What follows belongs to an exercise in optimizing a design on an open flow for small area, a short achievable clock period and few clock cycles; a production flow would make more cautious choices.
The RTL was checked by simulation tests, not by an equivalence proof against the original design.
Not every run is shown, and edits may drop behaviour that the tests do not exercise.

## flow/design.v

```verilog
module aoi222 (input logic a0, b0, a1, b1, a2, b2, output logic y);
    assign y = ~(a0 & b0 | a1 & b1 | a2 & b2);
endmodule
module aoi22 (input logic a0, b0, a1, b1, output logic y);
    assign y = ~(a0 & b0 | a1 & b1);
endmodule
module rdmux32 (input logic [31:0] sel, d, output logic y);
    logic [10:0] n;
    genvar t;
    generate
        for (t = 0; t < 10; t = t + 1) begin : g_t
            aoi222 u (.a0(sel[3*t]), .b0(d[3*t]), .a1(sel[3*t+1]), .b1(d[3*t+1]),
                      .a2(sel[3*t+2]), .b2(d[3*t+2]), .y(n[t]));
        end
    endgenerate
    aoi22 u_last (.a0(sel[30]), .b0(d[30]), .a1(sel[31]), .b1(d[31]), .y(n[10]));
    assign y = ~(&n);
endmodule
module fa_cell (input logic a, b, c, output logic s, co);
  assign {co, s} = a + b + c;
endmodule
module ha_cell (input logic a, b, output logic s, co);
  assign {co, s} = a + b;
endmodule
module booth_digit (input logic [2:0] m, w, r, input logic fm, fw,
                    output logic neg, one, two);
  wire [2:0] t = fm ? m : fw ? w : r;
  assign neg = t[2];
  assign one = t[1] ^ t[0];
  assign two = (t[2] & ~t[1] & ~t[0]) | (~t[2] & t[1] & t[0]);
endmodule
module mul_booth (input logic clk,
                  input logic [31:0] a,
                  input logic [31:0] bm, bw, br,   
                  input logic fm, fw,
                  input logic sa, sb,
                  output logic [63:0] p);
  wire [33:0] ax = {{2{sa & a[31]}}, a};
  wire [34:0] bxm = {{3{sb & bm[31]}}, bm};
  wire [34:0] bxw = {{3{sb & bw[31]}}, bw};
  wire [34:0] bxr = {{3{sb & br[31]}}, br};
  wire s1;
  wire c2;
  wire s3;
  wire c4;
  wire s5;
  wire c6;
  wire s7;
  wire c8;
  wire s9;
  wire c10;
  wire s11;
  wire c12;
  wire s13;
  wire c14;
  wire s15;
  wire c16;
  wire s17;
  wire c18;
  wire s19;
  wire c20;
  wire s21;
  wire c22;
  wire s23;
  wire c24;
  wire s25;
  wire c26;
  wire s27;
  wire c28;
  wire s29;
  wire c30;
  wire s31;
  wire c32;
  wire s33;
  wire c34;
  wire s35;
  wire c36;
  wire s37;
  wire c38;
  wire s39;
  wire c40;
  wire s41;
  wire c42;
  wire s43;
  wire c44;
  wire s45;
  wire c46;
  wire s47;
  wire c48;
  wire s49;
  wire c50;
  wire s51;
  wire c52;
  wire s53;
  wire c54;
  wire s55;
  wire c56;
  wire s57;
  wire c58;
  wire s59;
  wire c60;
  wire s61;
  wire c62;
  wire s63;
  wire c64;
  wire s65;
  wire c66;
  wire s67;
  wire c68;
  wire s69;
  wire c70;
  wire s71;
  wire c72;
  wire s73;
  wire c74;
  wire s75;
  wire c76;
  wire s77;
  wire c78;
  wire s79;
  wire c80;
  wire s81;
  wire c82;
  wire s83;
  wire c84;
  wire s85;
  wire c86;
  wire s87;
  wire c88;
  wire s89;
  wire c90;
  wire s91;
  wire c92;
  wire s93;
  wire c94;
  wire s95;
  wire c96;
  wire s97;
  wire c98;
  wire s99;
  wire c100;
  wire s101;
  wire c102;
  wire s103;
  wire c104;
  wire s105;
  wire c106;
  wire s107;
  wire c108;
  wire s109;
  wire c110;
  wire s111;
  wire c112;
  wire s113;
  wire c114;
  wire s115;
  wire c116;
  wire s117;
  wire c118;
  wire s119;
  wire c120;
  wire s121;
  wire c122;
  wire s123;
  wire c124;
  wire s125;
  wire c126;
  wire s127;
  wire c128;
  wire s129;
  wire c130;
  wire s131;
  wire c132;
  wire s133;
  wire c134;
  wire s135;
  wire c136;
  wire s137;
  wire c138;
  wire s139;
  wire c140;
  wire s141;
  wire c142;
  wire s143;
  wire c144;
  wire s145;
  wire c146;
  wire s147;
  wire c148;
  wire s149;
  wire c150;
  wire s151;
  wire c152;
  wire s153;
  wire c154;
  wire s155;
  wire c156;
  wire s157;
  wire c158;
  wire s159;
  wire c160;
  wire s161;
  wire c162;
  wire s163;
  wire c164;
  wire s165;
  wire c166;
  wire s167;
  wire c168;
  wire s169;
  wire c170;
  wire s171;
  wire c172;
  wire s173;
  wire c174;
  wire s175;
  wire c176;
  wire s177;
  wire c178;
  wire s179;
  wire c180;
  wire s181;
  wire c182;
  wire s183;
  wire c184;
  wire s185;
  wire c186;
  wire s187;
  wire c188;
  wire s189;
  wire c190;
  wire s191;
  wire c192;
  wire s193;
  wire c194;
  wire s195;
  wire c196;
  wire s197;
  wire c198;
  wire s199;
  wire c200;
  wire s201;
  wire c202;
  wire s203;
  wire c204;
  wire s205;
  wire c206;
  wire s207;
  wire c208;
  wire s209;
  wire c210;
  wire s211;
  wire c212;
  wire s213;
  wire c214;
  wire s215;
  wire c216;
  wire s217;
  wire c218;
  wire s219;
  wire c220;
  wire s221;
  wire c222;
  wire s223;
  wire c224;
  wire s225;
  wire c226;
  wire s227;
  wire c228;
  wire s229;
  wire c230;
  wire s231;
  wire c232;
  wire s233;
  wire c234;
  wire s235;
  wire c236;
  wire s237;
  wire c238;
  wire s239;
  wire c240;
  wire s241;
  wire c242;
  wire s243;
  wire c244;
  wire s245;
  wire c246;
  wire s247;
  wire c248;
  wire s249;
  wire c250;
  wire s251;
  wire c252;
  wire s253;
  wire c254;
  wire s255;
  wire c256;
  wire s257;
  wire c258;
  wire s259;
  wire c260;
  wire s261;
  wire c262;
  wire s263;
  wire c264;
  wire s265;
  wire c266;
  wire s267;
  wire c268;
  wire s269;
  wire c270;
  wire s271;
  wire c272;
  wire s273;
  wire c274;
  wire s275;
  wire c276;
  wire s277;
  wire c278;
  wire s279;
  wire c280;
  wire s281;
  wire c282;
  wire s283;
  wire c284;
  wire s285;
  wire c286;
  wire s287;
  wire c288;
  wire s289;
  wire c290;
  wire s291;
  wire c292;
  wire s293;
  wire c294;
  wire s295;
  wire c296;
  wire s297;
  wire c298;
  wire s299;
  wire c300;
  wire s301;
  wire c302;
  wire s303;
  wire c304;
  wire s305;
  wire c306;
  wire s307;
  wire c308;
  wire s309;
  wire c310;
  wire s311;
  wire c312;
  wire s313;
  wire c314;
  wire s315;
  wire c316;
  wire s317;
  wire c318;
  wire s319;
  wire c320;
  wire s321;
  wire c322;
  wire s323;
  wire c324;
  wire s325;
  wire c326;
  wire s327;
  wire c328;
  wire s329;
  wire c330;
  wire s331;
  wire c332;
  wire s333;
  wire c334;
  wire s335;
  wire c336;
  wire s337;
  wire c338;
  wire s339;
  wire c340;
  wire s341;
  wire c342;
  wire s343;
  wire c344;
  wire s345;
  wire c346;
  wire s347;
  wire c348;
  wire s349;
  wire c350;
  wire s351;
  wire c352;
  wire s353;
  wire c354;
  wire s355;
  wire c356;
  wire s357;
  wire c358;
  wire s359;
  wire c360;
  wire s361;
  wire c362;
  wire s363;
  wire c364;
  wire s365;
  wire c366;
  wire s367;
  wire c368;
  wire s369;
  wire c370;
  wire s371;
  wire c372;
  wire s373;
  wire c374;
  wire s375;
  wire c376;
  wire s377;
  wire c378;
  wire s379;
  wire c380;
  wire s381;
  wire c382;
  wire s383;
  wire c384;
  wire s385;
  wire c386;
  wire s387;
  wire c388;
  wire s389;
  wire c390;
  wire s391;
  wire c392;
  wire s393;
  wire c394;
  wire s395;
  wire c396;
  wire s397;
  wire c398;
  wire s399;
  wire c400;
  wire s401;
  wire c402;
  wire s403;
  wire c404;
  wire s405;
  wire c406;
  wire s407;
  wire c408;
  wire s409;
  wire c410;
  wire s411;
  wire c412;
  wire s413;
  wire c414;
  wire s415;
  wire c416;
  wire s417;
  wire c418;
  wire s419;
  wire c420;
  wire s421;
  wire c422;
  wire s423;
  wire c424;
  wire s425;
  wire c426;
  wire s427;
  wire c428;
  wire s429;
  wire c430;
  wire s431;
  wire c432;
  wire s433;
  wire c434;
  wire s435;
  wire c436;
  wire s437;
  wire c438;
  wire s439;
  wire c440;
  wire s441;
  wire c442;
  wire s443;
  wire c444;
  wire s445;
  wire c446;
  wire s447;
  wire c448;
  wire s449;
  wire c450;
  wire s451;
  wire c452;
  wire s453;
  wire c454;
  wire s455;
  wire c456;
  wire s457;
  wire c458;
  wire s459;
  wire c460;
  wire s461;
  wire c462;
  wire s463;
  wire c464;
  wire s465;
  wire c466;
  wire s467;
  wire c468;
  wire s469;
  wire c470;
  wire s471;
  wire c472;
  wire s473;
  wire c474;
  wire s475;
  wire c476;
  wire s477;
  wire c478;
  wire s479;
  wire c480;
  wire s481;
  wire c482;
  wire s483;
  wire c484;
  wire s485;
  wire c486;
  wire s487;
  wire c488;
  wire s489;
  wire c490;
  wire s491;
  wire c492;
  wire s493;
  wire c494;
  wire s495;
  wire c496;
  wire s497;
  wire c498;
  wire s499;
  wire c500;
  wire s501;
  wire c502;
  wire s503;
  wire c504;
  wire s505;
  wire c506;
  wire s507;
  wire c508;
  wire s509;
  wire c510;
  wire s511;
  wire c512;
  wire s513;
  wire c514;
  wire s515;
  wire c516;
  wire s517;
  wire c518;
  wire s519;
  wire c520;
  wire s521;
  wire c522;
  wire s523;
  wire c524;
  wire s525;
  wire c526;
  wire s527;
  wire c528;
  wire s529;
  wire c530;
  wire s531;
  wire c532;
  wire s533;
  wire c534;
  wire s535;
  wire c536;
  wire s537;
  wire c538;
  wire s539;
  wire c540;
  wire s541;
  wire c542;
  wire s543;
  wire c544;
  wire s545;
  wire c546;
  wire s547;
  wire c548;
  wire s549;
  wire c550;
  wire s551;
  wire c552;
  wire s553;
  wire c554;
  wire s555;
  wire c556;
  wire s557;
  wire c558;
  wire s559;
  wire c560;
  wire s561;
  wire c562;
  wire s563;
  wire c564;
  wire s565;
  wire c566;
  wire s567;
  wire c568;
  wire s569;
  wire c570;
  wire s571;
  wire c572;
  wire s573;
  wire c574;
  wire s575;
  wire c576;
  wire s577;
  wire c578;
  wire s579;
  wire c580;
  wire s581;
  wire c582;
  wire s583;
  wire c584;
  wire s585;
  wire c586;
  wire s587;
  wire c588;
  wire s589;
  wire c590;
  wire s591;
  wire c592;
  wire s593;
  wire c594;
  wire s595;
  wire c596;
  wire s597;
  wire c598;
  wire s599;
  wire c600;
  wire s601;
  wire c602;
  wire s603;
  wire c604;
  wire s605;
  wire c606;
  wire s607;
  wire c608;
  wire s609;
  wire c610;
  wire s611;
  wire c612;
  wire s613;
  wire c614;
  wire s615;
  wire c616;
  wire s617;
  wire c618;
  wire s619;
  wire c620;
  wire s621;
  wire c622;
  wire s623;
  wire c624;
  wire s625;
  wire c626;
  wire s627;
  wire c628;
  wire s629;
  wire c630;
  wire s631;
  wire c632;
  wire s633;
  wire c634;
  wire s635;
  wire c636;
  wire s637;
  wire c638;
  wire s639;
  wire c640;
  wire s641;
  wire c642;
  wire s643;
  wire c644;
  wire s645;
  wire c646;
  wire s647;
  wire c648;
  wire s649;
  wire c650;
  wire s651;
  wire c652;
  wire s653;
  wire c654;
  wire s655;
  wire c656;
  wire s657;
  wire c658;
  wire s659;
  wire c660;
  wire s661;
  wire c662;
  wire s663;
  wire c664;
  wire s665;
  wire c666;
  wire s667;
  wire c668;
  wire s669;
  wire c670;
  wire s671;
  wire c672;
  wire s673;
  wire c674;
  wire s675;
  wire c676;
  wire s677;
  wire c678;
  wire s679;
  wire c680;
  wire s681;
  wire c682;
  wire s683;
  wire c684;
  wire s685;
  wire c686;
  wire s687;
  wire c688;
  wire s689;
  wire c690;
  wire s691;
  wire c692;
  wire s693;
  wire c694;
  wire s695;
  wire c696;
  wire s697;
  wire c698;
  wire s699;
  wire c700;
  wire s701;
  wire c702;
  wire s703;
  wire c704;
  wire s705;
  wire c706;
  wire s707;
  wire c708;
  wire s709;
  wire c710;
  wire s711;
  wire c712;
  wire s713;
  wire c714;
  wire s715;
  wire c716;
  wire s717;
  wire c718;
  wire s719;
  wire c720;
  wire s721;
  wire c722;
  wire s723;
  wire c724;
  wire s725;
  wire c726;
  wire s727;
  wire c728;
  wire s729;
  wire c730;
  wire s731;
  wire c732;
  wire s733;
  wire c734;
  wire s735;
  wire c736;
  wire s737;
  wire c738;
  wire s739;
  wire c740;
  wire s741;
  wire c742;
  wire s743;
  wire c744;
  wire s745;
  wire c746;
  wire s747;
  wire c748;
  wire s749;
  wire c750;
  wire s751;
  wire c752;
  wire s753;
  wire c754;
  wire s755;
  wire c756;
  wire s757;
  wire c758;
  wire s759;
  wire c760;
  wire s761;
  wire c762;
  wire s763;
  wire c764;
  wire s765;
  wire c766;
  wire s767;
  wire c768;
  wire s769;
  wire c770;
  wire s771;
  wire c772;
  wire s773;
  wire c774;
  wire s775;
  wire c776;
  wire s777;
  wire c778;
  wire s779;
  wire c780;
  wire s781;
  wire c782;
  wire s783;
  wire c784;
  wire s785;
  wire c786;
  wire s787;
  wire c788;
  wire s789;
  wire c790;
  wire s791;
  wire c792;
  wire s793;
  wire c794;
  wire s795;
  wire c796;
  wire s797;
  wire c798;
  wire s799;
  wire c800;
  wire s801;
  wire c802;
  wire s803;
  wire c804;
  wire s805;
  wire c806;
  wire s807;
  wire c808;
  wire s809;
  wire c810;
  wire s811;
  wire c812;
  wire s813;
  wire c814;
  wire s815;
  wire c816;
  wire s817;
  wire c818;
  wire s819;
  wire c820;
  wire s821;
  wire c822;
  wire s823;
  wire c824;
  wire s825;
  wire c826;
  wire s827;
  wire c828;
  wire s829;
  wire c830;
  wire s831;
  wire c832;
  wire s833;
  wire c834;
  wire s835;
  wire c836;
  wire s837;
  wire c838;
  wire s839;
  wire c840;
  wire s841;
  wire c842;
  wire s843;
  wire c844;
  wire s845;
  wire c846;
  wire s847;
  wire c848;
  wire s849;
  wire c850;
  wire s851;
  wire c852;
  wire s853;
  wire c854;
  wire s855;
  wire c856;
  wire s857;
  wire c858;
  wire s859;
  wire c860;
  wire s861;
  wire c862;
  wire s863;
  wire c864;
  wire s865;
  wire c866;
  wire s867;
  wire c868;
  wire s869;
  wire c870;
  wire s871;
  wire c872;
  wire s873;
  wire c874;
  wire s875;
  wire c876;
  wire s877;
  wire c878;
  wire s879;
  wire c880;
  wire s881;
  wire c882;
  wire s883;
  wire c884;
  wire s885;
  wire c886;
  wire s887;
  wire c888;
  wire s889;
  wire c890;
  wire s891;
  wire c892;
  wire s893;
  wire c894;
  wire s895;
  wire c896;
  wire s897;
  wire c898;
  wire s899;
  wire c900;
  wire s901;
  wire c902;
  wire s903;
  wire c904;
  wire s905;
  wire c906;
  wire s907;
  wire c908;
  wire s909;
  wire c910;
  wire s911;
  wire c912;
  wire s913;
  wire c914;
  wire s915;
  wire c916;
  wire s917;
  wire c918;
  wire s919;
  wire c920;
  wire s921;
  wire c922;
  wire s923;
  wire c924;
  wire s925;
  wire c926;
  wire s927;
  wire c928;
  wire s929;
  wire c930;
  wire s931;
  wire c932;
  wire s933;
  wire c934;
  wire s935;
  wire c936;
  wire s937;
  wire c938;
  wire s939;
  wire c940;
  wire s941;
  wire c942;
  wire s943;
  wire c944;
  wire s945;
  wire c946;
  wire s947;
  wire c948;
  wire s949;
  wire c950;
  wire s951;
  wire c952;
  wire s953;
  wire c954;
  wire s955;
  wire c956;
  wire s957;
  wire c958;
  wire s959;
  wire c960;
  wire s961;
  wire c962;
  wire s963;
  wire c964;
  wire s965;
  wire c966;
  wire s967;
  wire c968;
  wire s969;
  wire c970;
  wire s971;
  wire c972;
  wire s973;
  wire c974;
  wire s975;
  wire c976;
  wire s977;
  wire c978;
  wire s979;
  wire c980;
  wire s981;
  wire c982;
  wire s983;
  wire c984;
  wire s985;
  wire c986;
  wire s987;
  wire c988;
  wire s989;
  wire c990;
  wire s991;
  wire c992;
  wire s993;
  wire c994;
  wire s995;
  wire c996;
  wire s997;
  wire c998;
  wire s999;
  wire c1000;
  wire s1001;
  wire c1002;
  wire s1003;
  wire c1004;
  wire s1005;
  wire c1006;
  wire s1007;
  wire c1008;
  wire s1009;
  wire c1010;
  wire s1011;
  wire c1012;
  wire s1013;
  wire c1014;
  wire s1015;
  wire c1016;
  wire s1017;
  wire c1018;
  wire s1019;
  wire c1020;
  wire s1021;
  wire c1022;
  wire s1023;
  wire c1024;
  wire s1025;
  wire c1026;
  wire s1027;
  wire c1028;
  wire s1029;
  wire c1030;
  wire s1031;
  wire c1032;
  wire s1033;
  wire c1034;
  wire s1035;
  wire c1036;
  wire s1037;
  wire c1038;
  wire s1039;
  wire c1040;
  wire s1041;
  wire c1042;
  wire s1043;
  wire c1044;
  wire s1045;
  wire c1046;
  wire s1047;
  wire c1048;
  wire s1049;
  wire c1050;
  wire s1051;
  wire c1052;
  wire s1053;
  wire c1054;
  reg [241:0] q;
  wire q0 = q[0];
  wire q1 = q[1];
  wire q2 = q[2];
  wire q3 = q[3];
  wire q4 = q[4];
  wire q5 = q[5];
  wire q6 = q[6];
  wire q7 = q[7];
  wire q8 = q[8];
  wire q9 = q[9];
  wire q10 = q[10];
  wire q11 = q[11];
  wire q12 = q[12];
  wire q13 = q[13];
  wire q14 = q[14];
  wire q15 = q[15];
  wire q16 = q[16];
  wire q17 = q[17];
  wire q18 = q[18];
  wire q19 = q[19];
  wire q20 = q[20];
  wire q21 = q[21];
  wire q22 = q[22];
  wire q23 = q[23];
  wire q24 = q[24];
  wire q25 = q[25];
  wire q26 = q[26];
  wire q27 = q[27];
  wire q28 = q[28];
  wire q29 = q[29];
  wire q30 = q[30];
  wire q31 = q[31];
  wire q32 = q[32];
  wire q33 = q[33];
  wire q34 = q[34];
  wire q35 = q[35];
  wire q36 = q[36];
  wire q37 = q[37];
  wire q38 = q[38];
  wire q39 = q[39];
  wire q40 = q[40];
  wire q41 = q[41];
  wire q42 = q[42];
  wire q43 = q[43];
  wire q44 = q[44];
  wire q45 = q[45];
  wire q46 = q[46];
  wire q47 = q[47];
  wire q48 = q[48];
  wire q49 = q[49];
  wire q50 = q[50];
  wire q51 = q[51];
  wire q52 = q[52];
  wire q53 = q[53];
  wire q54 = q[54];
  wire q55 = q[55];
  wire q56 = q[56];
  wire q57 = q[57];
  wire q58 = q[58];
  wire q59 = q[59];
  wire q60 = q[60];
  wire q61 = q[61];
  wire q62 = q[62];
  wire q63 = q[63];
  wire q64 = q[64];
  wire q65 = q[65];
  wire q66 = q[66];
  wire q67 = q[67];
  wire q68 = q[68];
  wire q69 = q[69];
  wire q70 = q[70];
  wire q71 = q[71];
  wire q72 = q[72];
  wire q73 = q[73];
  wire q74 = q[74];
  wire q75 = q[75];
  wire q76 = q[76];
  wire q77 = q[77];
  wire q78 = q[78];
  wire q79 = q[79];
  wire q80 = q[80];
  wire q81 = q[81];
  wire q82 = q[82];
  wire q83 = q[83];
  wire q84 = q[84];
  wire q85 = q[85];
  wire q86 = q[86];
  wire q87 = q[87];
  wire q88 = q[88];
  wire q89 = q[89];
  wire q90 = q[90];
  wire q91 = q[91];
  wire q92 = q[92];
  wire q93 = q[93];
  wire q94 = q[94];
  wire q95 = q[95];
  wire q96 = q[96];
  wire q97 = q[97];
  wire q98 = q[98];
  wire q99 = q[99];
  wire q100 = q[100];
  wire q101 = q[101];
  wire q102 = q[102];
  wire q103 = q[103];
  wire q104 = q[104];
  wire q105 = q[105];
  wire q106 = q[106];
  wire q107 = q[107];
  wire q108 = q[108];
  wire q109 = q[109];
  wire q110 = q[110];
  wire q111 = q[111];
  wire q112 = q[112];
  wire q113 = q[113];
  wire q114 = q[114];
  wire q115 = q[115];
  wire q116 = q[116];
  wire q117 = q[117];
  wire q118 = q[118];
  wire q119 = q[119];
  wire q120 = q[120];
  wire q121 = q[121];
  wire q122 = q[122];
  wire q123 = q[123];
  wire q124 = q[124];
  wire q125 = q[125];
  wire q126 = q[126];
  wire q127 = q[127];
  wire q128 = q[128];
  wire q129 = q[129];
  wire q130 = q[130];
  wire q131 = q[131];
  wire q132 = q[132];
  wire q133 = q[133];
  wire q134 = q[134];
  wire q135 = q[135];
  wire q136 = q[136];
  wire q137 = q[137];
  wire q138 = q[138];
  wire q139 = q[139];
  wire q140 = q[140];
  wire q141 = q[141];
  wire q142 = q[142];
  wire q143 = q[143];
  wire q144 = q[144];
  wire q145 = q[145];
  wire q146 = q[146];
  wire q147 = q[147];
  wire q148 = q[148];
  wire q149 = q[149];
  wire q150 = q[150];
  wire q151 = q[151];
  wire q152 = q[152];
  wire q153 = q[153];
  wire q154 = q[154];
  wire q155 = q[155];
  wire q156 = q[156];
  wire q157 = q[157];
  wire q158 = q[158];
  wire q159 = q[159];
  wire q160 = q[160];
  wire q161 = q[161];
  wire q162 = q[162];
  wire q163 = q[163];
  wire q164 = q[164];
  wire q165 = q[165];
  wire q166 = q[166];
  wire q167 = q[167];
  wire q168 = q[168];
  wire q169 = q[169];
  wire q170 = q[170];
  wire q171 = q[171];
  wire q172 = q[172];
  wire q173 = q[173];
  wire q174 = q[174];
  wire q175 = q[175];
  wire q176 = q[176];
  wire q177 = q[177];
  wire q178 = q[178];
  wire q179 = q[179];
  wire q180 = q[180];
  wire q181 = q[181];
  wire q182 = q[182];
  wire q183 = q[183];
  wire q184 = q[184];
  wire q185 = q[185];
  wire q186 = q[186];
  wire q187 = q[187];
  wire q188 = q[188];
  wire q189 = q[189];
  wire q190 = q[190];
  wire q191 = q[191];
  wire q192 = q[192];
  wire q193 = q[193];
  wire q194 = q[194];
  wire q195 = q[195];
  wire q196 = q[196];
  wire q197 = q[197];
  wire q198 = q[198];
  wire q199 = q[199];
  wire q200 = q[200];
  wire q201 = q[201];
  wire q202 = q[202];
  wire q203 = q[203];
  wire q204 = q[204];
  wire q205 = q[205];
  wire q206 = q[206];
  wire q207 = q[207];
  wire q208 = q[208];
  wire q209 = q[209];
  wire q210 = q[210];
  wire q211 = q[211];
  wire q212 = q[212];
  wire q213 = q[213];
  wire q214 = q[214];
  wire q215 = q[215];
  wire q216 = q[216];
  wire q217 = q[217];
  wire q218 = q[218];
  wire q219 = q[219];
  wire q220 = q[220];
  wire q221 = q[221];
  wire q222 = q[222];
  wire q223 = q[223];
  wire q224 = q[224];
  wire q225 = q[225];
  wire q226 = q[226];
  wire q227 = q[227];
  wire q228 = q[228];
  wire q229 = q[229];
  wire q230 = q[230];
  wire q231 = q[231];
  wire q232 = q[232];
  wire q233 = q[233];
  wire q234 = q[234];
  wire q235 = q[235];
  wire q236 = q[236];
  wire q237 = q[237];
  wire q238 = q[238];
  wire q239 = q[239];
  wire q240 = q[240];
  wire q241 = q[241];
  wire neg0, one0, two0;
  booth_digit u_bd0 (.m({bxm[1], bxm[0], 1'b0}), .w({bxw[1], bxw[0], 1'b0}), .r({bxr[1], bxr[0], 1'b0}), .fm(fm), .fw(fw), .neg(neg0), .one(one0), .two(two0));
  wire [33:0] pp0;
  assign pp0 = ({34{one0}} & ax[33:0] | {34{two0}} & {ax[32:0],1'b0}) ^ {34{neg0}};
  wire ns0 = ~pp0[33];
  wire neg1, one1, two1;
  booth_digit u_bd1 (.m({bxm[3], bxm[2], bxm[1]}), .w({bxw[3], bxw[2], bxw[1]}), .r({bxr[3], bxr[2], bxr[1]}), .fm(fm), .fw(fw), .neg(neg1), .one(one1), .two(two1));
  wire [33:0] pp1;
  assign pp1 = ({34{one1}} & ax[33:0] | {34{two1}} & {ax[32:0],1'b0}) ^ {34{neg1}};
  wire ns1 = ~pp1[33];
  wire neg2, one2, two2;
  booth_digit u_bd2 (.m({bxm[5], bxm[4], bxm[3]}), .w({bxw[5], bxw[4], bxw[3]}), .r({bxr[5], bxr[4], bxr[3]}), .fm(fm), .fw(fw), .neg(neg2), .one(one2), .two(two2));
  wire [33:0] pp2;
  assign pp2 = ({34{one2}} & ax[33:0] | {34{two2}} & {ax[32:0],1'b0}) ^ {34{neg2}};
  wire ns2 = ~pp2[33];
  wire neg3, one3, two3;
  booth_digit u_bd3 (.m({bxm[7], bxm[6], bxm[5]}), .w({bxw[7], bxw[6], bxw[5]}), .r({bxr[7], bxr[6], bxr[5]}), .fm(fm), .fw(fw), .neg(neg3), .one(one3), .two(two3));
  wire [33:0] pp3;
  assign pp3 = ({34{one3}} & ax[33:0] | {34{two3}} & {ax[32:0],1'b0}) ^ {34{neg3}};
  wire ns3 = ~pp3[33];
  wire neg4, one4, two4;
  booth_digit u_bd4 (.m({bxm[9], bxm[8], bxm[7]}), .w({bxw[9], bxw[8], bxw[7]}), .r({bxr[9], bxr[8], bxr[7]}), .fm(fm), .fw(fw), .neg(neg4), .one(one4), .two(two4));
  wire [33:0] pp4;
  assign pp4 = ({34{one4}} & ax[33:0] | {34{two4}} & {ax[32:0],1'b0}) ^ {34{neg4}};
  wire ns4 = ~pp4[33];
  wire neg5, one5, two5;
  booth_digit u_bd5 (.m({bxm[11], bxm[10], bxm[9]}), .w({bxw[11], bxw[10], bxw[9]}), .r({bxr[11], bxr[10], bxr[9]}), .fm(fm), .fw(fw), .neg(neg5), .one(one5), .two(two5));
  wire [33:0] pp5;
  assign pp5 = ({34{one5}} & ax[33:0] | {34{two5}} & {ax[32:0],1'b0}) ^ {34{neg5}};
  wire ns5 = ~pp5[33];
  wire neg6, one6, two6;
  booth_digit u_bd6 (.m({bxm[13], bxm[12], bxm[11]}), .w({bxw[13], bxw[12], bxw[11]}), .r({bxr[13], bxr[12], bxr[11]}), .fm(fm), .fw(fw), .neg(neg6), .one(one6), .two(two6));
  wire [33:0] pp6;
  assign pp6 = ({34{one6}} & ax[33:0] | {34{two6}} & {ax[32:0],1'b0}) ^ {34{neg6}};
  wire ns6 = ~pp6[33];
  wire neg7, one7, two7;
  booth_digit u_bd7 (.m({bxm[15], bxm[14], bxm[13]}), .w({bxw[15], bxw[14], bxw[13]}), .r({bxr[15], bxr[14], bxr[13]}), .fm(fm), .fw(fw), .neg(neg7), .one(one7), .two(two7));
  wire [33:0] pp7;
  assign pp7 = ({34{one7}} & ax[33:0] | {34{two7}} & {ax[32:0],1'b0}) ^ {34{neg7}};
  wire ns7 = ~pp7[33];
  wire neg8, one8, two8;
  booth_digit u_bd8 (.m({bxm[17], bxm[16], bxm[15]}), .w({bxw[17], bxw[16], bxw[15]}), .r({bxr[17], bxr[16], bxr[15]}), .fm(fm), .fw(fw), .neg(neg8), .one(one8), .two(two8));
  wire [33:0] pp8;
  assign pp8 = ({34{one8}} & ax[33:0] | {34{two8}} & {ax[32:0],1'b0}) ^ {34{neg8}};
  wire ns8 = ~pp8[33];
  wire neg9, one9, two9;
  booth_digit u_bd9 (.m({bxm[19], bxm[18], bxm[17]}), .w({bxw[19], bxw[18], bxw[17]}), .r({bxr[19], bxr[18], bxr[17]}), .fm(fm), .fw(fw), .neg(neg9), .one(one9), .two(two9));
  wire [33:0] pp9;
  assign pp9 = ({34{one9}} & ax[33:0] | {34{two9}} & {ax[32:0],1'b0}) ^ {34{neg9}};
  wire ns9 = ~pp9[33];
  wire neg10, one10, two10;
  booth_digit u_bd10 (.m({bxm[21], bxm[20], bxm[19]}), .w({bxw[21], bxw[20], bxw[19]}), .r({bxr[21], bxr[20], bxr[19]}), .fm(fm), .fw(fw), .neg(neg10), .one(one10), .two(two10));
  wire [33:0] pp10;
  assign pp10 = ({34{one10}} & ax[33:0] | {34{two10}} & {ax[32:0],1'b0}) ^ {34{neg10}};
  wire ns10 = ~pp10[33];
  wire neg11, one11, two11;
  booth_digit u_bd11 (.m({bxm[23], bxm[22], bxm[21]}), .w({bxw[23], bxw[22], bxw[21]}), .r({bxr[23], bxr[22], bxr[21]}), .fm(fm), .fw(fw), .neg(neg11), .one(one11), .two(two11));
  wire [33:0] pp11;
  assign pp11 = ({34{one11}} & ax[33:0] | {34{two11}} & {ax[32:0],1'b0}) ^ {34{neg11}};
  wire ns11 = ~pp11[33];
  wire neg12, one12, two12;
  booth_digit u_bd12 (.m({bxm[25], bxm[24], bxm[23]}), .w({bxw[25], bxw[24], bxw[23]}), .r({bxr[25], bxr[24], bxr[23]}), .fm(fm), .fw(fw), .neg(neg12), .one(one12), .two(two12));
  wire [33:0] pp12;
  assign pp12 = ({34{one12}} & ax[33:0] | {34{two12}} & {ax[32:0],1'b0}) ^ {34{neg12}};
  wire ns12 = ~pp12[33];
  wire neg13, one13, two13;
  booth_digit u_bd13 (.m({bxm[27], bxm[26], bxm[25]}), .w({bxw[27], bxw[26], bxw[25]}), .r({bxr[27], bxr[26], bxr[25]}), .fm(fm), .fw(fw), .neg(neg13), .one(one13), .two(two13));
  wire [33:0] pp13;
  assign pp13 = ({34{one13}} & ax[33:0] | {34{two13}} & {ax[32:0],1'b0}) ^ {34{neg13}};
  wire ns13 = ~pp13[33];
  wire neg14, one14, two14;
  booth_digit u_bd14 (.m({bxm[29], bxm[28], bxm[27]}), .w({bxw[29], bxw[28], bxw[27]}), .r({bxr[29], bxr[28], bxr[27]}), .fm(fm), .fw(fw), .neg(neg14), .one(one14), .two(two14));
  wire [33:0] pp14;
  assign pp14 = ({34{one14}} & ax[33:0] | {34{two14}} & {ax[32:0],1'b0}) ^ {34{neg14}};
  wire ns14 = ~pp14[33];
  wire neg15, one15, two15;
  booth_digit u_bd15 (.m({bxm[31], bxm[30], bxm[29]}), .w({bxw[31], bxw[30], bxw[29]}), .r({bxr[31], bxr[30], bxr[29]}), .fm(fm), .fw(fw), .neg(neg15), .one(one15), .two(two15));
  wire [33:0] pp15;
  assign pp15 = ({34{one15}} & ax[33:0] | {34{two15}} & {ax[32:0],1'b0}) ^ {34{neg15}};
  wire ns15 = ~pp15[33];
  wire neg16, one16, two16;
  booth_digit u_bd16 (.m({bxm[33], bxm[32], bxm[31]}), .w({bxw[33], bxw[32], bxw[31]}), .r({bxr[33], bxr[32], bxr[31]}), .fm(fm), .fw(fw), .neg(neg16), .one(one16), .two(two16));
  wire [33:0] pp16;
  assign pp16 = ({34{one16}} & ax[33:0] | {34{two16}} & {ax[32:0],1'b0}) ^ {34{neg16}};
  ha_cell u_s1 (.a(pp0[24]), .b(pp1[22]), .s(s1), .co(c2));
  ha_cell u_s3 (.a(pp0[25]), .b(pp1[23]), .s(s3), .co(c4));
  fa_cell u_s5 (.a(pp0[26]), .b(pp1[24]), .c(pp2[22]), .s(s5), .co(c6));
  ha_cell u_s7 (.a(pp3[20]), .b(pp4[18]), .s(s7), .co(c8));
  fa_cell u_s9 (.a(pp0[27]), .b(pp1[25]), .c(pp2[23]), .s(s9), .co(c10));
  ha_cell u_s11 (.a(pp3[21]), .b(pp4[19]), .s(s11), .co(c12));
  fa_cell u_s13 (.a(pp0[28]), .b(pp1[26]), .c(pp2[24]), .s(s13), .co(c14));
  fa_cell u_s15 (.a(pp3[22]), .b(pp4[20]), .c(pp5[18]), .s(s15), .co(c16));
  ha_cell u_s17 (.a(pp6[16]), .b(pp7[14]), .s(s17), .co(c18));
  fa_cell u_s19 (.a(pp0[29]), .b(pp1[27]), .c(pp2[25]), .s(s19), .co(c20));
  fa_cell u_s21 (.a(pp3[23]), .b(pp4[21]), .c(pp5[19]), .s(s21), .co(c22));
  ha_cell u_s23 (.a(pp6[17]), .b(pp7[15]), .s(s23), .co(c24));
  fa_cell u_s25 (.a(pp0[30]), .b(pp1[28]), .c(pp2[26]), .s(s25), .co(c26));
  fa_cell u_s27 (.a(pp3[24]), .b(pp4[22]), .c(pp5[20]), .s(s27), .co(c28));
  fa_cell u_s29 (.a(pp6[18]), .b(pp7[16]), .c(pp8[14]), .s(s29), .co(c30));
  ha_cell u_s31 (.a(pp9[12]), .b(pp10[10]), .s(s31), .co(c32));
  fa_cell u_s33 (.a(pp0[31]), .b(pp1[29]), .c(pp2[27]), .s(s33), .co(c34));
  fa_cell u_s35 (.a(pp3[25]), .b(pp4[23]), .c(pp5[21]), .s(s35), .co(c36));
  fa_cell u_s37 (.a(pp6[19]), .b(pp7[17]), .c(pp8[15]), .s(s37), .co(c38));
  ha_cell u_s39 (.a(pp9[13]), .b(pp10[11]), .s(s39), .co(c40));
  fa_cell u_s41 (.a(pp0[32]), .b(pp1[30]), .c(pp2[28]), .s(s41), .co(c42));
  fa_cell u_s43 (.a(pp3[26]), .b(pp4[24]), .c(pp5[22]), .s(s43), .co(c44));
  fa_cell u_s45 (.a(pp6[20]), .b(pp7[18]), .c(pp8[16]), .s(s45), .co(c46));
  fa_cell u_s47 (.a(pp9[14]), .b(pp10[12]), .c(pp11[10]), .s(s47), .co(c48));
  ha_cell u_s49 (.a(pp12[8]), .b(pp13[6]), .s(s49), .co(c50));
  fa_cell u_s51 (.a(ns0), .b(pp1[31]), .c(pp2[29]), .s(s51), .co(c52));
  fa_cell u_s53 (.a(pp3[27]), .b(pp4[25]), .c(pp5[23]), .s(s53), .co(c54));
  fa_cell u_s55 (.a(pp6[21]), .b(pp7[19]), .c(pp8[17]), .s(s55), .co(c56));
  fa_cell u_s57 (.a(pp9[15]), .b(pp10[13]), .c(pp11[11]), .s(s57), .co(c58));
  fa_cell u_s59 (.a(pp12[9]), .b(pp13[7]), .c(pp14[5]), .s(s59), .co(c60));
  fa_cell u_s61 (.a(pp1[32]), .b(pp2[30]), .c(pp3[28]), .s(s61), .co(c62));
  fa_cell u_s63 (.a(pp4[26]), .b(pp5[24]), .c(pp6[22]), .s(s63), .co(c64));
  fa_cell u_s65 (.a(pp7[20]), .b(pp8[18]), .c(pp9[16]), .s(s65), .co(c66));
  fa_cell u_s67 (.a(pp10[14]), .b(pp11[12]), .c(pp12[10]), .s(s67), .co(c68));
  ha_cell u_s69 (.a(pp13[8]), .b(pp14[6]), .s(s69), .co(c70));
  fa_cell u_s71 (.a(ns1), .b(pp2[31]), .c(pp3[29]), .s(s71), .co(c72));
  fa_cell u_s73 (.a(pp4[27]), .b(pp5[25]), .c(pp6[23]), .s(s73), .co(c74));
  fa_cell u_s75 (.a(pp7[21]), .b(pp8[19]), .c(pp9[17]), .s(s75), .co(c76));
  fa_cell u_s77 (.a(pp10[15]), .b(pp11[13]), .c(pp12[11]), .s(s77), .co(c78));
  fa_cell u_s79 (.a(pp2[32]), .b(pp3[30]), .c(pp4[28]), .s(s79), .co(c80));
  fa_cell u_s81 (.a(pp5[26]), .b(pp6[24]), .c(pp7[22]), .s(s81), .co(c82));
  fa_cell u_s83 (.a(pp8[20]), .b(pp9[18]), .c(pp10[16]), .s(s83), .co(c84));
  ha_cell u_s85 (.a(pp11[14]), .b(pp12[12]), .s(s85), .co(c86));
  fa_cell u_s87 (.a(ns2), .b(pp3[31]), .c(pp4[29]), .s(s87), .co(c88));
  fa_cell u_s89 (.a(pp5[27]), .b(pp6[25]), .c(pp7[23]), .s(s89), .co(c90));
  fa_cell u_s91 (.a(pp8[21]), .b(pp9[19]), .c(pp10[17]), .s(s91), .co(c92));
  fa_cell u_s93 (.a(pp3[32]), .b(pp4[30]), .c(pp5[28]), .s(s93), .co(c94));
  fa_cell u_s95 (.a(pp6[26]), .b(pp7[24]), .c(pp8[22]), .s(s95), .co(c96));
  ha_cell u_s97 (.a(pp9[20]), .b(pp10[18]), .s(s97), .co(c98));
  fa_cell u_s99 (.a(ns3), .b(pp4[31]), .c(pp5[29]), .s(s99), .co(c100));
  fa_cell u_s101 (.a(pp6[27]), .b(pp7[25]), .c(pp8[23]), .s(s101), .co(c102));
  fa_cell u_s103 (.a(pp4[32]), .b(pp5[30]), .c(pp6[28]), .s(s103), .co(c104));
  ha_cell u_s105 (.a(pp7[26]), .b(pp8[24]), .s(s105), .co(c106));
  fa_cell u_s107 (.a(ns4), .b(pp5[31]), .c(pp6[29]), .s(s107), .co(c108));
  ha_cell u_s109 (.a(pp5[32]), .b(pp6[30]), .s(s109), .co(c110));
  ha_cell u_s111 (.a(pp0[16]), .b(pp1[14]), .s(s111), .co(c112));
  ha_cell u_s113 (.a(pp0[17]), .b(pp1[15]), .s(s113), .co(c114));
  fa_cell u_s115 (.a(pp0[18]), .b(pp1[16]), .c(pp2[14]), .s(s115), .co(c116));
  ha_cell u_s117 (.a(pp3[12]), .b(pp4[10]), .s(s117), .co(c118));
  fa_cell u_s119 (.a(pp0[19]), .b(pp1[17]), .c(pp2[15]), .s(s119), .co(c120));
  ha_cell u_s121 (.a(pp3[13]), .b(pp4[11]), .s(s121), .co(c122));
  fa_cell u_s123 (.a(pp0[20]), .b(pp1[18]), .c(pp2[16]), .s(s123), .co(c124));
  fa_cell u_s125 (.a(pp3[14]), .b(pp4[12]), .c(pp5[10]), .s(s125), .co(c126));
  ha_cell u_s127 (.a(pp6[8]), .b(pp7[6]), .s(s127), .co(c128));
  fa_cell u_s129 (.a(pp0[21]), .b(pp1[19]), .c(pp2[17]), .s(s129), .co(c130));
  fa_cell u_s131 (.a(pp3[15]), .b(pp4[13]), .c(pp5[11]), .s(s131), .co(c132));
  ha_cell u_s133 (.a(pp6[9]), .b(pp7[7]), .s(s133), .co(c134));
  fa_cell u_s135 (.a(pp0[22]), .b(pp1[20]), .c(pp2[18]), .s(s135), .co(c136));
  fa_cell u_s137 (.a(pp3[16]), .b(pp4[14]), .c(pp5[12]), .s(s137), .co(c138));
  fa_cell u_s139 (.a(pp6[10]), .b(pp7[8]), .c(pp8[6]), .s(s139), .co(c140));
  ha_cell u_s141 (.a(pp9[4]), .b(pp10[2]), .s(s141), .co(c142));
  fa_cell u_s143 (.a(pp0[23]), .b(pp1[21]), .c(pp2[19]), .s(s143), .co(c144));
  fa_cell u_s145 (.a(pp3[17]), .b(pp4[15]), .c(pp5[13]), .s(s145), .co(c146));
  fa_cell u_s147 (.a(pp6[11]), .b(pp7[9]), .c(pp8[7]), .s(s147), .co(c148));
  ha_cell u_s149 (.a(pp9[5]), .b(pp10[3]), .s(s149), .co(c150));
  fa_cell u_s151 (.a(pp2[20]), .b(pp3[18]), .c(pp4[16]), .s(s151), .co(c152));
  fa_cell u_s153 (.a(pp5[14]), .b(pp6[12]), .c(pp7[10]), .s(s153), .co(c154));
  fa_cell u_s155 (.a(pp8[8]), .b(pp9[6]), .c(pp10[4]), .s(s155), .co(c156));
  fa_cell u_s157 (.a(pp11[2]), .b(pp12[0]), .c(neg12), .s(s157), .co(c158));
  fa_cell u_s159 (.a(pp2[21]), .b(pp3[19]), .c(pp4[17]), .s(s159), .co(c160));
  fa_cell u_s161 (.a(pp5[15]), .b(pp6[13]), .c(pp7[11]), .s(s161), .co(c162));
  fa_cell u_s163 (.a(pp8[9]), .b(pp9[7]), .c(pp10[5]), .s(s163), .co(c164));
  fa_cell u_s165 (.a(pp11[3]), .b(pp12[1]), .c(s3), .s(s165), .co(c166));
  fa_cell u_s167 (.a(pp5[16]), .b(pp6[14]), .c(pp7[12]), .s(s167), .co(c168));
  fa_cell u_s169 (.a(pp8[10]), .b(pp9[8]), .c(pp10[6]), .s(s169), .co(c170));
  fa_cell u_s171 (.a(pp11[4]), .b(pp12[2]), .c(pp13[0]), .s(s171), .co(c172));
  fa_cell u_s173 (.a(neg13), .b(s5), .c(s7), .s(s173), .co(c174));
  fa_cell u_s175 (.a(pp5[17]), .b(pp6[15]), .c(pp7[13]), .s(s175), .co(c176));
  fa_cell u_s177 (.a(pp8[11]), .b(pp9[9]), .c(pp10[7]), .s(s177), .co(c178));
  fa_cell u_s179 (.a(pp11[5]), .b(pp12[3]), .c(pp13[1]), .s(s179), .co(c180));
  fa_cell u_s181 (.a(s9), .b(s11), .c(c6), .s(s181), .co(c182));
  fa_cell u_s183 (.a(pp8[12]), .b(pp9[10]), .c(pp10[8]), .s(s183), .co(c184));
  fa_cell u_s185 (.a(pp11[6]), .b(pp12[4]), .c(pp13[2]), .s(s185), .co(c186));
  fa_cell u_s187 (.a(pp14[0]), .b(neg14), .c(s13), .s(s187), .co(c188));
  fa_cell u_s189 (.a(s15), .b(s17), .c(c10), .s(s189), .co(c190));
  fa_cell u_s191 (.a(pp8[13]), .b(pp9[11]), .c(pp10[9]), .s(s191), .co(c192));
  fa_cell u_s193 (.a(pp11[7]), .b(pp12[5]), .c(pp13[3]), .s(s193), .co(c194));
  fa_cell u_s195 (.a(pp14[1]), .b(s19), .c(s21), .s(s195), .co(c196));
  fa_cell u_s197 (.a(s23), .b(c14), .c(c16), .s(s197), .co(c198));
  fa_cell u_s199 (.a(pp11[8]), .b(pp12[6]), .c(pp13[4]), .s(s199), .co(c200));
  fa_cell u_s201 (.a(pp14[2]), .b(pp15[0]), .c(neg15), .s(s201), .co(c202));
  fa_cell u_s203 (.a(s25), .b(s27), .c(s29), .s(s203), .co(c204));
  fa_cell u_s205 (.a(s31), .b(c20), .c(c22), .s(s205), .co(c206));
  fa_cell u_s207 (.a(pp11[9]), .b(pp12[7]), .c(pp13[5]), .s(s207), .co(c208));
  fa_cell u_s209 (.a(pp14[3]), .b(pp15[1]), .c(s33), .s(s209), .co(c210));
  fa_cell u_s211 (.a(s35), .b(s37), .c(s39), .s(s211), .co(c212));
  fa_cell u_s213 (.a(c26), .b(c28), .c(c30), .s(s213), .co(c214));
  fa_cell u_s215 (.a(pp14[4]), .b(pp15[2]), .c(pp16[0]), .s(s215), .co(c216));
  fa_cell u_s217 (.a(neg16), .b(s41), .c(s43), .s(s217), .co(c218));
  fa_cell u_s219 (.a(s45), .b(s47), .c(s49), .s(s219), .co(c220));
  fa_cell u_s221 (.a(c34), .b(c36), .c(c38), .s(s221), .co(c222));
  assign {c224,s223} = pp15[3] + pp16[1] + 1'b1;
  fa_cell u_s225 (.a(s51), .b(s53), .c(s55), .s(s225), .co(c226));
  fa_cell u_s227 (.a(s57), .b(s59), .c(c42), .s(s227), .co(c228));
  fa_cell u_s229 (.a(c44), .b(c46), .c(c48), .s(s229), .co(c230));
  assign {c232,s231} = pp15[4] + pp16[2] + 1'b1;
  fa_cell u_s233 (.a(s61), .b(s63), .c(s65), .s(s233), .co(c234));
  fa_cell u_s235 (.a(s67), .b(s69), .c(c52), .s(s235), .co(c236));
  fa_cell u_s237 (.a(c54), .b(c56), .c(c58), .s(s237), .co(c238));
  fa_cell u_s239 (.a(pp13[9]), .b(pp14[7]), .c(pp15[5]), .s(s239), .co(c240));
  fa_cell u_s241 (.a(pp16[3]), .b(s71), .c(s73), .s(s241), .co(c242));
  fa_cell u_s243 (.a(s75), .b(s77), .c(c62), .s(s243), .co(c244));
  fa_cell u_s245 (.a(c64), .b(c66), .c(c68), .s(s245), .co(c246));
  fa_cell u_s247 (.a(pp13[10]), .b(pp14[8]), .c(pp15[6]), .s(s247), .co(c248));
  assign {c250,s249} = pp16[4] + 1'b1 + s79;
  fa_cell u_s251 (.a(s81), .b(s83), .c(s85), .s(s251), .co(c252));
  fa_cell u_s253 (.a(c72), .b(c74), .c(c76), .s(s253), .co(c254));
  fa_cell u_s255 (.a(pp11[15]), .b(pp12[13]), .c(pp13[11]), .s(s255), .co(c256));
  fa_cell u_s257 (.a(pp14[9]), .b(pp15[7]), .c(pp16[5]), .s(s257), .co(c258));
  fa_cell u_s259 (.a(s87), .b(s89), .c(s91), .s(s259), .co(c260));
  fa_cell u_s261 (.a(c80), .b(c82), .c(c84), .s(s261), .co(c262));
  fa_cell u_s263 (.a(pp11[16]), .b(pp12[14]), .c(pp13[12]), .s(s263), .co(c264));
  fa_cell u_s265 (.a(pp14[10]), .b(pp15[8]), .c(pp16[6]), .s(s265), .co(c266));
  assign {c268,s267} = 1'b1 + s93 + s95;
  fa_cell u_s269 (.a(s97), .b(c88), .c(c90), .s(s269), .co(c270));
  fa_cell u_s271 (.a(pp9[21]), .b(pp10[19]), .c(pp11[17]), .s(s271), .co(c272));
  fa_cell u_s273 (.a(pp12[15]), .b(pp13[13]), .c(pp14[11]), .s(s273), .co(c274));
  fa_cell u_s275 (.a(pp15[9]), .b(pp16[7]), .c(s99), .s(s275), .co(c276));
  fa_cell u_s277 (.a(s101), .b(c94), .c(c96), .s(s277), .co(c278));
  fa_cell u_s279 (.a(pp9[22]), .b(pp10[20]), .c(pp11[18]), .s(s279), .co(c280));
  fa_cell u_s281 (.a(pp12[16]), .b(pp13[14]), .c(pp14[12]), .s(s281), .co(c282));
  assign {c284,s283} = pp15[10] + pp16[8] + 1'b1;
  fa_cell u_s285 (.a(s103), .b(s105), .c(c100), .s(s285), .co(c286));
  fa_cell u_s287 (.a(pp7[27]), .b(pp8[25]), .c(pp9[23]), .s(s287), .co(c288));
  fa_cell u_s289 (.a(pp10[21]), .b(pp11[19]), .c(pp12[17]), .s(s289), .co(c290));
  fa_cell u_s291 (.a(pp13[15]), .b(pp14[13]), .c(pp15[11]), .s(s291), .co(c292));
  fa_cell u_s293 (.a(pp16[9]), .b(s107), .c(c104), .s(s293), .co(c294));
  fa_cell u_s295 (.a(pp7[28]), .b(pp8[26]), .c(pp9[24]), .s(s295), .co(c296));
  fa_cell u_s297 (.a(pp10[22]), .b(pp11[20]), .c(pp12[18]), .s(s297), .co(c298));
  fa_cell u_s299 (.a(pp13[16]), .b(pp14[14]), .c(pp15[12]), .s(s299), .co(c300));
  assign {c302,s301} = pp16[10] + 1'b1 + s109;
  fa_cell u_s303 (.a(ns5), .b(pp6[31]), .c(pp7[29]), .s(s303), .co(c304));
  fa_cell u_s305 (.a(pp8[27]), .b(pp9[25]), .c(pp10[23]), .s(s305), .co(c306));
  fa_cell u_s307 (.a(pp11[21]), .b(pp12[19]), .c(pp13[17]), .s(s307), .co(c308));
  fa_cell u_s309 (.a(pp14[15]), .b(pp15[13]), .c(pp16[11]), .s(s309), .co(c310));
  fa_cell u_s311 (.a(pp6[32]), .b(pp7[30]), .c(pp8[28]), .s(s311), .co(c312));
  fa_cell u_s313 (.a(pp9[26]), .b(pp10[24]), .c(pp11[22]), .s(s313), .co(c314));
  fa_cell u_s315 (.a(pp12[20]), .b(pp13[18]), .c(pp14[16]), .s(s315), .co(c316));
  ha_cell u_s317 (.a(pp15[14]), .b(pp16[12]), .s(s317), .co(c318));
  fa_cell u_s319 (.a(ns6), .b(pp7[31]), .c(pp8[29]), .s(s319), .co(c320));
  fa_cell u_s321 (.a(pp9[27]), .b(pp10[25]), .c(pp11[23]), .s(s321), .co(c322));
  fa_cell u_s323 (.a(pp12[21]), .b(pp13[19]), .c(pp14[17]), .s(s323), .co(c324));
  fa_cell u_s325 (.a(pp7[32]), .b(pp8[30]), .c(pp9[28]), .s(s325), .co(c326));
  fa_cell u_s327 (.a(pp10[26]), .b(pp11[24]), .c(pp12[22]), .s(s327), .co(c328));
  ha_cell u_s329 (.a(pp13[20]), .b(pp14[18]), .s(s329), .co(c330));
  fa_cell u_s331 (.a(ns7), .b(pp8[31]), .c(pp9[29]), .s(s331), .co(c332));
  fa_cell u_s333 (.a(pp10[27]), .b(pp11[25]), .c(pp12[23]), .s(s333), .co(c334));
  fa_cell u_s335 (.a(pp8[32]), .b(pp9[30]), .c(pp10[28]), .s(s335), .co(c336));
  ha_cell u_s337 (.a(pp11[26]), .b(pp12[24]), .s(s337), .co(c338));
  fa_cell u_s339 (.a(ns8), .b(pp9[31]), .c(pp10[29]), .s(s339), .co(c340));
  ha_cell u_s341 (.a(pp9[32]), .b(pp10[30]), .s(s341), .co(c342));
  ha_cell u_s343 (.a(pp0[10]), .b(pp1[8]), .s(s343), .co(c344));
  ha_cell u_s345 (.a(pp0[11]), .b(pp1[9]), .s(s345), .co(c346));
  fa_cell u_s347 (.a(pp0[12]), .b(pp1[10]), .c(pp2[8]), .s(s347), .co(c348));
  ha_cell u_s349 (.a(pp3[6]), .b(pp4[4]), .s(s349), .co(c350));
  fa_cell u_s351 (.a(pp0[13]), .b(pp1[11]), .c(pp2[9]), .s(s351), .co(c352));
  ha_cell u_s353 (.a(pp3[7]), .b(pp4[5]), .s(s353), .co(c354));
  fa_cell u_s355 (.a(pp0[14]), .b(pp1[12]), .c(pp2[10]), .s(s355), .co(c356));
  fa_cell u_s357 (.a(pp3[8]), .b(pp4[6]), .c(pp5[4]), .s(s357), .co(c358));
  ha_cell u_s359 (.a(pp6[2]), .b(pp7[0]), .s(s359), .co(c360));
  fa_cell u_s361 (.a(pp0[15]), .b(pp1[13]), .c(pp2[11]), .s(s361), .co(c362));
  fa_cell u_s363 (.a(pp3[9]), .b(pp4[7]), .c(pp5[5]), .s(s363), .co(c364));
  ha_cell u_s365 (.a(pp6[3]), .b(pp7[1]), .s(s365), .co(c366));
  fa_cell u_s367 (.a(pp2[12]), .b(pp3[10]), .c(pp4[8]), .s(s367), .co(c368));
  fa_cell u_s369 (.a(pp5[6]), .b(pp6[4]), .c(pp7[2]), .s(s369), .co(c370));
  fa_cell u_s371 (.a(pp8[0]), .b(neg8), .c(s111), .s(s371), .co(c372));
  fa_cell u_s373 (.a(pp2[13]), .b(pp3[11]), .c(pp4[9]), .s(s373), .co(c374));
  fa_cell u_s375 (.a(pp5[7]), .b(pp6[5]), .c(pp7[3]), .s(s375), .co(c376));
  fa_cell u_s377 (.a(pp8[1]), .b(s113), .c(c112), .s(s377), .co(c378));
  fa_cell u_s379 (.a(pp5[8]), .b(pp6[6]), .c(pp7[4]), .s(s379), .co(c380));
  fa_cell u_s381 (.a(pp8[2]), .b(pp9[0]), .c(neg9), .s(s381), .co(c382));
  fa_cell u_s383 (.a(s115), .b(s117), .c(c114), .s(s383), .co(c384));
  fa_cell u_s385 (.a(pp5[9]), .b(pp6[7]), .c(pp7[5]), .s(s385), .co(c386));
  fa_cell u_s387 (.a(pp8[3]), .b(pp9[1]), .c(s119), .s(s387), .co(c388));
  fa_cell u_s389 (.a(s121), .b(c116), .c(c118), .s(s389), .co(c390));
  fa_cell u_s391 (.a(pp8[4]), .b(pp9[2]), .c(pp10[0]), .s(s391), .co(c392));
  fa_cell u_s393 (.a(neg10), .b(s123), .c(s125), .s(s393), .co(c394));
  fa_cell u_s395 (.a(s127), .b(c120), .c(c122), .s(s395), .co(c396));
  fa_cell u_s397 (.a(pp8[5]), .b(pp9[3]), .c(pp10[1]), .s(s397), .co(c398));
  fa_cell u_s399 (.a(s129), .b(s131), .c(s133), .s(s399), .co(c400));
  fa_cell u_s401 (.a(c124), .b(c126), .c(c128), .s(s401), .co(c402));
  fa_cell u_s403 (.a(pp11[0]), .b(neg11), .c(s135), .s(s403), .co(c404));
  fa_cell u_s405 (.a(s137), .b(s139), .c(s141), .s(s405), .co(c406));
  fa_cell u_s407 (.a(c130), .b(c132), .c(c134), .s(s407), .co(c408));
  fa_cell u_s409 (.a(pp11[1]), .b(s143), .c(s145), .s(s409), .co(c410));
  fa_cell u_s411 (.a(s147), .b(s149), .c(c136), .s(s411), .co(c412));
  fa_cell u_s413 (.a(c138), .b(c140), .c(c142), .s(s413), .co(c414));
  fa_cell u_s415 (.a(s1), .b(s151), .c(s153), .s(s415), .co(c416));
  fa_cell u_s417 (.a(s155), .b(s157), .c(c144), .s(s417), .co(c418));
  fa_cell u_s419 (.a(c146), .b(c148), .c(c150), .s(s419), .co(c420));
  fa_cell u_s421 (.a(c2), .b(s159), .c(s161), .s(s421), .co(c422));
  fa_cell u_s423 (.a(s163), .b(s165), .c(c152), .s(s423), .co(c424));
  fa_cell u_s425 (.a(c154), .b(c156), .c(c158), .s(s425), .co(c426));
  fa_cell u_s427 (.a(c4), .b(s167), .c(s169), .s(s427), .co(c428));
  fa_cell u_s429 (.a(s171), .b(s173), .c(c160), .s(s429), .co(c430));
  fa_cell u_s431 (.a(c162), .b(c164), .c(c166), .s(s431), .co(c432));
  fa_cell u_s433 (.a(c8), .b(s175), .c(s177), .s(s433), .co(c434));
  fa_cell u_s435 (.a(s179), .b(s181), .c(c168), .s(s435), .co(c436));
  fa_cell u_s437 (.a(c170), .b(c172), .c(c174), .s(s437), .co(c438));
  fa_cell u_s439 (.a(c12), .b(s183), .c(s185), .s(s439), .co(c440));
  fa_cell u_s441 (.a(s187), .b(s189), .c(c176), .s(s441), .co(c442));
  fa_cell u_s443 (.a(c178), .b(c180), .c(c182), .s(s443), .co(c444));
  fa_cell u_s445 (.a(c18), .b(s191), .c(s193), .s(s445), .co(c446));
  fa_cell u_s447 (.a(s195), .b(s197), .c(c184), .s(s447), .co(c448));
  fa_cell u_s449 (.a(c186), .b(c188), .c(c190), .s(s449), .co(c450));
  fa_cell u_s451 (.a(c24), .b(s199), .c(s201), .s(s451), .co(c452));
  fa_cell u_s453 (.a(s203), .b(s205), .c(c192), .s(s453), .co(c454));
  fa_cell u_s455 (.a(c194), .b(c196), .c(c198), .s(s455), .co(c456));
  fa_cell u_s457 (.a(c32), .b(s207), .c(s209), .s(s457), .co(c458));
  fa_cell u_s459 (.a(s211), .b(s213), .c(c200), .s(s459), .co(c460));
  fa_cell u_s461 (.a(c202), .b(c204), .c(c206), .s(s461), .co(c462));
  fa_cell u_s463 (.a(c40), .b(s215), .c(s217), .s(s463), .co(c464));
  fa_cell u_s465 (.a(s219), .b(s221), .c(c208), .s(s465), .co(c466));
  fa_cell u_s467 (.a(c210), .b(c212), .c(c214), .s(s467), .co(c468));
  fa_cell u_s469 (.a(c50), .b(s223), .c(s225), .s(s469), .co(c470));
  fa_cell u_s471 (.a(s227), .b(s229), .c(c216), .s(s471), .co(c472));
  fa_cell u_s473 (.a(c218), .b(c220), .c(c222), .s(s473), .co(c474));
  fa_cell u_s475 (.a(c60), .b(s231), .c(s233), .s(s475), .co(c476));
  fa_cell u_s477 (.a(s235), .b(s237), .c(c224), .s(s477), .co(c478));
  fa_cell u_s479 (.a(c226), .b(c228), .c(c230), .s(s479), .co(c480));
  fa_cell u_s481 (.a(c70), .b(s239), .c(s241), .s(s481), .co(c482));
  fa_cell u_s483 (.a(s243), .b(s245), .c(c232), .s(s483), .co(c484));
  fa_cell u_s485 (.a(c234), .b(c236), .c(c238), .s(s485), .co(c486));
  fa_cell u_s487 (.a(c78), .b(s247), .c(s249), .s(s487), .co(c488));
  fa_cell u_s489 (.a(s251), .b(s253), .c(c240), .s(s489), .co(c490));
  fa_cell u_s491 (.a(c242), .b(c244), .c(c246), .s(s491), .co(c492));
  fa_cell u_s493 (.a(c86), .b(s255), .c(s257), .s(s493), .co(c494));
  fa_cell u_s495 (.a(s259), .b(s261), .c(c248), .s(s495), .co(c496));
  fa_cell u_s497 (.a(c250), .b(c252), .c(c254), .s(s497), .co(c498));
  fa_cell u_s499 (.a(c92), .b(s263), .c(s265), .s(s499), .co(c500));
  fa_cell u_s501 (.a(s267), .b(s269), .c(c256), .s(s501), .co(c502));
  fa_cell u_s503 (.a(c258), .b(c260), .c(c262), .s(s503), .co(c504));
  fa_cell u_s505 (.a(c98), .b(s271), .c(s273), .s(s505), .co(c506));
  fa_cell u_s507 (.a(s275), .b(s277), .c(c264), .s(s507), .co(c508));
  fa_cell u_s509 (.a(c266), .b(c268), .c(c270), .s(s509), .co(c510));
  fa_cell u_s511 (.a(c102), .b(s279), .c(s281), .s(s511), .co(c512));
  fa_cell u_s513 (.a(s283), .b(s285), .c(c272), .s(s513), .co(c514));
  fa_cell u_s515 (.a(c274), .b(c276), .c(c278), .s(s515), .co(c516));
  fa_cell u_s517 (.a(c106), .b(s287), .c(s289), .s(s517), .co(c518));
  fa_cell u_s519 (.a(s291), .b(s293), .c(c280), .s(s519), .co(c520));
  fa_cell u_s521 (.a(c282), .b(c284), .c(c286), .s(s521), .co(c522));
  fa_cell u_s523 (.a(c108), .b(s295), .c(s297), .s(s523), .co(c524));
  fa_cell u_s525 (.a(s299), .b(s301), .c(c288), .s(s525), .co(c526));
  fa_cell u_s527 (.a(c290), .b(c292), .c(c294), .s(s527), .co(c528));
  fa_cell u_s529 (.a(c110), .b(s303), .c(s305), .s(s529), .co(c530));
  fa_cell u_s531 (.a(s307), .b(s309), .c(c296), .s(s531), .co(c532));
  fa_cell u_s533 (.a(c298), .b(c300), .c(c302), .s(s533), .co(c534));
  assign {c536,s535} = 1'b1 + s311 + s313;
  fa_cell u_s537 (.a(s315), .b(s317), .c(c304), .s(s537), .co(c538));
  fa_cell u_s539 (.a(c306), .b(c308), .c(c310), .s(s539), .co(c540));
  fa_cell u_s541 (.a(pp15[15]), .b(pp16[13]), .c(s319), .s(s541), .co(c542));
  fa_cell u_s543 (.a(s321), .b(s323), .c(c312), .s(s543), .co(c544));
  fa_cell u_s545 (.a(c314), .b(c316), .c(c318), .s(s545), .co(c546));
  assign {c548,s547} = pp15[16] + pp16[14] + 1'b1;
  fa_cell u_s549 (.a(s325), .b(s327), .c(s329), .s(s549), .co(c550));
  fa_cell u_s551 (.a(c320), .b(c322), .c(c324), .s(s551), .co(c552));
  fa_cell u_s553 (.a(pp13[21]), .b(pp14[19]), .c(pp15[17]), .s(s553), .co(c554));
  fa_cell u_s555 (.a(pp16[15]), .b(s331), .c(s333), .s(s555), .co(c556));
  fa_cell u_s557 (.a(c326), .b(c328), .c(c330), .s(s557), .co(c558));
  fa_cell u_s559 (.a(pp13[22]), .b(pp14[20]), .c(pp15[18]), .s(s559), .co(c560));
  assign {c562,s561} = pp16[16] + 1'b1 + s335;
  fa_cell u_s563 (.a(s337), .b(c332), .c(c334), .s(s563), .co(c564));
  fa_cell u_s565 (.a(pp11[27]), .b(pp12[25]), .c(pp13[23]), .s(s565), .co(c566));
  fa_cell u_s567 (.a(pp14[21]), .b(pp15[19]), .c(pp16[17]), .s(s567), .co(c568));
  fa_cell u_s569 (.a(s339), .b(c336), .c(c338), .s(s569), .co(c570));
  fa_cell u_s571 (.a(pp11[28]), .b(pp12[26]), .c(pp13[24]), .s(s571), .co(c572));
  fa_cell u_s573 (.a(pp14[22]), .b(pp15[20]), .c(pp16[18]), .s(s573), .co(c574));
  assign {c576,s575} = 1'b1 + s341 + c340;
  fa_cell u_s577 (.a(ns9), .b(pp10[31]), .c(pp11[29]), .s(s577), .co(c578));
  fa_cell u_s579 (.a(pp12[27]), .b(pp13[25]), .c(pp14[23]), .s(s579), .co(c580));
  fa_cell u_s581 (.a(pp15[21]), .b(pp16[19]), .c(c342), .s(s581), .co(c582));
  fa_cell u_s583 (.a(pp10[32]), .b(pp11[30]), .c(pp12[28]), .s(s583), .co(c584));
  fa_cell u_s585 (.a(pp13[26]), .b(pp14[24]), .c(pp15[22]), .s(s585), .co(c586));
  assign {c588,s587} = pp16[20] + 1'b1;
  fa_cell u_s589 (.a(ns10), .b(pp11[31]), .c(pp12[29]), .s(s589), .co(c590));
  fa_cell u_s591 (.a(pp13[27]), .b(pp14[25]), .c(pp15[23]), .s(s591), .co(c592));
  fa_cell u_s593 (.a(pp11[32]), .b(pp12[30]), .c(pp13[28]), .s(s593), .co(c594));
  ha_cell u_s595 (.a(pp14[26]), .b(pp15[24]), .s(s595), .co(c596));
  fa_cell u_s597 (.a(ns11), .b(pp12[31]), .c(pp13[29]), .s(s597), .co(c598));
  ha_cell u_s599 (.a(pp12[32]), .b(pp13[30]), .s(s599), .co(c600));
  ha_cell u_s601 (.a(pp0[6]), .b(pp1[4]), .s(s601), .co(c602));
  ha_cell u_s603 (.a(pp0[7]), .b(pp1[5]), .s(s603), .co(c604));
  fa_cell u_s605 (.a(pp0[8]), .b(pp1[6]), .c(pp2[4]), .s(s605), .co(c606));
  ha_cell u_s607 (.a(pp3[2]), .b(pp4[0]), .s(s607), .co(c608));
  fa_cell u_s609 (.a(pp0[9]), .b(pp1[7]), .c(pp2[5]), .s(s609), .co(c610));
  ha_cell u_s611 (.a(pp3[3]), .b(pp4[1]), .s(s611), .co(c612));
  fa_cell u_s613 (.a(pp2[6]), .b(pp3[4]), .c(pp4[2]), .s(s613), .co(c614));
  fa_cell u_s615 (.a(pp5[0]), .b(neg5), .c(s343), .s(s615), .co(c616));
  fa_cell u_s617 (.a(pp2[7]), .b(pp3[5]), .c(pp4[3]), .s(s617), .co(c618));
  fa_cell u_s619 (.a(pp5[1]), .b(s345), .c(c344), .s(s619), .co(c620));
  fa_cell u_s621 (.a(pp5[2]), .b(pp6[0]), .c(neg6), .s(s621), .co(c622));
  fa_cell u_s623 (.a(s347), .b(s349), .c(c346), .s(s623), .co(c624));
  fa_cell u_s625 (.a(pp5[3]), .b(pp6[1]), .c(s351), .s(s625), .co(c626));
  fa_cell u_s627 (.a(s353), .b(c348), .c(c350), .s(s627), .co(c628));
  fa_cell u_s629 (.a(neg7), .b(s355), .c(s357), .s(s629), .co(c630));
  fa_cell u_s631 (.a(s359), .b(c352), .c(c354), .s(s631), .co(c632));
  fa_cell u_s633 (.a(s361), .b(s363), .c(s365), .s(s633), .co(c634));
  fa_cell u_s635 (.a(c356), .b(c358), .c(c360), .s(s635), .co(c636));
  fa_cell u_s637 (.a(s367), .b(s369), .c(s371), .s(s637), .co(c638));
  fa_cell u_s639 (.a(c362), .b(c364), .c(c366), .s(s639), .co(c640));
  fa_cell u_s641 (.a(s373), .b(s375), .c(s377), .s(s641), .co(c642));
  fa_cell u_s643 (.a(c368), .b(c370), .c(c372), .s(s643), .co(c644));
  fa_cell u_s645 (.a(s379), .b(s381), .c(s383), .s(s645), .co(c646));
  fa_cell u_s647 (.a(c374), .b(c376), .c(c378), .s(s647), .co(c648));
  fa_cell u_s649 (.a(s385), .b(s387), .c(s389), .s(s649), .co(c650));
  fa_cell u_s651 (.a(c380), .b(c382), .c(c384), .s(s651), .co(c652));
  fa_cell u_s653 (.a(s391), .b(s393), .c(s395), .s(s653), .co(c654));
  fa_cell u_s655 (.a(c386), .b(c388), .c(c390), .s(s655), .co(c656));
  fa_cell u_s657 (.a(s397), .b(s399), .c(s401), .s(s657), .co(c658));
  fa_cell u_s659 (.a(c392), .b(c394), .c(c396), .s(s659), .co(c660));
  fa_cell u_s661 (.a(s403), .b(s405), .c(s407), .s(s661), .co(c662));
  fa_cell u_s663 (.a(c398), .b(c400), .c(c402), .s(s663), .co(c664));
  fa_cell u_s665 (.a(s409), .b(s411), .c(s413), .s(s665), .co(c666));
  fa_cell u_s667 (.a(c404), .b(c406), .c(c408), .s(s667), .co(c668));
  fa_cell u_s669 (.a(s415), .b(s417), .c(s419), .s(s669), .co(c670));
  fa_cell u_s671 (.a(c410), .b(c412), .c(c414), .s(s671), .co(c672));
  fa_cell u_s673 (.a(s421), .b(s423), .c(s425), .s(s673), .co(c674));
  fa_cell u_s675 (.a(c416), .b(c418), .c(c420), .s(s675), .co(c676));
  fa_cell u_s677 (.a(s427), .b(s429), .c(s431), .s(s677), .co(c678));
  fa_cell u_s679 (.a(c422), .b(c424), .c(c426), .s(s679), .co(c680));
  fa_cell u_s681 (.a(s433), .b(s435), .c(s437), .s(s681), .co(c682));
  fa_cell u_s683 (.a(c428), .b(c430), .c(c432), .s(s683), .co(c684));
  fa_cell u_s685 (.a(s439), .b(s441), .c(s443), .s(s685), .co(c686));
  fa_cell u_s687 (.a(c434), .b(c436), .c(c438), .s(s687), .co(c688));
  fa_cell u_s689 (.a(s445), .b(s447), .c(s449), .s(s689), .co(c690));
  fa_cell u_s691 (.a(c440), .b(c442), .c(c444), .s(s691), .co(c692));
  fa_cell u_s693 (.a(s451), .b(s453), .c(s455), .s(s693), .co(c694));
  fa_cell u_s695 (.a(c446), .b(c448), .c(c450), .s(s695), .co(c696));
  fa_cell u_s697 (.a(s457), .b(s459), .c(s461), .s(s697), .co(c698));
  fa_cell u_s699 (.a(c452), .b(c454), .c(c456), .s(s699), .co(c700));
  fa_cell u_s701 (.a(s463), .b(s465), .c(s467), .s(s701), .co(c702));
  fa_cell u_s703 (.a(c458), .b(c460), .c(c462), .s(s703), .co(c704));
  fa_cell u_s705 (.a(s469), .b(s471), .c(s473), .s(s705), .co(c706));
  fa_cell u_s707 (.a(c464), .b(c466), .c(c468), .s(s707), .co(c708));
  fa_cell u_s709 (.a(s475), .b(s477), .c(s479), .s(s709), .co(c710));
  fa_cell u_s711 (.a(c470), .b(c472), .c(c474), .s(s711), .co(c712));
  fa_cell u_s713 (.a(s481), .b(s483), .c(s485), .s(s713), .co(c714));
  fa_cell u_s715 (.a(c476), .b(c478), .c(c480), .s(s715), .co(c716));
  fa_cell u_s717 (.a(s487), .b(s489), .c(s491), .s(s717), .co(c718));
  fa_cell u_s719 (.a(c482), .b(c484), .c(c486), .s(s719), .co(c720));
  fa_cell u_s721 (.a(s493), .b(s495), .c(s497), .s(s721), .co(c722));
  fa_cell u_s723 (.a(c488), .b(c490), .c(c492), .s(s723), .co(c724));
  fa_cell u_s725 (.a(s499), .b(s501), .c(s503), .s(s725), .co(c726));
  fa_cell u_s727 (.a(c494), .b(c496), .c(c498), .s(s727), .co(c728));
  fa_cell u_s729 (.a(s505), .b(s507), .c(s509), .s(s729), .co(c730));
  fa_cell u_s731 (.a(c500), .b(c502), .c(c504), .s(s731), .co(c732));
  fa_cell u_s733 (.a(s511), .b(s513), .c(s515), .s(s733), .co(c734));
  fa_cell u_s735 (.a(c506), .b(c508), .c(c510), .s(s735), .co(c736));
  fa_cell u_s737 (.a(s517), .b(s519), .c(s521), .s(s737), .co(c738));
  fa_cell u_s739 (.a(c512), .b(c514), .c(c516), .s(s739), .co(c740));
  fa_cell u_s741 (.a(s523), .b(s525), .c(s527), .s(s741), .co(c742));
  fa_cell u_s743 (.a(c518), .b(c520), .c(c522), .s(s743), .co(c744));
  fa_cell u_s745 (.a(s529), .b(s531), .c(s533), .s(s745), .co(c746));
  fa_cell u_s747 (.a(c524), .b(c526), .c(c528), .s(s747), .co(c748));
  fa_cell u_s749 (.a(s535), .b(s537), .c(s539), .s(s749), .co(c750));
  fa_cell u_s751 (.a(c530), .b(c532), .c(c534), .s(s751), .co(c752));
  fa_cell u_s753 (.a(s541), .b(s543), .c(s545), .s(s753), .co(c754));
  fa_cell u_s755 (.a(c536), .b(c538), .c(c540), .s(s755), .co(c756));
  fa_cell u_s757 (.a(s547), .b(s549), .c(s551), .s(s757), .co(c758));
  fa_cell u_s759 (.a(c542), .b(c544), .c(c546), .s(s759), .co(c760));
  fa_cell u_s761 (.a(s553), .b(s555), .c(s557), .s(s761), .co(c762));
  fa_cell u_s763 (.a(c548), .b(c550), .c(c552), .s(s763), .co(c764));
  fa_cell u_s765 (.a(s559), .b(s561), .c(s563), .s(s765), .co(c766));
  fa_cell u_s767 (.a(c554), .b(c556), .c(c558), .s(s767), .co(c768));
  fa_cell u_s769 (.a(s565), .b(s567), .c(s569), .s(s769), .co(c770));
  fa_cell u_s771 (.a(c560), .b(c562), .c(c564), .s(s771), .co(c772));
  fa_cell u_s773 (.a(s571), .b(s573), .c(s575), .s(s773), .co(c774));
  fa_cell u_s775 (.a(c566), .b(c568), .c(c570), .s(s775), .co(c776));
  fa_cell u_s777 (.a(s577), .b(s579), .c(s581), .s(s777), .co(c778));
  fa_cell u_s779 (.a(c572), .b(c574), .c(c576), .s(s779), .co(c780));
  fa_cell u_s781 (.a(s583), .b(s585), .c(s587), .s(s781), .co(c782));
  fa_cell u_s783 (.a(c578), .b(c580), .c(c582), .s(s783), .co(c784));
  fa_cell u_s785 (.a(pp16[21]), .b(s589), .c(s591), .s(s785), .co(c786));
  fa_cell u_s787 (.a(c584), .b(c586), .c(c588), .s(s787), .co(c788));
  assign {c790,s789} = pp16[22] + 1'b1 + s593;
  fa_cell u_s791 (.a(s595), .b(c590), .c(c592), .s(s791), .co(c792));
  fa_cell u_s793 (.a(pp14[27]), .b(pp15[25]), .c(pp16[23]), .s(s793), .co(c794));
  fa_cell u_s795 (.a(s597), .b(c594), .c(c596), .s(s795), .co(c796));
  fa_cell u_s797 (.a(pp14[28]), .b(pp15[26]), .c(pp16[24]), .s(s797), .co(c798));
  assign {c800,s799} = 1'b1 + s599 + c598;
  fa_cell u_s801 (.a(ns12), .b(pp13[31]), .c(pp14[29]), .s(s801), .co(c802));
  fa_cell u_s803 (.a(pp15[27]), .b(pp16[25]), .c(c600), .s(s803), .co(c804));
  fa_cell u_s805 (.a(pp13[32]), .b(pp14[30]), .c(pp15[28]), .s(s805), .co(c806));
  assign {c808,s807} = pp16[26] + 1'b1;
  fa_cell u_s809 (.a(ns13), .b(pp14[31]), .c(pp15[29]), .s(s809), .co(c810));
  ha_cell u_s811 (.a(pp14[32]), .b(pp15[30]), .s(s811), .co(c812));
  ha_cell u_s813 (.a(q8), .b(q9), .s(s813), .co(c814));
  ha_cell u_s815 (.a(q12), .b(q13), .s(s815), .co(c816));
  fa_cell u_s817 (.a(q15), .b(q16), .c(q17), .s(s817), .co(c818));
  fa_cell u_s819 (.a(q19), .b(q20), .c(q21), .s(s819), .co(c820));
  fa_cell u_s821 (.a(q23), .b(q24), .c(q25), .s(s821), .co(c822));
  fa_cell u_s823 (.a(q27), .b(q28), .c(q29), .s(s823), .co(c824));
  fa_cell u_s825 (.a(q31), .b(q32), .c(q33), .s(s825), .co(c826));
  fa_cell u_s827 (.a(q35), .b(q36), .c(q37), .s(s827), .co(c828));
  fa_cell u_s829 (.a(q39), .b(q40), .c(q41), .s(s829), .co(c830));
  fa_cell u_s831 (.a(q43), .b(q44), .c(q45), .s(s831), .co(c832));
  fa_cell u_s833 (.a(q47), .b(q48), .c(q49), .s(s833), .co(c834));
  fa_cell u_s835 (.a(q51), .b(q52), .c(q53), .s(s835), .co(c836));
  fa_cell u_s837 (.a(q55), .b(q56), .c(q57), .s(s837), .co(c838));
  fa_cell u_s839 (.a(q59), .b(q60), .c(q61), .s(s839), .co(c840));
  fa_cell u_s841 (.a(q63), .b(q64), .c(q65), .s(s841), .co(c842));
  fa_cell u_s843 (.a(q67), .b(q68), .c(q69), .s(s843), .co(c844));
  fa_cell u_s845 (.a(q71), .b(q72), .c(q73), .s(s845), .co(c846));
  fa_cell u_s847 (.a(q75), .b(q76), .c(q77), .s(s847), .co(c848));
  fa_cell u_s849 (.a(q79), .b(q80), .c(q81), .s(s849), .co(c850));
  fa_cell u_s851 (.a(q83), .b(q84), .c(q85), .s(s851), .co(c852));
  fa_cell u_s853 (.a(q87), .b(q88), .c(q89), .s(s853), .co(c854));
  fa_cell u_s855 (.a(q91), .b(q92), .c(q93), .s(s855), .co(c856));
  fa_cell u_s857 (.a(q95), .b(q96), .c(q97), .s(s857), .co(c858));
  fa_cell u_s859 (.a(q99), .b(q100), .c(q101), .s(s859), .co(c860));
  fa_cell u_s861 (.a(q103), .b(q104), .c(q105), .s(s861), .co(c862));
  fa_cell u_s863 (.a(q107), .b(q108), .c(q109), .s(s863), .co(c864));
  fa_cell u_s865 (.a(q111), .b(q112), .c(q113), .s(s865), .co(c866));
  fa_cell u_s867 (.a(q115), .b(q116), .c(q117), .s(s867), .co(c868));
  fa_cell u_s869 (.a(q119), .b(q120), .c(q121), .s(s869), .co(c870));
  fa_cell u_s871 (.a(q123), .b(q124), .c(q125), .s(s871), .co(c872));
  fa_cell u_s873 (.a(q127), .b(q128), .c(q129), .s(s873), .co(c874));
  fa_cell u_s875 (.a(q131), .b(q132), .c(q133), .s(s875), .co(c876));
  fa_cell u_s877 (.a(q135), .b(q136), .c(q137), .s(s877), .co(c878));
  fa_cell u_s879 (.a(q139), .b(q140), .c(q141), .s(s879), .co(c880));
  fa_cell u_s881 (.a(q143), .b(q144), .c(q145), .s(s881), .co(c882));
  fa_cell u_s883 (.a(q147), .b(q148), .c(q149), .s(s883), .co(c884));
  fa_cell u_s885 (.a(q151), .b(q152), .c(q153), .s(s885), .co(c886));
  fa_cell u_s887 (.a(q155), .b(q156), .c(q157), .s(s887), .co(c888));
  fa_cell u_s889 (.a(q159), .b(q160), .c(q161), .s(s889), .co(c890));
  fa_cell u_s891 (.a(q163), .b(q164), .c(q165), .s(s891), .co(c892));
  fa_cell u_s893 (.a(q167), .b(q168), .c(q169), .s(s893), .co(c894));
  fa_cell u_s895 (.a(q171), .b(q172), .c(q173), .s(s895), .co(c896));
  fa_cell u_s897 (.a(q175), .b(q176), .c(q177), .s(s897), .co(c898));
  fa_cell u_s899 (.a(q179), .b(q180), .c(q181), .s(s899), .co(c900));
  fa_cell u_s901 (.a(q183), .b(q184), .c(q185), .s(s901), .co(c902));
  fa_cell u_s903 (.a(q187), .b(q188), .c(q189), .s(s903), .co(c904));
  fa_cell u_s905 (.a(q191), .b(q192), .c(q193), .s(s905), .co(c906));
  fa_cell u_s907 (.a(q195), .b(q196), .c(q197), .s(s907), .co(c908));
  fa_cell u_s909 (.a(q199), .b(q200), .c(q201), .s(s909), .co(c910));
  fa_cell u_s911 (.a(q203), .b(q204), .c(q205), .s(s911), .co(c912));
  fa_cell u_s913 (.a(q207), .b(q208), .c(q209), .s(s913), .co(c914));
  fa_cell u_s915 (.a(q211), .b(q212), .c(q213), .s(s915), .co(c916));
  fa_cell u_s917 (.a(q215), .b(q216), .c(q217), .s(s917), .co(c918));
  fa_cell u_s919 (.a(q219), .b(q220), .c(q221), .s(s919), .co(c920));
  fa_cell u_s921 (.a(q223), .b(q224), .c(q225), .s(s921), .co(c922));
  fa_cell u_s923 (.a(q227), .b(q228), .c(q229), .s(s923), .co(c924));
  assign {c926,s925} = q231 + 1'b1 + q232;
  fa_cell u_s927 (.a(q234), .b(q235), .c(q236), .s(s927), .co(c928));
  ha_cell u_s929 (.a(q238), .b(q239), .s(s929), .co(c930));
  ha_cell u_s931 (.a(q3), .b(q4), .s(s931), .co(c932));
  ha_cell u_s933 (.a(q6), .b(q7), .s(s933), .co(c934));
  fa_cell u_s935 (.a(q10), .b(q11), .c(s813), .s(s935), .co(c936));
  fa_cell u_s937 (.a(q14), .b(s815), .c(c814), .s(s937), .co(c938));
  fa_cell u_s939 (.a(q18), .b(s817), .c(c816), .s(s939), .co(c940));
  fa_cell u_s941 (.a(q22), .b(s819), .c(c818), .s(s941), .co(c942));
  fa_cell u_s943 (.a(q26), .b(s821), .c(c820), .s(s943), .co(c944));
  fa_cell u_s945 (.a(q30), .b(s823), .c(c822), .s(s945), .co(c946));
  fa_cell u_s947 (.a(q34), .b(s825), .c(c824), .s(s947), .co(c948));
  fa_cell u_s949 (.a(q38), .b(s827), .c(c826), .s(s949), .co(c950));
  fa_cell u_s951 (.a(q42), .b(s829), .c(c828), .s(s951), .co(c952));
  fa_cell u_s953 (.a(q46), .b(s831), .c(c830), .s(s953), .co(c954));
  fa_cell u_s955 (.a(q50), .b(s833), .c(c832), .s(s955), .co(c956));
  fa_cell u_s957 (.a(q54), .b(s835), .c(c834), .s(s957), .co(c958));
  fa_cell u_s959 (.a(q58), .b(s837), .c(c836), .s(s959), .co(c960));
  fa_cell u_s961 (.a(q62), .b(s839), .c(c838), .s(s961), .co(c962));
  fa_cell u_s963 (.a(q66), .b(s841), .c(c840), .s(s963), .co(c964));
  fa_cell u_s965 (.a(q70), .b(s843), .c(c842), .s(s965), .co(c966));
  fa_cell u_s967 (.a(q74), .b(s845), .c(c844), .s(s967), .co(c968));
  fa_cell u_s969 (.a(q78), .b(s847), .c(c846), .s(s969), .co(c970));
  fa_cell u_s971 (.a(q82), .b(s849), .c(c848), .s(s971), .co(c972));
  fa_cell u_s973 (.a(q86), .b(s851), .c(c850), .s(s973), .co(c974));
  fa_cell u_s975 (.a(q90), .b(s853), .c(c852), .s(s975), .co(c976));
  fa_cell u_s977 (.a(q94), .b(s855), .c(c854), .s(s977), .co(c978));
  fa_cell u_s979 (.a(q98), .b(s857), .c(c856), .s(s979), .co(c980));
  fa_cell u_s981 (.a(q102), .b(s859), .c(c858), .s(s981), .co(c982));
  fa_cell u_s983 (.a(q106), .b(s861), .c(c860), .s(s983), .co(c984));
  fa_cell u_s985 (.a(q110), .b(s863), .c(c862), .s(s985), .co(c986));
  fa_cell u_s987 (.a(q114), .b(s865), .c(c864), .s(s987), .co(c988));
  fa_cell u_s989 (.a(q118), .b(s867), .c(c866), .s(s989), .co(c990));
  fa_cell u_s991 (.a(q122), .b(s869), .c(c868), .s(s991), .co(c992));
  fa_cell u_s993 (.a(q126), .b(s871), .c(c870), .s(s993), .co(c994));
  fa_cell u_s995 (.a(q130), .b(s873), .c(c872), .s(s995), .co(c996));
  fa_cell u_s997 (.a(q134), .b(s875), .c(c874), .s(s997), .co(c998));
  fa_cell u_s999 (.a(q138), .b(s877), .c(c876), .s(s999), .co(c1000));
  fa_cell u_s1001 (.a(q142), .b(s879), .c(c878), .s(s1001), .co(c1002));
  fa_cell u_s1003 (.a(q146), .b(s881), .c(c880), .s(s1003), .co(c1004));
  fa_cell u_s1005 (.a(q150), .b(s883), .c(c882), .s(s1005), .co(c1006));
  fa_cell u_s1007 (.a(q154), .b(s885), .c(c884), .s(s1007), .co(c1008));
  fa_cell u_s1009 (.a(q158), .b(s887), .c(c886), .s(s1009), .co(c1010));
  fa_cell u_s1011 (.a(q162), .b(s889), .c(c888), .s(s1011), .co(c1012));
  fa_cell u_s1013 (.a(q166), .b(s891), .c(c890), .s(s1013), .co(c1014));
  fa_cell u_s1015 (.a(q170), .b(s893), .c(c892), .s(s1015), .co(c1016));
  fa_cell u_s1017 (.a(q174), .b(s895), .c(c894), .s(s1017), .co(c1018));
  fa_cell u_s1019 (.a(q178), .b(s897), .c(c896), .s(s1019), .co(c1020));
  fa_cell u_s1021 (.a(q182), .b(s899), .c(c898), .s(s1021), .co(c1022));
  fa_cell u_s1023 (.a(q186), .b(s901), .c(c900), .s(s1023), .co(c1024));
  fa_cell u_s1025 (.a(q190), .b(s903), .c(c902), .s(s1025), .co(c1026));
  fa_cell u_s1027 (.a(q194), .b(s905), .c(c904), .s(s1027), .co(c1028));
  fa_cell u_s1029 (.a(q198), .b(s907), .c(c906), .s(s1029), .co(c1030));
  fa_cell u_s1031 (.a(q202), .b(s909), .c(c908), .s(s1031), .co(c1032));
  fa_cell u_s1033 (.a(q206), .b(s911), .c(c910), .s(s1033), .co(c1034));
  fa_cell u_s1035 (.a(q210), .b(s913), .c(c912), .s(s1035), .co(c1036));
  fa_cell u_s1037 (.a(q214), .b(s915), .c(c914), .s(s1037), .co(c1038));
  fa_cell u_s1039 (.a(q218), .b(s917), .c(c916), .s(s1039), .co(c1040));
  fa_cell u_s1041 (.a(q222), .b(s919), .c(c918), .s(s1041), .co(c1042));
  fa_cell u_s1043 (.a(q226), .b(s921), .c(c920), .s(s1043), .co(c1044));
  fa_cell u_s1045 (.a(q230), .b(s923), .c(c922), .s(s1045), .co(c1046));
  fa_cell u_s1047 (.a(q233), .b(s925), .c(c924), .s(s1047), .co(c1048));
  fa_cell u_s1049 (.a(q237), .b(s927), .c(c926), .s(s1049), .co(c1050));
  assign {c1052,s1051} = 1'b1 + s929 + c928;
  fa_cell u_s1053 (.a(q240), .b(q241), .c(c930), .s(s1053), .co(c1054));
  always_ff @(posedge clk) begin
    q <= {pp16[31], ns15, pp16[30], pp15[32], c812, pp16[29], pp15[31], ns14, c810, s811, pp16[28], c808, c806, s809, pp16[27], c804, c802, s807, s805, c800, c798, s803, s801, c796, c794, s799, s797, c792, c790, s795, s793, c788, c786, s791, s789, c784, c782, s787, s785, c780, c778, s783, s781, c776, c774, s779, s777, c772, c770, s775, s773, c768, c766, s771, s769, c764, c762, s767, s765, c760, c758, s763, s761, c756, c754, s759, s757, c752, c750, s755, s753, c748, c746, s751, s749, c744, c742, s747, s745, c740, c738, s743, s741, c736, c734, s739, s737, c732, c730, s735, s733, c728, c726, s731, s729, c724, c722, s727, s725, c720, c718, s723, s721, c716, c714, s719, s717, c712, c710, s715, s713, c708, c706, s711, s709, c704, c702, s707, s705, c700, c698, s703, s701, c696, c694, s699, s697, c692, c690, s695, s693, c688, c686, s691, s689, c684, c682, s687, s685, c680, c678, s683, s681, c676, c674, s679, s677, c672, c670, s675, s673, c668, c666, s671, s669, c664, c662, s667, s665, c660, c658, s663, s661, c656, c654, s659, s657, c652, c650, s655, s653, c648, c646, s651, s649, c644, c642, s647, s645, c640, c638, s643, s641, c636, c634, s639, s637, c632, c630, s635, s633, c628, c626, s631, s629, c624, c622, s627, s625, c620, c618, s623, s621, c616, c614, s619, s617, c612, c610, s615, s613, c608, c606, s611, s609, c604, s607, s605, neg4, c602, s603, pp3[1], pp2[3], s601, neg3, pp3[0], pp2[2], pp2[1], pp1[3], pp0[5], neg2, pp2[0], pp1[2], pp0[4], pp1[1], pp0[3], neg1, pp1[0], pp0[2], pp0[1], neg0, pp0[0]};
  end
  wire [63:0] ra = {s1053, s1051, s1049, s1047, s1045, s1043, s1041, s1039, s1037, s1035, s1033, s1031, s1029, s1027, s1025, s1023, s1021, s1019, s1017, s1015, s1013, s1011, s1009, s1007, s1005, s1003, s1001, s999, s997, s995, s993, s991, s989, s987, s985, s983, s981, s979, s977, s975, s973, s971, s969, s967, s965, s963, s961, s959, s957, s955, s953, s951, s949, s947, s945, s943, s941, s939, s937, s935, s933, q5, q2, q0};
  wire [63:0] rb = {c1052, c1050, c1048, c1046, c1044, c1042, c1040, c1038, c1036, c1034, c1032, c1030, c1028, c1026, c1024, c1022, c1020, c1018, c1016, c1014, c1012, c1010, c1008, c1006, c1004, c1002, c1000, c998, c996, c994, c992, c990, c988, c986, c984, c982, c980, c978, c976, c974, c972, c970, c968, c966, c964, c962, c960, c958, c956, c954, c952, c950, c948, c946, c944, c942, c940, c938, c936, c934, c932, s931, 1'b0, q1};
  assign p = ra + rb;
endmodule
module riscv (input  logic        clk, clr,
              input  logic [31:0] RD_instr, RD_data,
              output logic [31:0] PCF,
              output logic [31:0] ALUResultM, WriteDataM,
              output logic        MemWriteM,
              output logic [3:0]  byteEnable);
    logic        stallF, redirE, predF, takeTgtF;
    logic [31:0] pcTgtF;
    logic [31:0] targetE;
    logic [31:1] pcF;
    assign PCF = {pcF, 1'b0};
    always_ff @(posedge clk or posedge clr)
        if (clr)           pcF <= '0;
        else if (takeTgtF) pcF <= pcTgtF[31:1];
        else if (redirE)   pcF <= targetE[31:1];
        else if (!stallF)  pcF <= pcF + 31'd1 + 31'd1;
    wire [31:0] iF   = RD_instr;
    wire [4:0]  op   = iF[6:2];
    wire [2:0]  f3   = iF[14:12];
    wire [4:0]  rdF  = iF[11:7];
    wire [4:0]  rs1F = iF[19:15];
    wire [4:0]  rs2F = iF[24:20];
    wire isAluC  = op[2] & ~op[0];
    wire isUpper = op[2] & op[0];
    wire isLUI   = isUpper & op[3];
    wire isAUIPC = isUpper & ~op[3];
    wire isJAL   = op[4] & op[1];
    wire isJALR  = op[4] & op[0] & ~op[1];
    wire isBr    = op[4] & ~op[0];
    wire isLd    = ~op[4] & ~op[3] & ~op[2];
    wire isSt    = ~op[4] & op[3] & ~op[2];
    wire isOpI   = isAluC & ~op[3];
    wire isOp    = isAluC & op[3];
    wire isMul   = isOp & iF[25];
    wire isAlu   = isAluC & ~(op[3] & iF[25]);
    wire writesRd = ~isBr & ~isSt;
    wire useRs1   = ~op[0] | ~op[2] & ~op[1];
    wire useRs2   = op[3] & ~op[0];
    wire [31:0] immI = {{20{iF[31]}}, iF[31:20]};
    wire [31:0] immS = {{20{iF[31]}}, iF[31:25], iF[11:7]};
    wire [31:0] immB = {{20{iF[31]}}, iF[7], iF[30:25], iF[11:8], 1'b0};
    wire [31:0] immJ = {{12{iF[31]}}, iF[19:12], iF[20], iF[30:21], 1'b0};
    wire [31:0] immU = {iF[31:12], 12'b0};
    assign predF  = isJAL | isBr & iF[31];
    assign pcTgtF = {pcF, 1'b0} + (iF[3] ? immJ : immB);
    assign takeTgtF = predF & ~stallF & ~redirE;
    wire [31:0] immF = (isLUI | isAUIPC) ? immU : predF ? 32'd4 : isBr ? immB : isSt ? immS : immI;
    wire subF   = isAluC & (op[3] & iF[30] & (f3 == 3'b000) | f3[2:1] == 2'b01);
    wire selAdd = isAlu & (f3 == 3'b000) | isLd | isSt;
    wire selSlt = isAlu & (f3[2:1] == 2'b01);
    wire selSh  = isAlu & (f3[1:0] == 2'b01);
    wire selXor = isAlu & (f3 == 3'b100);
    wire selOr  = isAlu & (f3 == 3'b110);
    wire selAnd = isAlu & (f3 == 3'b111);
    wire bImm   = isOpI | isLd | isSt | isJALR;
    logic [31:0] regs [31:1];
    logic        regwW;
    logic [4:0]  rdW;
    logic [31:0] resW;
    logic [31:1] wdec;
    always_comb
        for (int k = 1; k < 32; k++) wdec[k] = regwW & (rdW == k);
    genvar gi;
    generate
        for (gi = 1; gi < 32; gi = gi + 1) begin : g_rf
            always_ff @(posedge clk)
                if (wdec[gi]) regs[gi] <= resW;
        end
    endgenerate
    logic [31:0] sel1, sel2, r1F, r2F;
    assign sel1[0] = regwW & (rdW == rs1F) & (rs1F != 5'd0);
    assign sel2[0] = regwW & (rdW == rs2F) & (rs2F != 5'd0);
    always_comb
        for (int k = 1; k < 32; k++) begin
            sel1[k] = (rs1F == k) & ~wdec[k];
            sel2[k] = (rs2F == k) & ~wdec[k];
        end
    genvar bi, ki;
    generate
        for (bi = 0; bi < 32; bi = bi + 1) begin : g_rd
            wire [31:0] col;
            assign col[0] = resW[bi];
            for (ki = 1; ki < 32; ki = ki + 1) begin : g_c
                assign col[ki] = regs[ki][bi];
            end
            rdmux32 u1 (.sel(sel1), .d(col), .y(r1F[bi]));
            rdmux32 u2 (.sel(sel2), .d(col), .y(r2F[bi]));
        end
    endgenerate
    logic        regwE, isLdE, isMulE, isStE, isBrE, isJALRE, predE;
    logic        ldmulE;    
    logic [4:0]  rdE;
    logic [31:0] aE, bE, immE;
    logic [31:1] pcE;
    logic [2:0]  f3E;
    logic        fAME, fAWE, fBME, fBWE;
    logic        subE, selAddE, selSltE, selShE, selXorE, selOrE, selAndE, bImmE;
    logic        selLuiE, selAuipcE, selLinkE;    
    logic        shLeftE, shArithE, saE, sbE, mulHiE;
    logic        regwM, isLdM, isMulM, mulHiM;
    logic [4:0]  rdM;
    logic [2:0]  f3M;
    assign stallF = ldmulE & ((useRs1 & (rdE == rs1F)) | (useRs2 & (rdE == rs2F)));
    wire bubble = stallF | redirE;
    always_ff @(posedge clk or posedge clr)
        if (clr) begin
            regwE <= 1'b0; isLdE <= 1'b0; isMulE <= 1'b0; isStE <= 1'b0; ldmulE <= 1'b0;
            isBrE <= 1'b0; isJALRE <= 1'b0;
        end else if (bubble) begin
            regwE <= 1'b0; isLdE <= 1'b0; isMulE <= 1'b0; isStE <= 1'b0; ldmulE <= 1'b0;
            isBrE <= 1'b0; isJALRE <= 1'b0;
        end else begin
            regwE   <= writesRd & (rdF != 5'd0);
            ldmulE  <= (isLd | isMul) & (rdF != 5'd0);
            isLdE   <= isLd;
            isMulE  <= isMul;
            isStE   <= isSt;
            isBrE   <= isBr;
            isJALRE <= isJALR;
        end
    always_ff @(posedge clk) begin
        rdE  <= rdF;
        aE   <= r1F;
        bE   <= r2F;
        immE <= immF;
        pcE  <= pcF;
        f3E  <= f3;
        fAME <= regwE & (rdE == rs1F);
        fAWE <= regwM & (rdM == rs1F) & ~(regwE & (rdE == rs1F));
        fBME <= regwE & (rdE == rs2F);
        fBWE <= regwM & (rdM == rs2F) & ~(regwE & (rdE == rs2F));
        subE <= subF;
        selAddE <= selAdd; selSltE <= selSlt; selShE <= selSh; selXorE <= selXor;
        selOrE <= selOr; selAndE <= selAnd; bImmE <= bImm;
        selLuiE <= isLUI; selAuipcE <= isAUIPC | isJAL; selLinkE <= isJALR;
        predE <= iF[31];
        shLeftE  <= ~f3[2];
        shArithE <= iF[30] & f3[2];
        saE    <= f3[1] ^ f3[0];
        sbE    <= ~f3[1] & f3[0];
        mulHiE <= f3[1] | f3[0];
    end
    wire [31:0] A   = fAME ? ALUResultM : fAWE ? resW : aE;
    wire [31:0] B   = fBME ? ALUResultM : fBWE ? resW : bE;
    wire [31:0] opB = bImmE ? immE : B;
    wire [32:0] sum = {1'b0, A} + {1'b0, opB ^ {32{subE}}} + {32'b0, subE};
    wire ltU = ~sum[32];
    wire ltS = (A[31] ^ opB[31]) ? A[31] : sum[31];
    wire brEq  = A == B;
    wire brLtU = A < B;
    wire brLtS = (A[31] ^ B[31]) ? A[31] : brLtU;
    wire [31:0] pcImmE = {pcE, 1'b0} + immE;
    logic [31:0] shIn, shOut, shRes;
    always_comb
        for (int k = 0; k < 32; k++) shIn[k] = shLeftE ? A[31-k] : A[k];
    assign shOut = 32'($signed({shArithE & A[31], shIn}) >>> opB[4:0]);
    always_comb
        for (int k = 0; k < 32; k++) shRes[k] = shLeftE ? shOut[31-k] : shOut[k];
    wire slt = f3E[0] ? ltU : ltS;
    wire [31:0] resE = ({32{selAddE}}   & sum[31:0])
                     | ({32{selSltE}}   & {31'b0, slt})
                     | ({32{selShE}}    & shRes)
                     | ({32{selXorE}}   & (A ^ opB))
                     | ({32{selOrE}}    & (A | opB))
                     | ({32{selAndE}}   & (A & opB))
                     | ({32{selLuiE}}   & immE)
                     | ({32{selAuipcE}} & pcImmE)
                     | ({32{selLinkE}}  & {pcF, 1'b0});
    logic taken;
    always_comb
        case (f3E[2:1])
            2'b00:   taken = brEq ^ f3E[0];
            2'b10:   taken = brLtS ^ f3E[0];
            2'b11:   taken = brLtU ^ f3E[0];
            default: taken = 1'b0;
        endcase
    assign redirE  = isBrE & (taken ^ predE) | isJALRE;
    assign targetE = isJALRE ? {sum[31:1], 1'b0} : pcImmE;
    wire [63:0] prodM;
    mul_booth mul (.clk(clk), .a(A), .bm(ALUResultM), .bw(resW), .br(bE), .fm(fBME), .fw(fBWE),
                   .sa(saE), .sb(sbE), .p(prodM));
    always_ff @(posedge clk or posedge clr)
        if (clr) begin
            MemWriteM <= 1'b0; regwM <= 1'b0; isLdM <= 1'b0; isMulM <= 1'b0;
        end else begin
            MemWriteM <= isStE; regwM <= regwE; isLdM <= isLdE; isMulM <= isMulE;
        end
    always_ff @(posedge clk) begin
        ALUResultM <= resE;
        WriteDataM <= f3E[1] ? B : f3E[0] ? {2{B[15:0]}} : {4{B[7:0]}};
        byteEnable <= f3E[1] ? 4'b1111 :
                      f3E[0] ? (sum[1] ? 4'b1100 : 4'b0011) :
                      (4'b0001 << sum[1:0]);
        rdM    <= rdE;
        f3M    <= f3E;
        mulHiM <= mulHiE;
    end
    wire [7:0]  ldByte = ALUResultM[1] ? (ALUResultM[0] ? RD_data[31:24] : RD_data[23:16])
                                       : (ALUResultM[0] ? RD_data[15:8]  : RD_data[7:0]);
    wire [15:0] ldHalf = ALUResultM[1] ? RD_data[31:16] : RD_data[15:0];
    wire [31:0] ldData = f3M[1] ? RD_data :
                         f3M[0] ? {{16{~f3M[2] & ldHalf[15]}}, ldHalf} :
                                  {{24{~f3M[2] & ldByte[7]}}, ldByte};
    wire [31:0] mulRes = mulHiM ? prodM[63:32] : prodM[31:0];
    wire [31:0] resM   = isLdM ? ldData : isMulM ? mulRes : ALUResultM;
    always_ff @(posedge clk or posedge clr)
        if (clr) regwW <= 1'b0;
        else     regwW <= regwM;
    always_ff @(posedge clk) begin
        resW <= resM;
        rdW  <= rdM;
    end
endmodule
```

## flow/flow/run.sh

```bash
#!/bin/bash
set -euo pipefail
R=orfs/results/sky130hd/riscv/base
DU="sky130_fd_sc_hd__probe_p_8 sky130_fd_sc_hd__probec_p_8 sky130_fd_sc_hd__lpflow_bleeder_1 sky130_fd_sc_hd__lpflow_clkbufkapwr_1 sky130_fd_sc_hd__lpflow_clkbufkapwr_16 sky130_fd_sc_hd__lpflow_clkbufkapwr_2 sky130_fd_sc_hd__lpflow_clkbufkapwr_4 sky130_fd_sc_hd__lpflow_clkbufkapwr_8 sky130_fd_sc_hd__lpflow_clkinvkapwr_1 sky130_fd_sc_hd__lpflow_clkinvkapwr_16 sky130_fd_sc_hd__lpflow_clkinvkapwr_2 sky130_fd_sc_hd__lpflow_clkinvkapwr_4 sky130_fd_sc_hd__lpflow_clkinvkapwr_8 sky130_fd_sc_hd__lpflow_decapkapwr_12 sky130_fd_sc_hd__lpflow_decapkapwr_3 sky130_fd_sc_hd__lpflow_decapkapwr_4 sky130_fd_sc_hd__lpflow_decapkapwr_6 sky130_fd_sc_hd__lpflow_decapkapwr_8 sky130_fd_sc_hd__lpflow_inputiso0n_1 sky130_fd_sc_hd__lpflow_inputiso0p_1 sky130_fd_sc_hd__lpflow_inputiso1n_1 sky130_fd_sc_hd__lpflow_inputiso1p_1 sky130_fd_sc_hd__lpflow_inputisolatch_1 sky130_fd_sc_hd__lpflow_isobufsrc_1 sky130_fd_sc_hd__lpflow_isobufsrc_16 sky130_fd_sc_hd__lpflow_isobufsrc_2 sky130_fd_sc_hd__lpflow_isobufsrc_4 sky130_fd_sc_hd__lpflow_isobufsrc_8 sky130_fd_sc_hd__lpflow_isobufsrckapwr_16 sky130_fd_sc_hd__lpflow_lsbuf_lh_hl_isowell_tap_1 sky130_fd_sc_hd__lpflow_lsbuf_lh_hl_isowell_tap_2 sky130_fd_sc_hd__lpflow_lsbuf_lh_hl_isowell_tap_4 sky130_fd_sc_hd__lpflow_lsbuf_lh_isowell_4 sky130_fd_sc_hd__lpflow_lsbuf_lh_isowell_tap_1 sky130_fd_sc_hd__lpflow_lsbuf_lh_isowell_tap_2 sky130_fd_sc_hd__lpflow_lsbuf_lh_isowell_tap_4 sky130_fd_sc_hd__clkdlybuf4s* sky130_fd_sc_hd__dlygate4sd* sky130_fd_sc_hd__dlymetal6s*"

bash standard.sh synth > std_synth.log 2>&1
cp $R/1_2_yosys.v std_1_2_yosys.v
cp orfs/logs/sky130hd/riscv/base/1_2_yosys.log std_1_2_yosys.log

sed "s|SYNTH_SCRIPT=[^ ]*|SYNTH_SCRIPT=$PWD/flow/synth_split.tcl|" standard.sh > split.sh
rm -f $R/1_2_yosys.v $R/1_2_yosys.sdc $R/1_synth.odb $R/1_synth.sdc
bash split.sh synth > split_synth.log 2>&1
python3 flow/regcheck.py std_1_2_yosys.v $R/1_2_yosys.v > regcheck.log 2>&1

bash split.sh SETUP_SLACK_MARGIN=7.5 "DONT_USE_CELLS=$DU" finish > layout.log 2>&1
```

## flow/flow/regcheck.py

```python
#!/usr/bin/env python3
"""regcheck.py STD.v NEW.v: exit 1 unless both netlists hold the same registers (instance names
and cell types, drive strength aside)."""
import re, sys

def regs(path):
    text = open(path).read()
    out = {}
    for typ, name in re.findall(r'^\s*(sky130_fd_sc_hd__\w+)\s+(\S+)\s*\(', text, re.M):
        base = re.sub(r'_\d+$', '', typ)
        if re.search(r'__(s?e?df|dl)', base):
            out[name] = base
    return out

a, b = regs(sys.argv[1]), regs(sys.argv[2])
bad = [n for n in set(a) | set(b) if a.get(n) != b.get(n)]
print(f"registers: standard {len(a)}, this synthesis {len(b)}, differing {len(bad)}")
for n in sorted(bad)[:20]:
    print(f"  {n}: {a.get(n)} vs {b.get(n)}")
sys.exit(1 if bad else 0)
```

## flow/flow/synth_split.tcl

```tcl
# The standard synthesis script (synth_recipe.tcl), except that technology mapping with ABC
# runs per module: the small gate modules (aoi222, aoi22, rdmux32, booth_digit) with ORFS's speed
# script, which maps each small module to few complex cells, and every other module with ORFS's area
# script.  Registers are mapped before ABC runs, so they are the standard synthesis's.
proc synth {args} { yosys synth -nofsm -noshare {*}$args }
proc abc {args} {
  set speed_mods {aoi222 aoi22 rdmux32 booth_digit}
  set base [list]
  set skip 0
  foreach a $args {
    if {$skip} { set skip 0; continue }
    if {$a eq "-script"} { set skip 1; continue }
    lappend base $a
  }
  set sd $::env(SCRIPTS_DIR)
  yosys abc -script $sd/abc_speed.script {*}$base {*}$speed_mods
  set rest [list *]
  foreach m $speed_mods { lappend rest $m %d }
  yosys abc -script $sd/abc_area.script {*}$base {*}$rest
}
source $::env(SCRIPTS_DIR)/synth.tcl
# left out here: clear keep_hierarchy, flatten, clean up, hide names made inside functions, write 1_2_yosys.v
```

## flow/standard.sh

```bash
#!/bin/bash
# synth_recipe.tcl (not shown) runs the flow's synth.tcl, then flattens the netlist and writes it again
# the make line also repeats each setting of config.mk as NAME=value (left out here)
make -C /OpenROAD-flow-scripts/flow DESIGN_CONFIG=/design/flow/config.mk WORK_HOME=/design/flow/orfs CLKGATE_MAP_FILE= SYNTH_SCRIPT=/design/flow/synth_recipe.tcl "${@:-finish}"
```

## flow/config.mk

```make
export PLATFORM = sky130hd
export DESIGN_NAME = riscv
export DESIGN_NICKNAME = riscv
export VERILOG_FILES = /design/flow/design.v
export SDC_FILE = /design/flow/constraint.sdc
export NUM_CORES = 8
export LEC_CHECK = 0
export CAP_MARGIN = 20
export CORE_MARGIN = 2
export CORE_UTILIZATION = 45
export SLEW_MARGIN = 20
export SYNTH_HIERARCHICAL = 1
```

## flow/constraint.sdc

```tcl
create_clock -name core_clock -period 12.0 [get_ports {clk}]
set_input_delay 2.4000 -clock core_clock [delete_from_list [all_inputs] [get_ports {clk}]]
set_output_delay 2.4000 -clock core_clock [all_outputs]
set_load 0.01 [all_outputs]
```

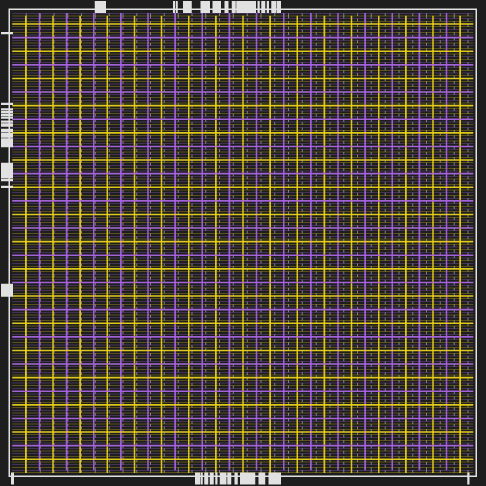
Run 1: PDN straps and rails
Drawn at 1 px/um. Pins as bars on the die edge. Tap cells in grey.
[yellow] VSS
[purple] VDD
rows: 169
met4 straps: 33
met5 straps: 33
signal pins: 167
die height: 466 um
Die W: 466 um
Core ar.: 212000 sq um

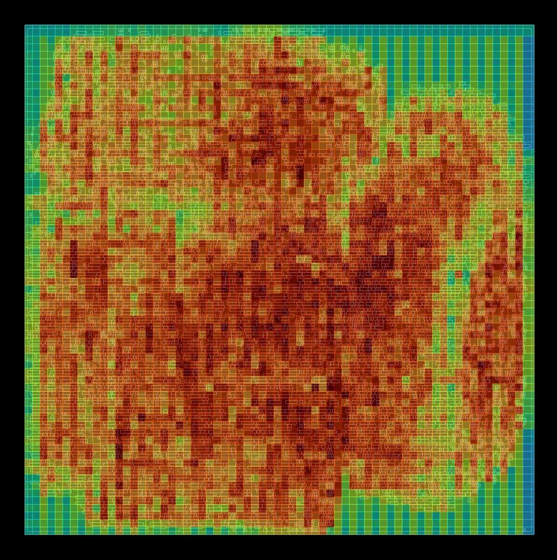
Run 1: congestion heat map
fin util: 0.527
total global-route track usage: 0.403
WL per Instance: 34.8 um
Top Usage Layer GRT: met2

==> impl_metrics.csv, run 1 <==
group,metric,value,unit
status,status,"no timing/DRC/antenna violations",
critical_path,crit_path_cell_trace,"buf_12 > buf_16 > buf_1 > mux2i_1 > o21ai_4 > buf_1 > buf_2 > xor2_1 > fa_1 > fa_2 > fa_1 > fa_2",
synthesis,synth_xor_area_frac,0.0699,
timing,slew_headroom,0.106,
detailed_routing,drc_errors,0,
synthesis,async_flop_share,0.0278,
synthesis,synth-compound-area-share,0.161,
grt,grt_pass1_vias,83100,
critical_path,worst_setup_path_end_kind,"flip-flop",
layout,area_growth_syn_to_layout,16.4,%
grt,grt_max_degree,65,
synthesis,synthCells,9515,
timing,setup_violations,0,
clocking,post-cts-setup-buffers,130,
floorplan,pin_count,167,
clocking,clk_latency,0.88,ns
timing,finalHoldViolations,0,
placement,place_hpwl,314,mm
detailed_routing,wl,453,mm
synthesis,muxShareOfSynthArea,0.0138,
min_path,whs_path_depth,0,
synthesis,yosys-top-cells-count,"nand2_1 (1646), edfxtp_1 (992), xor2_1 (712)",
timing,worst_slack,7.27,ns
clocking,cts_resized,605,
synthesis,synth_edf_count,992,
placement,pre_cts_ws,4.81,ns
synthesis,ys.flop_type,"edfxtp_1",
critical_path,r2r_setup_slack,7.27,ns
critical_path,cp_num_cells,12,
timing,fin_crit,4.73,ns
timing,min_period_over_period,0.395,
synthesis,synth_top_family_by_area,"compound AO/OA/AOI/OAI gates",
layout,fin_nets,10900,
synthesis,ys_ff_latch,1547,
timing,timing.hold.ws,0.348,ns
grt,antenna_found_initial,50,
Testbench counts for the RTL of run 1, summed over its fixed seeds: cycles 17,224.
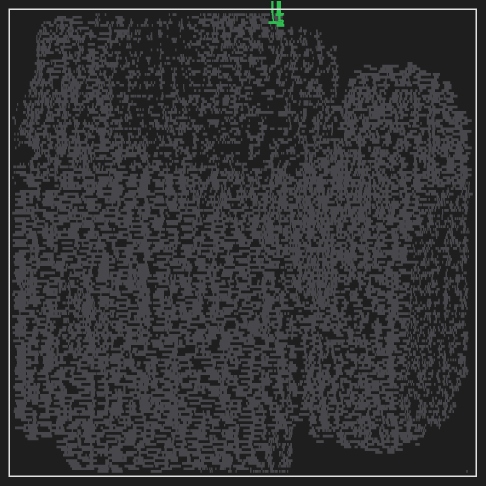
Run 1: nets reached from selected ports
Drawn at 1 px/um.
[green] byteEnable | bits: 4 | direction: output | edge: north | end cells: 4 | buffers: 4 | wire: 62.2 um

## run 1: metal layers
metal	routed length, um	up-vias	global-route usage	share of wire
met5	340	-	0.00395	0.00075
met4	37500	34	0.257	0.083
li1	-	36200	-	-
met3	63800	1690	0.132	0.14
met2	193000	7189	0.603	0.43
met1	158000	43000	0.500	0.35
## run 1: cell type report
| cell class | instances | area share |
|---|---|---|
| Antenna cell | 34 | 0.000762 |
| Clock buffer | 227 | 0.0409 |
| Clock inverter | 78 | 0.00959 |
| Inverter | 718 | 0.0281 |
| Multi-Input combinational cell | 6827 | 0.477 |
| Sequential cell | 1547 | 0.369 |
| Tap cell | 2821 | 0.0316 |
| Timing Repair Buffer | 737 | 0.0424 |
| Timing Repair inverter | 8 | 0.000549 |
## run 1: sequential cells by signal (all words and copies together), names as in the netlist, 3 cells and up
name and cells:
rdE 5, regs 992, pcF 31, rdM 5, immE 32, f3E 3, byteEnable 4, pcE 31
f3M 3, ALUResultM 32, resW 32, WriteDataM 32, aE 32, bE 32, rdW 5, mul.q 242
## Run 2: what changed since run 1
--- a/flow/config.mk
+++ b/flow/config.mk
@@ -9,3 +9,3 @@
 export CORE_MARGIN = 2
-export CORE_UTILIZATION = 45
+export CORE_UTILIZATION = 50
 export SLEW_MARGIN = 20
==> impl_metrics.csv, run 2 <==
group,metric,value,unit
grt,antenna_found_initial,39,
layout,seq_cell_count,1547,
timing,fin_crit,4.70,ns
layout,largest_reg_flops,992,
clocking,cts_resized,526,
grt,grtUsageTotal,0.449,
floorplan,tap_cells,2511,
synthesis,ys_ff_latch,1547,
layout,fin_nets,10800,
synthesis,ys.flop_type,"edfxtp_1",
layout,buffer_area_frac,0.0457,
synthesis,yosys-top-cells-count,"nand2_1 (1646), edfxtp_1 (992), xor2_1 (712)",
placement,place_hpwl,315,mm
grt,met1_usage,0.551,
layout,area_growth_syn_to_layout,16.1,%
timing,worst_slack,7.30,ns
critical_path,worst_setup_path_end_kind,"flip-flop",
clocking,post-cts-setup-buffers,141,
layout,num-multi-input-gates,6818,
detailed_routing,wl_met3,62.4,mm
synthesis,async_flop_share,0.0278,
timing,finalHoldViolations,0,
layout,seq_area_frac,0.370,
layout,multi_input_area_share,0.477,
grt,top_usage_layer,"met2",
detailed_routing,top_layer_used,"met5",
clocking,clk_latency,0.90,ns
timing,timing.hold.ws,0.353,ns
synthesis,synth_edf_count,992,
layout,top_register,"regs",
layout,nNonClkInverters,729,
placement,pre_cts_ws,4.91,ns
status,status,"no timing/DRC/antenna violations",
layout,top_area_cell_class,"multi-input combinational cells",
detailed_routing,wl_met2,193,mm
-- run 2: cell counts after synthesis --
No cell type changed its count.
-- run 2: kinds of logic after synthesis --
group                    count (synthesis)  share of synthesized area
AO/OA/AOI/OAI                         2098                      0.161
XOR/XNOR                               765                     0.0699
adder cells (fa/ha/maj)                783                      0.139
buffers and inverters                 1167                     0.0476
flip-flops                            1547                      0.429
multiplexers                           109                     0.0138
other                                    2                  0.0000783
AND/OR/NAND/NOR                       3044                      0.140
-- run 2: final timing paths --
| path | start | to | slack [ns] | depth (start not counted) |
|---|---|---|---|---|
| max reg2reg | resW[28] | mul.q[123] | 7.30 | 12 |
| min in group asynchronous | clr | pcF[3] | 1.64 | 2 |
| min reg2reg | isMulE | isMulM | 0.35 | 0 |
| max in group asynchronous | clr | pcF[15] | 9.80 | 2 |
| min | isMulE | isMulM | 0.35 | 0 |
| max | resW[28] | mul.q[123] | 7.30 | 12 |
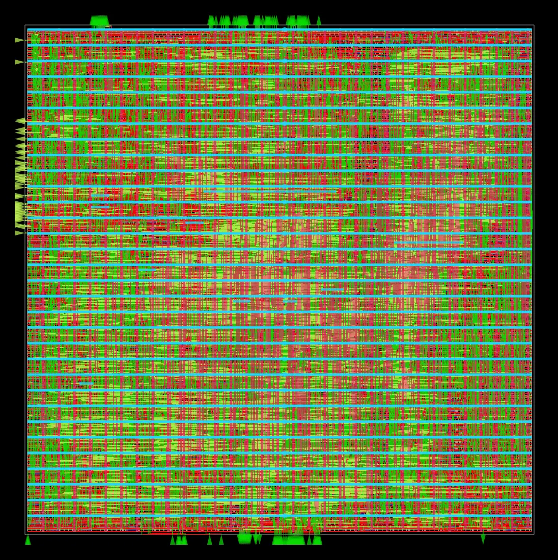
Run 2: the whole layout, all layers
Rows: 160
fin area: 111000 sq um
Die W: 442 um
die area: 195000 sq um
IO Pins: 167

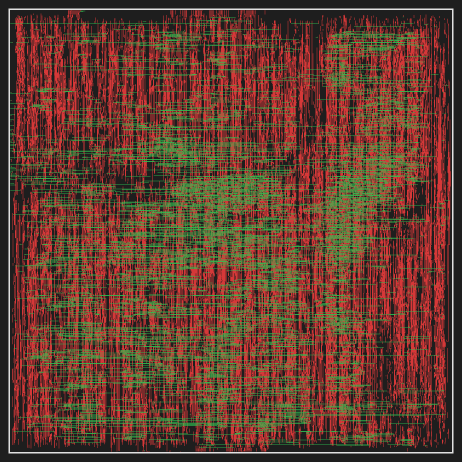
Run 2: routed metal, one colour a layer
Drawn at 1 px/um. Only two layers are drawn.
[red] metal 2 | wire length: 193 mm
[green] metal 3 | wire length: 62.4 mm

## Run 3: what changed since run 2
==> flow/flow/run.sh (replaced) <==
#!/bin/bash
set -euo pipefail
R=orfs/results/sky130hd/riscv/base
DU="sky130_fd_sc_hd__probe_p_8 sky130_fd_sc_hd__probec_p_8 sky130_fd_sc_hd__lpflow_bleeder_1 sky130_fd_sc_hd__lpflow_clkbufkapwr_1 sky130_fd_sc_hd__lpflow_clkbufkapwr_16 sky130_fd_sc_hd__lpflow_clkbufkapwr_2 sky130_fd_sc_hd__lpflow_clkbufkapwr_4 sky130_fd_sc_hd__lpflow_clkbufkapwr_8 sky130_fd_sc_hd__lpflow_clkinvkapwr_1 sky130_fd_sc_hd__lpflow_clkinvkapwr_16 sky130_fd_sc_hd__lpflow_clkinvkapwr_2 sky130_fd_sc_hd__lpflow_clkinvkapwr_4 sky130_fd_sc_hd__lpflow_clkinvkapwr_8 sky130_fd_sc_hd__lpflow_decapkapwr_12 sky130_fd_sc_hd__lpflow_decapkapwr_3 sky130_fd_sc_hd__lpflow_decapkapwr_4 sky130_fd_sc_hd__lpflow_decapkapwr_6 sky130_fd_sc_hd__lpflow_decapkapwr_8 sky130_fd_sc_hd__lpflow_inputiso0n_1 sky130_fd_sc_hd__lpflow_inputiso0p_1 sky130_fd_sc_hd__lpflow_inputiso1n_1 sky130_fd_sc_hd__lpflow_inputiso1p_1 sky130_fd_sc_hd__lpflow_inputisolatch_1 sky130_fd_sc_hd__lpflow_isobufsrc_1 sky130_fd_sc_hd__lpflow_isobufsrc_16 sky130_fd_sc_hd__lpflow_isobufsrc_2 sky130_fd_sc_hd__lpflow_isobufsrc_4 sky130_fd_sc_hd__lpflow_isobufsrc_8 sky130_fd_sc_hd__lpflow_isobufsrckapwr_16 sky130_fd_sc_hd__lpflow_lsbuf_lh_hl_isowell_tap_1 sky130_fd_sc_hd__lpflow_lsbuf_lh_hl_isowell_tap_2 sky130_fd_sc_hd__lpflow_lsbuf_lh_hl_isowell_tap_4 sky130_fd_sc_hd__lpflow_lsbuf_lh_isowell_4 sky130_fd_sc_hd__lpflow_lsbuf_lh_isowell_tap_1 sky130_fd_sc_hd__lpflow_lsbuf_lh_isowell_tap_2 sky130_fd_sc_hd__lpflow_lsbuf_lh_isowell_tap_4 sky130_fd_sc_hd__clkdlybuf4s* sky130_fd_sc_hd__dlygate4sd* sky130_fd_sc_hd__dlymetal6s* sky130_fd_sc_hd__a2111oi_0 sky130_fd_sc_hd__a21boi_0 sky130_fd_sc_hd__and2_0 sky130_fd_sc_hd__einvn_0 sky130_fd_sc_hd__o21ai_0 sky130_fd_sc_hd__o311ai_0 sky130_fd_sc_hd__or2_0"

bash standard.sh synth > std_synth.log 2>&1
cp $R/1_2_yosys.v std_1_2_yosys.v
cp orfs/logs/sky130hd/riscv/base/1_2_yosys.log std_1_2_yosys.log

sed "s|SYNTH_SCRIPT=[^ ]*|SYNTH_SCRIPT=$PWD/flow/synth_split.tcl|" standard.sh > split.sh
rm -f $R/1_2_yosys.v $R/1_2_yosys.sdc $R/1_synth.odb $R/1_synth.sdc
bash split.sh "DONT_USE_CELLS=$DU" synth > split_synth.log 2>&1
python3 flow/regcheck.py std_1_2_yosys.v $R/1_2_yosys.v > regcheck.log 2>&1

bash split.sh SETUP_SLACK_MARGIN=7.5 "DONT_USE_CELLS=$DU" finish > layout.log 2>&1
--- a/flow/config.mk
+++ b/flow/config.mk
@@ -9,3 +9,3 @@
 export CORE_MARGIN = 2
-export CORE_UTILIZATION = 50
+export CORE_UTILIZATION = 45
 export SLEW_MARGIN = 20
==> impl_metrics.csv, run 3 <==
group,metric,value,unit
synthesis,async_flop_share,0.0278,
critical_path,crit_path_cell_trace,"buf_1 > inv_2 > nor2_1 > nand2_1 > nor3_2 > buf_2 > a222oi_1 > nand4_1 > or3_1",
synthesis,muxShareOfSynthArea,0.0138,
synthesis,synth_xor_area_frac,0.0698,
status,status,"no timing/DRC/antenna violations",
synthesis,ys_ff_latch,1547,
detailed_routing,top_layer_used,"met5",
timing,finalHoldViolations,0,
critical_path,r2r_setup_slack,7.38,ns
min_path,whs_path_depth,0,
grt,grt_max_degree,92,
grt,grt_use_met3,0.128,
synthesis,ys.flop_type,"edfxtp_1",
critical_path,r2r_cells,11,
timing,fin_crit,4.63,ns
floorplan,die-width,466,um
timing,min_period_over_period,0.386,
synthesis,synth-compound-area-share,0.161,
clocking,cts_resized,563,
synthesis,synthSimpleGateAreaFrac,0.140,
floorplan,placementRows,169,
clocking,clk_latency,0.91,ns
clocking,post-cts-setup-buffers,151,
detailed_routing,wl_met2,189,mm
synthesis,synthAdderAreaFrac,0.139,
min_path,min_to,"isLdM",
grt,antenna_found_initial,40,
critical_path,worst_setup_path_end_kind,"flip-flop",
synthesis,synthCells,9530,
detailed_routing,drc_errors,0,
floorplan,core,212000,sq um
synthesis,yosys-top-cells-count,"nand2_1 (1660), edfxtp_1 (992), xor2_1 (713)",
detailed_routing,met1_length,159,mm
min_path,holdCritStartpoint,"isLdE",
grt,met2_usage,0.586,
placement,pre_cts_ws,4.75,ns
placement,place_hpwl,308,mm
critical_path,r2r-end,"mul.q[147]",
layout,top_register,"regs",
## run 3: kinds of logic (layout without fill, tap and decap cells)
group | count (synthesis) | in the layout
AND/OR/NAND/NOR | 3058 | 3070
AO/OA/AOI/OAI | 2098 | 2103
flip-flops | 1547 | 1547
buffers and inverters | 1168 | 1696
adder cells (fa/ha/maj) | 783 | 783
XOR/XNOR | 765 | 765
multiplexers | 109 | 109
other | 2 | 26
## run 3: worst max path at each step
stage | startpoint | end | slack, ns | depth (start not counted)
after floorplan | RD_instr[21] | bE[0] | 5.86 | 8
after global placement | fBWE | pcF[12] | 4.75 | 21
after detailed placement | fBWE | pcF[13] | 4.75 | 21
after CTS | fBWE | pcF[30] | 7.45 | 27
after global routing | fBWE | mul.q[115] | 7.34 | 16
final | RD_instr[15] | aE[23] | 7.37 | 9
## run 3: final cells by class
| type | instances | area, sq um |
|---|---|---|
| fill | 18900 | 101000 |
| multi-input combinational | 6834 | 52800 |
| sequential | 1547 | 41200 |
| clock buffer | 224 | 4630 |
| timing repair buffer | 670 | 4270 |
| tap | 2821 | 3530 |
| inverter | 716 | 3090 |
| clock inverter | 79 | 1020 |
| antenna | 22 | 55.1 |
| timing repair inverter | 7 | 47.5 |
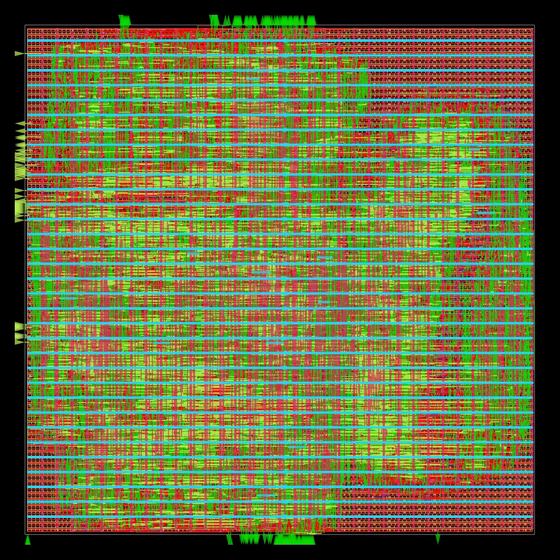
Run 3: the whole layout, all layers
WL final: 449 mm
die area: 217000 sq um
fin util: 0.522
die height: 466 um

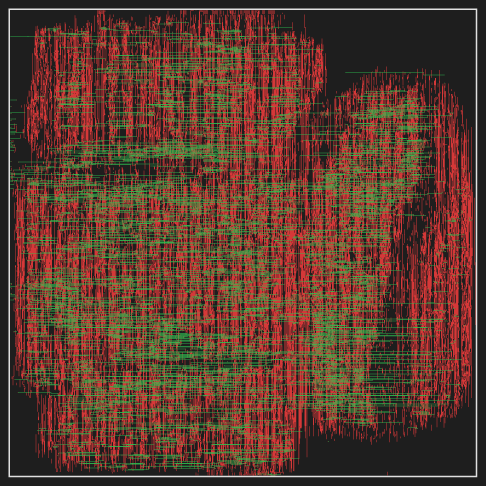
Run 3: routed metal, one colour a layer
Drawn at 1 px/um. Only two layers are drawn.
[green] metal 3 | wire length: 63.4 mm
[red] metal 2 | wire length: 189 mm
WL per Instance: 34.7 um
total number of vias: 87700
total global-route track usage: 0.399

## Run 4: what changed since run 3
--- a/flow/config.mk
+++ b/flow/config.mk
@@ -12 +12,2 @@
 export SYNTH_HIERARCHICAL = 1
+export TNS_END_PERCENT = 30
==> impl_metrics.csv, run 4 <==
group,metric,value,unit
min_path,holdCritStartpoint,"isMulE",
layout,reg_top3,"regs: 992 flops, mul.q: 242 flops",
timing,worst_slack,7.22,ns
synthesis,async_flop_share,0.0278,
timing,timing.hold.ws,0.349,ns
layout,largest_reg_flops,992,
layout,fin_nets,10800,
layout,ff_latch_area,41200,sq um
grt,antenna_found_initial,32,
timing,fin_crit,4.78,ns
floorplan,dieArea,217000,sq um
layout,multiInputGateArea,53000,sq um
detailed_routing,top_layer_used,"met5",
floorplan,placementRows,169,
layout,top_register,"regs",
grt,met2_usage,0.581,
timing,min_period_over_period,0.398,
grt,grt_pass1_vias,81700,
status,status,"no timing/DRC/antenna violations",
min_path,whs_path_depth,0,
min_path,min_to,"isMulM",
critical_path,cp-endpoint,"aE[15]",
critical_path,critPathLaunch,"RD_instr[19]",
synthesis,synthCells,9530,
detailed_routing,met1_length,157,mm
detailed_routing,wl_met3,64.4,mm
layout,fill_cells,18800,
critical_path,worst_setup_path_end_kind,"flip-flop",
synthesis,ys.flop_type,"edfxtp_1",
critical_path,r2r_setup_slack,7.27,ns
synthesis,yosys-top-cells-count,"nand2_1 (1660), edfxtp_1 (992), xor2_1 (713)",
[run 4: kinds of logic after synthesis]
family	Yosys count	synth area share
AO/OA/AOI/OAI	2098	0.161
XOR/XNOR	765	0.0698
adder cells (fa/ha/maj)	783	0.139
buffers and inverters	1168	0.0478
flip-flops	1547	0.429
multiplexers	109	0.0138
other	2	0.0000783
AND/OR/NAND/NOR	3058	0.140
[run 4: final cells by class]
class | instances | share of cell area
repair buffers | 717 | 0.0416
clock buffers | 217 | 0.0403
flip-flops and latches | 1547 | 0.370
diodes | 18 | 0.000405
repair inverters | 6 | 0.000473
well taps | 2821 | 0.0317
clock inverters | 81 | 0.00981
inverters | 716 | 0.0282
multi-input cells | 6842 | 0.477
[run 4: modules after synthesis (local to each module, per instance), a selection]
module       flops+latches  cells
riscv                 1305   4784
mul_booth              242   3071
booth_digit              0     12
rdmux32                  0      4
ha_cell                  0      1
aoi222                   0      1
[run 4: repair_timing]
| action | 4_1_cts | 5_1_grt |
|---|---|---|
| setup endpoints to repair | 352 | 240 |
| resized for setup | 519 | 390 |
| setup buffers | 134 | 131 |
| pin swaps | 52 | 97 |
| cloned | 22 | 17 |
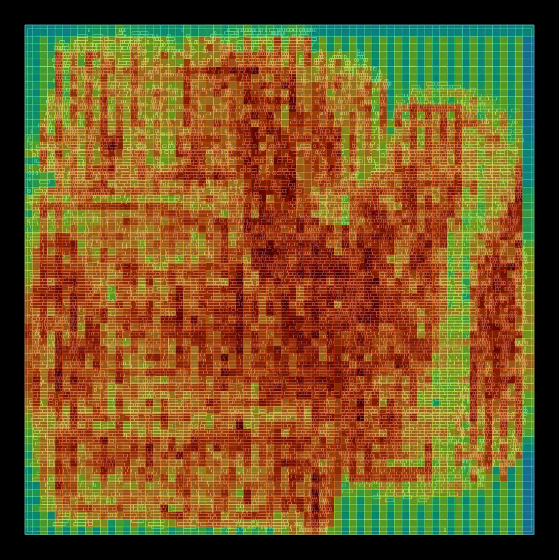
Run 4: congestion heat map
met3 usage: 0.126
fin util: 0.524
met1 Usage GRT: 0.497
total global-route track usage: 0.395

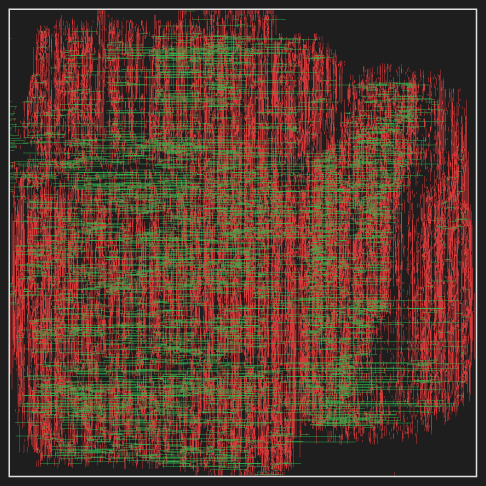
Run 4: routed metal, one colour a layer
Drawn at 1 px/um. Only two layers are drawn.
[green] metal 3 | wire length: 64.4 mm
[red] metal 2 | wire length: 188 mm
WL per Instance: 34.5 um
total number of vias: 87200
WL final: 447 mm

## Run 5: what changed since run 4
--- a/flow/design.v
+++ b/flow/design.v
@@ -1978,16 +1978,14 @@
     wire [4:0]  rs2F = iF[24:20];
-    wire isAluC  = op[2] & ~op[0];
-    wire isUpper = op[2] & op[0];
-    wire isLUI   = isUpper & op[3];
-    wire isAUIPC = isUpper & ~op[3];
-    wire isJAL   = op[4] & op[1];
-    wire isJALR  = op[4] & op[0] & ~op[1];
-    wire isBr    = op[4] & ~op[0];
-    wire isLd    = ~op[4] & ~op[3] & ~op[2];
-    wire isSt    = ~op[4] & op[3] & ~op[2];
-    wire isOpI   = isAluC & ~op[3];
-    wire isOp    = isAluC & op[3];
+    wire isLUI   = op == 5'b01101;
+    wire isAUIPC = op == 5'b00101;
+    wire isJAL   = op == 5'b11011;
+    wire isJALR  = op == 5'b11001;
+    wire isBr    = op == 5'b11000;
+    wire isLd    = op == 5'b00000;
+    wire isSt    = op == 5'b01000;
+    wire isOpI   = op == 5'b00100;
+    wire isOp    = op == 5'b01100;
     wire isMul   = isOp & iF[25];
-    wire isAlu   = isAluC & ~(op[3] & iF[25]);
-    wire writesRd = ~isBr & ~isSt;
+    wire isAlu   = isOpI | isOp & ~iF[25];
+    wire writesRd = isLUI | isAUIPC | isJAL | isJALR | isLd | isOpI | isOp;
     wire useRs1   = ~op[0] | ~op[2] & ~op[1];
@@ -2003,3 +2001,3 @@
     wire [31:0] immF = (isLUI | isAUIPC) ? immU : predF ? 32'd4 : isBr ? immB : isSt ? immS : immI;
-    wire subF   = isAluC & (op[3] & iF[30] & (f3 == 3'b000) | f3[2:1] == 2'b01);
+    wire subF   = isOp & iF[30] & (f3 == 3'b000) | (isAlu & f3[2:1] == 2'b01);
     wire selAdd = isAlu & (f3 == 3'b000) | isLd | isSt;
--- a/flow/config.mk
+++ b/flow/config.mk
@@ -12,2 +12 @@
 export SYNTH_HIERARCHICAL = 1
-export TNS_END_PERCENT = 30
==> impl_metrics.csv, run 5 <==
group,metric,value,unit
layout,utilization,0.527,
detailed_routing,wl,446,mm
layout,fill_cells,18800,
critical_path,critPathLaunch,"fBWE",
synthesis,synth_edf_count,992,
synthesis,synthAdderAreaFrac,0.139,
synthesis,ys.flop_type,"edfxtp_1",
timing,worst_slack,6.89,ns
grt,grt_pass1_vias,82500,
timing,timing.hold.ws,0.304,ns
synthesis,synthSimpleGateAreaFrac,0.138,
timing,setup_violations,0,
layout,top_register,"regs",
critical_path,cp-endpoint,"mul.q[131]",
floorplan,pin_count,167,
layout,reg_top3,"regs: 992 flops, mul.q: 242 flops",
critical_path,crit_path_cell_trace,"buf_6 > buf_16 > buf_4 > mux2i_4 > o21ai_4 > or2_1 > mux2i_1 > buf_2 > o21ai_1 > xor2_1 > fa_1 > fa_1 > fa_1 > fa_2",
critical_path,r2r-start,"fBWE",
floorplan,placementRows,169,
critical_path,r2r-end,"mul.q[131]",
grt,grtUsageTotal,0.396,
min_path,holdCritStartpoint,"isLdE",
synthesis,ys_ff_latch,1547,
grt,antenna_found_initial,33,
timing,slew_headroom,0.162,
layout,fin_nets,10900,
clocking,post-cts-setup-buffers,179,
critical_path,r2r_cells,14,
placement,pre_cts_ws,5.03,ns
min_path,whs_path_depth,0,
min_path,min_to,"isLdM",
clocking,cts_resized,598,
synthesis,yosys-top-cells-count,"nand2_1 (1700), edfxtp_1 (992), xor2_1 (713)",
synthesis,async_flop_share,0.0278,
timing,fin_crit,5.11,ns
synthesis,muxShareOfSynthArea,0.0139,
detailed_routing,vias,87500,
status,status,"no timing/DRC/antenna violations",
floorplan,core,212000,sq um
clocking,clk_latency,0.88,ns
Testbench counts for the RTL of run 5, summed over its fixed seeds: cycles 17,224.
-- run 5: per-layer routing --
layer / global-route usage / vias to the layer above / wire length [um]
met4: 0.261 / 34 / 38700
met3: 0.112 / 1679 / 60600
met5: 0 / - / 224
met1: 0.506 / 42500 / 159000
met2: 0.584 / 7058 / 187000
li1: - / 36200 / -
-- run 5: cell type report --
| class | instances | area (sq um) | share of cell area |
|---|---|---|---|
| antenna | 18 | 45.0 | 0.000404 |
| clock buffer | 212 | 4510 | 0.0404 |
| clock inverter | 90 | 1030 | 0.00922 |
| inverter | 696 | 3050 | 0.0273 |
| multi-input combinational | 6844 | 53300 | 0.478 |
| sequential | 1547 | 41200 | 0.369 |
| tap | 2821 | 3530 | 0.0316 |
| timing repair buffer | 756 | 4880 | 0.0437 |
| timing repair inverter | 8 | 56.3 | 0.000504 |
-- run 5: per-stage QoR --
step	cell area, sq um
floorplan	96000
global placement	100000
detailed placement	100000
CTS	109000
global route	112000
finish	112000
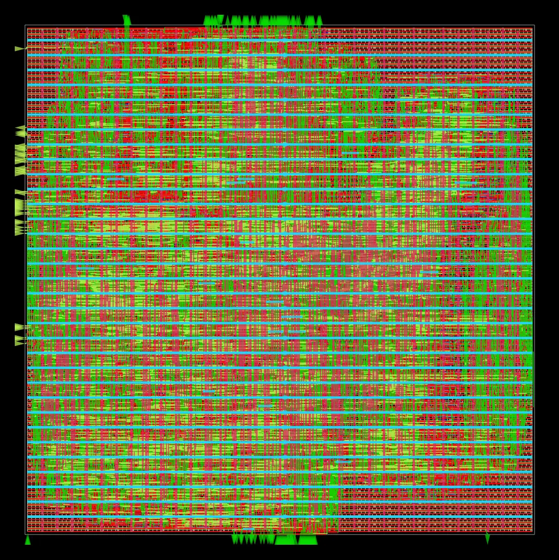
Run 5: the whole layout, all layers
die height: 465 um
final non-filler cell total: 13000
Die W: 465 um
die area: 217000 sq um

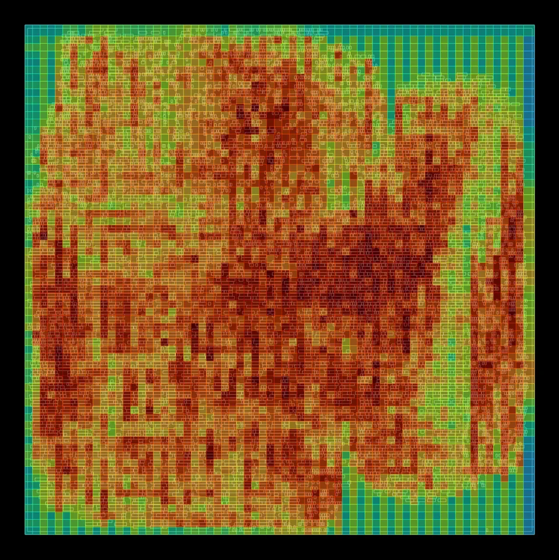
Run 5: congestion heat map
WL per Instance: 34.3 um
met3 usage: 0.112

Run 5, PDN straps and rails:
Drawn at 1 px/um. Pins as bars on the die edge. Tap cells in grey.
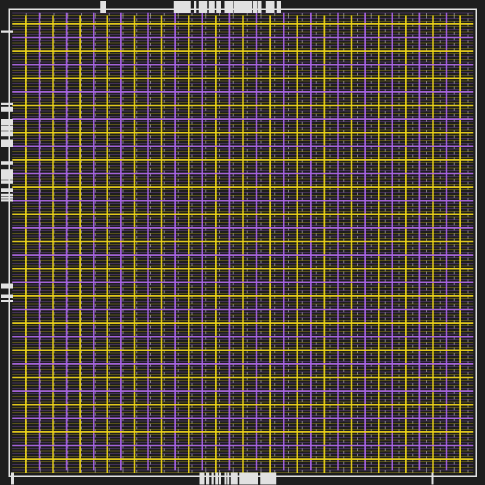

## Run 6: what changed since run 5
--- a/flow/design.v
+++ b/flow/design.v
@@ -18,2 +18,8 @@
 endmodule
+module rdsel (input logic [4:0] rs, input logic regw, input logic [4:0] rd,
+              input logic [31:1] wdec, output logic [31:0] sel);
+    assign sel[0] = regw & (rd == rs) & (rs != 5'd0);
+    always_comb
+        for (int k = 1; k < 32; k++) sel[k] = (rs == k) & ~wdec[k];
+endmodule
 module fa_cell (input logic a, b, c, output logic s, co);
@@ -2023,10 +2029,7 @@
     endgenerate
-    logic [31:0] sel1, sel2, r1F, r2F;
-    assign sel1[0] = regwW & (rdW == rs1F) & (rs1F != 5'd0);
-    assign sel2[0] = regwW & (rdW == rs2F) & (rs2F != 5'd0);
-    always_comb
-        for (int k = 1; k < 32; k++) begin
-            sel1[k] = (rs1F == k) & ~wdec[k];
-            sel2[k] = (rs2F == k) & ~wdec[k];
-        end
+    logic [31:0] sel1lo, sel1hi, sel2lo, sel2hi, r1F, r2F;
+    rdsel u_s1lo (.rs(rs1F), .regw(regwW), .rd(rdW), .wdec(wdec), .sel(sel1lo));
+    rdsel u_s1hi (.rs(rs1F), .regw(regwW), .rd(rdW), .wdec(wdec), .sel(sel1hi));
+    rdsel u_s2lo (.rs(rs2F), .regw(regwW), .rd(rdW), .wdec(wdec), .sel(sel2lo));
+    rdsel u_s2hi (.rs(rs2F), .regw(regwW), .rd(rdW), .wdec(wdec), .sel(sel2hi));
     genvar bi, ki;
@@ -2039,4 +2042,4 @@
             end
-            rdmux32 u1 (.sel(sel1), .d(col), .y(r1F[bi]));
-            rdmux32 u2 (.sel(sel2), .d(col), .y(r2F[bi]));
+            rdmux32 u1 (.sel(bi < 16 ? sel1lo : sel1hi), .d(col), .y(r1F[bi]));
+            rdmux32 u2 (.sel(bi < 16 ? sel2lo : sel2hi), .d(col), .y(r2F[bi]));
         end
==> flow/flow/run.sh (replaced) <==
#!/bin/bash
set -euo pipefail
R=orfs/results/sky130hd/riscv/base
DU="sky130_fd_sc_hd__probe_p_8 sky130_fd_sc_hd__probec_p_8 sky130_fd_sc_hd__lpflow_bleeder_1 sky130_fd_sc_hd__lpflow_clkbufkapwr_1 sky130_fd_sc_hd__lpflow_clkbufkapwr_16 sky130_fd_sc_hd__lpflow_clkbufkapwr_2 sky130_fd_sc_hd__lpflow_clkbufkapwr_4 sky130_fd_sc_hd__lpflow_clkbufkapwr_8 sky130_fd_sc_hd__lpflow_clkinvkapwr_1 sky130_fd_sc_hd__lpflow_clkinvkapwr_16 sky130_fd_sc_hd__lpflow_clkinvkapwr_2 sky130_fd_sc_hd__lpflow_clkinvkapwr_4 sky130_fd_sc_hd__lpflow_clkinvkapwr_8 sky130_fd_sc_hd__lpflow_decapkapwr_12 sky130_fd_sc_hd__lpflow_decapkapwr_3 sky130_fd_sc_hd__lpflow_decapkapwr_4 sky130_fd_sc_hd__lpflow_decapkapwr_6 sky130_fd_sc_hd__lpflow_decapkapwr_8 sky130_fd_sc_hd__lpflow_inputiso0n_1 sky130_fd_sc_hd__lpflow_inputiso0p_1 sky130_fd_sc_hd__lpflow_inputiso1n_1 sky130_fd_sc_hd__lpflow_inputiso1p_1 sky130_fd_sc_hd__lpflow_inputisolatch_1 sky130_fd_sc_hd__lpflow_isobufsrc_1 sky130_fd_sc_hd__lpflow_isobufsrc_16 sky130_fd_sc_hd__lpflow_isobufsrc_2 sky130_fd_sc_hd__lpflow_isobufsrc_4 sky130_fd_sc_hd__lpflow_isobufsrc_8 sky130_fd_sc_hd__lpflow_isobufsrckapwr_16 sky130_fd_sc_hd__lpflow_lsbuf_lh_hl_isowell_tap_1 sky130_fd_sc_hd__lpflow_lsbuf_lh_hl_isowell_tap_2 sky130_fd_sc_hd__lpflow_lsbuf_lh_hl_isowell_tap_4 sky130_fd_sc_hd__lpflow_lsbuf_lh_isowell_4 sky130_fd_sc_hd__lpflow_lsbuf_lh_isowell_tap_1 sky130_fd_sc_hd__lpflow_lsbuf_lh_isowell_tap_2 sky130_fd_sc_hd__lpflow_lsbuf_lh_isowell_tap_4 sky130_fd_sc_hd__clkdlybuf4s* sky130_fd_sc_hd__dlygate4sd* sky130_fd_sc_hd__dlymetal6s*"

bash standard.sh synth > std_synth.log 2>&1
cp $R/1_2_yosys.v std_1_2_yosys.v
cp orfs/logs/sky130hd/riscv/base/1_2_yosys.log std_1_2_yosys.log

sed "s|SYNTH_SCRIPT=[^ ]*|SYNTH_SCRIPT=$PWD/flow/synth_split.tcl|" standard.sh > split.sh
rm -f $R/1_2_yosys.v $R/1_2_yosys.sdc $R/1_synth.odb $R/1_synth.sdc
bash split.sh synth > split_synth.log 2>&1
python3 flow/regcheck.py std_1_2_yosys.v $R/1_2_yosys.v > regcheck.log 2>&1

bash split.sh SETUP_SLACK_MARGIN=7.5 "DONT_USE_CELLS=$DU" finish > layout.log 2>&1
--- a/flow/flow/synth_split.tcl
+++ b/flow/flow/synth_split.tcl
@@ -1,3 +1,3 @@
 # The standard synthesis script (synth_recipe.tcl), except that technology mapping with ABC
-# runs per module: the small gate modules (aoi222, aoi22, rdmux32, booth_digit) with ORFS's speed
+# runs per module: the small gate modules (aoi222, aoi22, rdmux32, booth_digit, rdsel) with ORFS's speed
 # script, which maps each small module to few complex cells, and every other module with ORFS's area
@@ -6,3 +6,3 @@
 proc abc {args} {
-  set speed_mods {aoi222 aoi22 rdmux32 booth_digit}
+  set speed_mods {aoi222 aoi22 rdmux32 booth_digit rdsel}
   set base [list]
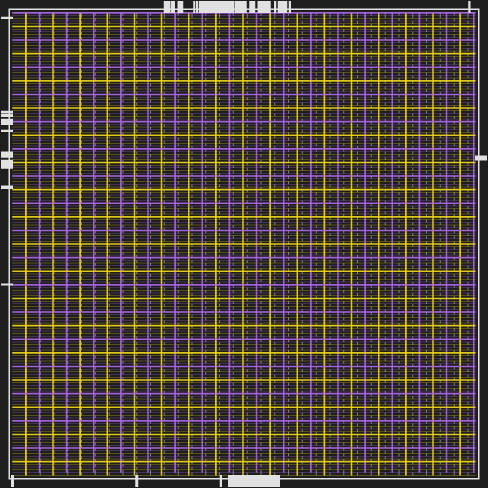
Run 6: PDN straps and rails
Drawn at 1 px/um. Pins as bars on the die edge. Tap cells in grey.
[purple] VDD
[yellow] VSS
signal pins: 167
met5 straps: 34
met1 rails: 171
tap cells: 2838
met4 straps: 34
Core ar.: 214000 sq um

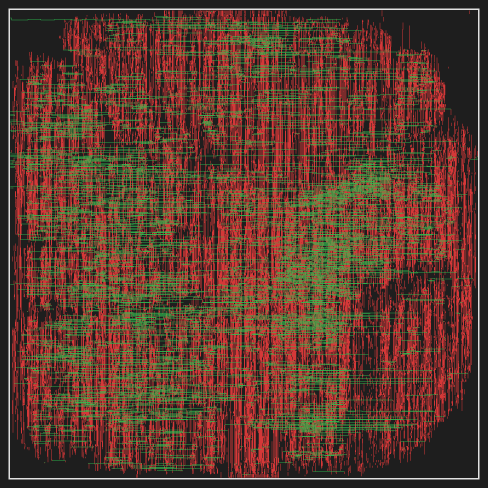
Run 6: routed metal, one colour a layer
Drawn at 1 px/um. Only two layers are drawn.
[red] metal 2 | wire length: 195 mm
[green] metal 3 | wire length: 64.9 mm

==> impl_metrics.csv, run 6 <==
group,metric,value,unit
status,status,"complete, but fails checks",
status,violatedChecks,"capacitance limit, slew limit",
placement,placed_area,102000,sq um
synthesis,ys.flop_type,"edfxtp_1",
timing,finalMaxSlewViolations,2,
timing,setup_violations,0,
critical_path,r2r-start,"fBWE",
floorplan,dieArea,219000,sq um
layout,reg_top3,"regs: 992 flops, mul.q: 242 flops",
timing,min_period_over_period,0.446,
synthesis,muxShareOfSynthArea,0.0136,
layout,fin_cells,13200,
job,drv_cap,1,
synthesis,synth-compound-area-share,0.160,
synthesis,synth_edf_count,992,
floorplan,die-width,468,um
synthesis,synthSimpleGateAreaFrac,0.144,
synthesis,yosys-top-cells-count,"nand2_1 (1633), edfxtp_1 (992), xor2_1 (725)",
timing,slew_headroom,-0.203,
synthesis,ys_ff_latch,1547,
floorplan,die_h,468,um
layout,area_growth_syn_to_layout,17.3,%
timing,timing.hold.ws,0.348,ns
grt,antenna_found_initial,48,
synthesis,synth_top_family_by_area,"compound AO/OA/AOI/OAI gates",
critical_path,critPathLaunch,"fBWE",
layout,multiInputGateArea,54500,sq um
floorplan,pin_count,167,
detailed_routing,wl,467,mm
detailed_routing,met1_length,172,mm
critical_path,cp-endpoint,"mul.q[163]",
timing,finalHoldViolations,0,
synthesis,synthAdderAreaFrac,0.138,
grt,grt_pass1_vias,83400,
timing,fin_crit,5.35,ns
detailed_routing,wl_met2,195,mm
grt,grt_max_degree,48,
layout,top_register,"regs",
timing,worst_slack,6.65,ns
layout,fin_nets,11000,
synthesis,async_flop_share,0.0278,
critical_path,r2r_cells,12,
layout,utilization,0.530,
grt,grtUsageTotal,0.411,
detailed_routing,top_layer_used,"met5",
critical_path,r2r-end,"mul.q[163]",
detailed_routing,vias,89000,
floorplan,placementRows,170,
detailed_routing,drc_errors,0,
Testbench counts for the RTL of run 6, summed over its fixed seeds: cycles 17,224.
-- run 6: layout make-up --
class | count | share of cell area
Sequential cell | 1547 | 0.362
Timing Repair Buffer | 804 | 0.0443
Clock inverter | 83 | 0.00959
Inverter | 749 | 0.0300
Tap cell | 2838 | 0.0313
Antenna cell | 18 | 0.000396
Multi-Input combinational cell | 6910 | 0.480
Clock buffer | 230 | 0.0411
Timing Repair inverter | 17 | 0.00110
-- run 6: worst min-delay path by stage --
stage | slack, ns | to | from | cells after the start
floorplan | 0.31 | mulHiM | mulHiE | 0
detailed placement | 0.33 | mulHiM | mulHiE | 0
CTS | 0.35 | isMulM | isMulE | 0
global placement | 0.32 | mulHiM | mulHiE | 0
finish | 0.35 | isMulM | isMulE | 0
global route | 0.36 | mulHiM | mulHiE | 0
-- run 6: metal layers --
layer,vias to the layer above,track usage
li1,36700,-
met1,43500,0.536
met2,7056,0.602
met3,1688,0.131
met4,20,0.233
met5,-,0
-- run 6: what timing repair did --
action | CTS | global route
setup endpoints to repair | 353 | 231
cloned | 21 | 15
resized for setup | 577 | 459
setup buffers | 168 | 171
hold buffers | 0 | 0
pin swaps | 48 | 118
Run 6, the whole layout, all layers:
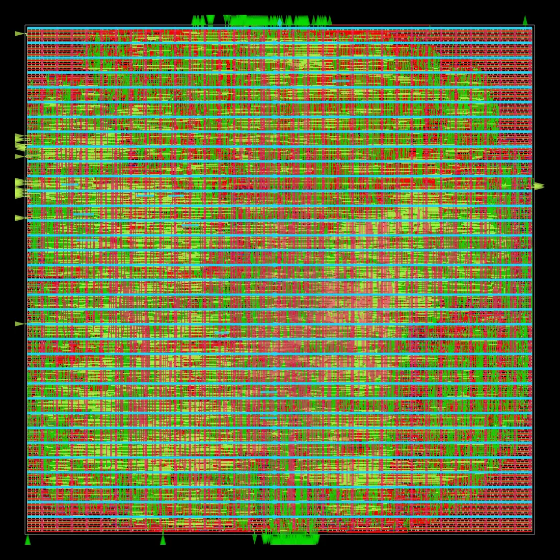

## Run 7: what changed since run 6
--- a/flow/design.v
+++ b/flow/design.v
@@ -18,8 +18,2 @@
 endmodule
-module rdsel (input logic [4:0] rs, input logic regw, input logic [4:0] rd,
-              input logic [31:1] wdec, output logic [31:0] sel);
-    assign sel[0] = regw & (rd == rs) & (rs != 5'd0);
-    always_comb
-        for (int k = 1; k < 32; k++) sel[k] = (rs == k) & ~wdec[k];
-endmodule
 module fa_cell (input logic a, b, c, output logic s, co);
@@ -30,9 +24,2 @@
 endmodule
-module booth_digit (input logic [2:0] m, w, r, input logic fm, fw,
-                    output logic neg, one, two);
-  wire [2:0] t = fm ? m : fw ? w : r;
-  assign neg = t[2];
-  assign one = t[1] ^ t[0];
-  assign two = (t[2] & ~t[1] & ~t[0]) | (~t[2] & t[1] & t[0]);
-endmodule
 module mul_booth (input logic clk,
@@ -1344,4 +1331,14 @@
   wire q241 = q[241];
-  wire neg0, one0, two0;
-  booth_digit u_bd0 (.m({bxm[1], bxm[0], 1'b0}), .w({bxw[1], bxw[0], 1'b0}), .r({bxr[1], bxr[0], 1'b0}), .fm(fm), .fw(fw), .neg(neg0), .one(one0), .two(two0));
+  wire neg0m = bxm[1];
+  wire one0m = bxm[0] ^ 1'b0;
+  wire two0m = (bxm[1] & ~bxm[0] & ~1'b0) | (~bxm[1] & bxm[0] & 1'b0);
+  wire neg0w = bxw[1];
+  wire one0w = bxw[0] ^ 1'b0;
+  wire two0w = (bxw[1] & ~bxw[0] & ~1'b0) | (~bxw[1] & bxw[0] & 1'b0);
+  wire neg0r = bxr[1];
+  wire one0r = bxr[0] ^ 1'b0;
+  wire two0r = (bxr[1] & ~bxr[0] & ~1'b0) | (~bxr[1] & bxr[0] & 1'b0);
+  wire neg0 = fm ? neg0m : fw ? neg0w : neg0r;
+  wire one0 = fm ? one0m : fw ? one0w : one0r;
+  wire two0 = fm ? two0m : fw ? two0w : two0r;
   wire [33:0] pp0;
@@ -1349,4 +1346,14 @@
   wire ns0 = ~pp0[33];
-  wire neg1, one1, two1;
-  booth_digit u_bd1 (.m({bxm[3], bxm[2], bxm[1]}), .w({bxw[3], bxw[2], bxw[1]}), .r({bxr[3], bxr[2], bxr[1]}), .fm(fm), .fw(fw), .neg(neg1), .one(one1), .two(two1));
+  wire neg1m = bxm[3];
+  wire one1m = bxm[2] ^ bxm[1];
+  wire two1m = (bxm[3] & ~bxm[2] & ~bxm[1]) | (~bxm[3] & bxm[2] & bxm[1]);
+  wire neg1w = bxw[3];
+  wire one1w = bxw[2] ^ bxw[1];
+  wire two1w = (bxw[3] & ~bxw[2] & ~bxw[1]) | (~bxw[3] & bxw[2] & bxw[1]);
+  wire neg1r = bxr[3];
+  wire one1r = bxr[2] ^ bxr[1];
+  wire two1r = (bxr[3] & ~bxr[2] & ~bxr[1]) | (~bxr[3] & bxr[2] & bxr[1]);
+  wire neg1 = fm ? neg1m : fw ? neg1w : neg1r;
+  wire one1 = fm ? one1m : fw ? one1w : one1r;
+  wire two1 = fm ? two1m : fw ? two1w : two1r;
   wire [33:0] pp1;
@@ -1354,4 +1361,14 @@
   wire ns1 = ~pp1[33];
-  wire neg2, one2, two2;
-  booth_digit u_bd2 (.m({bxm[5], bxm[4], bxm[3]}), .w({bxw[5], bxw[4], bxw[3]}), .r({bxr[5], bxr[4], bxr[3]}), .fm(fm), .fw(fw), .neg(neg2), .one(one2), .two(two2));
+  wire neg2m = bxm[5];
+  wire one2m = bxm[4] ^ bxm[3];
+  wire two2m = (bxm[5] & ~bxm[4] & ~bxm[3]) | (~bxm[5] & bxm[4] & bxm[3]);
+  wire neg2w = bxw[5];
+  wire one2w = bxw[4] ^ bxw[3];
+  wire two2w = (bxw[5] & ~bxw[4] & ~bxw[3]) | (~bxw[5] & bxw[4] & bxw[3]);
+  wire neg2r = bxr[5];
+  wire one2r = bxr[4] ^ bxr[3];
+  wire two2r = (bxr[5] & ~bxr[4] & ~bxr[3]) | (~bxr[5] & bxr[4] & bxr[3]);
+  wire neg2 = fm ? neg2m : fw ? neg2w : neg2r;
+  wire one2 = fm ? one2m : fw ? one2w : one2r;
+  wire two2 = fm ? two2m : fw ? two2w : two2r;
   wire [33:0] pp2;
@@ -1359,4 +1376,14 @@
   wire ns2 = ~pp2[33];
-  wire neg3, one3, two3;
-  booth_digit u_bd3 (.m({bxm[7], bxm[6], bxm[5]}), .w({bxw[7], bxw[6], bxw[5]}), .r({bxr[7], bxr[6], bxr[5]}), .fm(fm), .fw(fw), .neg(neg3), .one(one3), .two(two3));
+  wire neg3m = bxm[7];
+  wire one3m = bxm[6] ^ bxm[5];
+  wire two3m = (bxm[7] & ~bxm[6] & ~bxm[5]) | (~bxm[7] & bxm[6] & bxm[5]);
+  wire neg3w = bxw[7];
+  wire one3w = bxw[6] ^ bxw[5];
+  wire two3w = (bxw[7] & ~bxw[6] & ~bxw[5]) | (~bxw[7] & bxw[6] & bxw[5]);
+  wire neg3r = bxr[7];
+  wire one3r = bxr[6] ^ bxr[5];
+  wire two3r = (bxr[7] & ~bxr[6] & ~bxr[5]) | (~bxr[7] & bxr[6] & bxr[5]);
+  wire neg3 = fm ? neg3m : fw ? neg3w : neg3r;
+  wire one3 = fm ? one3m : fw ? one3w : one3r;
+  wire two3 = fm ? two3m : fw ? two3w : two3r;
   wire [33:0] pp3;
@@ -1364,4 +1391,14 @@
   wire ns3 = ~pp3[33];
-  wire neg4, one4, two4;
-  booth_digit u_bd4 (.m({bxm[9], bxm[8], bxm[7]}), .w({bxw[9], bxw[8], bxw[7]}), .r({bxr[9], bxr[8], bxr[7]}), .fm(fm), .fw(fw), .neg(neg4), .one(one4), .two(two4));
+  wire neg4m = bxm[9];
+  wire one4m = bxm[8] ^ bxm[7];
+  wire two4m = (bxm[9] & ~bxm[8] & ~bxm[7]) | (~bxm[9] & bxm[8] & bxm[7]);
+  wire neg4w = bxw[9];
+  wire one4w = bxw[8] ^ bxw[7];
+  wire two4w = (bxw[9] & ~bxw[8] & ~bxw[7]) | (~bxw[9] & bxw[8] & bxw[7]);
+  wire neg4r = bxr[9];
+  wire one4r = bxr[8] ^ bxr[7];
+  wire two4r = (bxr[9] & ~bxr[8] & ~bxr[7]) | (~bxr[9] & bxr[8] & bxr[7]);
+  wire neg4 = fm ? neg4m : fw ? neg4w : neg4r;
+  wire one4 = fm ? one4m : fw ? one4w : one4r;
+  wire two4 = fm ? two4m : fw ? two4w : two4r;
   wire [33:0] pp4;
@@ -1369,4 +1406,14 @@
   wire ns4 = ~pp4[33];
-  wire neg5, one5, two5;
-  booth_digit u_bd5 (.m({bxm[11], bxm[10], bxm[9]}), .w({bxw[11], bxw[10], bxw[9]}), .r({bxr[11], bxr[10], bxr[9]}), .fm(fm), .fw(fw), .neg(neg5), .one(one5), .two(two5));
+  wire neg5m = bxm[11];
+  wire one5m = bxm[10] ^ bxm[9];
+  wire two5m = (bxm[11] & ~bxm[10] & ~bxm[9]) | (~bxm[11] & bxm[10] & bxm[9]);
+  wire neg5w = bxw[11];
+  wire one5w = bxw[10] ^ bxw[9];
+  wire two5w = (bxw[11] & ~bxw[10] & ~bxw[9]) | (~bxw[11] & bxw[10] & bxw[9]);
+  wire neg5r = bxr[11];
+  wire one5r = bxr[10] ^ bxr[9];
+  wire two5r = (bxr[11] & ~bxr[10] & ~bxr[9]) | (~bxr[11] & bxr[10] & bxr[9]);
+  wire neg5 = fm ? neg5m : fw ? neg5w : neg5r;
+  wire one5 = fm ? one5m : fw ? one5w : one5r;
+  wire two5 = fm ? two5m : fw ? two5w : two5r;
   wire [33:0] pp5;
@@ -1374,4 +1421,14 @@
   wire ns5 = ~pp5[33];
-  wire neg6, one6, two6;
-  booth_digit u_bd6 (.m({bxm[13], bxm[12], bxm[11]}), .w({bxw[13], bxw[12], bxw[11]}), .r({bxr[13], bxr[12], bxr[11]}), .fm(fm), .fw(fw), .neg(neg6), .one(one6), .two(two6));
+  wire neg6m = bxm[13];
+  wire one6m = bxm[12] ^ bxm[11];
+  wire two6m = (bxm[13] & ~bxm[12] & ~bxm[11]) | (~bxm[13] & bxm[12] & bxm[11]);
+  wire neg6w = bxw[13];
+  wire one6w = bxw[12] ^ bxw[11];
+  wire two6w = (bxw[13] & ~bxw[12] & ~bxw[11]) | (~bxw[13] & bxw[12] & bxw[11]);
+  wire neg6r = bxr[13];
+  wire one6r = bxr[12] ^ bxr[11];
+  wire two6r = (bxr[13] & ~bxr[12] & ~bxr[11]) | (~bxr[13] & bxr[12] & bxr[11]);
+  wire neg6 = fm ? neg6m : fw ? neg6w : neg6r;
+  wire one6 = fm ? one6m : fw ? one6w : one6r;
+  wire two6 = fm ? two6m : fw ? two6w : two6r;
   wire [33:0] pp6;
@@ -1379,4 +1436,14 @@
   wire ns6 = ~pp6[33];
-  wire neg7, one7, two7;
-  booth_digit u_bd7 (.m({bxm[15], bxm[14], bxm[13]}), .w({bxw[15], bxw[14], bxw[13]}), .r({bxr[15], bxr[14], bxr[13]}), .fm(fm), .fw(fw), .neg(neg7), .one(one7), .two(two7));
+  wire neg7m = bxm[15];
+  wire one7m = bxm[14] ^ bxm[13];
+  wire two7m = (bxm[15] & ~bxm[14] & ~bxm[13]) | (~bxm[15] & bxm[14] & bxm[13]);
+  wire neg7w = bxw[15];
+  wire one7w = bxw[14] ^ bxw[13];
+  wire two7w = (bxw[15] & ~bxw[14] & ~bxw[13]) | (~bxw[15] & bxw[14] & bxw[13]);
+  wire neg7r = bxr[15];
+  wire one7r = bxr[14] ^ bxr[13];
+  wire two7r = (bxr[15] & ~bxr[14] & ~bxr[13]) | (~bxr[15] & bxr[14] & bxr[13]);
+  wire neg7 = fm ? neg7m : fw ? neg7w : neg7r;
+  wire one7 = fm ? one7m : fw ? one7w : one7r;
+  wire two7 = fm ? two7m : fw ? two7w : two7r;
   wire [33:0] pp7;
@@ -1384,4 +1451,14 @@
   wire ns7 = ~pp7[33];
-  wire neg8, one8, two8;
-  booth_digit u_bd8 (.m({bxm[17], bxm[16], bxm[15]}), .w({bxw[17], bxw[16], bxw[15]}), .r({bxr[17], bxr[16], bxr[15]}), .fm(fm), .fw(fw), .neg(neg8), .one(one8), .two(two8));
+  wire neg8m = bxm[17];
+  wire one8m = bxm[16] ^ bxm[15];
+  wire two8m = (bxm[17] & ~bxm[16] & ~bxm[15]) | (~bxm[17] & bxm[16] & bxm[15]);
+  wire neg8w = bxw[17];
+  wire one8w = bxw[16] ^ bxw[15];
+  wire two8w = (bxw[17] & ~bxw[16] & ~bxw[15]) | (~bxw[17] & bxw[16] & bxw[15]);
+  wire neg8r = bxr[17];
+  wire one8r = bxr[16] ^ bxr[15];
+  wire two8r = (bxr[17] & ~bxr[16] & ~bxr[15]) | (~bxr[17] & bxr[16] & bxr[15]);
+  wire neg8 = fm ? neg8m : fw ? neg8w : neg8r;
+  wire one8 = fm ? one8m : fw ? one8w : one8r;
+  wire two8 = fm ? two8m : fw ? two8w : two8r;
   wire [33:0] pp8;
@@ -1389,4 +1466,14 @@
   wire ns8 = ~pp8[33];
-  wire neg9, one9, two9;
-  booth_digit u_bd9 (.m({bxm[19], bxm[18], bxm[17]}), .w({bxw[19], bxw[18], bxw[17]}), .r({bxr[19], bxr[18], bxr[17]}), .fm(fm), .fw(fw), .neg(neg9), .one(one9), .two(two9));
+  wire neg9m = bxm[19];
+  wire one9m = bxm[18] ^ bxm[17];
+  wire two9m = (bxm[19] & ~bxm[18] & ~bxm[17]) | (~bxm[19] & bxm[18] & bxm[17]);
+  wire neg9w = bxw[19];
+  wire one9w = bxw[18] ^ bxw[17];
+  wire two9w = (bxw[19] & ~bxw[18] & ~bxw[17]) | (~bxw[19] & bxw[18] & bxw[17]);
+  wire neg9r = bxr[19];
+  wire one9r = bxr[18] ^ bxr[17];
+  wire two9r = (bxr[19] & ~bxr[18] & ~bxr[17]) | (~bxr[19] & bxr[18] & bxr[17]);
+  wire neg9 = fm ? neg9m : fw ? neg9w : neg9r;
+  wire one9 = fm ? one9m : fw ? one9w : one9r;
+  wire two9 = fm ? two9m : fw ? two9w : two9r;
   wire [33:0] pp9;
@@ -1394,4 +1481,14 @@
   wire ns9 = ~pp9[33];
-  wire neg10, one10, two10;
-  booth_digit u_bd10 (.m({bxm[21], bxm[20], bxm[19]}), .w({bxw[21], bxw[20], bxw[19]}), .r({bxr[21], bxr[20], bxr[19]}), .fm(fm), .fw(fw), .neg(neg10), .one(one10), .two(two10));
+  wire neg10m = bxm[21];
+  wire one10m = bxm[20] ^ bxm[19];
+  wire two10m = (bxm[21] & ~bxm[20] & ~bxm[19]) | (~bxm[21] & bxm[20] & bxm[19]);
+  wire neg10w = bxw[21];
+  wire one10w = bxw[20] ^ bxw[19];
+  wire two10w = (bxw[21] & ~bxw[20] & ~bxw[19]) | (~bxw[21] & bxw[20] & bxw[19]);
+  wire neg10r = bxr[21];
+  wire one10r = bxr[20] ^ bxr[19];
+  wire two10r = (bxr[21] & ~bxr[20] & ~bxr[19]) | (~bxr[21] & bxr[20] & bxr[19]);
+  wire neg10 = fm ? neg10m : fw ? neg10w : neg10r;
+  wire one10 = fm ? one10m : fw ? one10w : one10r;
+  wire two10 = fm ? two10m : fw ? two10w : two10r;
   wire [33:0] pp10;
@@ -1399,4 +1496,14 @@
   wire ns10 = ~pp10[33];
-  wire neg11, one11, two11;
-  booth_digit u_bd11 (.m({bxm[23], bxm[22], bxm[21]}), .w({bxw[23], bxw[22], bxw[21]}), .r({bxr[23], bxr[22], bxr[21]}), .fm(fm), .fw(fw), .neg(neg11), .one(one11), .two(two11));
+  wire neg11m = bxm[23];
+  wire one11m = bxm[22] ^ bxm[21];
+  wire two11m = (bxm[23] & ~bxm[22] & ~bxm[21]) | (~bxm[23] & bxm[22] & bxm[21]);
+  wire neg11w = bxw[23];
+  wire one11w = bxw[22] ^ bxw[21];
+  wire two11w = (bxw[23] & ~bxw[22] & ~bxw[21]) | (~bxw[23] & bxw[22] & bxw[21]);
+  wire neg11r = bxr[23];
+  wire one11r = bxr[22] ^ bxr[21];
+  wire two11r = (bxr[23] & ~bxr[22] & ~bxr[21]) | (~bxr[23] & bxr[22] & bxr[21]);
+  wire neg11 = fm ? neg11m : fw ? neg11w : neg11r;
+  wire one11 = fm ? one11m : fw ? one11w : one11r;
+  wire two11 = fm ? two11m : fw ? two11w : two11r;
   wire [33:0] pp11;
@@ -1404,4 +1511,14 @@
   wire ns11 = ~pp11[33];
-  wire neg12, one12, two12;
-  booth_digit u_bd12 (.m({bxm[25], bxm[24], bxm[23]}), .w({bxw[25], bxw[24], bxw[23]}), .r({bxr[25], bxr[24], bxr[23]}), .fm(fm), .fw(fw), .neg(neg12), .one(one12), .two(two12));
+  wire neg12m = bxm[25];
+  wire one12m = bxm[24] ^ bxm[23];
+  wire two12m = (bxm[25] & ~bxm[24] & ~bxm[23]) | (~bxm[25] & bxm[24] & bxm[23]);
+  wire neg12w = bxw[25];
+  wire one12w = bxw[24] ^ bxw[23];
+  wire two12w = (bxw[25] & ~bxw[24] & ~bxw[23]) | (~bxw[25] & bxw[24] & bxw[23]);
+  wire neg12r = bxr[25];
+  wire one12r = bxr[24] ^ bxr[23];
+  wire two12r = (bxr[25] & ~bxr[24] & ~bxr[23]) | (~bxr[25] & bxr[24] & bxr[23]);
+  wire neg12 = fm ? neg12m : fw ? neg12w : neg12r;
+  wire one12 = fm ? one12m : fw ? one12w : one12r;
+  wire two12 = fm ? two12m : fw ? two12w : two12r;
   wire [33:0] pp12;
@@ -1409,4 +1526,14 @@
   wire ns12 = ~pp12[33];
-  wire neg13, one13, two13;
-  booth_digit u_bd13 (.m({bxm[27], bxm[26], bxm[25]}), .w({bxw[27], bxw[26], bxw[25]}), .r({bxr[27], bxr[26], bxr[25]}), .fm(fm), .fw(fw), .neg(neg13), .one(one13), .two(two13));
+  wire neg13m = bxm[27];
+  wire one13m = bxm[26] ^ bxm[25];
+  wire two13m = (bxm[27] & ~bxm[26] & ~bxm[25]) | (~bxm[27] & bxm[26] & bxm[25]);
+  wire neg13w = bxw[27];
+  wire one13w = bxw[26] ^ bxw[25];
+  wire two13w = (bxw[27] & ~bxw[26] & ~bxw[25]) | (~bxw[27] & bxw[26] & bxw[25]);
+  wire neg13r = bxr[27];
+  wire one13r = bxr[26] ^ bxr[25];
+  wire two13r = (bxr[27] & ~bxr[26] & ~bxr[25]) | (~bxr[27] & bxr[26] & bxr[25]);
+  wire neg13 = fm ? neg13m : fw ? neg13w : neg13r;
+  wire one13 = fm ? one13m : fw ? one13w : one13r;
+  wire two13 = fm ? two13m : fw ? two13w : two13r;
   wire [33:0] pp13;
@@ -1414,4 +1541,14 @@
   wire ns13 = ~pp13[33];
-  wire neg14, one14, two14;
-  booth_digit u_bd14 (.m({bxm[29], bxm[28], bxm[27]}), .w({bxw[29], bxw[28], bxw[27]}), .r({bxr[29], bxr[28], bxr[27]}), .fm(fm), .fw(fw), .neg(neg14), .one(one14), .two(two14));
+  wire neg14m = bxm[29];
+  wire one14m = bxm[28] ^ bxm[27];
+  wire two14m = (bxm[29] & ~bxm[28] & ~bxm[27]) | (~bxm[29] & bxm[28] & bxm[27]);
+  wire neg14w = bxw[29];
+  wire one14w = bxw[28] ^ bxw[27];
+  wire two14w = (bxw[29] & ~bxw[28] & ~bxw[27]) | (~bxw[29] & bxw[28] & bxw[27]);
+  wire neg14r = bxr[29];
+  wire one14r = bxr[28] ^ bxr[27];
+  wire two14r = (bxr[29] & ~bxr[28] & ~bxr[27]) | (~bxr[29] & bxr[28] & bxr[27]);
+  wire neg14 = fm ? neg14m : fw ? neg14w : neg14r;
+  wire one14 = fm ? one14m : fw ? one14w : one14r;
+  wire two14 = fm ? two14m : fw ? two14w : two14r;
   wire [33:0] pp14;
@@ -1419,4 +1556,14 @@
   wire ns14 = ~pp14[33];
-  wire neg15, one15, two15;
-  booth_digit u_bd15 (.m({bxm[31], bxm[30], bxm[29]}), .w({bxw[31], bxw[30], bxw[29]}), .r({bxr[31], bxr[30], bxr[29]}), .fm(fm), .fw(fw), .neg(neg15), .one(one15), .two(two15));
+  wire neg15m = bxm[31];
+  wire one15m = bxm[30] ^ bxm[29];
+  wire two15m = (bxm[31] & ~bxm[30] & ~bxm[29]) | (~bxm[31] & bxm[30] & bxm[29]);
+  wire neg15w = bxw[31];
+  wire one15w = bxw[30] ^ bxw[29];
+  wire two15w = (bxw[31] & ~bxw[30] & ~bxw[29]) | (~bxw[31] & bxw[30] & bxw[29]);
+  wire neg15r = bxr[31];
+  wire one15r = bxr[30] ^ bxr[29];
+  wire two15r = (bxr[31] & ~bxr[30] & ~bxr[29]) | (~bxr[31] & bxr[30] & bxr[29]);
+  wire neg15 = fm ? neg15m : fw ? neg15w : neg15r;
+  wire one15 = fm ? one15m : fw ? one15w : one15r;
+  wire two15 = fm ? two15m : fw ? two15w : two15r;
   wire [33:0] pp15;
@@ -1424,4 +1571,14 @@
   wire ns15 = ~pp15[33];
-  wire neg16, one16, two16;
-  booth_digit u_bd16 (.m({bxm[33], bxm[32], bxm[31]}), .w({bxw[33], bxw[32], bxw[31]}), .r({bxr[33], bxr[32], bxr[31]}), .fm(fm), .fw(fw), .neg(neg16), .one(one16), .two(two16));
+  wire neg16m = bxm[33];
+  wire one16m = bxm[32] ^ bxm[31];
+  wire two16m = (bxm[33] & ~bxm[32] & ~bxm[31]) | (~bxm[33] & bxm[32] & bxm[31]);
+  wire neg16w = bxw[33];
+  wire one16w = bxw[32] ^ bxw[31];
+  wire two16w = (bxw[33] & ~bxw[32] & ~bxw[31]) | (~bxw[33] & bxw[32] & bxw[31]);
+  wire neg16r = bxr[33];
+  wire one16r = bxr[32] ^ bxr[31];
+  wire two16r = (bxr[33] & ~bxr[32] & ~bxr[31]) | (~bxr[33] & bxr[32] & bxr[31]);
+  wire neg16 = fm ? neg16m : fw ? neg16w : neg16r;
+  wire one16 = fm ? one16m : fw ? one16w : one16r;
+  wire two16 = fm ? two16m : fw ? two16w : two16r;
   wire [33:0] pp16;
@@ -2018,3 +2175,3 @@
     logic [4:0]  rdW;
-    logic [31:0] resW;
+    logic [31:0] resW, resWr;
     logic [31:1] wdec;
@@ -2026,10 +2183,13 @@
             always_ff @(posedge clk)
-                if (wdec[gi]) regs[gi] <= resW;
+                if (wdec[gi]) regs[gi] <= resWr;
         end
     endgenerate
-    logic [31:0] sel1lo, sel1hi, sel2lo, sel2hi, r1F, r2F;
-    rdsel u_s1lo (.rs(rs1F), .regw(regwW), .rd(rdW), .wdec(wdec), .sel(sel1lo));
-    rdsel u_s1hi (.rs(rs1F), .regw(regwW), .rd(rdW), .wdec(wdec), .sel(sel1hi));
-    rdsel u_s2lo (.rs(rs2F), .regw(regwW), .rd(rdW), .wdec(wdec), .sel(sel2lo));
-    rdsel u_s2hi (.rs(rs2F), .regw(regwW), .rd(rdW), .wdec(wdec), .sel(sel2hi));
+    logic [31:0] sel1, sel2, r1F, r2F;
+    assign sel1[0] = regwW & (rdW == rs1F) & (rs1F != 5'd0);
+    assign sel2[0] = regwW & (rdW == rs2F) & (rs2F != 5'd0);
+    always_comb
+        for (int k = 1; k < 32; k++) begin
+            sel1[k] = (rs1F == k) & ~wdec[k];
+            sel2[k] = (rs2F == k) & ~wdec[k];
+        end
     genvar bi, ki;
@@ -2038,3 +2198,3 @@
             wire [31:0] col;
-            assign col[0] = resW[bi];
+            assign col[0] = resWr[bi];
             for (ki = 1; ki < 32; ki = ki + 1) begin : g_c
@@ -2042,4 +2202,4 @@
             end
-            rdmux32 u1 (.sel(bi < 16 ? sel1lo : sel1hi), .d(col), .y(r1F[bi]));
-            rdmux32 u2 (.sel(bi < 16 ? sel2lo : sel2hi), .d(col), .y(r2F[bi]));
+            rdmux32 u1 (.sel(sel1), .d(col), .y(r1F[bi]));
+            rdmux32 u2 (.sel(sel2), .d(col), .y(r2F[bi]));
         end
@@ -2168,2 +2328,3 @@
         rdW  <= rdM;
+        if (regwM) resWr <= resM;
     end
--- a/flow/flow/synth_split.tcl
+++ b/flow/flow/synth_split.tcl
@@ -1,4 +1,4 @@
 # The standard synthesis script (synth_recipe.tcl), except that technology mapping with ABC
-# runs per module: the small gate modules (aoi222, aoi22, rdmux32, booth_digit, rdsel) with ORFS's speed
-# script, which maps each small module to few complex cells, and every other module with ORFS's area
+# runs per module: the small gate modules of blocks.sv (aoi222, aoi22, rdmux32) with ORFS's speed
+# script, which maps each one to a single complex cell, and every other module with ORFS's area
 # script.  Registers are mapped before ABC runs, so they are the standard synthesis's.
@@ -6,3 +6,3 @@
 proc abc {args} {
-  set speed_mods {aoi222 aoi22 rdmux32 booth_digit rdsel}
+  set speed_mods {aoi222 aoi22 rdmux32}
   set base [list]
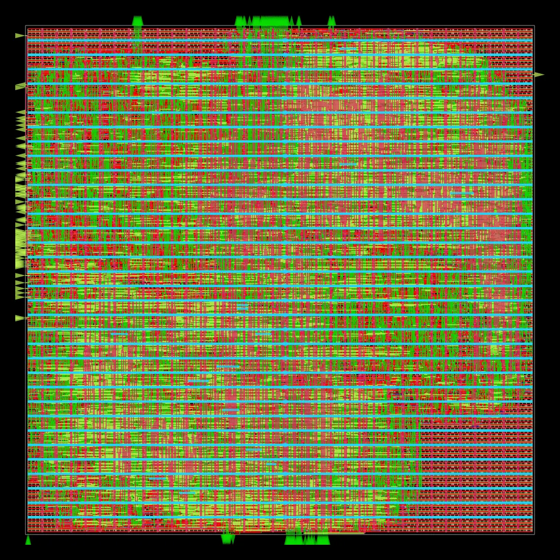
Run 7: the whole layout, all layers
die height: 479 um
Die W: 479 um

==> impl_metrics.csv, run 7 <==
group,metric,value,unit
status,status,"no timing/DRC/antenna violations",
timing,min_period_over_period,0.386,
grt,grt_use_met3,0.148,
critical_path,cp_num_cells,9,
critical_path,r2r_setup_slack,7.39,ns
timing,setup_violations,0,
floorplan,core,225000,sq um
detailed_routing,wl,504,mm
synthesis,yosys-top-cells-count,"nand2_1 (3321), edfxtp_1 (1024), inv_1 (774)",
clocking,cts_hold_buf,0,
floorplan,placementRows,174,
layout,fill_cells,20800,
synthesis,synthCells,11400,
placement,place_hpwl,338,mm
synthesis,synth_xor_area_frac,0.0203,
grt,met2_usage,0.607,
grt,met1_usage,0.521,
timing,slew_headroom,0.104,
grt,antenna_found_initial,37,
critical_path,r2r-end,"mul.q[105]",
critical_path,critPathLaunch,"RD_instr[21]",
detailed_routing,wl_met2,207,mm
synthesis,synthAdderAreaFrac,0.131,
timing,finalHoldViolations,0,
Testbench counts for the RTL of run 7, summed over its fixed seeds: cycles 17,224.
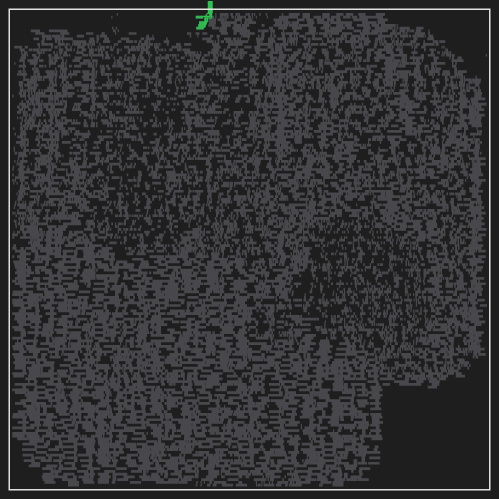
Run 7: nets reached from selected ports
Drawn at 1 px/um.
[green] byteEnable | bits: 4 | direction: output | edge: north | end cells: 4 | buffers: 4 | wire: 66.9 um

## run 7: cell count changes after synthesis, sizes merged, moves of 71 or more
cell and delta:
o22ai -479, xor2 -526, nand3 +106, o211ai +410, o21ai +391, inv +81
nand2 +1681, clkbuf +71
## run 7: layout make-up
| type | count | area (sq um) | area share |
|---|---|---|---|
| multi-input combinational | 8413 | 55800 | 0.480 |
| sequential | 1579 | 42100 | 0.362 |
| timing repair buffer | 762 | 4940 | 0.0425 |
| clock buffer | 227 | 4820 | 0.0415 |
| tap | 2992 | 3740 | 0.0322 |
| inverter | 800 | 3340 | 0.0287 |
| clock inverter | 102 | 1410 | 0.0121 |
| timing repair inverter | 6 | 51.3 | 0.000441 |
| antenna | 16 | 40.0 | 0.000344 |
## run 7: stage by stage
step | instances | worst slack (ns) | area [sq um] | hold slack, ns
4_1_cts | 14800 | 7.45 | 115000 | 0.359
6_report | 14900 | 7.37 | 116000 | 0.354
3_5_place_dp | 14300 | 4.51 | 106000 | 0.339
2_1_floorplan | 11400 | 5.84 | 102000 | 0.310
5_1_grt | 14900 | 7.37 | 116000 | 0.364
3_3_place_gp | 14300 | 4.47 | 106000 | 0.340
--- run 8: outline of the changes from run 7 ---
flow/design.v: 2331 -> 2269 lines; modules unchanged: 5
  booth_digit: new, 7 lines
  add64: new, 3 lines
  mul_booth: edited, 2095 -> 2022 lines
  riscv: edited, 212 -> 213 lines
==> module riscv as of run 8 <==
module riscv (input  logic        clk, clr,
              input  logic [31:0] RD_instr, RD_data,
              output logic [31:0] PCF,
              output logic [31:0] ALUResultM, WriteDataM,
              output logic        MemWriteM,
              output logic [3:0]  byteEnable);
    logic        stallF, redirE, predF, takeTgtF;
    logic [31:0] pcTgtF;
    logic [31:0] targetE;
    logic [31:1] pcF;
    assign PCF = {pcF, 1'b0};
    always_ff @(posedge clk or posedge clr)
        if (clr)           pcF <= '0;
        else if (takeTgtF) pcF <= pcTgtF[31:1];
        else if (redirE)   pcF <= targetE[31:1];
        else if (!stallF)  pcF <= pcF + 31'd1 + 31'd1;
    wire [31:0] iF   = RD_instr;
    wire [4:0]  op   = iF[6:2];
    wire [2:0]  f3   = iF[14:12];
    wire [4:0]  rdF  = iF[11:7];
    wire [4:0]  rs1F = iF[19:15];
    wire [4:0]  rs2F = iF[24:20];
    wire isAluC  = op[2] & ~op[0];
    wire isUpper = op[2] & op[0];
    wire isLUI   = isUpper & op[3];
    wire isAUIPC = isUpper & ~op[3];
    wire isJAL   = op[4] & op[1];
    wire isJALR  = op[4] & op[0] & ~op[1];
    wire isBr    = op[4] & ~op[0];
    wire isLd    = ~op[4] & ~op[3] & ~op[2];
    wire isSt    = ~op[4] & op[3] & ~op[2];
    wire isOpI   = isAluC & ~op[3];
    wire isOp    = isAluC & op[3];
    wire isMul   = isOp & iF[25];
    wire isAlu   = isAluC & ~(op[3] & iF[25]);
    wire writesRd = ~isBr & ~isSt;
    wire useRs1   = ~op[0] | ~op[2] & ~op[1];
    wire useRs2   = op[3] & ~op[0];
    wire [31:0] immI = {{20{iF[31]}}, iF[31:20]};
    wire [31:0] immS = {{20{iF[31]}}, iF[31:25], iF[11:7]};
    wire [31:0] immB = {{20{iF[31]}}, iF[7], iF[30:25], iF[11:8], 1'b0};
    wire [31:0] immJ = {{12{iF[31]}}, iF[19:12], iF[20], iF[30:21], 1'b0};
    wire [31:0] immU = {iF[31:12], 12'b0};
    assign predF  = isJAL | isBr & iF[31];
    assign pcTgtF = {pcF, 1'b0} + (iF[3] ? immJ : immB);
    assign takeTgtF = predF & ~stallF & ~redirE;
    wire [31:0] immF = (isLUI | isAUIPC) ? immU : predF ? 32'd4 : isBr ? immB : isSt ? immS : immI;
    wire subF   = isAluC & (op[3] & iF[30] & (f3 == 3'b000) | f3[2:1] == 2'b01);
    wire selAdd = isAlu & (f3 == 3'b000) | isLd | isSt;
    wire selSlt = isAlu & (f3[2:1] == 2'b01);
    wire selSh  = isAlu & (f3[1:0] == 2'b01);
    wire selXor = isAlu & (f3 == 3'b100);
    wire selOr  = isAlu & (f3 == 3'b110);
    wire selAnd = isAlu & (f3 == 3'b111);
    wire bImm   = isOpI | isLd | isSt | isJALR;
    logic [31:0] regs [31:1];
    logic        regwW;
    logic [4:0]  rdW;
    logic [31:0] resW;
    logic [31:1] wdec;
    always_comb
        for (int k = 1; k < 32; k++) wdec[k] = regwW & (rdW == k);
    genvar gi;
    generate
        for (gi = 1; gi < 32; gi = gi + 1) begin : g_rf
            always_ff @(posedge clk)
                if (wdec[gi]) regs[gi] <= resW;
        end
    endgenerate
    logic [31:0] sel1, sel2, r1F, r2F;
    assign sel1[0] = regwW & (rdW == rs1F) & (rs1F != 5'd0);
    assign sel2[0] = regwW & (rdW == rs2F) & (rs2F != 5'd0);
    always_comb
        for (int k = 1; k < 32; k++) begin
            sel1[k] = (rs1F == k) & ~wdec[k];
            sel2[k] = (rs2F == k) & ~wdec[k];
        end
    genvar bi, ki;
    generate
        for (bi = 0; bi < 32; bi = bi + 1) begin : g_rd
            wire [31:0] col;
            assign col[0] = resW[bi];
            for (ki = 1; ki < 32; ki = ki + 1) begin : g_c
                assign col[ki] = regs[ki][bi];
            end
            rdmux32 u1 (.sel(sel1), .d(col), .y(r1F[bi]));
            rdmux32 u2 (.sel(sel2), .d(col), .y(r2F[bi]));
        end
    endgenerate
    logic        regwE, isLdE, isMulE, isStE, isBrE, isJALRE, predE;
    logic        ldmulE;    
    logic [4:0]  rdE;
    logic [31:0] aE, bE, immE;
    logic [31:1] pcE;
    logic [2:0]  f3E;
    logic        fAME, fAWE, fBME, fBWE;
    logic        subE, selAddE, selSltE, selShE, selXorE, selOrE, selAndE, bImmE;
    logic        selLuiE, selAuipcE, selLinkE;    
    logic        shLeftE, shArithE, saE, sbE, mulHiE;
    logic        regwM, isLdM, isMulM, mulHiM;
    logic [4:0]  rdM;
    logic [2:0]  f3M;
    assign stallF = ldmulE & ((useRs1 & (rdE == rs1F)) | (useRs2 & (rdE == rs2F)));
    wire bubble = stallF | redirE;
    always_ff @(posedge clk or posedge clr)
        if (clr) begin
            regwE <= 1'b0; isLdE <= 1'b0; isMulE <= 1'b0; isStE <= 1'b0; ldmulE <= 1'b0;
            isBrE <= 1'b0; isJALRE <= 1'b0;
        end else if (bubble) begin
            regwE <= 1'b0; isLdE <= 1'b0; isMulE <= 1'b0; isStE <= 1'b0; ldmulE <= 1'b0;
            isBrE <= 1'b0; isJALRE <= 1'b0;
        end else begin
            regwE   <= writesRd & (rdF != 5'd0);
            ldmulE  <= (isLd | isMul) & (rdF != 5'd0);
            isLdE   <= isLd;
            isMulE  <= isMul;
            isStE   <= isSt;
            isBrE   <= isBr;
            isJALRE <= isJALR;
        end
    always_ff @(posedge clk) begin
        rdE  <= rdF;
        aE   <= r1F;
        bE   <= r2F;
        immE <= immF;
        pcE  <= pcF;
        f3E  <= f3;
        fAME <= regwE & (rdE == rs1F);
        fAWE <= regwM & (rdM == rs1F) & ~(regwE & (rdE == rs1F));
        fBME <= regwE & (rdE == rs2F);
        fBWE <= regwM & (rdM == rs2F) & ~(regwE & (rdE == rs2F));
        subE <= subF;
        selAddE <= selAdd; selSltE <= selSlt; selShE <= selSh; selXorE <= selXor;
        selOrE <= selOr; selAndE <= selAnd; bImmE <= bImm;
        selLuiE <= isLUI; selAuipcE <= isAUIPC | isJAL; selLinkE <= isJALR;
        predE <= iF[31];
        shLeftE  <= ~f3[2];
        shArithE <= iF[30] & f3[2];
        saE    <= f3[1] ^ f3[0];
        sbE    <= ~f3[1] & f3[0];
        mulHiE <= f3[1] | f3[0];
    end
    wire [31:0] A   = fAME ? ALUResultM : fAWE ? resW : aE;
    wire [31:0] B   = fBME ? ALUResultM : fBWE ? resW : bE;
    wire [31:0] opB = bImmE ? immE : B;
    wire [32:0] sum = {1'b0, A} + {1'b0, opB ^ {32{subE}}} + {32'b0, subE};
    wire ltU = ~sum[32];
    wire ltS = (A[31] ^ opB[31]) ? A[31] : sum[31];
    wire brEq  = A == B;
    wire brLtU = A < B;
    wire brLtS = (A[31] ^ B[31]) ? A[31] : brLtU;
    wire [31:0] pcImmE = {pcE, 1'b0} + immE;
    logic [31:0] shIn, shOut, shRes;
    always_comb
        for (int k = 0; k < 32; k++) shIn[k] = shLeftE ? A[31-k] : A[k];
    assign shOut = 32'($signed({shArithE & A[31], shIn}) >>> opB[4:0]);
    always_comb
        for (int k = 0; k < 32; k++) shRes[k] = shLeftE ? shOut[31-k] : shOut[k];
    wire slt = f3E[0] ? ltU : ltS;
    wire [31:0] resE = ({32{selAddE}}   & sum[31:0])
                     | ({32{selSltE}}   & {31'b0, slt})
                     | ({32{selShE}}    & shRes)
                     | ({32{selXorE}}   & (A ^ opB))
                     | ({32{selOrE}}    & (A | opB))
                     | ({32{selAndE}}   & (A & opB))
                     | ({32{selLuiE}}   & immE)
                     | ({32{selAuipcE}} & pcImmE)
                     | ({32{selLinkE}}  & {pcF, 1'b0});
    logic taken;
    always_comb
        case (f3E[2:1])
            2'b00:   taken = brEq ^ f3E[0];
            2'b10:   taken = brLtS ^ f3E[0];
            2'b11:   taken = brLtU ^ f3E[0];
            default: taken = 1'b0;
        endcase
    assign redirE  = isBrE & (taken ^ predE) | isJALRE;
    assign targetE = isJALRE ? {sum[31:1], 1'b0} : pcImmE;
    wire [63:0] prodM;
    mul_booth mul (.clk(clk), .a(A), .bm(ALUResultM), .bw(resW), .br(bE), .fm(fBME), .fw(fBWE),
                   .sa(saE), .sb(sbE), .p(prodM));
    always_ff @(posedge clk or posedge clr)
        if (clr) begin
            MemWriteM <= 1'b0; regwM <= 1'b0; isLdM <= 1'b0; isMulM <= 1'b0;
        end else begin
            MemWriteM <= isStE; regwM <= regwE; isLdM <= isLdE; isMulM <= isMulE;
        end
    always_ff @(posedge clk) begin
        ALUResultM <= resE;
        WriteDataM <= f3E[1] ? B : f3E[0] ? {2{B[15:0]}} : {4{B[7:0]}};
        byteEnable <= f3E[1] ? 4'b1111 :
                      f3E[0] ? (sum[1] ? 4'b1100 : 4'b0011) :
                      (4'b0001 << sum[1:0]);
        rdM    <= rdE;
        f3M    <= f3E;
        mulHiM <= mulHiE;
    end
    wire [7:0]  ldByte = ALUResultM[1] ? (ALUResultM[0] ? RD_data[31:24] : RD_data[23:16])
                                       : (ALUResultM[0] ? RD_data[15:8]  : RD_data[7:0]);
    wire [15:0] ldHalf = ALUResultM[1] ? RD_data[31:16] : RD_data[15:0];
    wire [31:0] ldData = f3M[1] ? RD_data :
                         f3M[0] ? {{16{~f3M[2] & ldHalf[15]}}, ldHalf} :
                                  {{24{~f3M[2] & ldByte[7]}}, ldByte};
    wire [31:0] mulRes = mulHiM ? prodM[63:32] : prodM[31:0];
    wire [31:0] resM   = isLdM ? ldData : isMulM ? mulRes : ALUResultM;
    always_ff @(posedge clk or posedge clr)
        if (clr) regwW <= 1'b0;
        else     regwW <= regwM;
    always_ff @(posedge clk) begin
        resW <= resM;
        rdW  <= rdM;
    end
endmodule
==> module add64 as of run 8 <==
module add64 (input logic [63:0] a, b, output logic [63:0] y);
  assign y = a + b;
endmodule
==> module booth_digit as of run 8 <==
module booth_digit (input logic [2:0] m, w, r, input logic fm, fw,
                    output logic neg, one, two);
  wire [2:0] t = fm ? m : fw ? w : r;
  assign neg = t[2];
  assign one = t[1] ^ t[0];
  assign two = (t[2] & ~t[1] & ~t[0]) | (~t[2] & t[1] & t[0]);
endmodule
==> flow/flow/run.sh (replaced) <==
#!/bin/bash
set -euo pipefail
R=orfs/results/sky130hd/riscv/base
DU="sky130_fd_sc_hd__probe_p_8 sky130_fd_sc_hd__probec_p_8 sky130_fd_sc_hd__lpflow_bleeder_1 sky130_fd_sc_hd__lpflow_clkbufkapwr_1 sky130_fd_sc_hd__lpflow_clkbufkapwr_16 sky130_fd_sc_hd__lpflow_clkbufkapwr_2 sky130_fd_sc_hd__lpflow_clkbufkapwr_4 sky130_fd_sc_hd__lpflow_clkbufkapwr_8 sky130_fd_sc_hd__lpflow_clkinvkapwr_1 sky130_fd_sc_hd__lpflow_clkinvkapwr_16 sky130_fd_sc_hd__lpflow_clkinvkapwr_2 sky130_fd_sc_hd__lpflow_clkinvkapwr_4 sky130_fd_sc_hd__lpflow_clkinvkapwr_8 sky130_fd_sc_hd__lpflow_decapkapwr_12 sky130_fd_sc_hd__lpflow_decapkapwr_3 sky130_fd_sc_hd__lpflow_decapkapwr_4 sky130_fd_sc_hd__lpflow_decapkapwr_6 sky130_fd_sc_hd__lpflow_decapkapwr_8 sky130_fd_sc_hd__lpflow_inputiso0n_1 sky130_fd_sc_hd__lpflow_inputiso0p_1 sky130_fd_sc_hd__lpflow_inputiso1n_1 sky130_fd_sc_hd__lpflow_inputiso1p_1 sky130_fd_sc_hd__lpflow_inputisolatch_1 sky130_fd_sc_hd__lpflow_isobufsrc_1 sky130_fd_sc_hd__lpflow_isobufsrc_16 sky130_fd_sc_hd__lpflow_isobufsrc_2 sky130_fd_sc_hd__lpflow_isobufsrc_4 sky130_fd_sc_hd__lpflow_isobufsrc_8 sky130_fd_sc_hd__lpflow_isobufsrckapwr_16 sky130_fd_sc_hd__lpflow_lsbuf_lh_hl_isowell_tap_1 sky130_fd_sc_hd__lpflow_lsbuf_lh_hl_isowell_tap_2 sky130_fd_sc_hd__lpflow_lsbuf_lh_hl_isowell_tap_4 sky130_fd_sc_hd__lpflow_lsbuf_lh_isowell_4 sky130_fd_sc_hd__lpflow_lsbuf_lh_isowell_tap_1 sky130_fd_sc_hd__lpflow_lsbuf_lh_isowell_tap_2 sky130_fd_sc_hd__lpflow_lsbuf_lh_isowell_tap_4 sky130_fd_sc_hd__clkdlybuf4s* sky130_fd_sc_hd__dlygate4sd* sky130_fd_sc_hd__dlymetal6s* sky130_fd_sc_hd__a2111oi_0 sky130_fd_sc_hd__a21boi_0 sky130_fd_sc_hd__and2_0 sky130_fd_sc_hd__einvn_0 sky130_fd_sc_hd__o21ai_0 sky130_fd_sc_hd__o311ai_0 sky130_fd_sc_hd__or2_0"

bash standard.sh synth > std_synth.log 2>&1
cp $R/1_2_yosys.v std_1_2_yosys.v
cp orfs/logs/sky130hd/riscv/base/1_2_yosys.log std_1_2_yosys.log

sed "s|SYNTH_SCRIPT=[^ ]*|SYNTH_SCRIPT=$PWD/flow/synth_split.tcl|" standard.sh > split.sh
rm -f $R/1_2_yosys.v $R/1_2_yosys.sdc $R/1_synth.odb $R/1_synth.sdc
bash split.sh "DONT_USE_CELLS=$DU" synth > split_synth.log 2>&1
python3 flow/regcheck.py std_1_2_yosys.v $R/1_2_yosys.v > regcheck.log 2>&1

bash split.sh SETUP_SLACK_MARGIN=7.5 "DONT_USE_CELLS=$DU" finish > layout.log 2>&1
--- a/flow/flow/synth_split.tcl
+++ b/flow/flow/synth_split.tcl
@@ -1,9 +1,10 @@
 # The standard synthesis script (synth_recipe.tcl), except that technology mapping with ABC
-# runs per module: the small gate modules of blocks.sv (aoi222, aoi22, rdmux32) with ORFS's speed
-# script, which maps each one to a single complex cell, and every other module with ORFS's area
+# runs per module: the small gate modules (aoi222, aoi22, rdmux32, booth_digit) and the
+# multiplier's final adder (add64) with ORFS's speed
+# script, which maps each small module to few complex cells, and every other module with ORFS's area
 # script.  Registers are mapped before ABC runs, so they are the standard synthesis's.
 proc synth {args} { yosys synth -nofsm -noshare {*}$args }
 proc abc {args} {
-  set speed_mods {aoi222 aoi22 rdmux32}
+  set speed_mods {aoi222 aoi22 rdmux32 booth_digit add64}
   set base [list]
   set skip 0
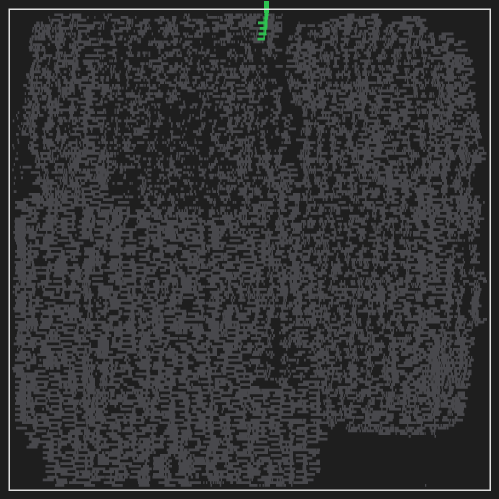
Run 8: nets reached from selected ports
Drawn at 1 px/um.
[green] byteEnable | bits: 4 | direction: output | edge: north | end cells: 4 | buffers: 4 | wire: 88.5 um

==> impl_metrics.csv, run 8 <==
group,metric,value,unit
layout,fin_nets,12400,
status,status,"no timing/DRC/antenna violations",
synthesis,ys_ff_latch,1644,
grt,met1_usage,0.516,
timing,finalMaxSlewViolations,0,
layout,ff_latch_area,43100,sq um
grt,grt_use_met3,0.117,
min_path,whs_path_depth,0,
layout,area_growth_syn_to_layout,15.7,%
floorplan,die-width,479,um
critical_path,worst_setup_path_end_kind,"flip-flop",
clocking,cts_hold_buf,0,
timing,min_period_over_period,0.416,
layout,reg_top3,"regs: 992 flops, mul.q: 339 flops",
timing,finalHoldViolations,0,
critical_path,cp-endpoint,"resW[18]",
detailed_routing,top_layer_used,"met5",
job,drv_cap,0,
synthesis,muxShareOfSynthArea,0.0130,
detailed_routing,met1_length,172,mm
grt,antenna_found_initial,38,
grt,met2_usage,0.608,
timing,worst_slack,7.01,ns
timing,setup_violations,0,
layout,num-multi-input-gates,8639,
detailed_routing,wl_met2,206,mm
grt,top_usage_layer,"met2",
min_path,min_to,"isMulM",
layout,utilization,0.524,
layout,antennaDiodeCount,22,
layout,nClkBuffers,244,
floorplan,core,225000,sq um
synthesis,synth-compound-area-share,0.130,
floorplan,tap_cells,2992,
layout,fin_cells,14800,
timing,timing.hold.ws,0.345,ns
layout,nNonClkInverters,412,
layout,multi_input_area_share,0.498,
layout,top_register,"regs",
Testbench counts for the RTL of run 8, summed over its fixed seeds: cycles 17,224.
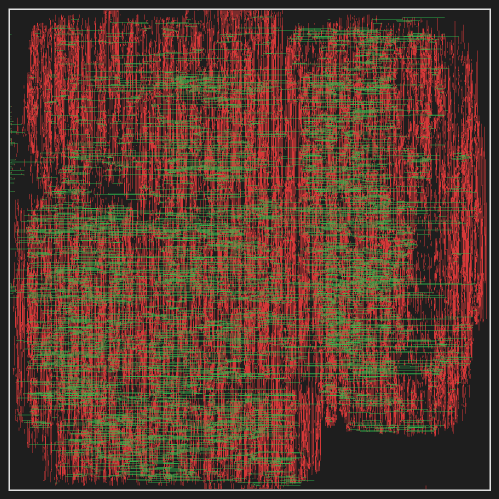
Run 8: routed metal, one colour a layer
Drawn at 1 px/um. Only two layers are drawn.
[green] metal 3 | wire length: 68.0 mm
[red] metal 2 | wire length: 206 mm

## run 8: cell count changes in the layout (fill, tap and decap cells not counted), moves of 41 or more
cell	previous run	this run
o22ai_1	64	13
inv_1	705	341
nand3_1	626	1040
o211ai_1	453	53
ha_4	0	41
o21ai_4	9	54
nand2_1	3295	3861
o21ai_1	37	312
dfxtp_1	485	577
nor2_1	400	244
xor2_1	196	127
ha_1	307	266
o21ai_0	724	0
o21ai_2	22	69
## run 8: repair_timing
item | in CTS | in global routing
pin swaps | 196 | 135
endpoints found under the hold margin | 0 | 0
gates cloned | 37 | 6
setup buffers | 161 | 89
resized for setup | 609 | 267
setup endpoints to repair | 422 | 201
## run 8: cell families after synthesis
logic type / after synthesis
AO/OA/AOI/OAI: 1718
XOR/XNOR: 236
adder cells (fa/ha/maj): 784
buffers and inverters: 1018
flip-flops: 1644
multiplexers: 109
other: 2
AND/OR/NAND/NOR: 5749

## afterwards: timing with drivers on the ports
The results above use ideal ports. As a check the final layouts listed here were re-extracted and re-timed, cells and wires unchanged.
Step 1 assumes that a clkbuf_16 drives the clock port and a buf_2 every other input.
Step 2 also shifts input and output timing later by t, the mid clock arrival at the registers, as if the neighbouring blocks saw the same clock.
Slacks: no drivers / after step 1 / after step 2; pairs: no drivers / after step 1.
run	shift t [ns]	setup slack, ns	pins driven straight from the clock port
run 1	0.932	7.266 / 7.266 / 6.432	1
run 2	0.947	7.299 / 7.299 / 6.395	1
run 3	0.953	7.368 / 7.375 / 6.491	1
run 4	0.928	7.222 / 7.266 / 6.361	1
run 5	0.935	6.893 / 6.893 / 6.479	1
run 6	0.962	6.646 / 6.646 / 6.504	1
run 7	0.950	7.371 / 7.392 / 6.497	1
run 8	0.963	7.013 / 7.013 / 6.442	1
The setup slack of run 2, which loses most, moves by 0.000 ns with the drivers and by -0.904 ns with both steps.
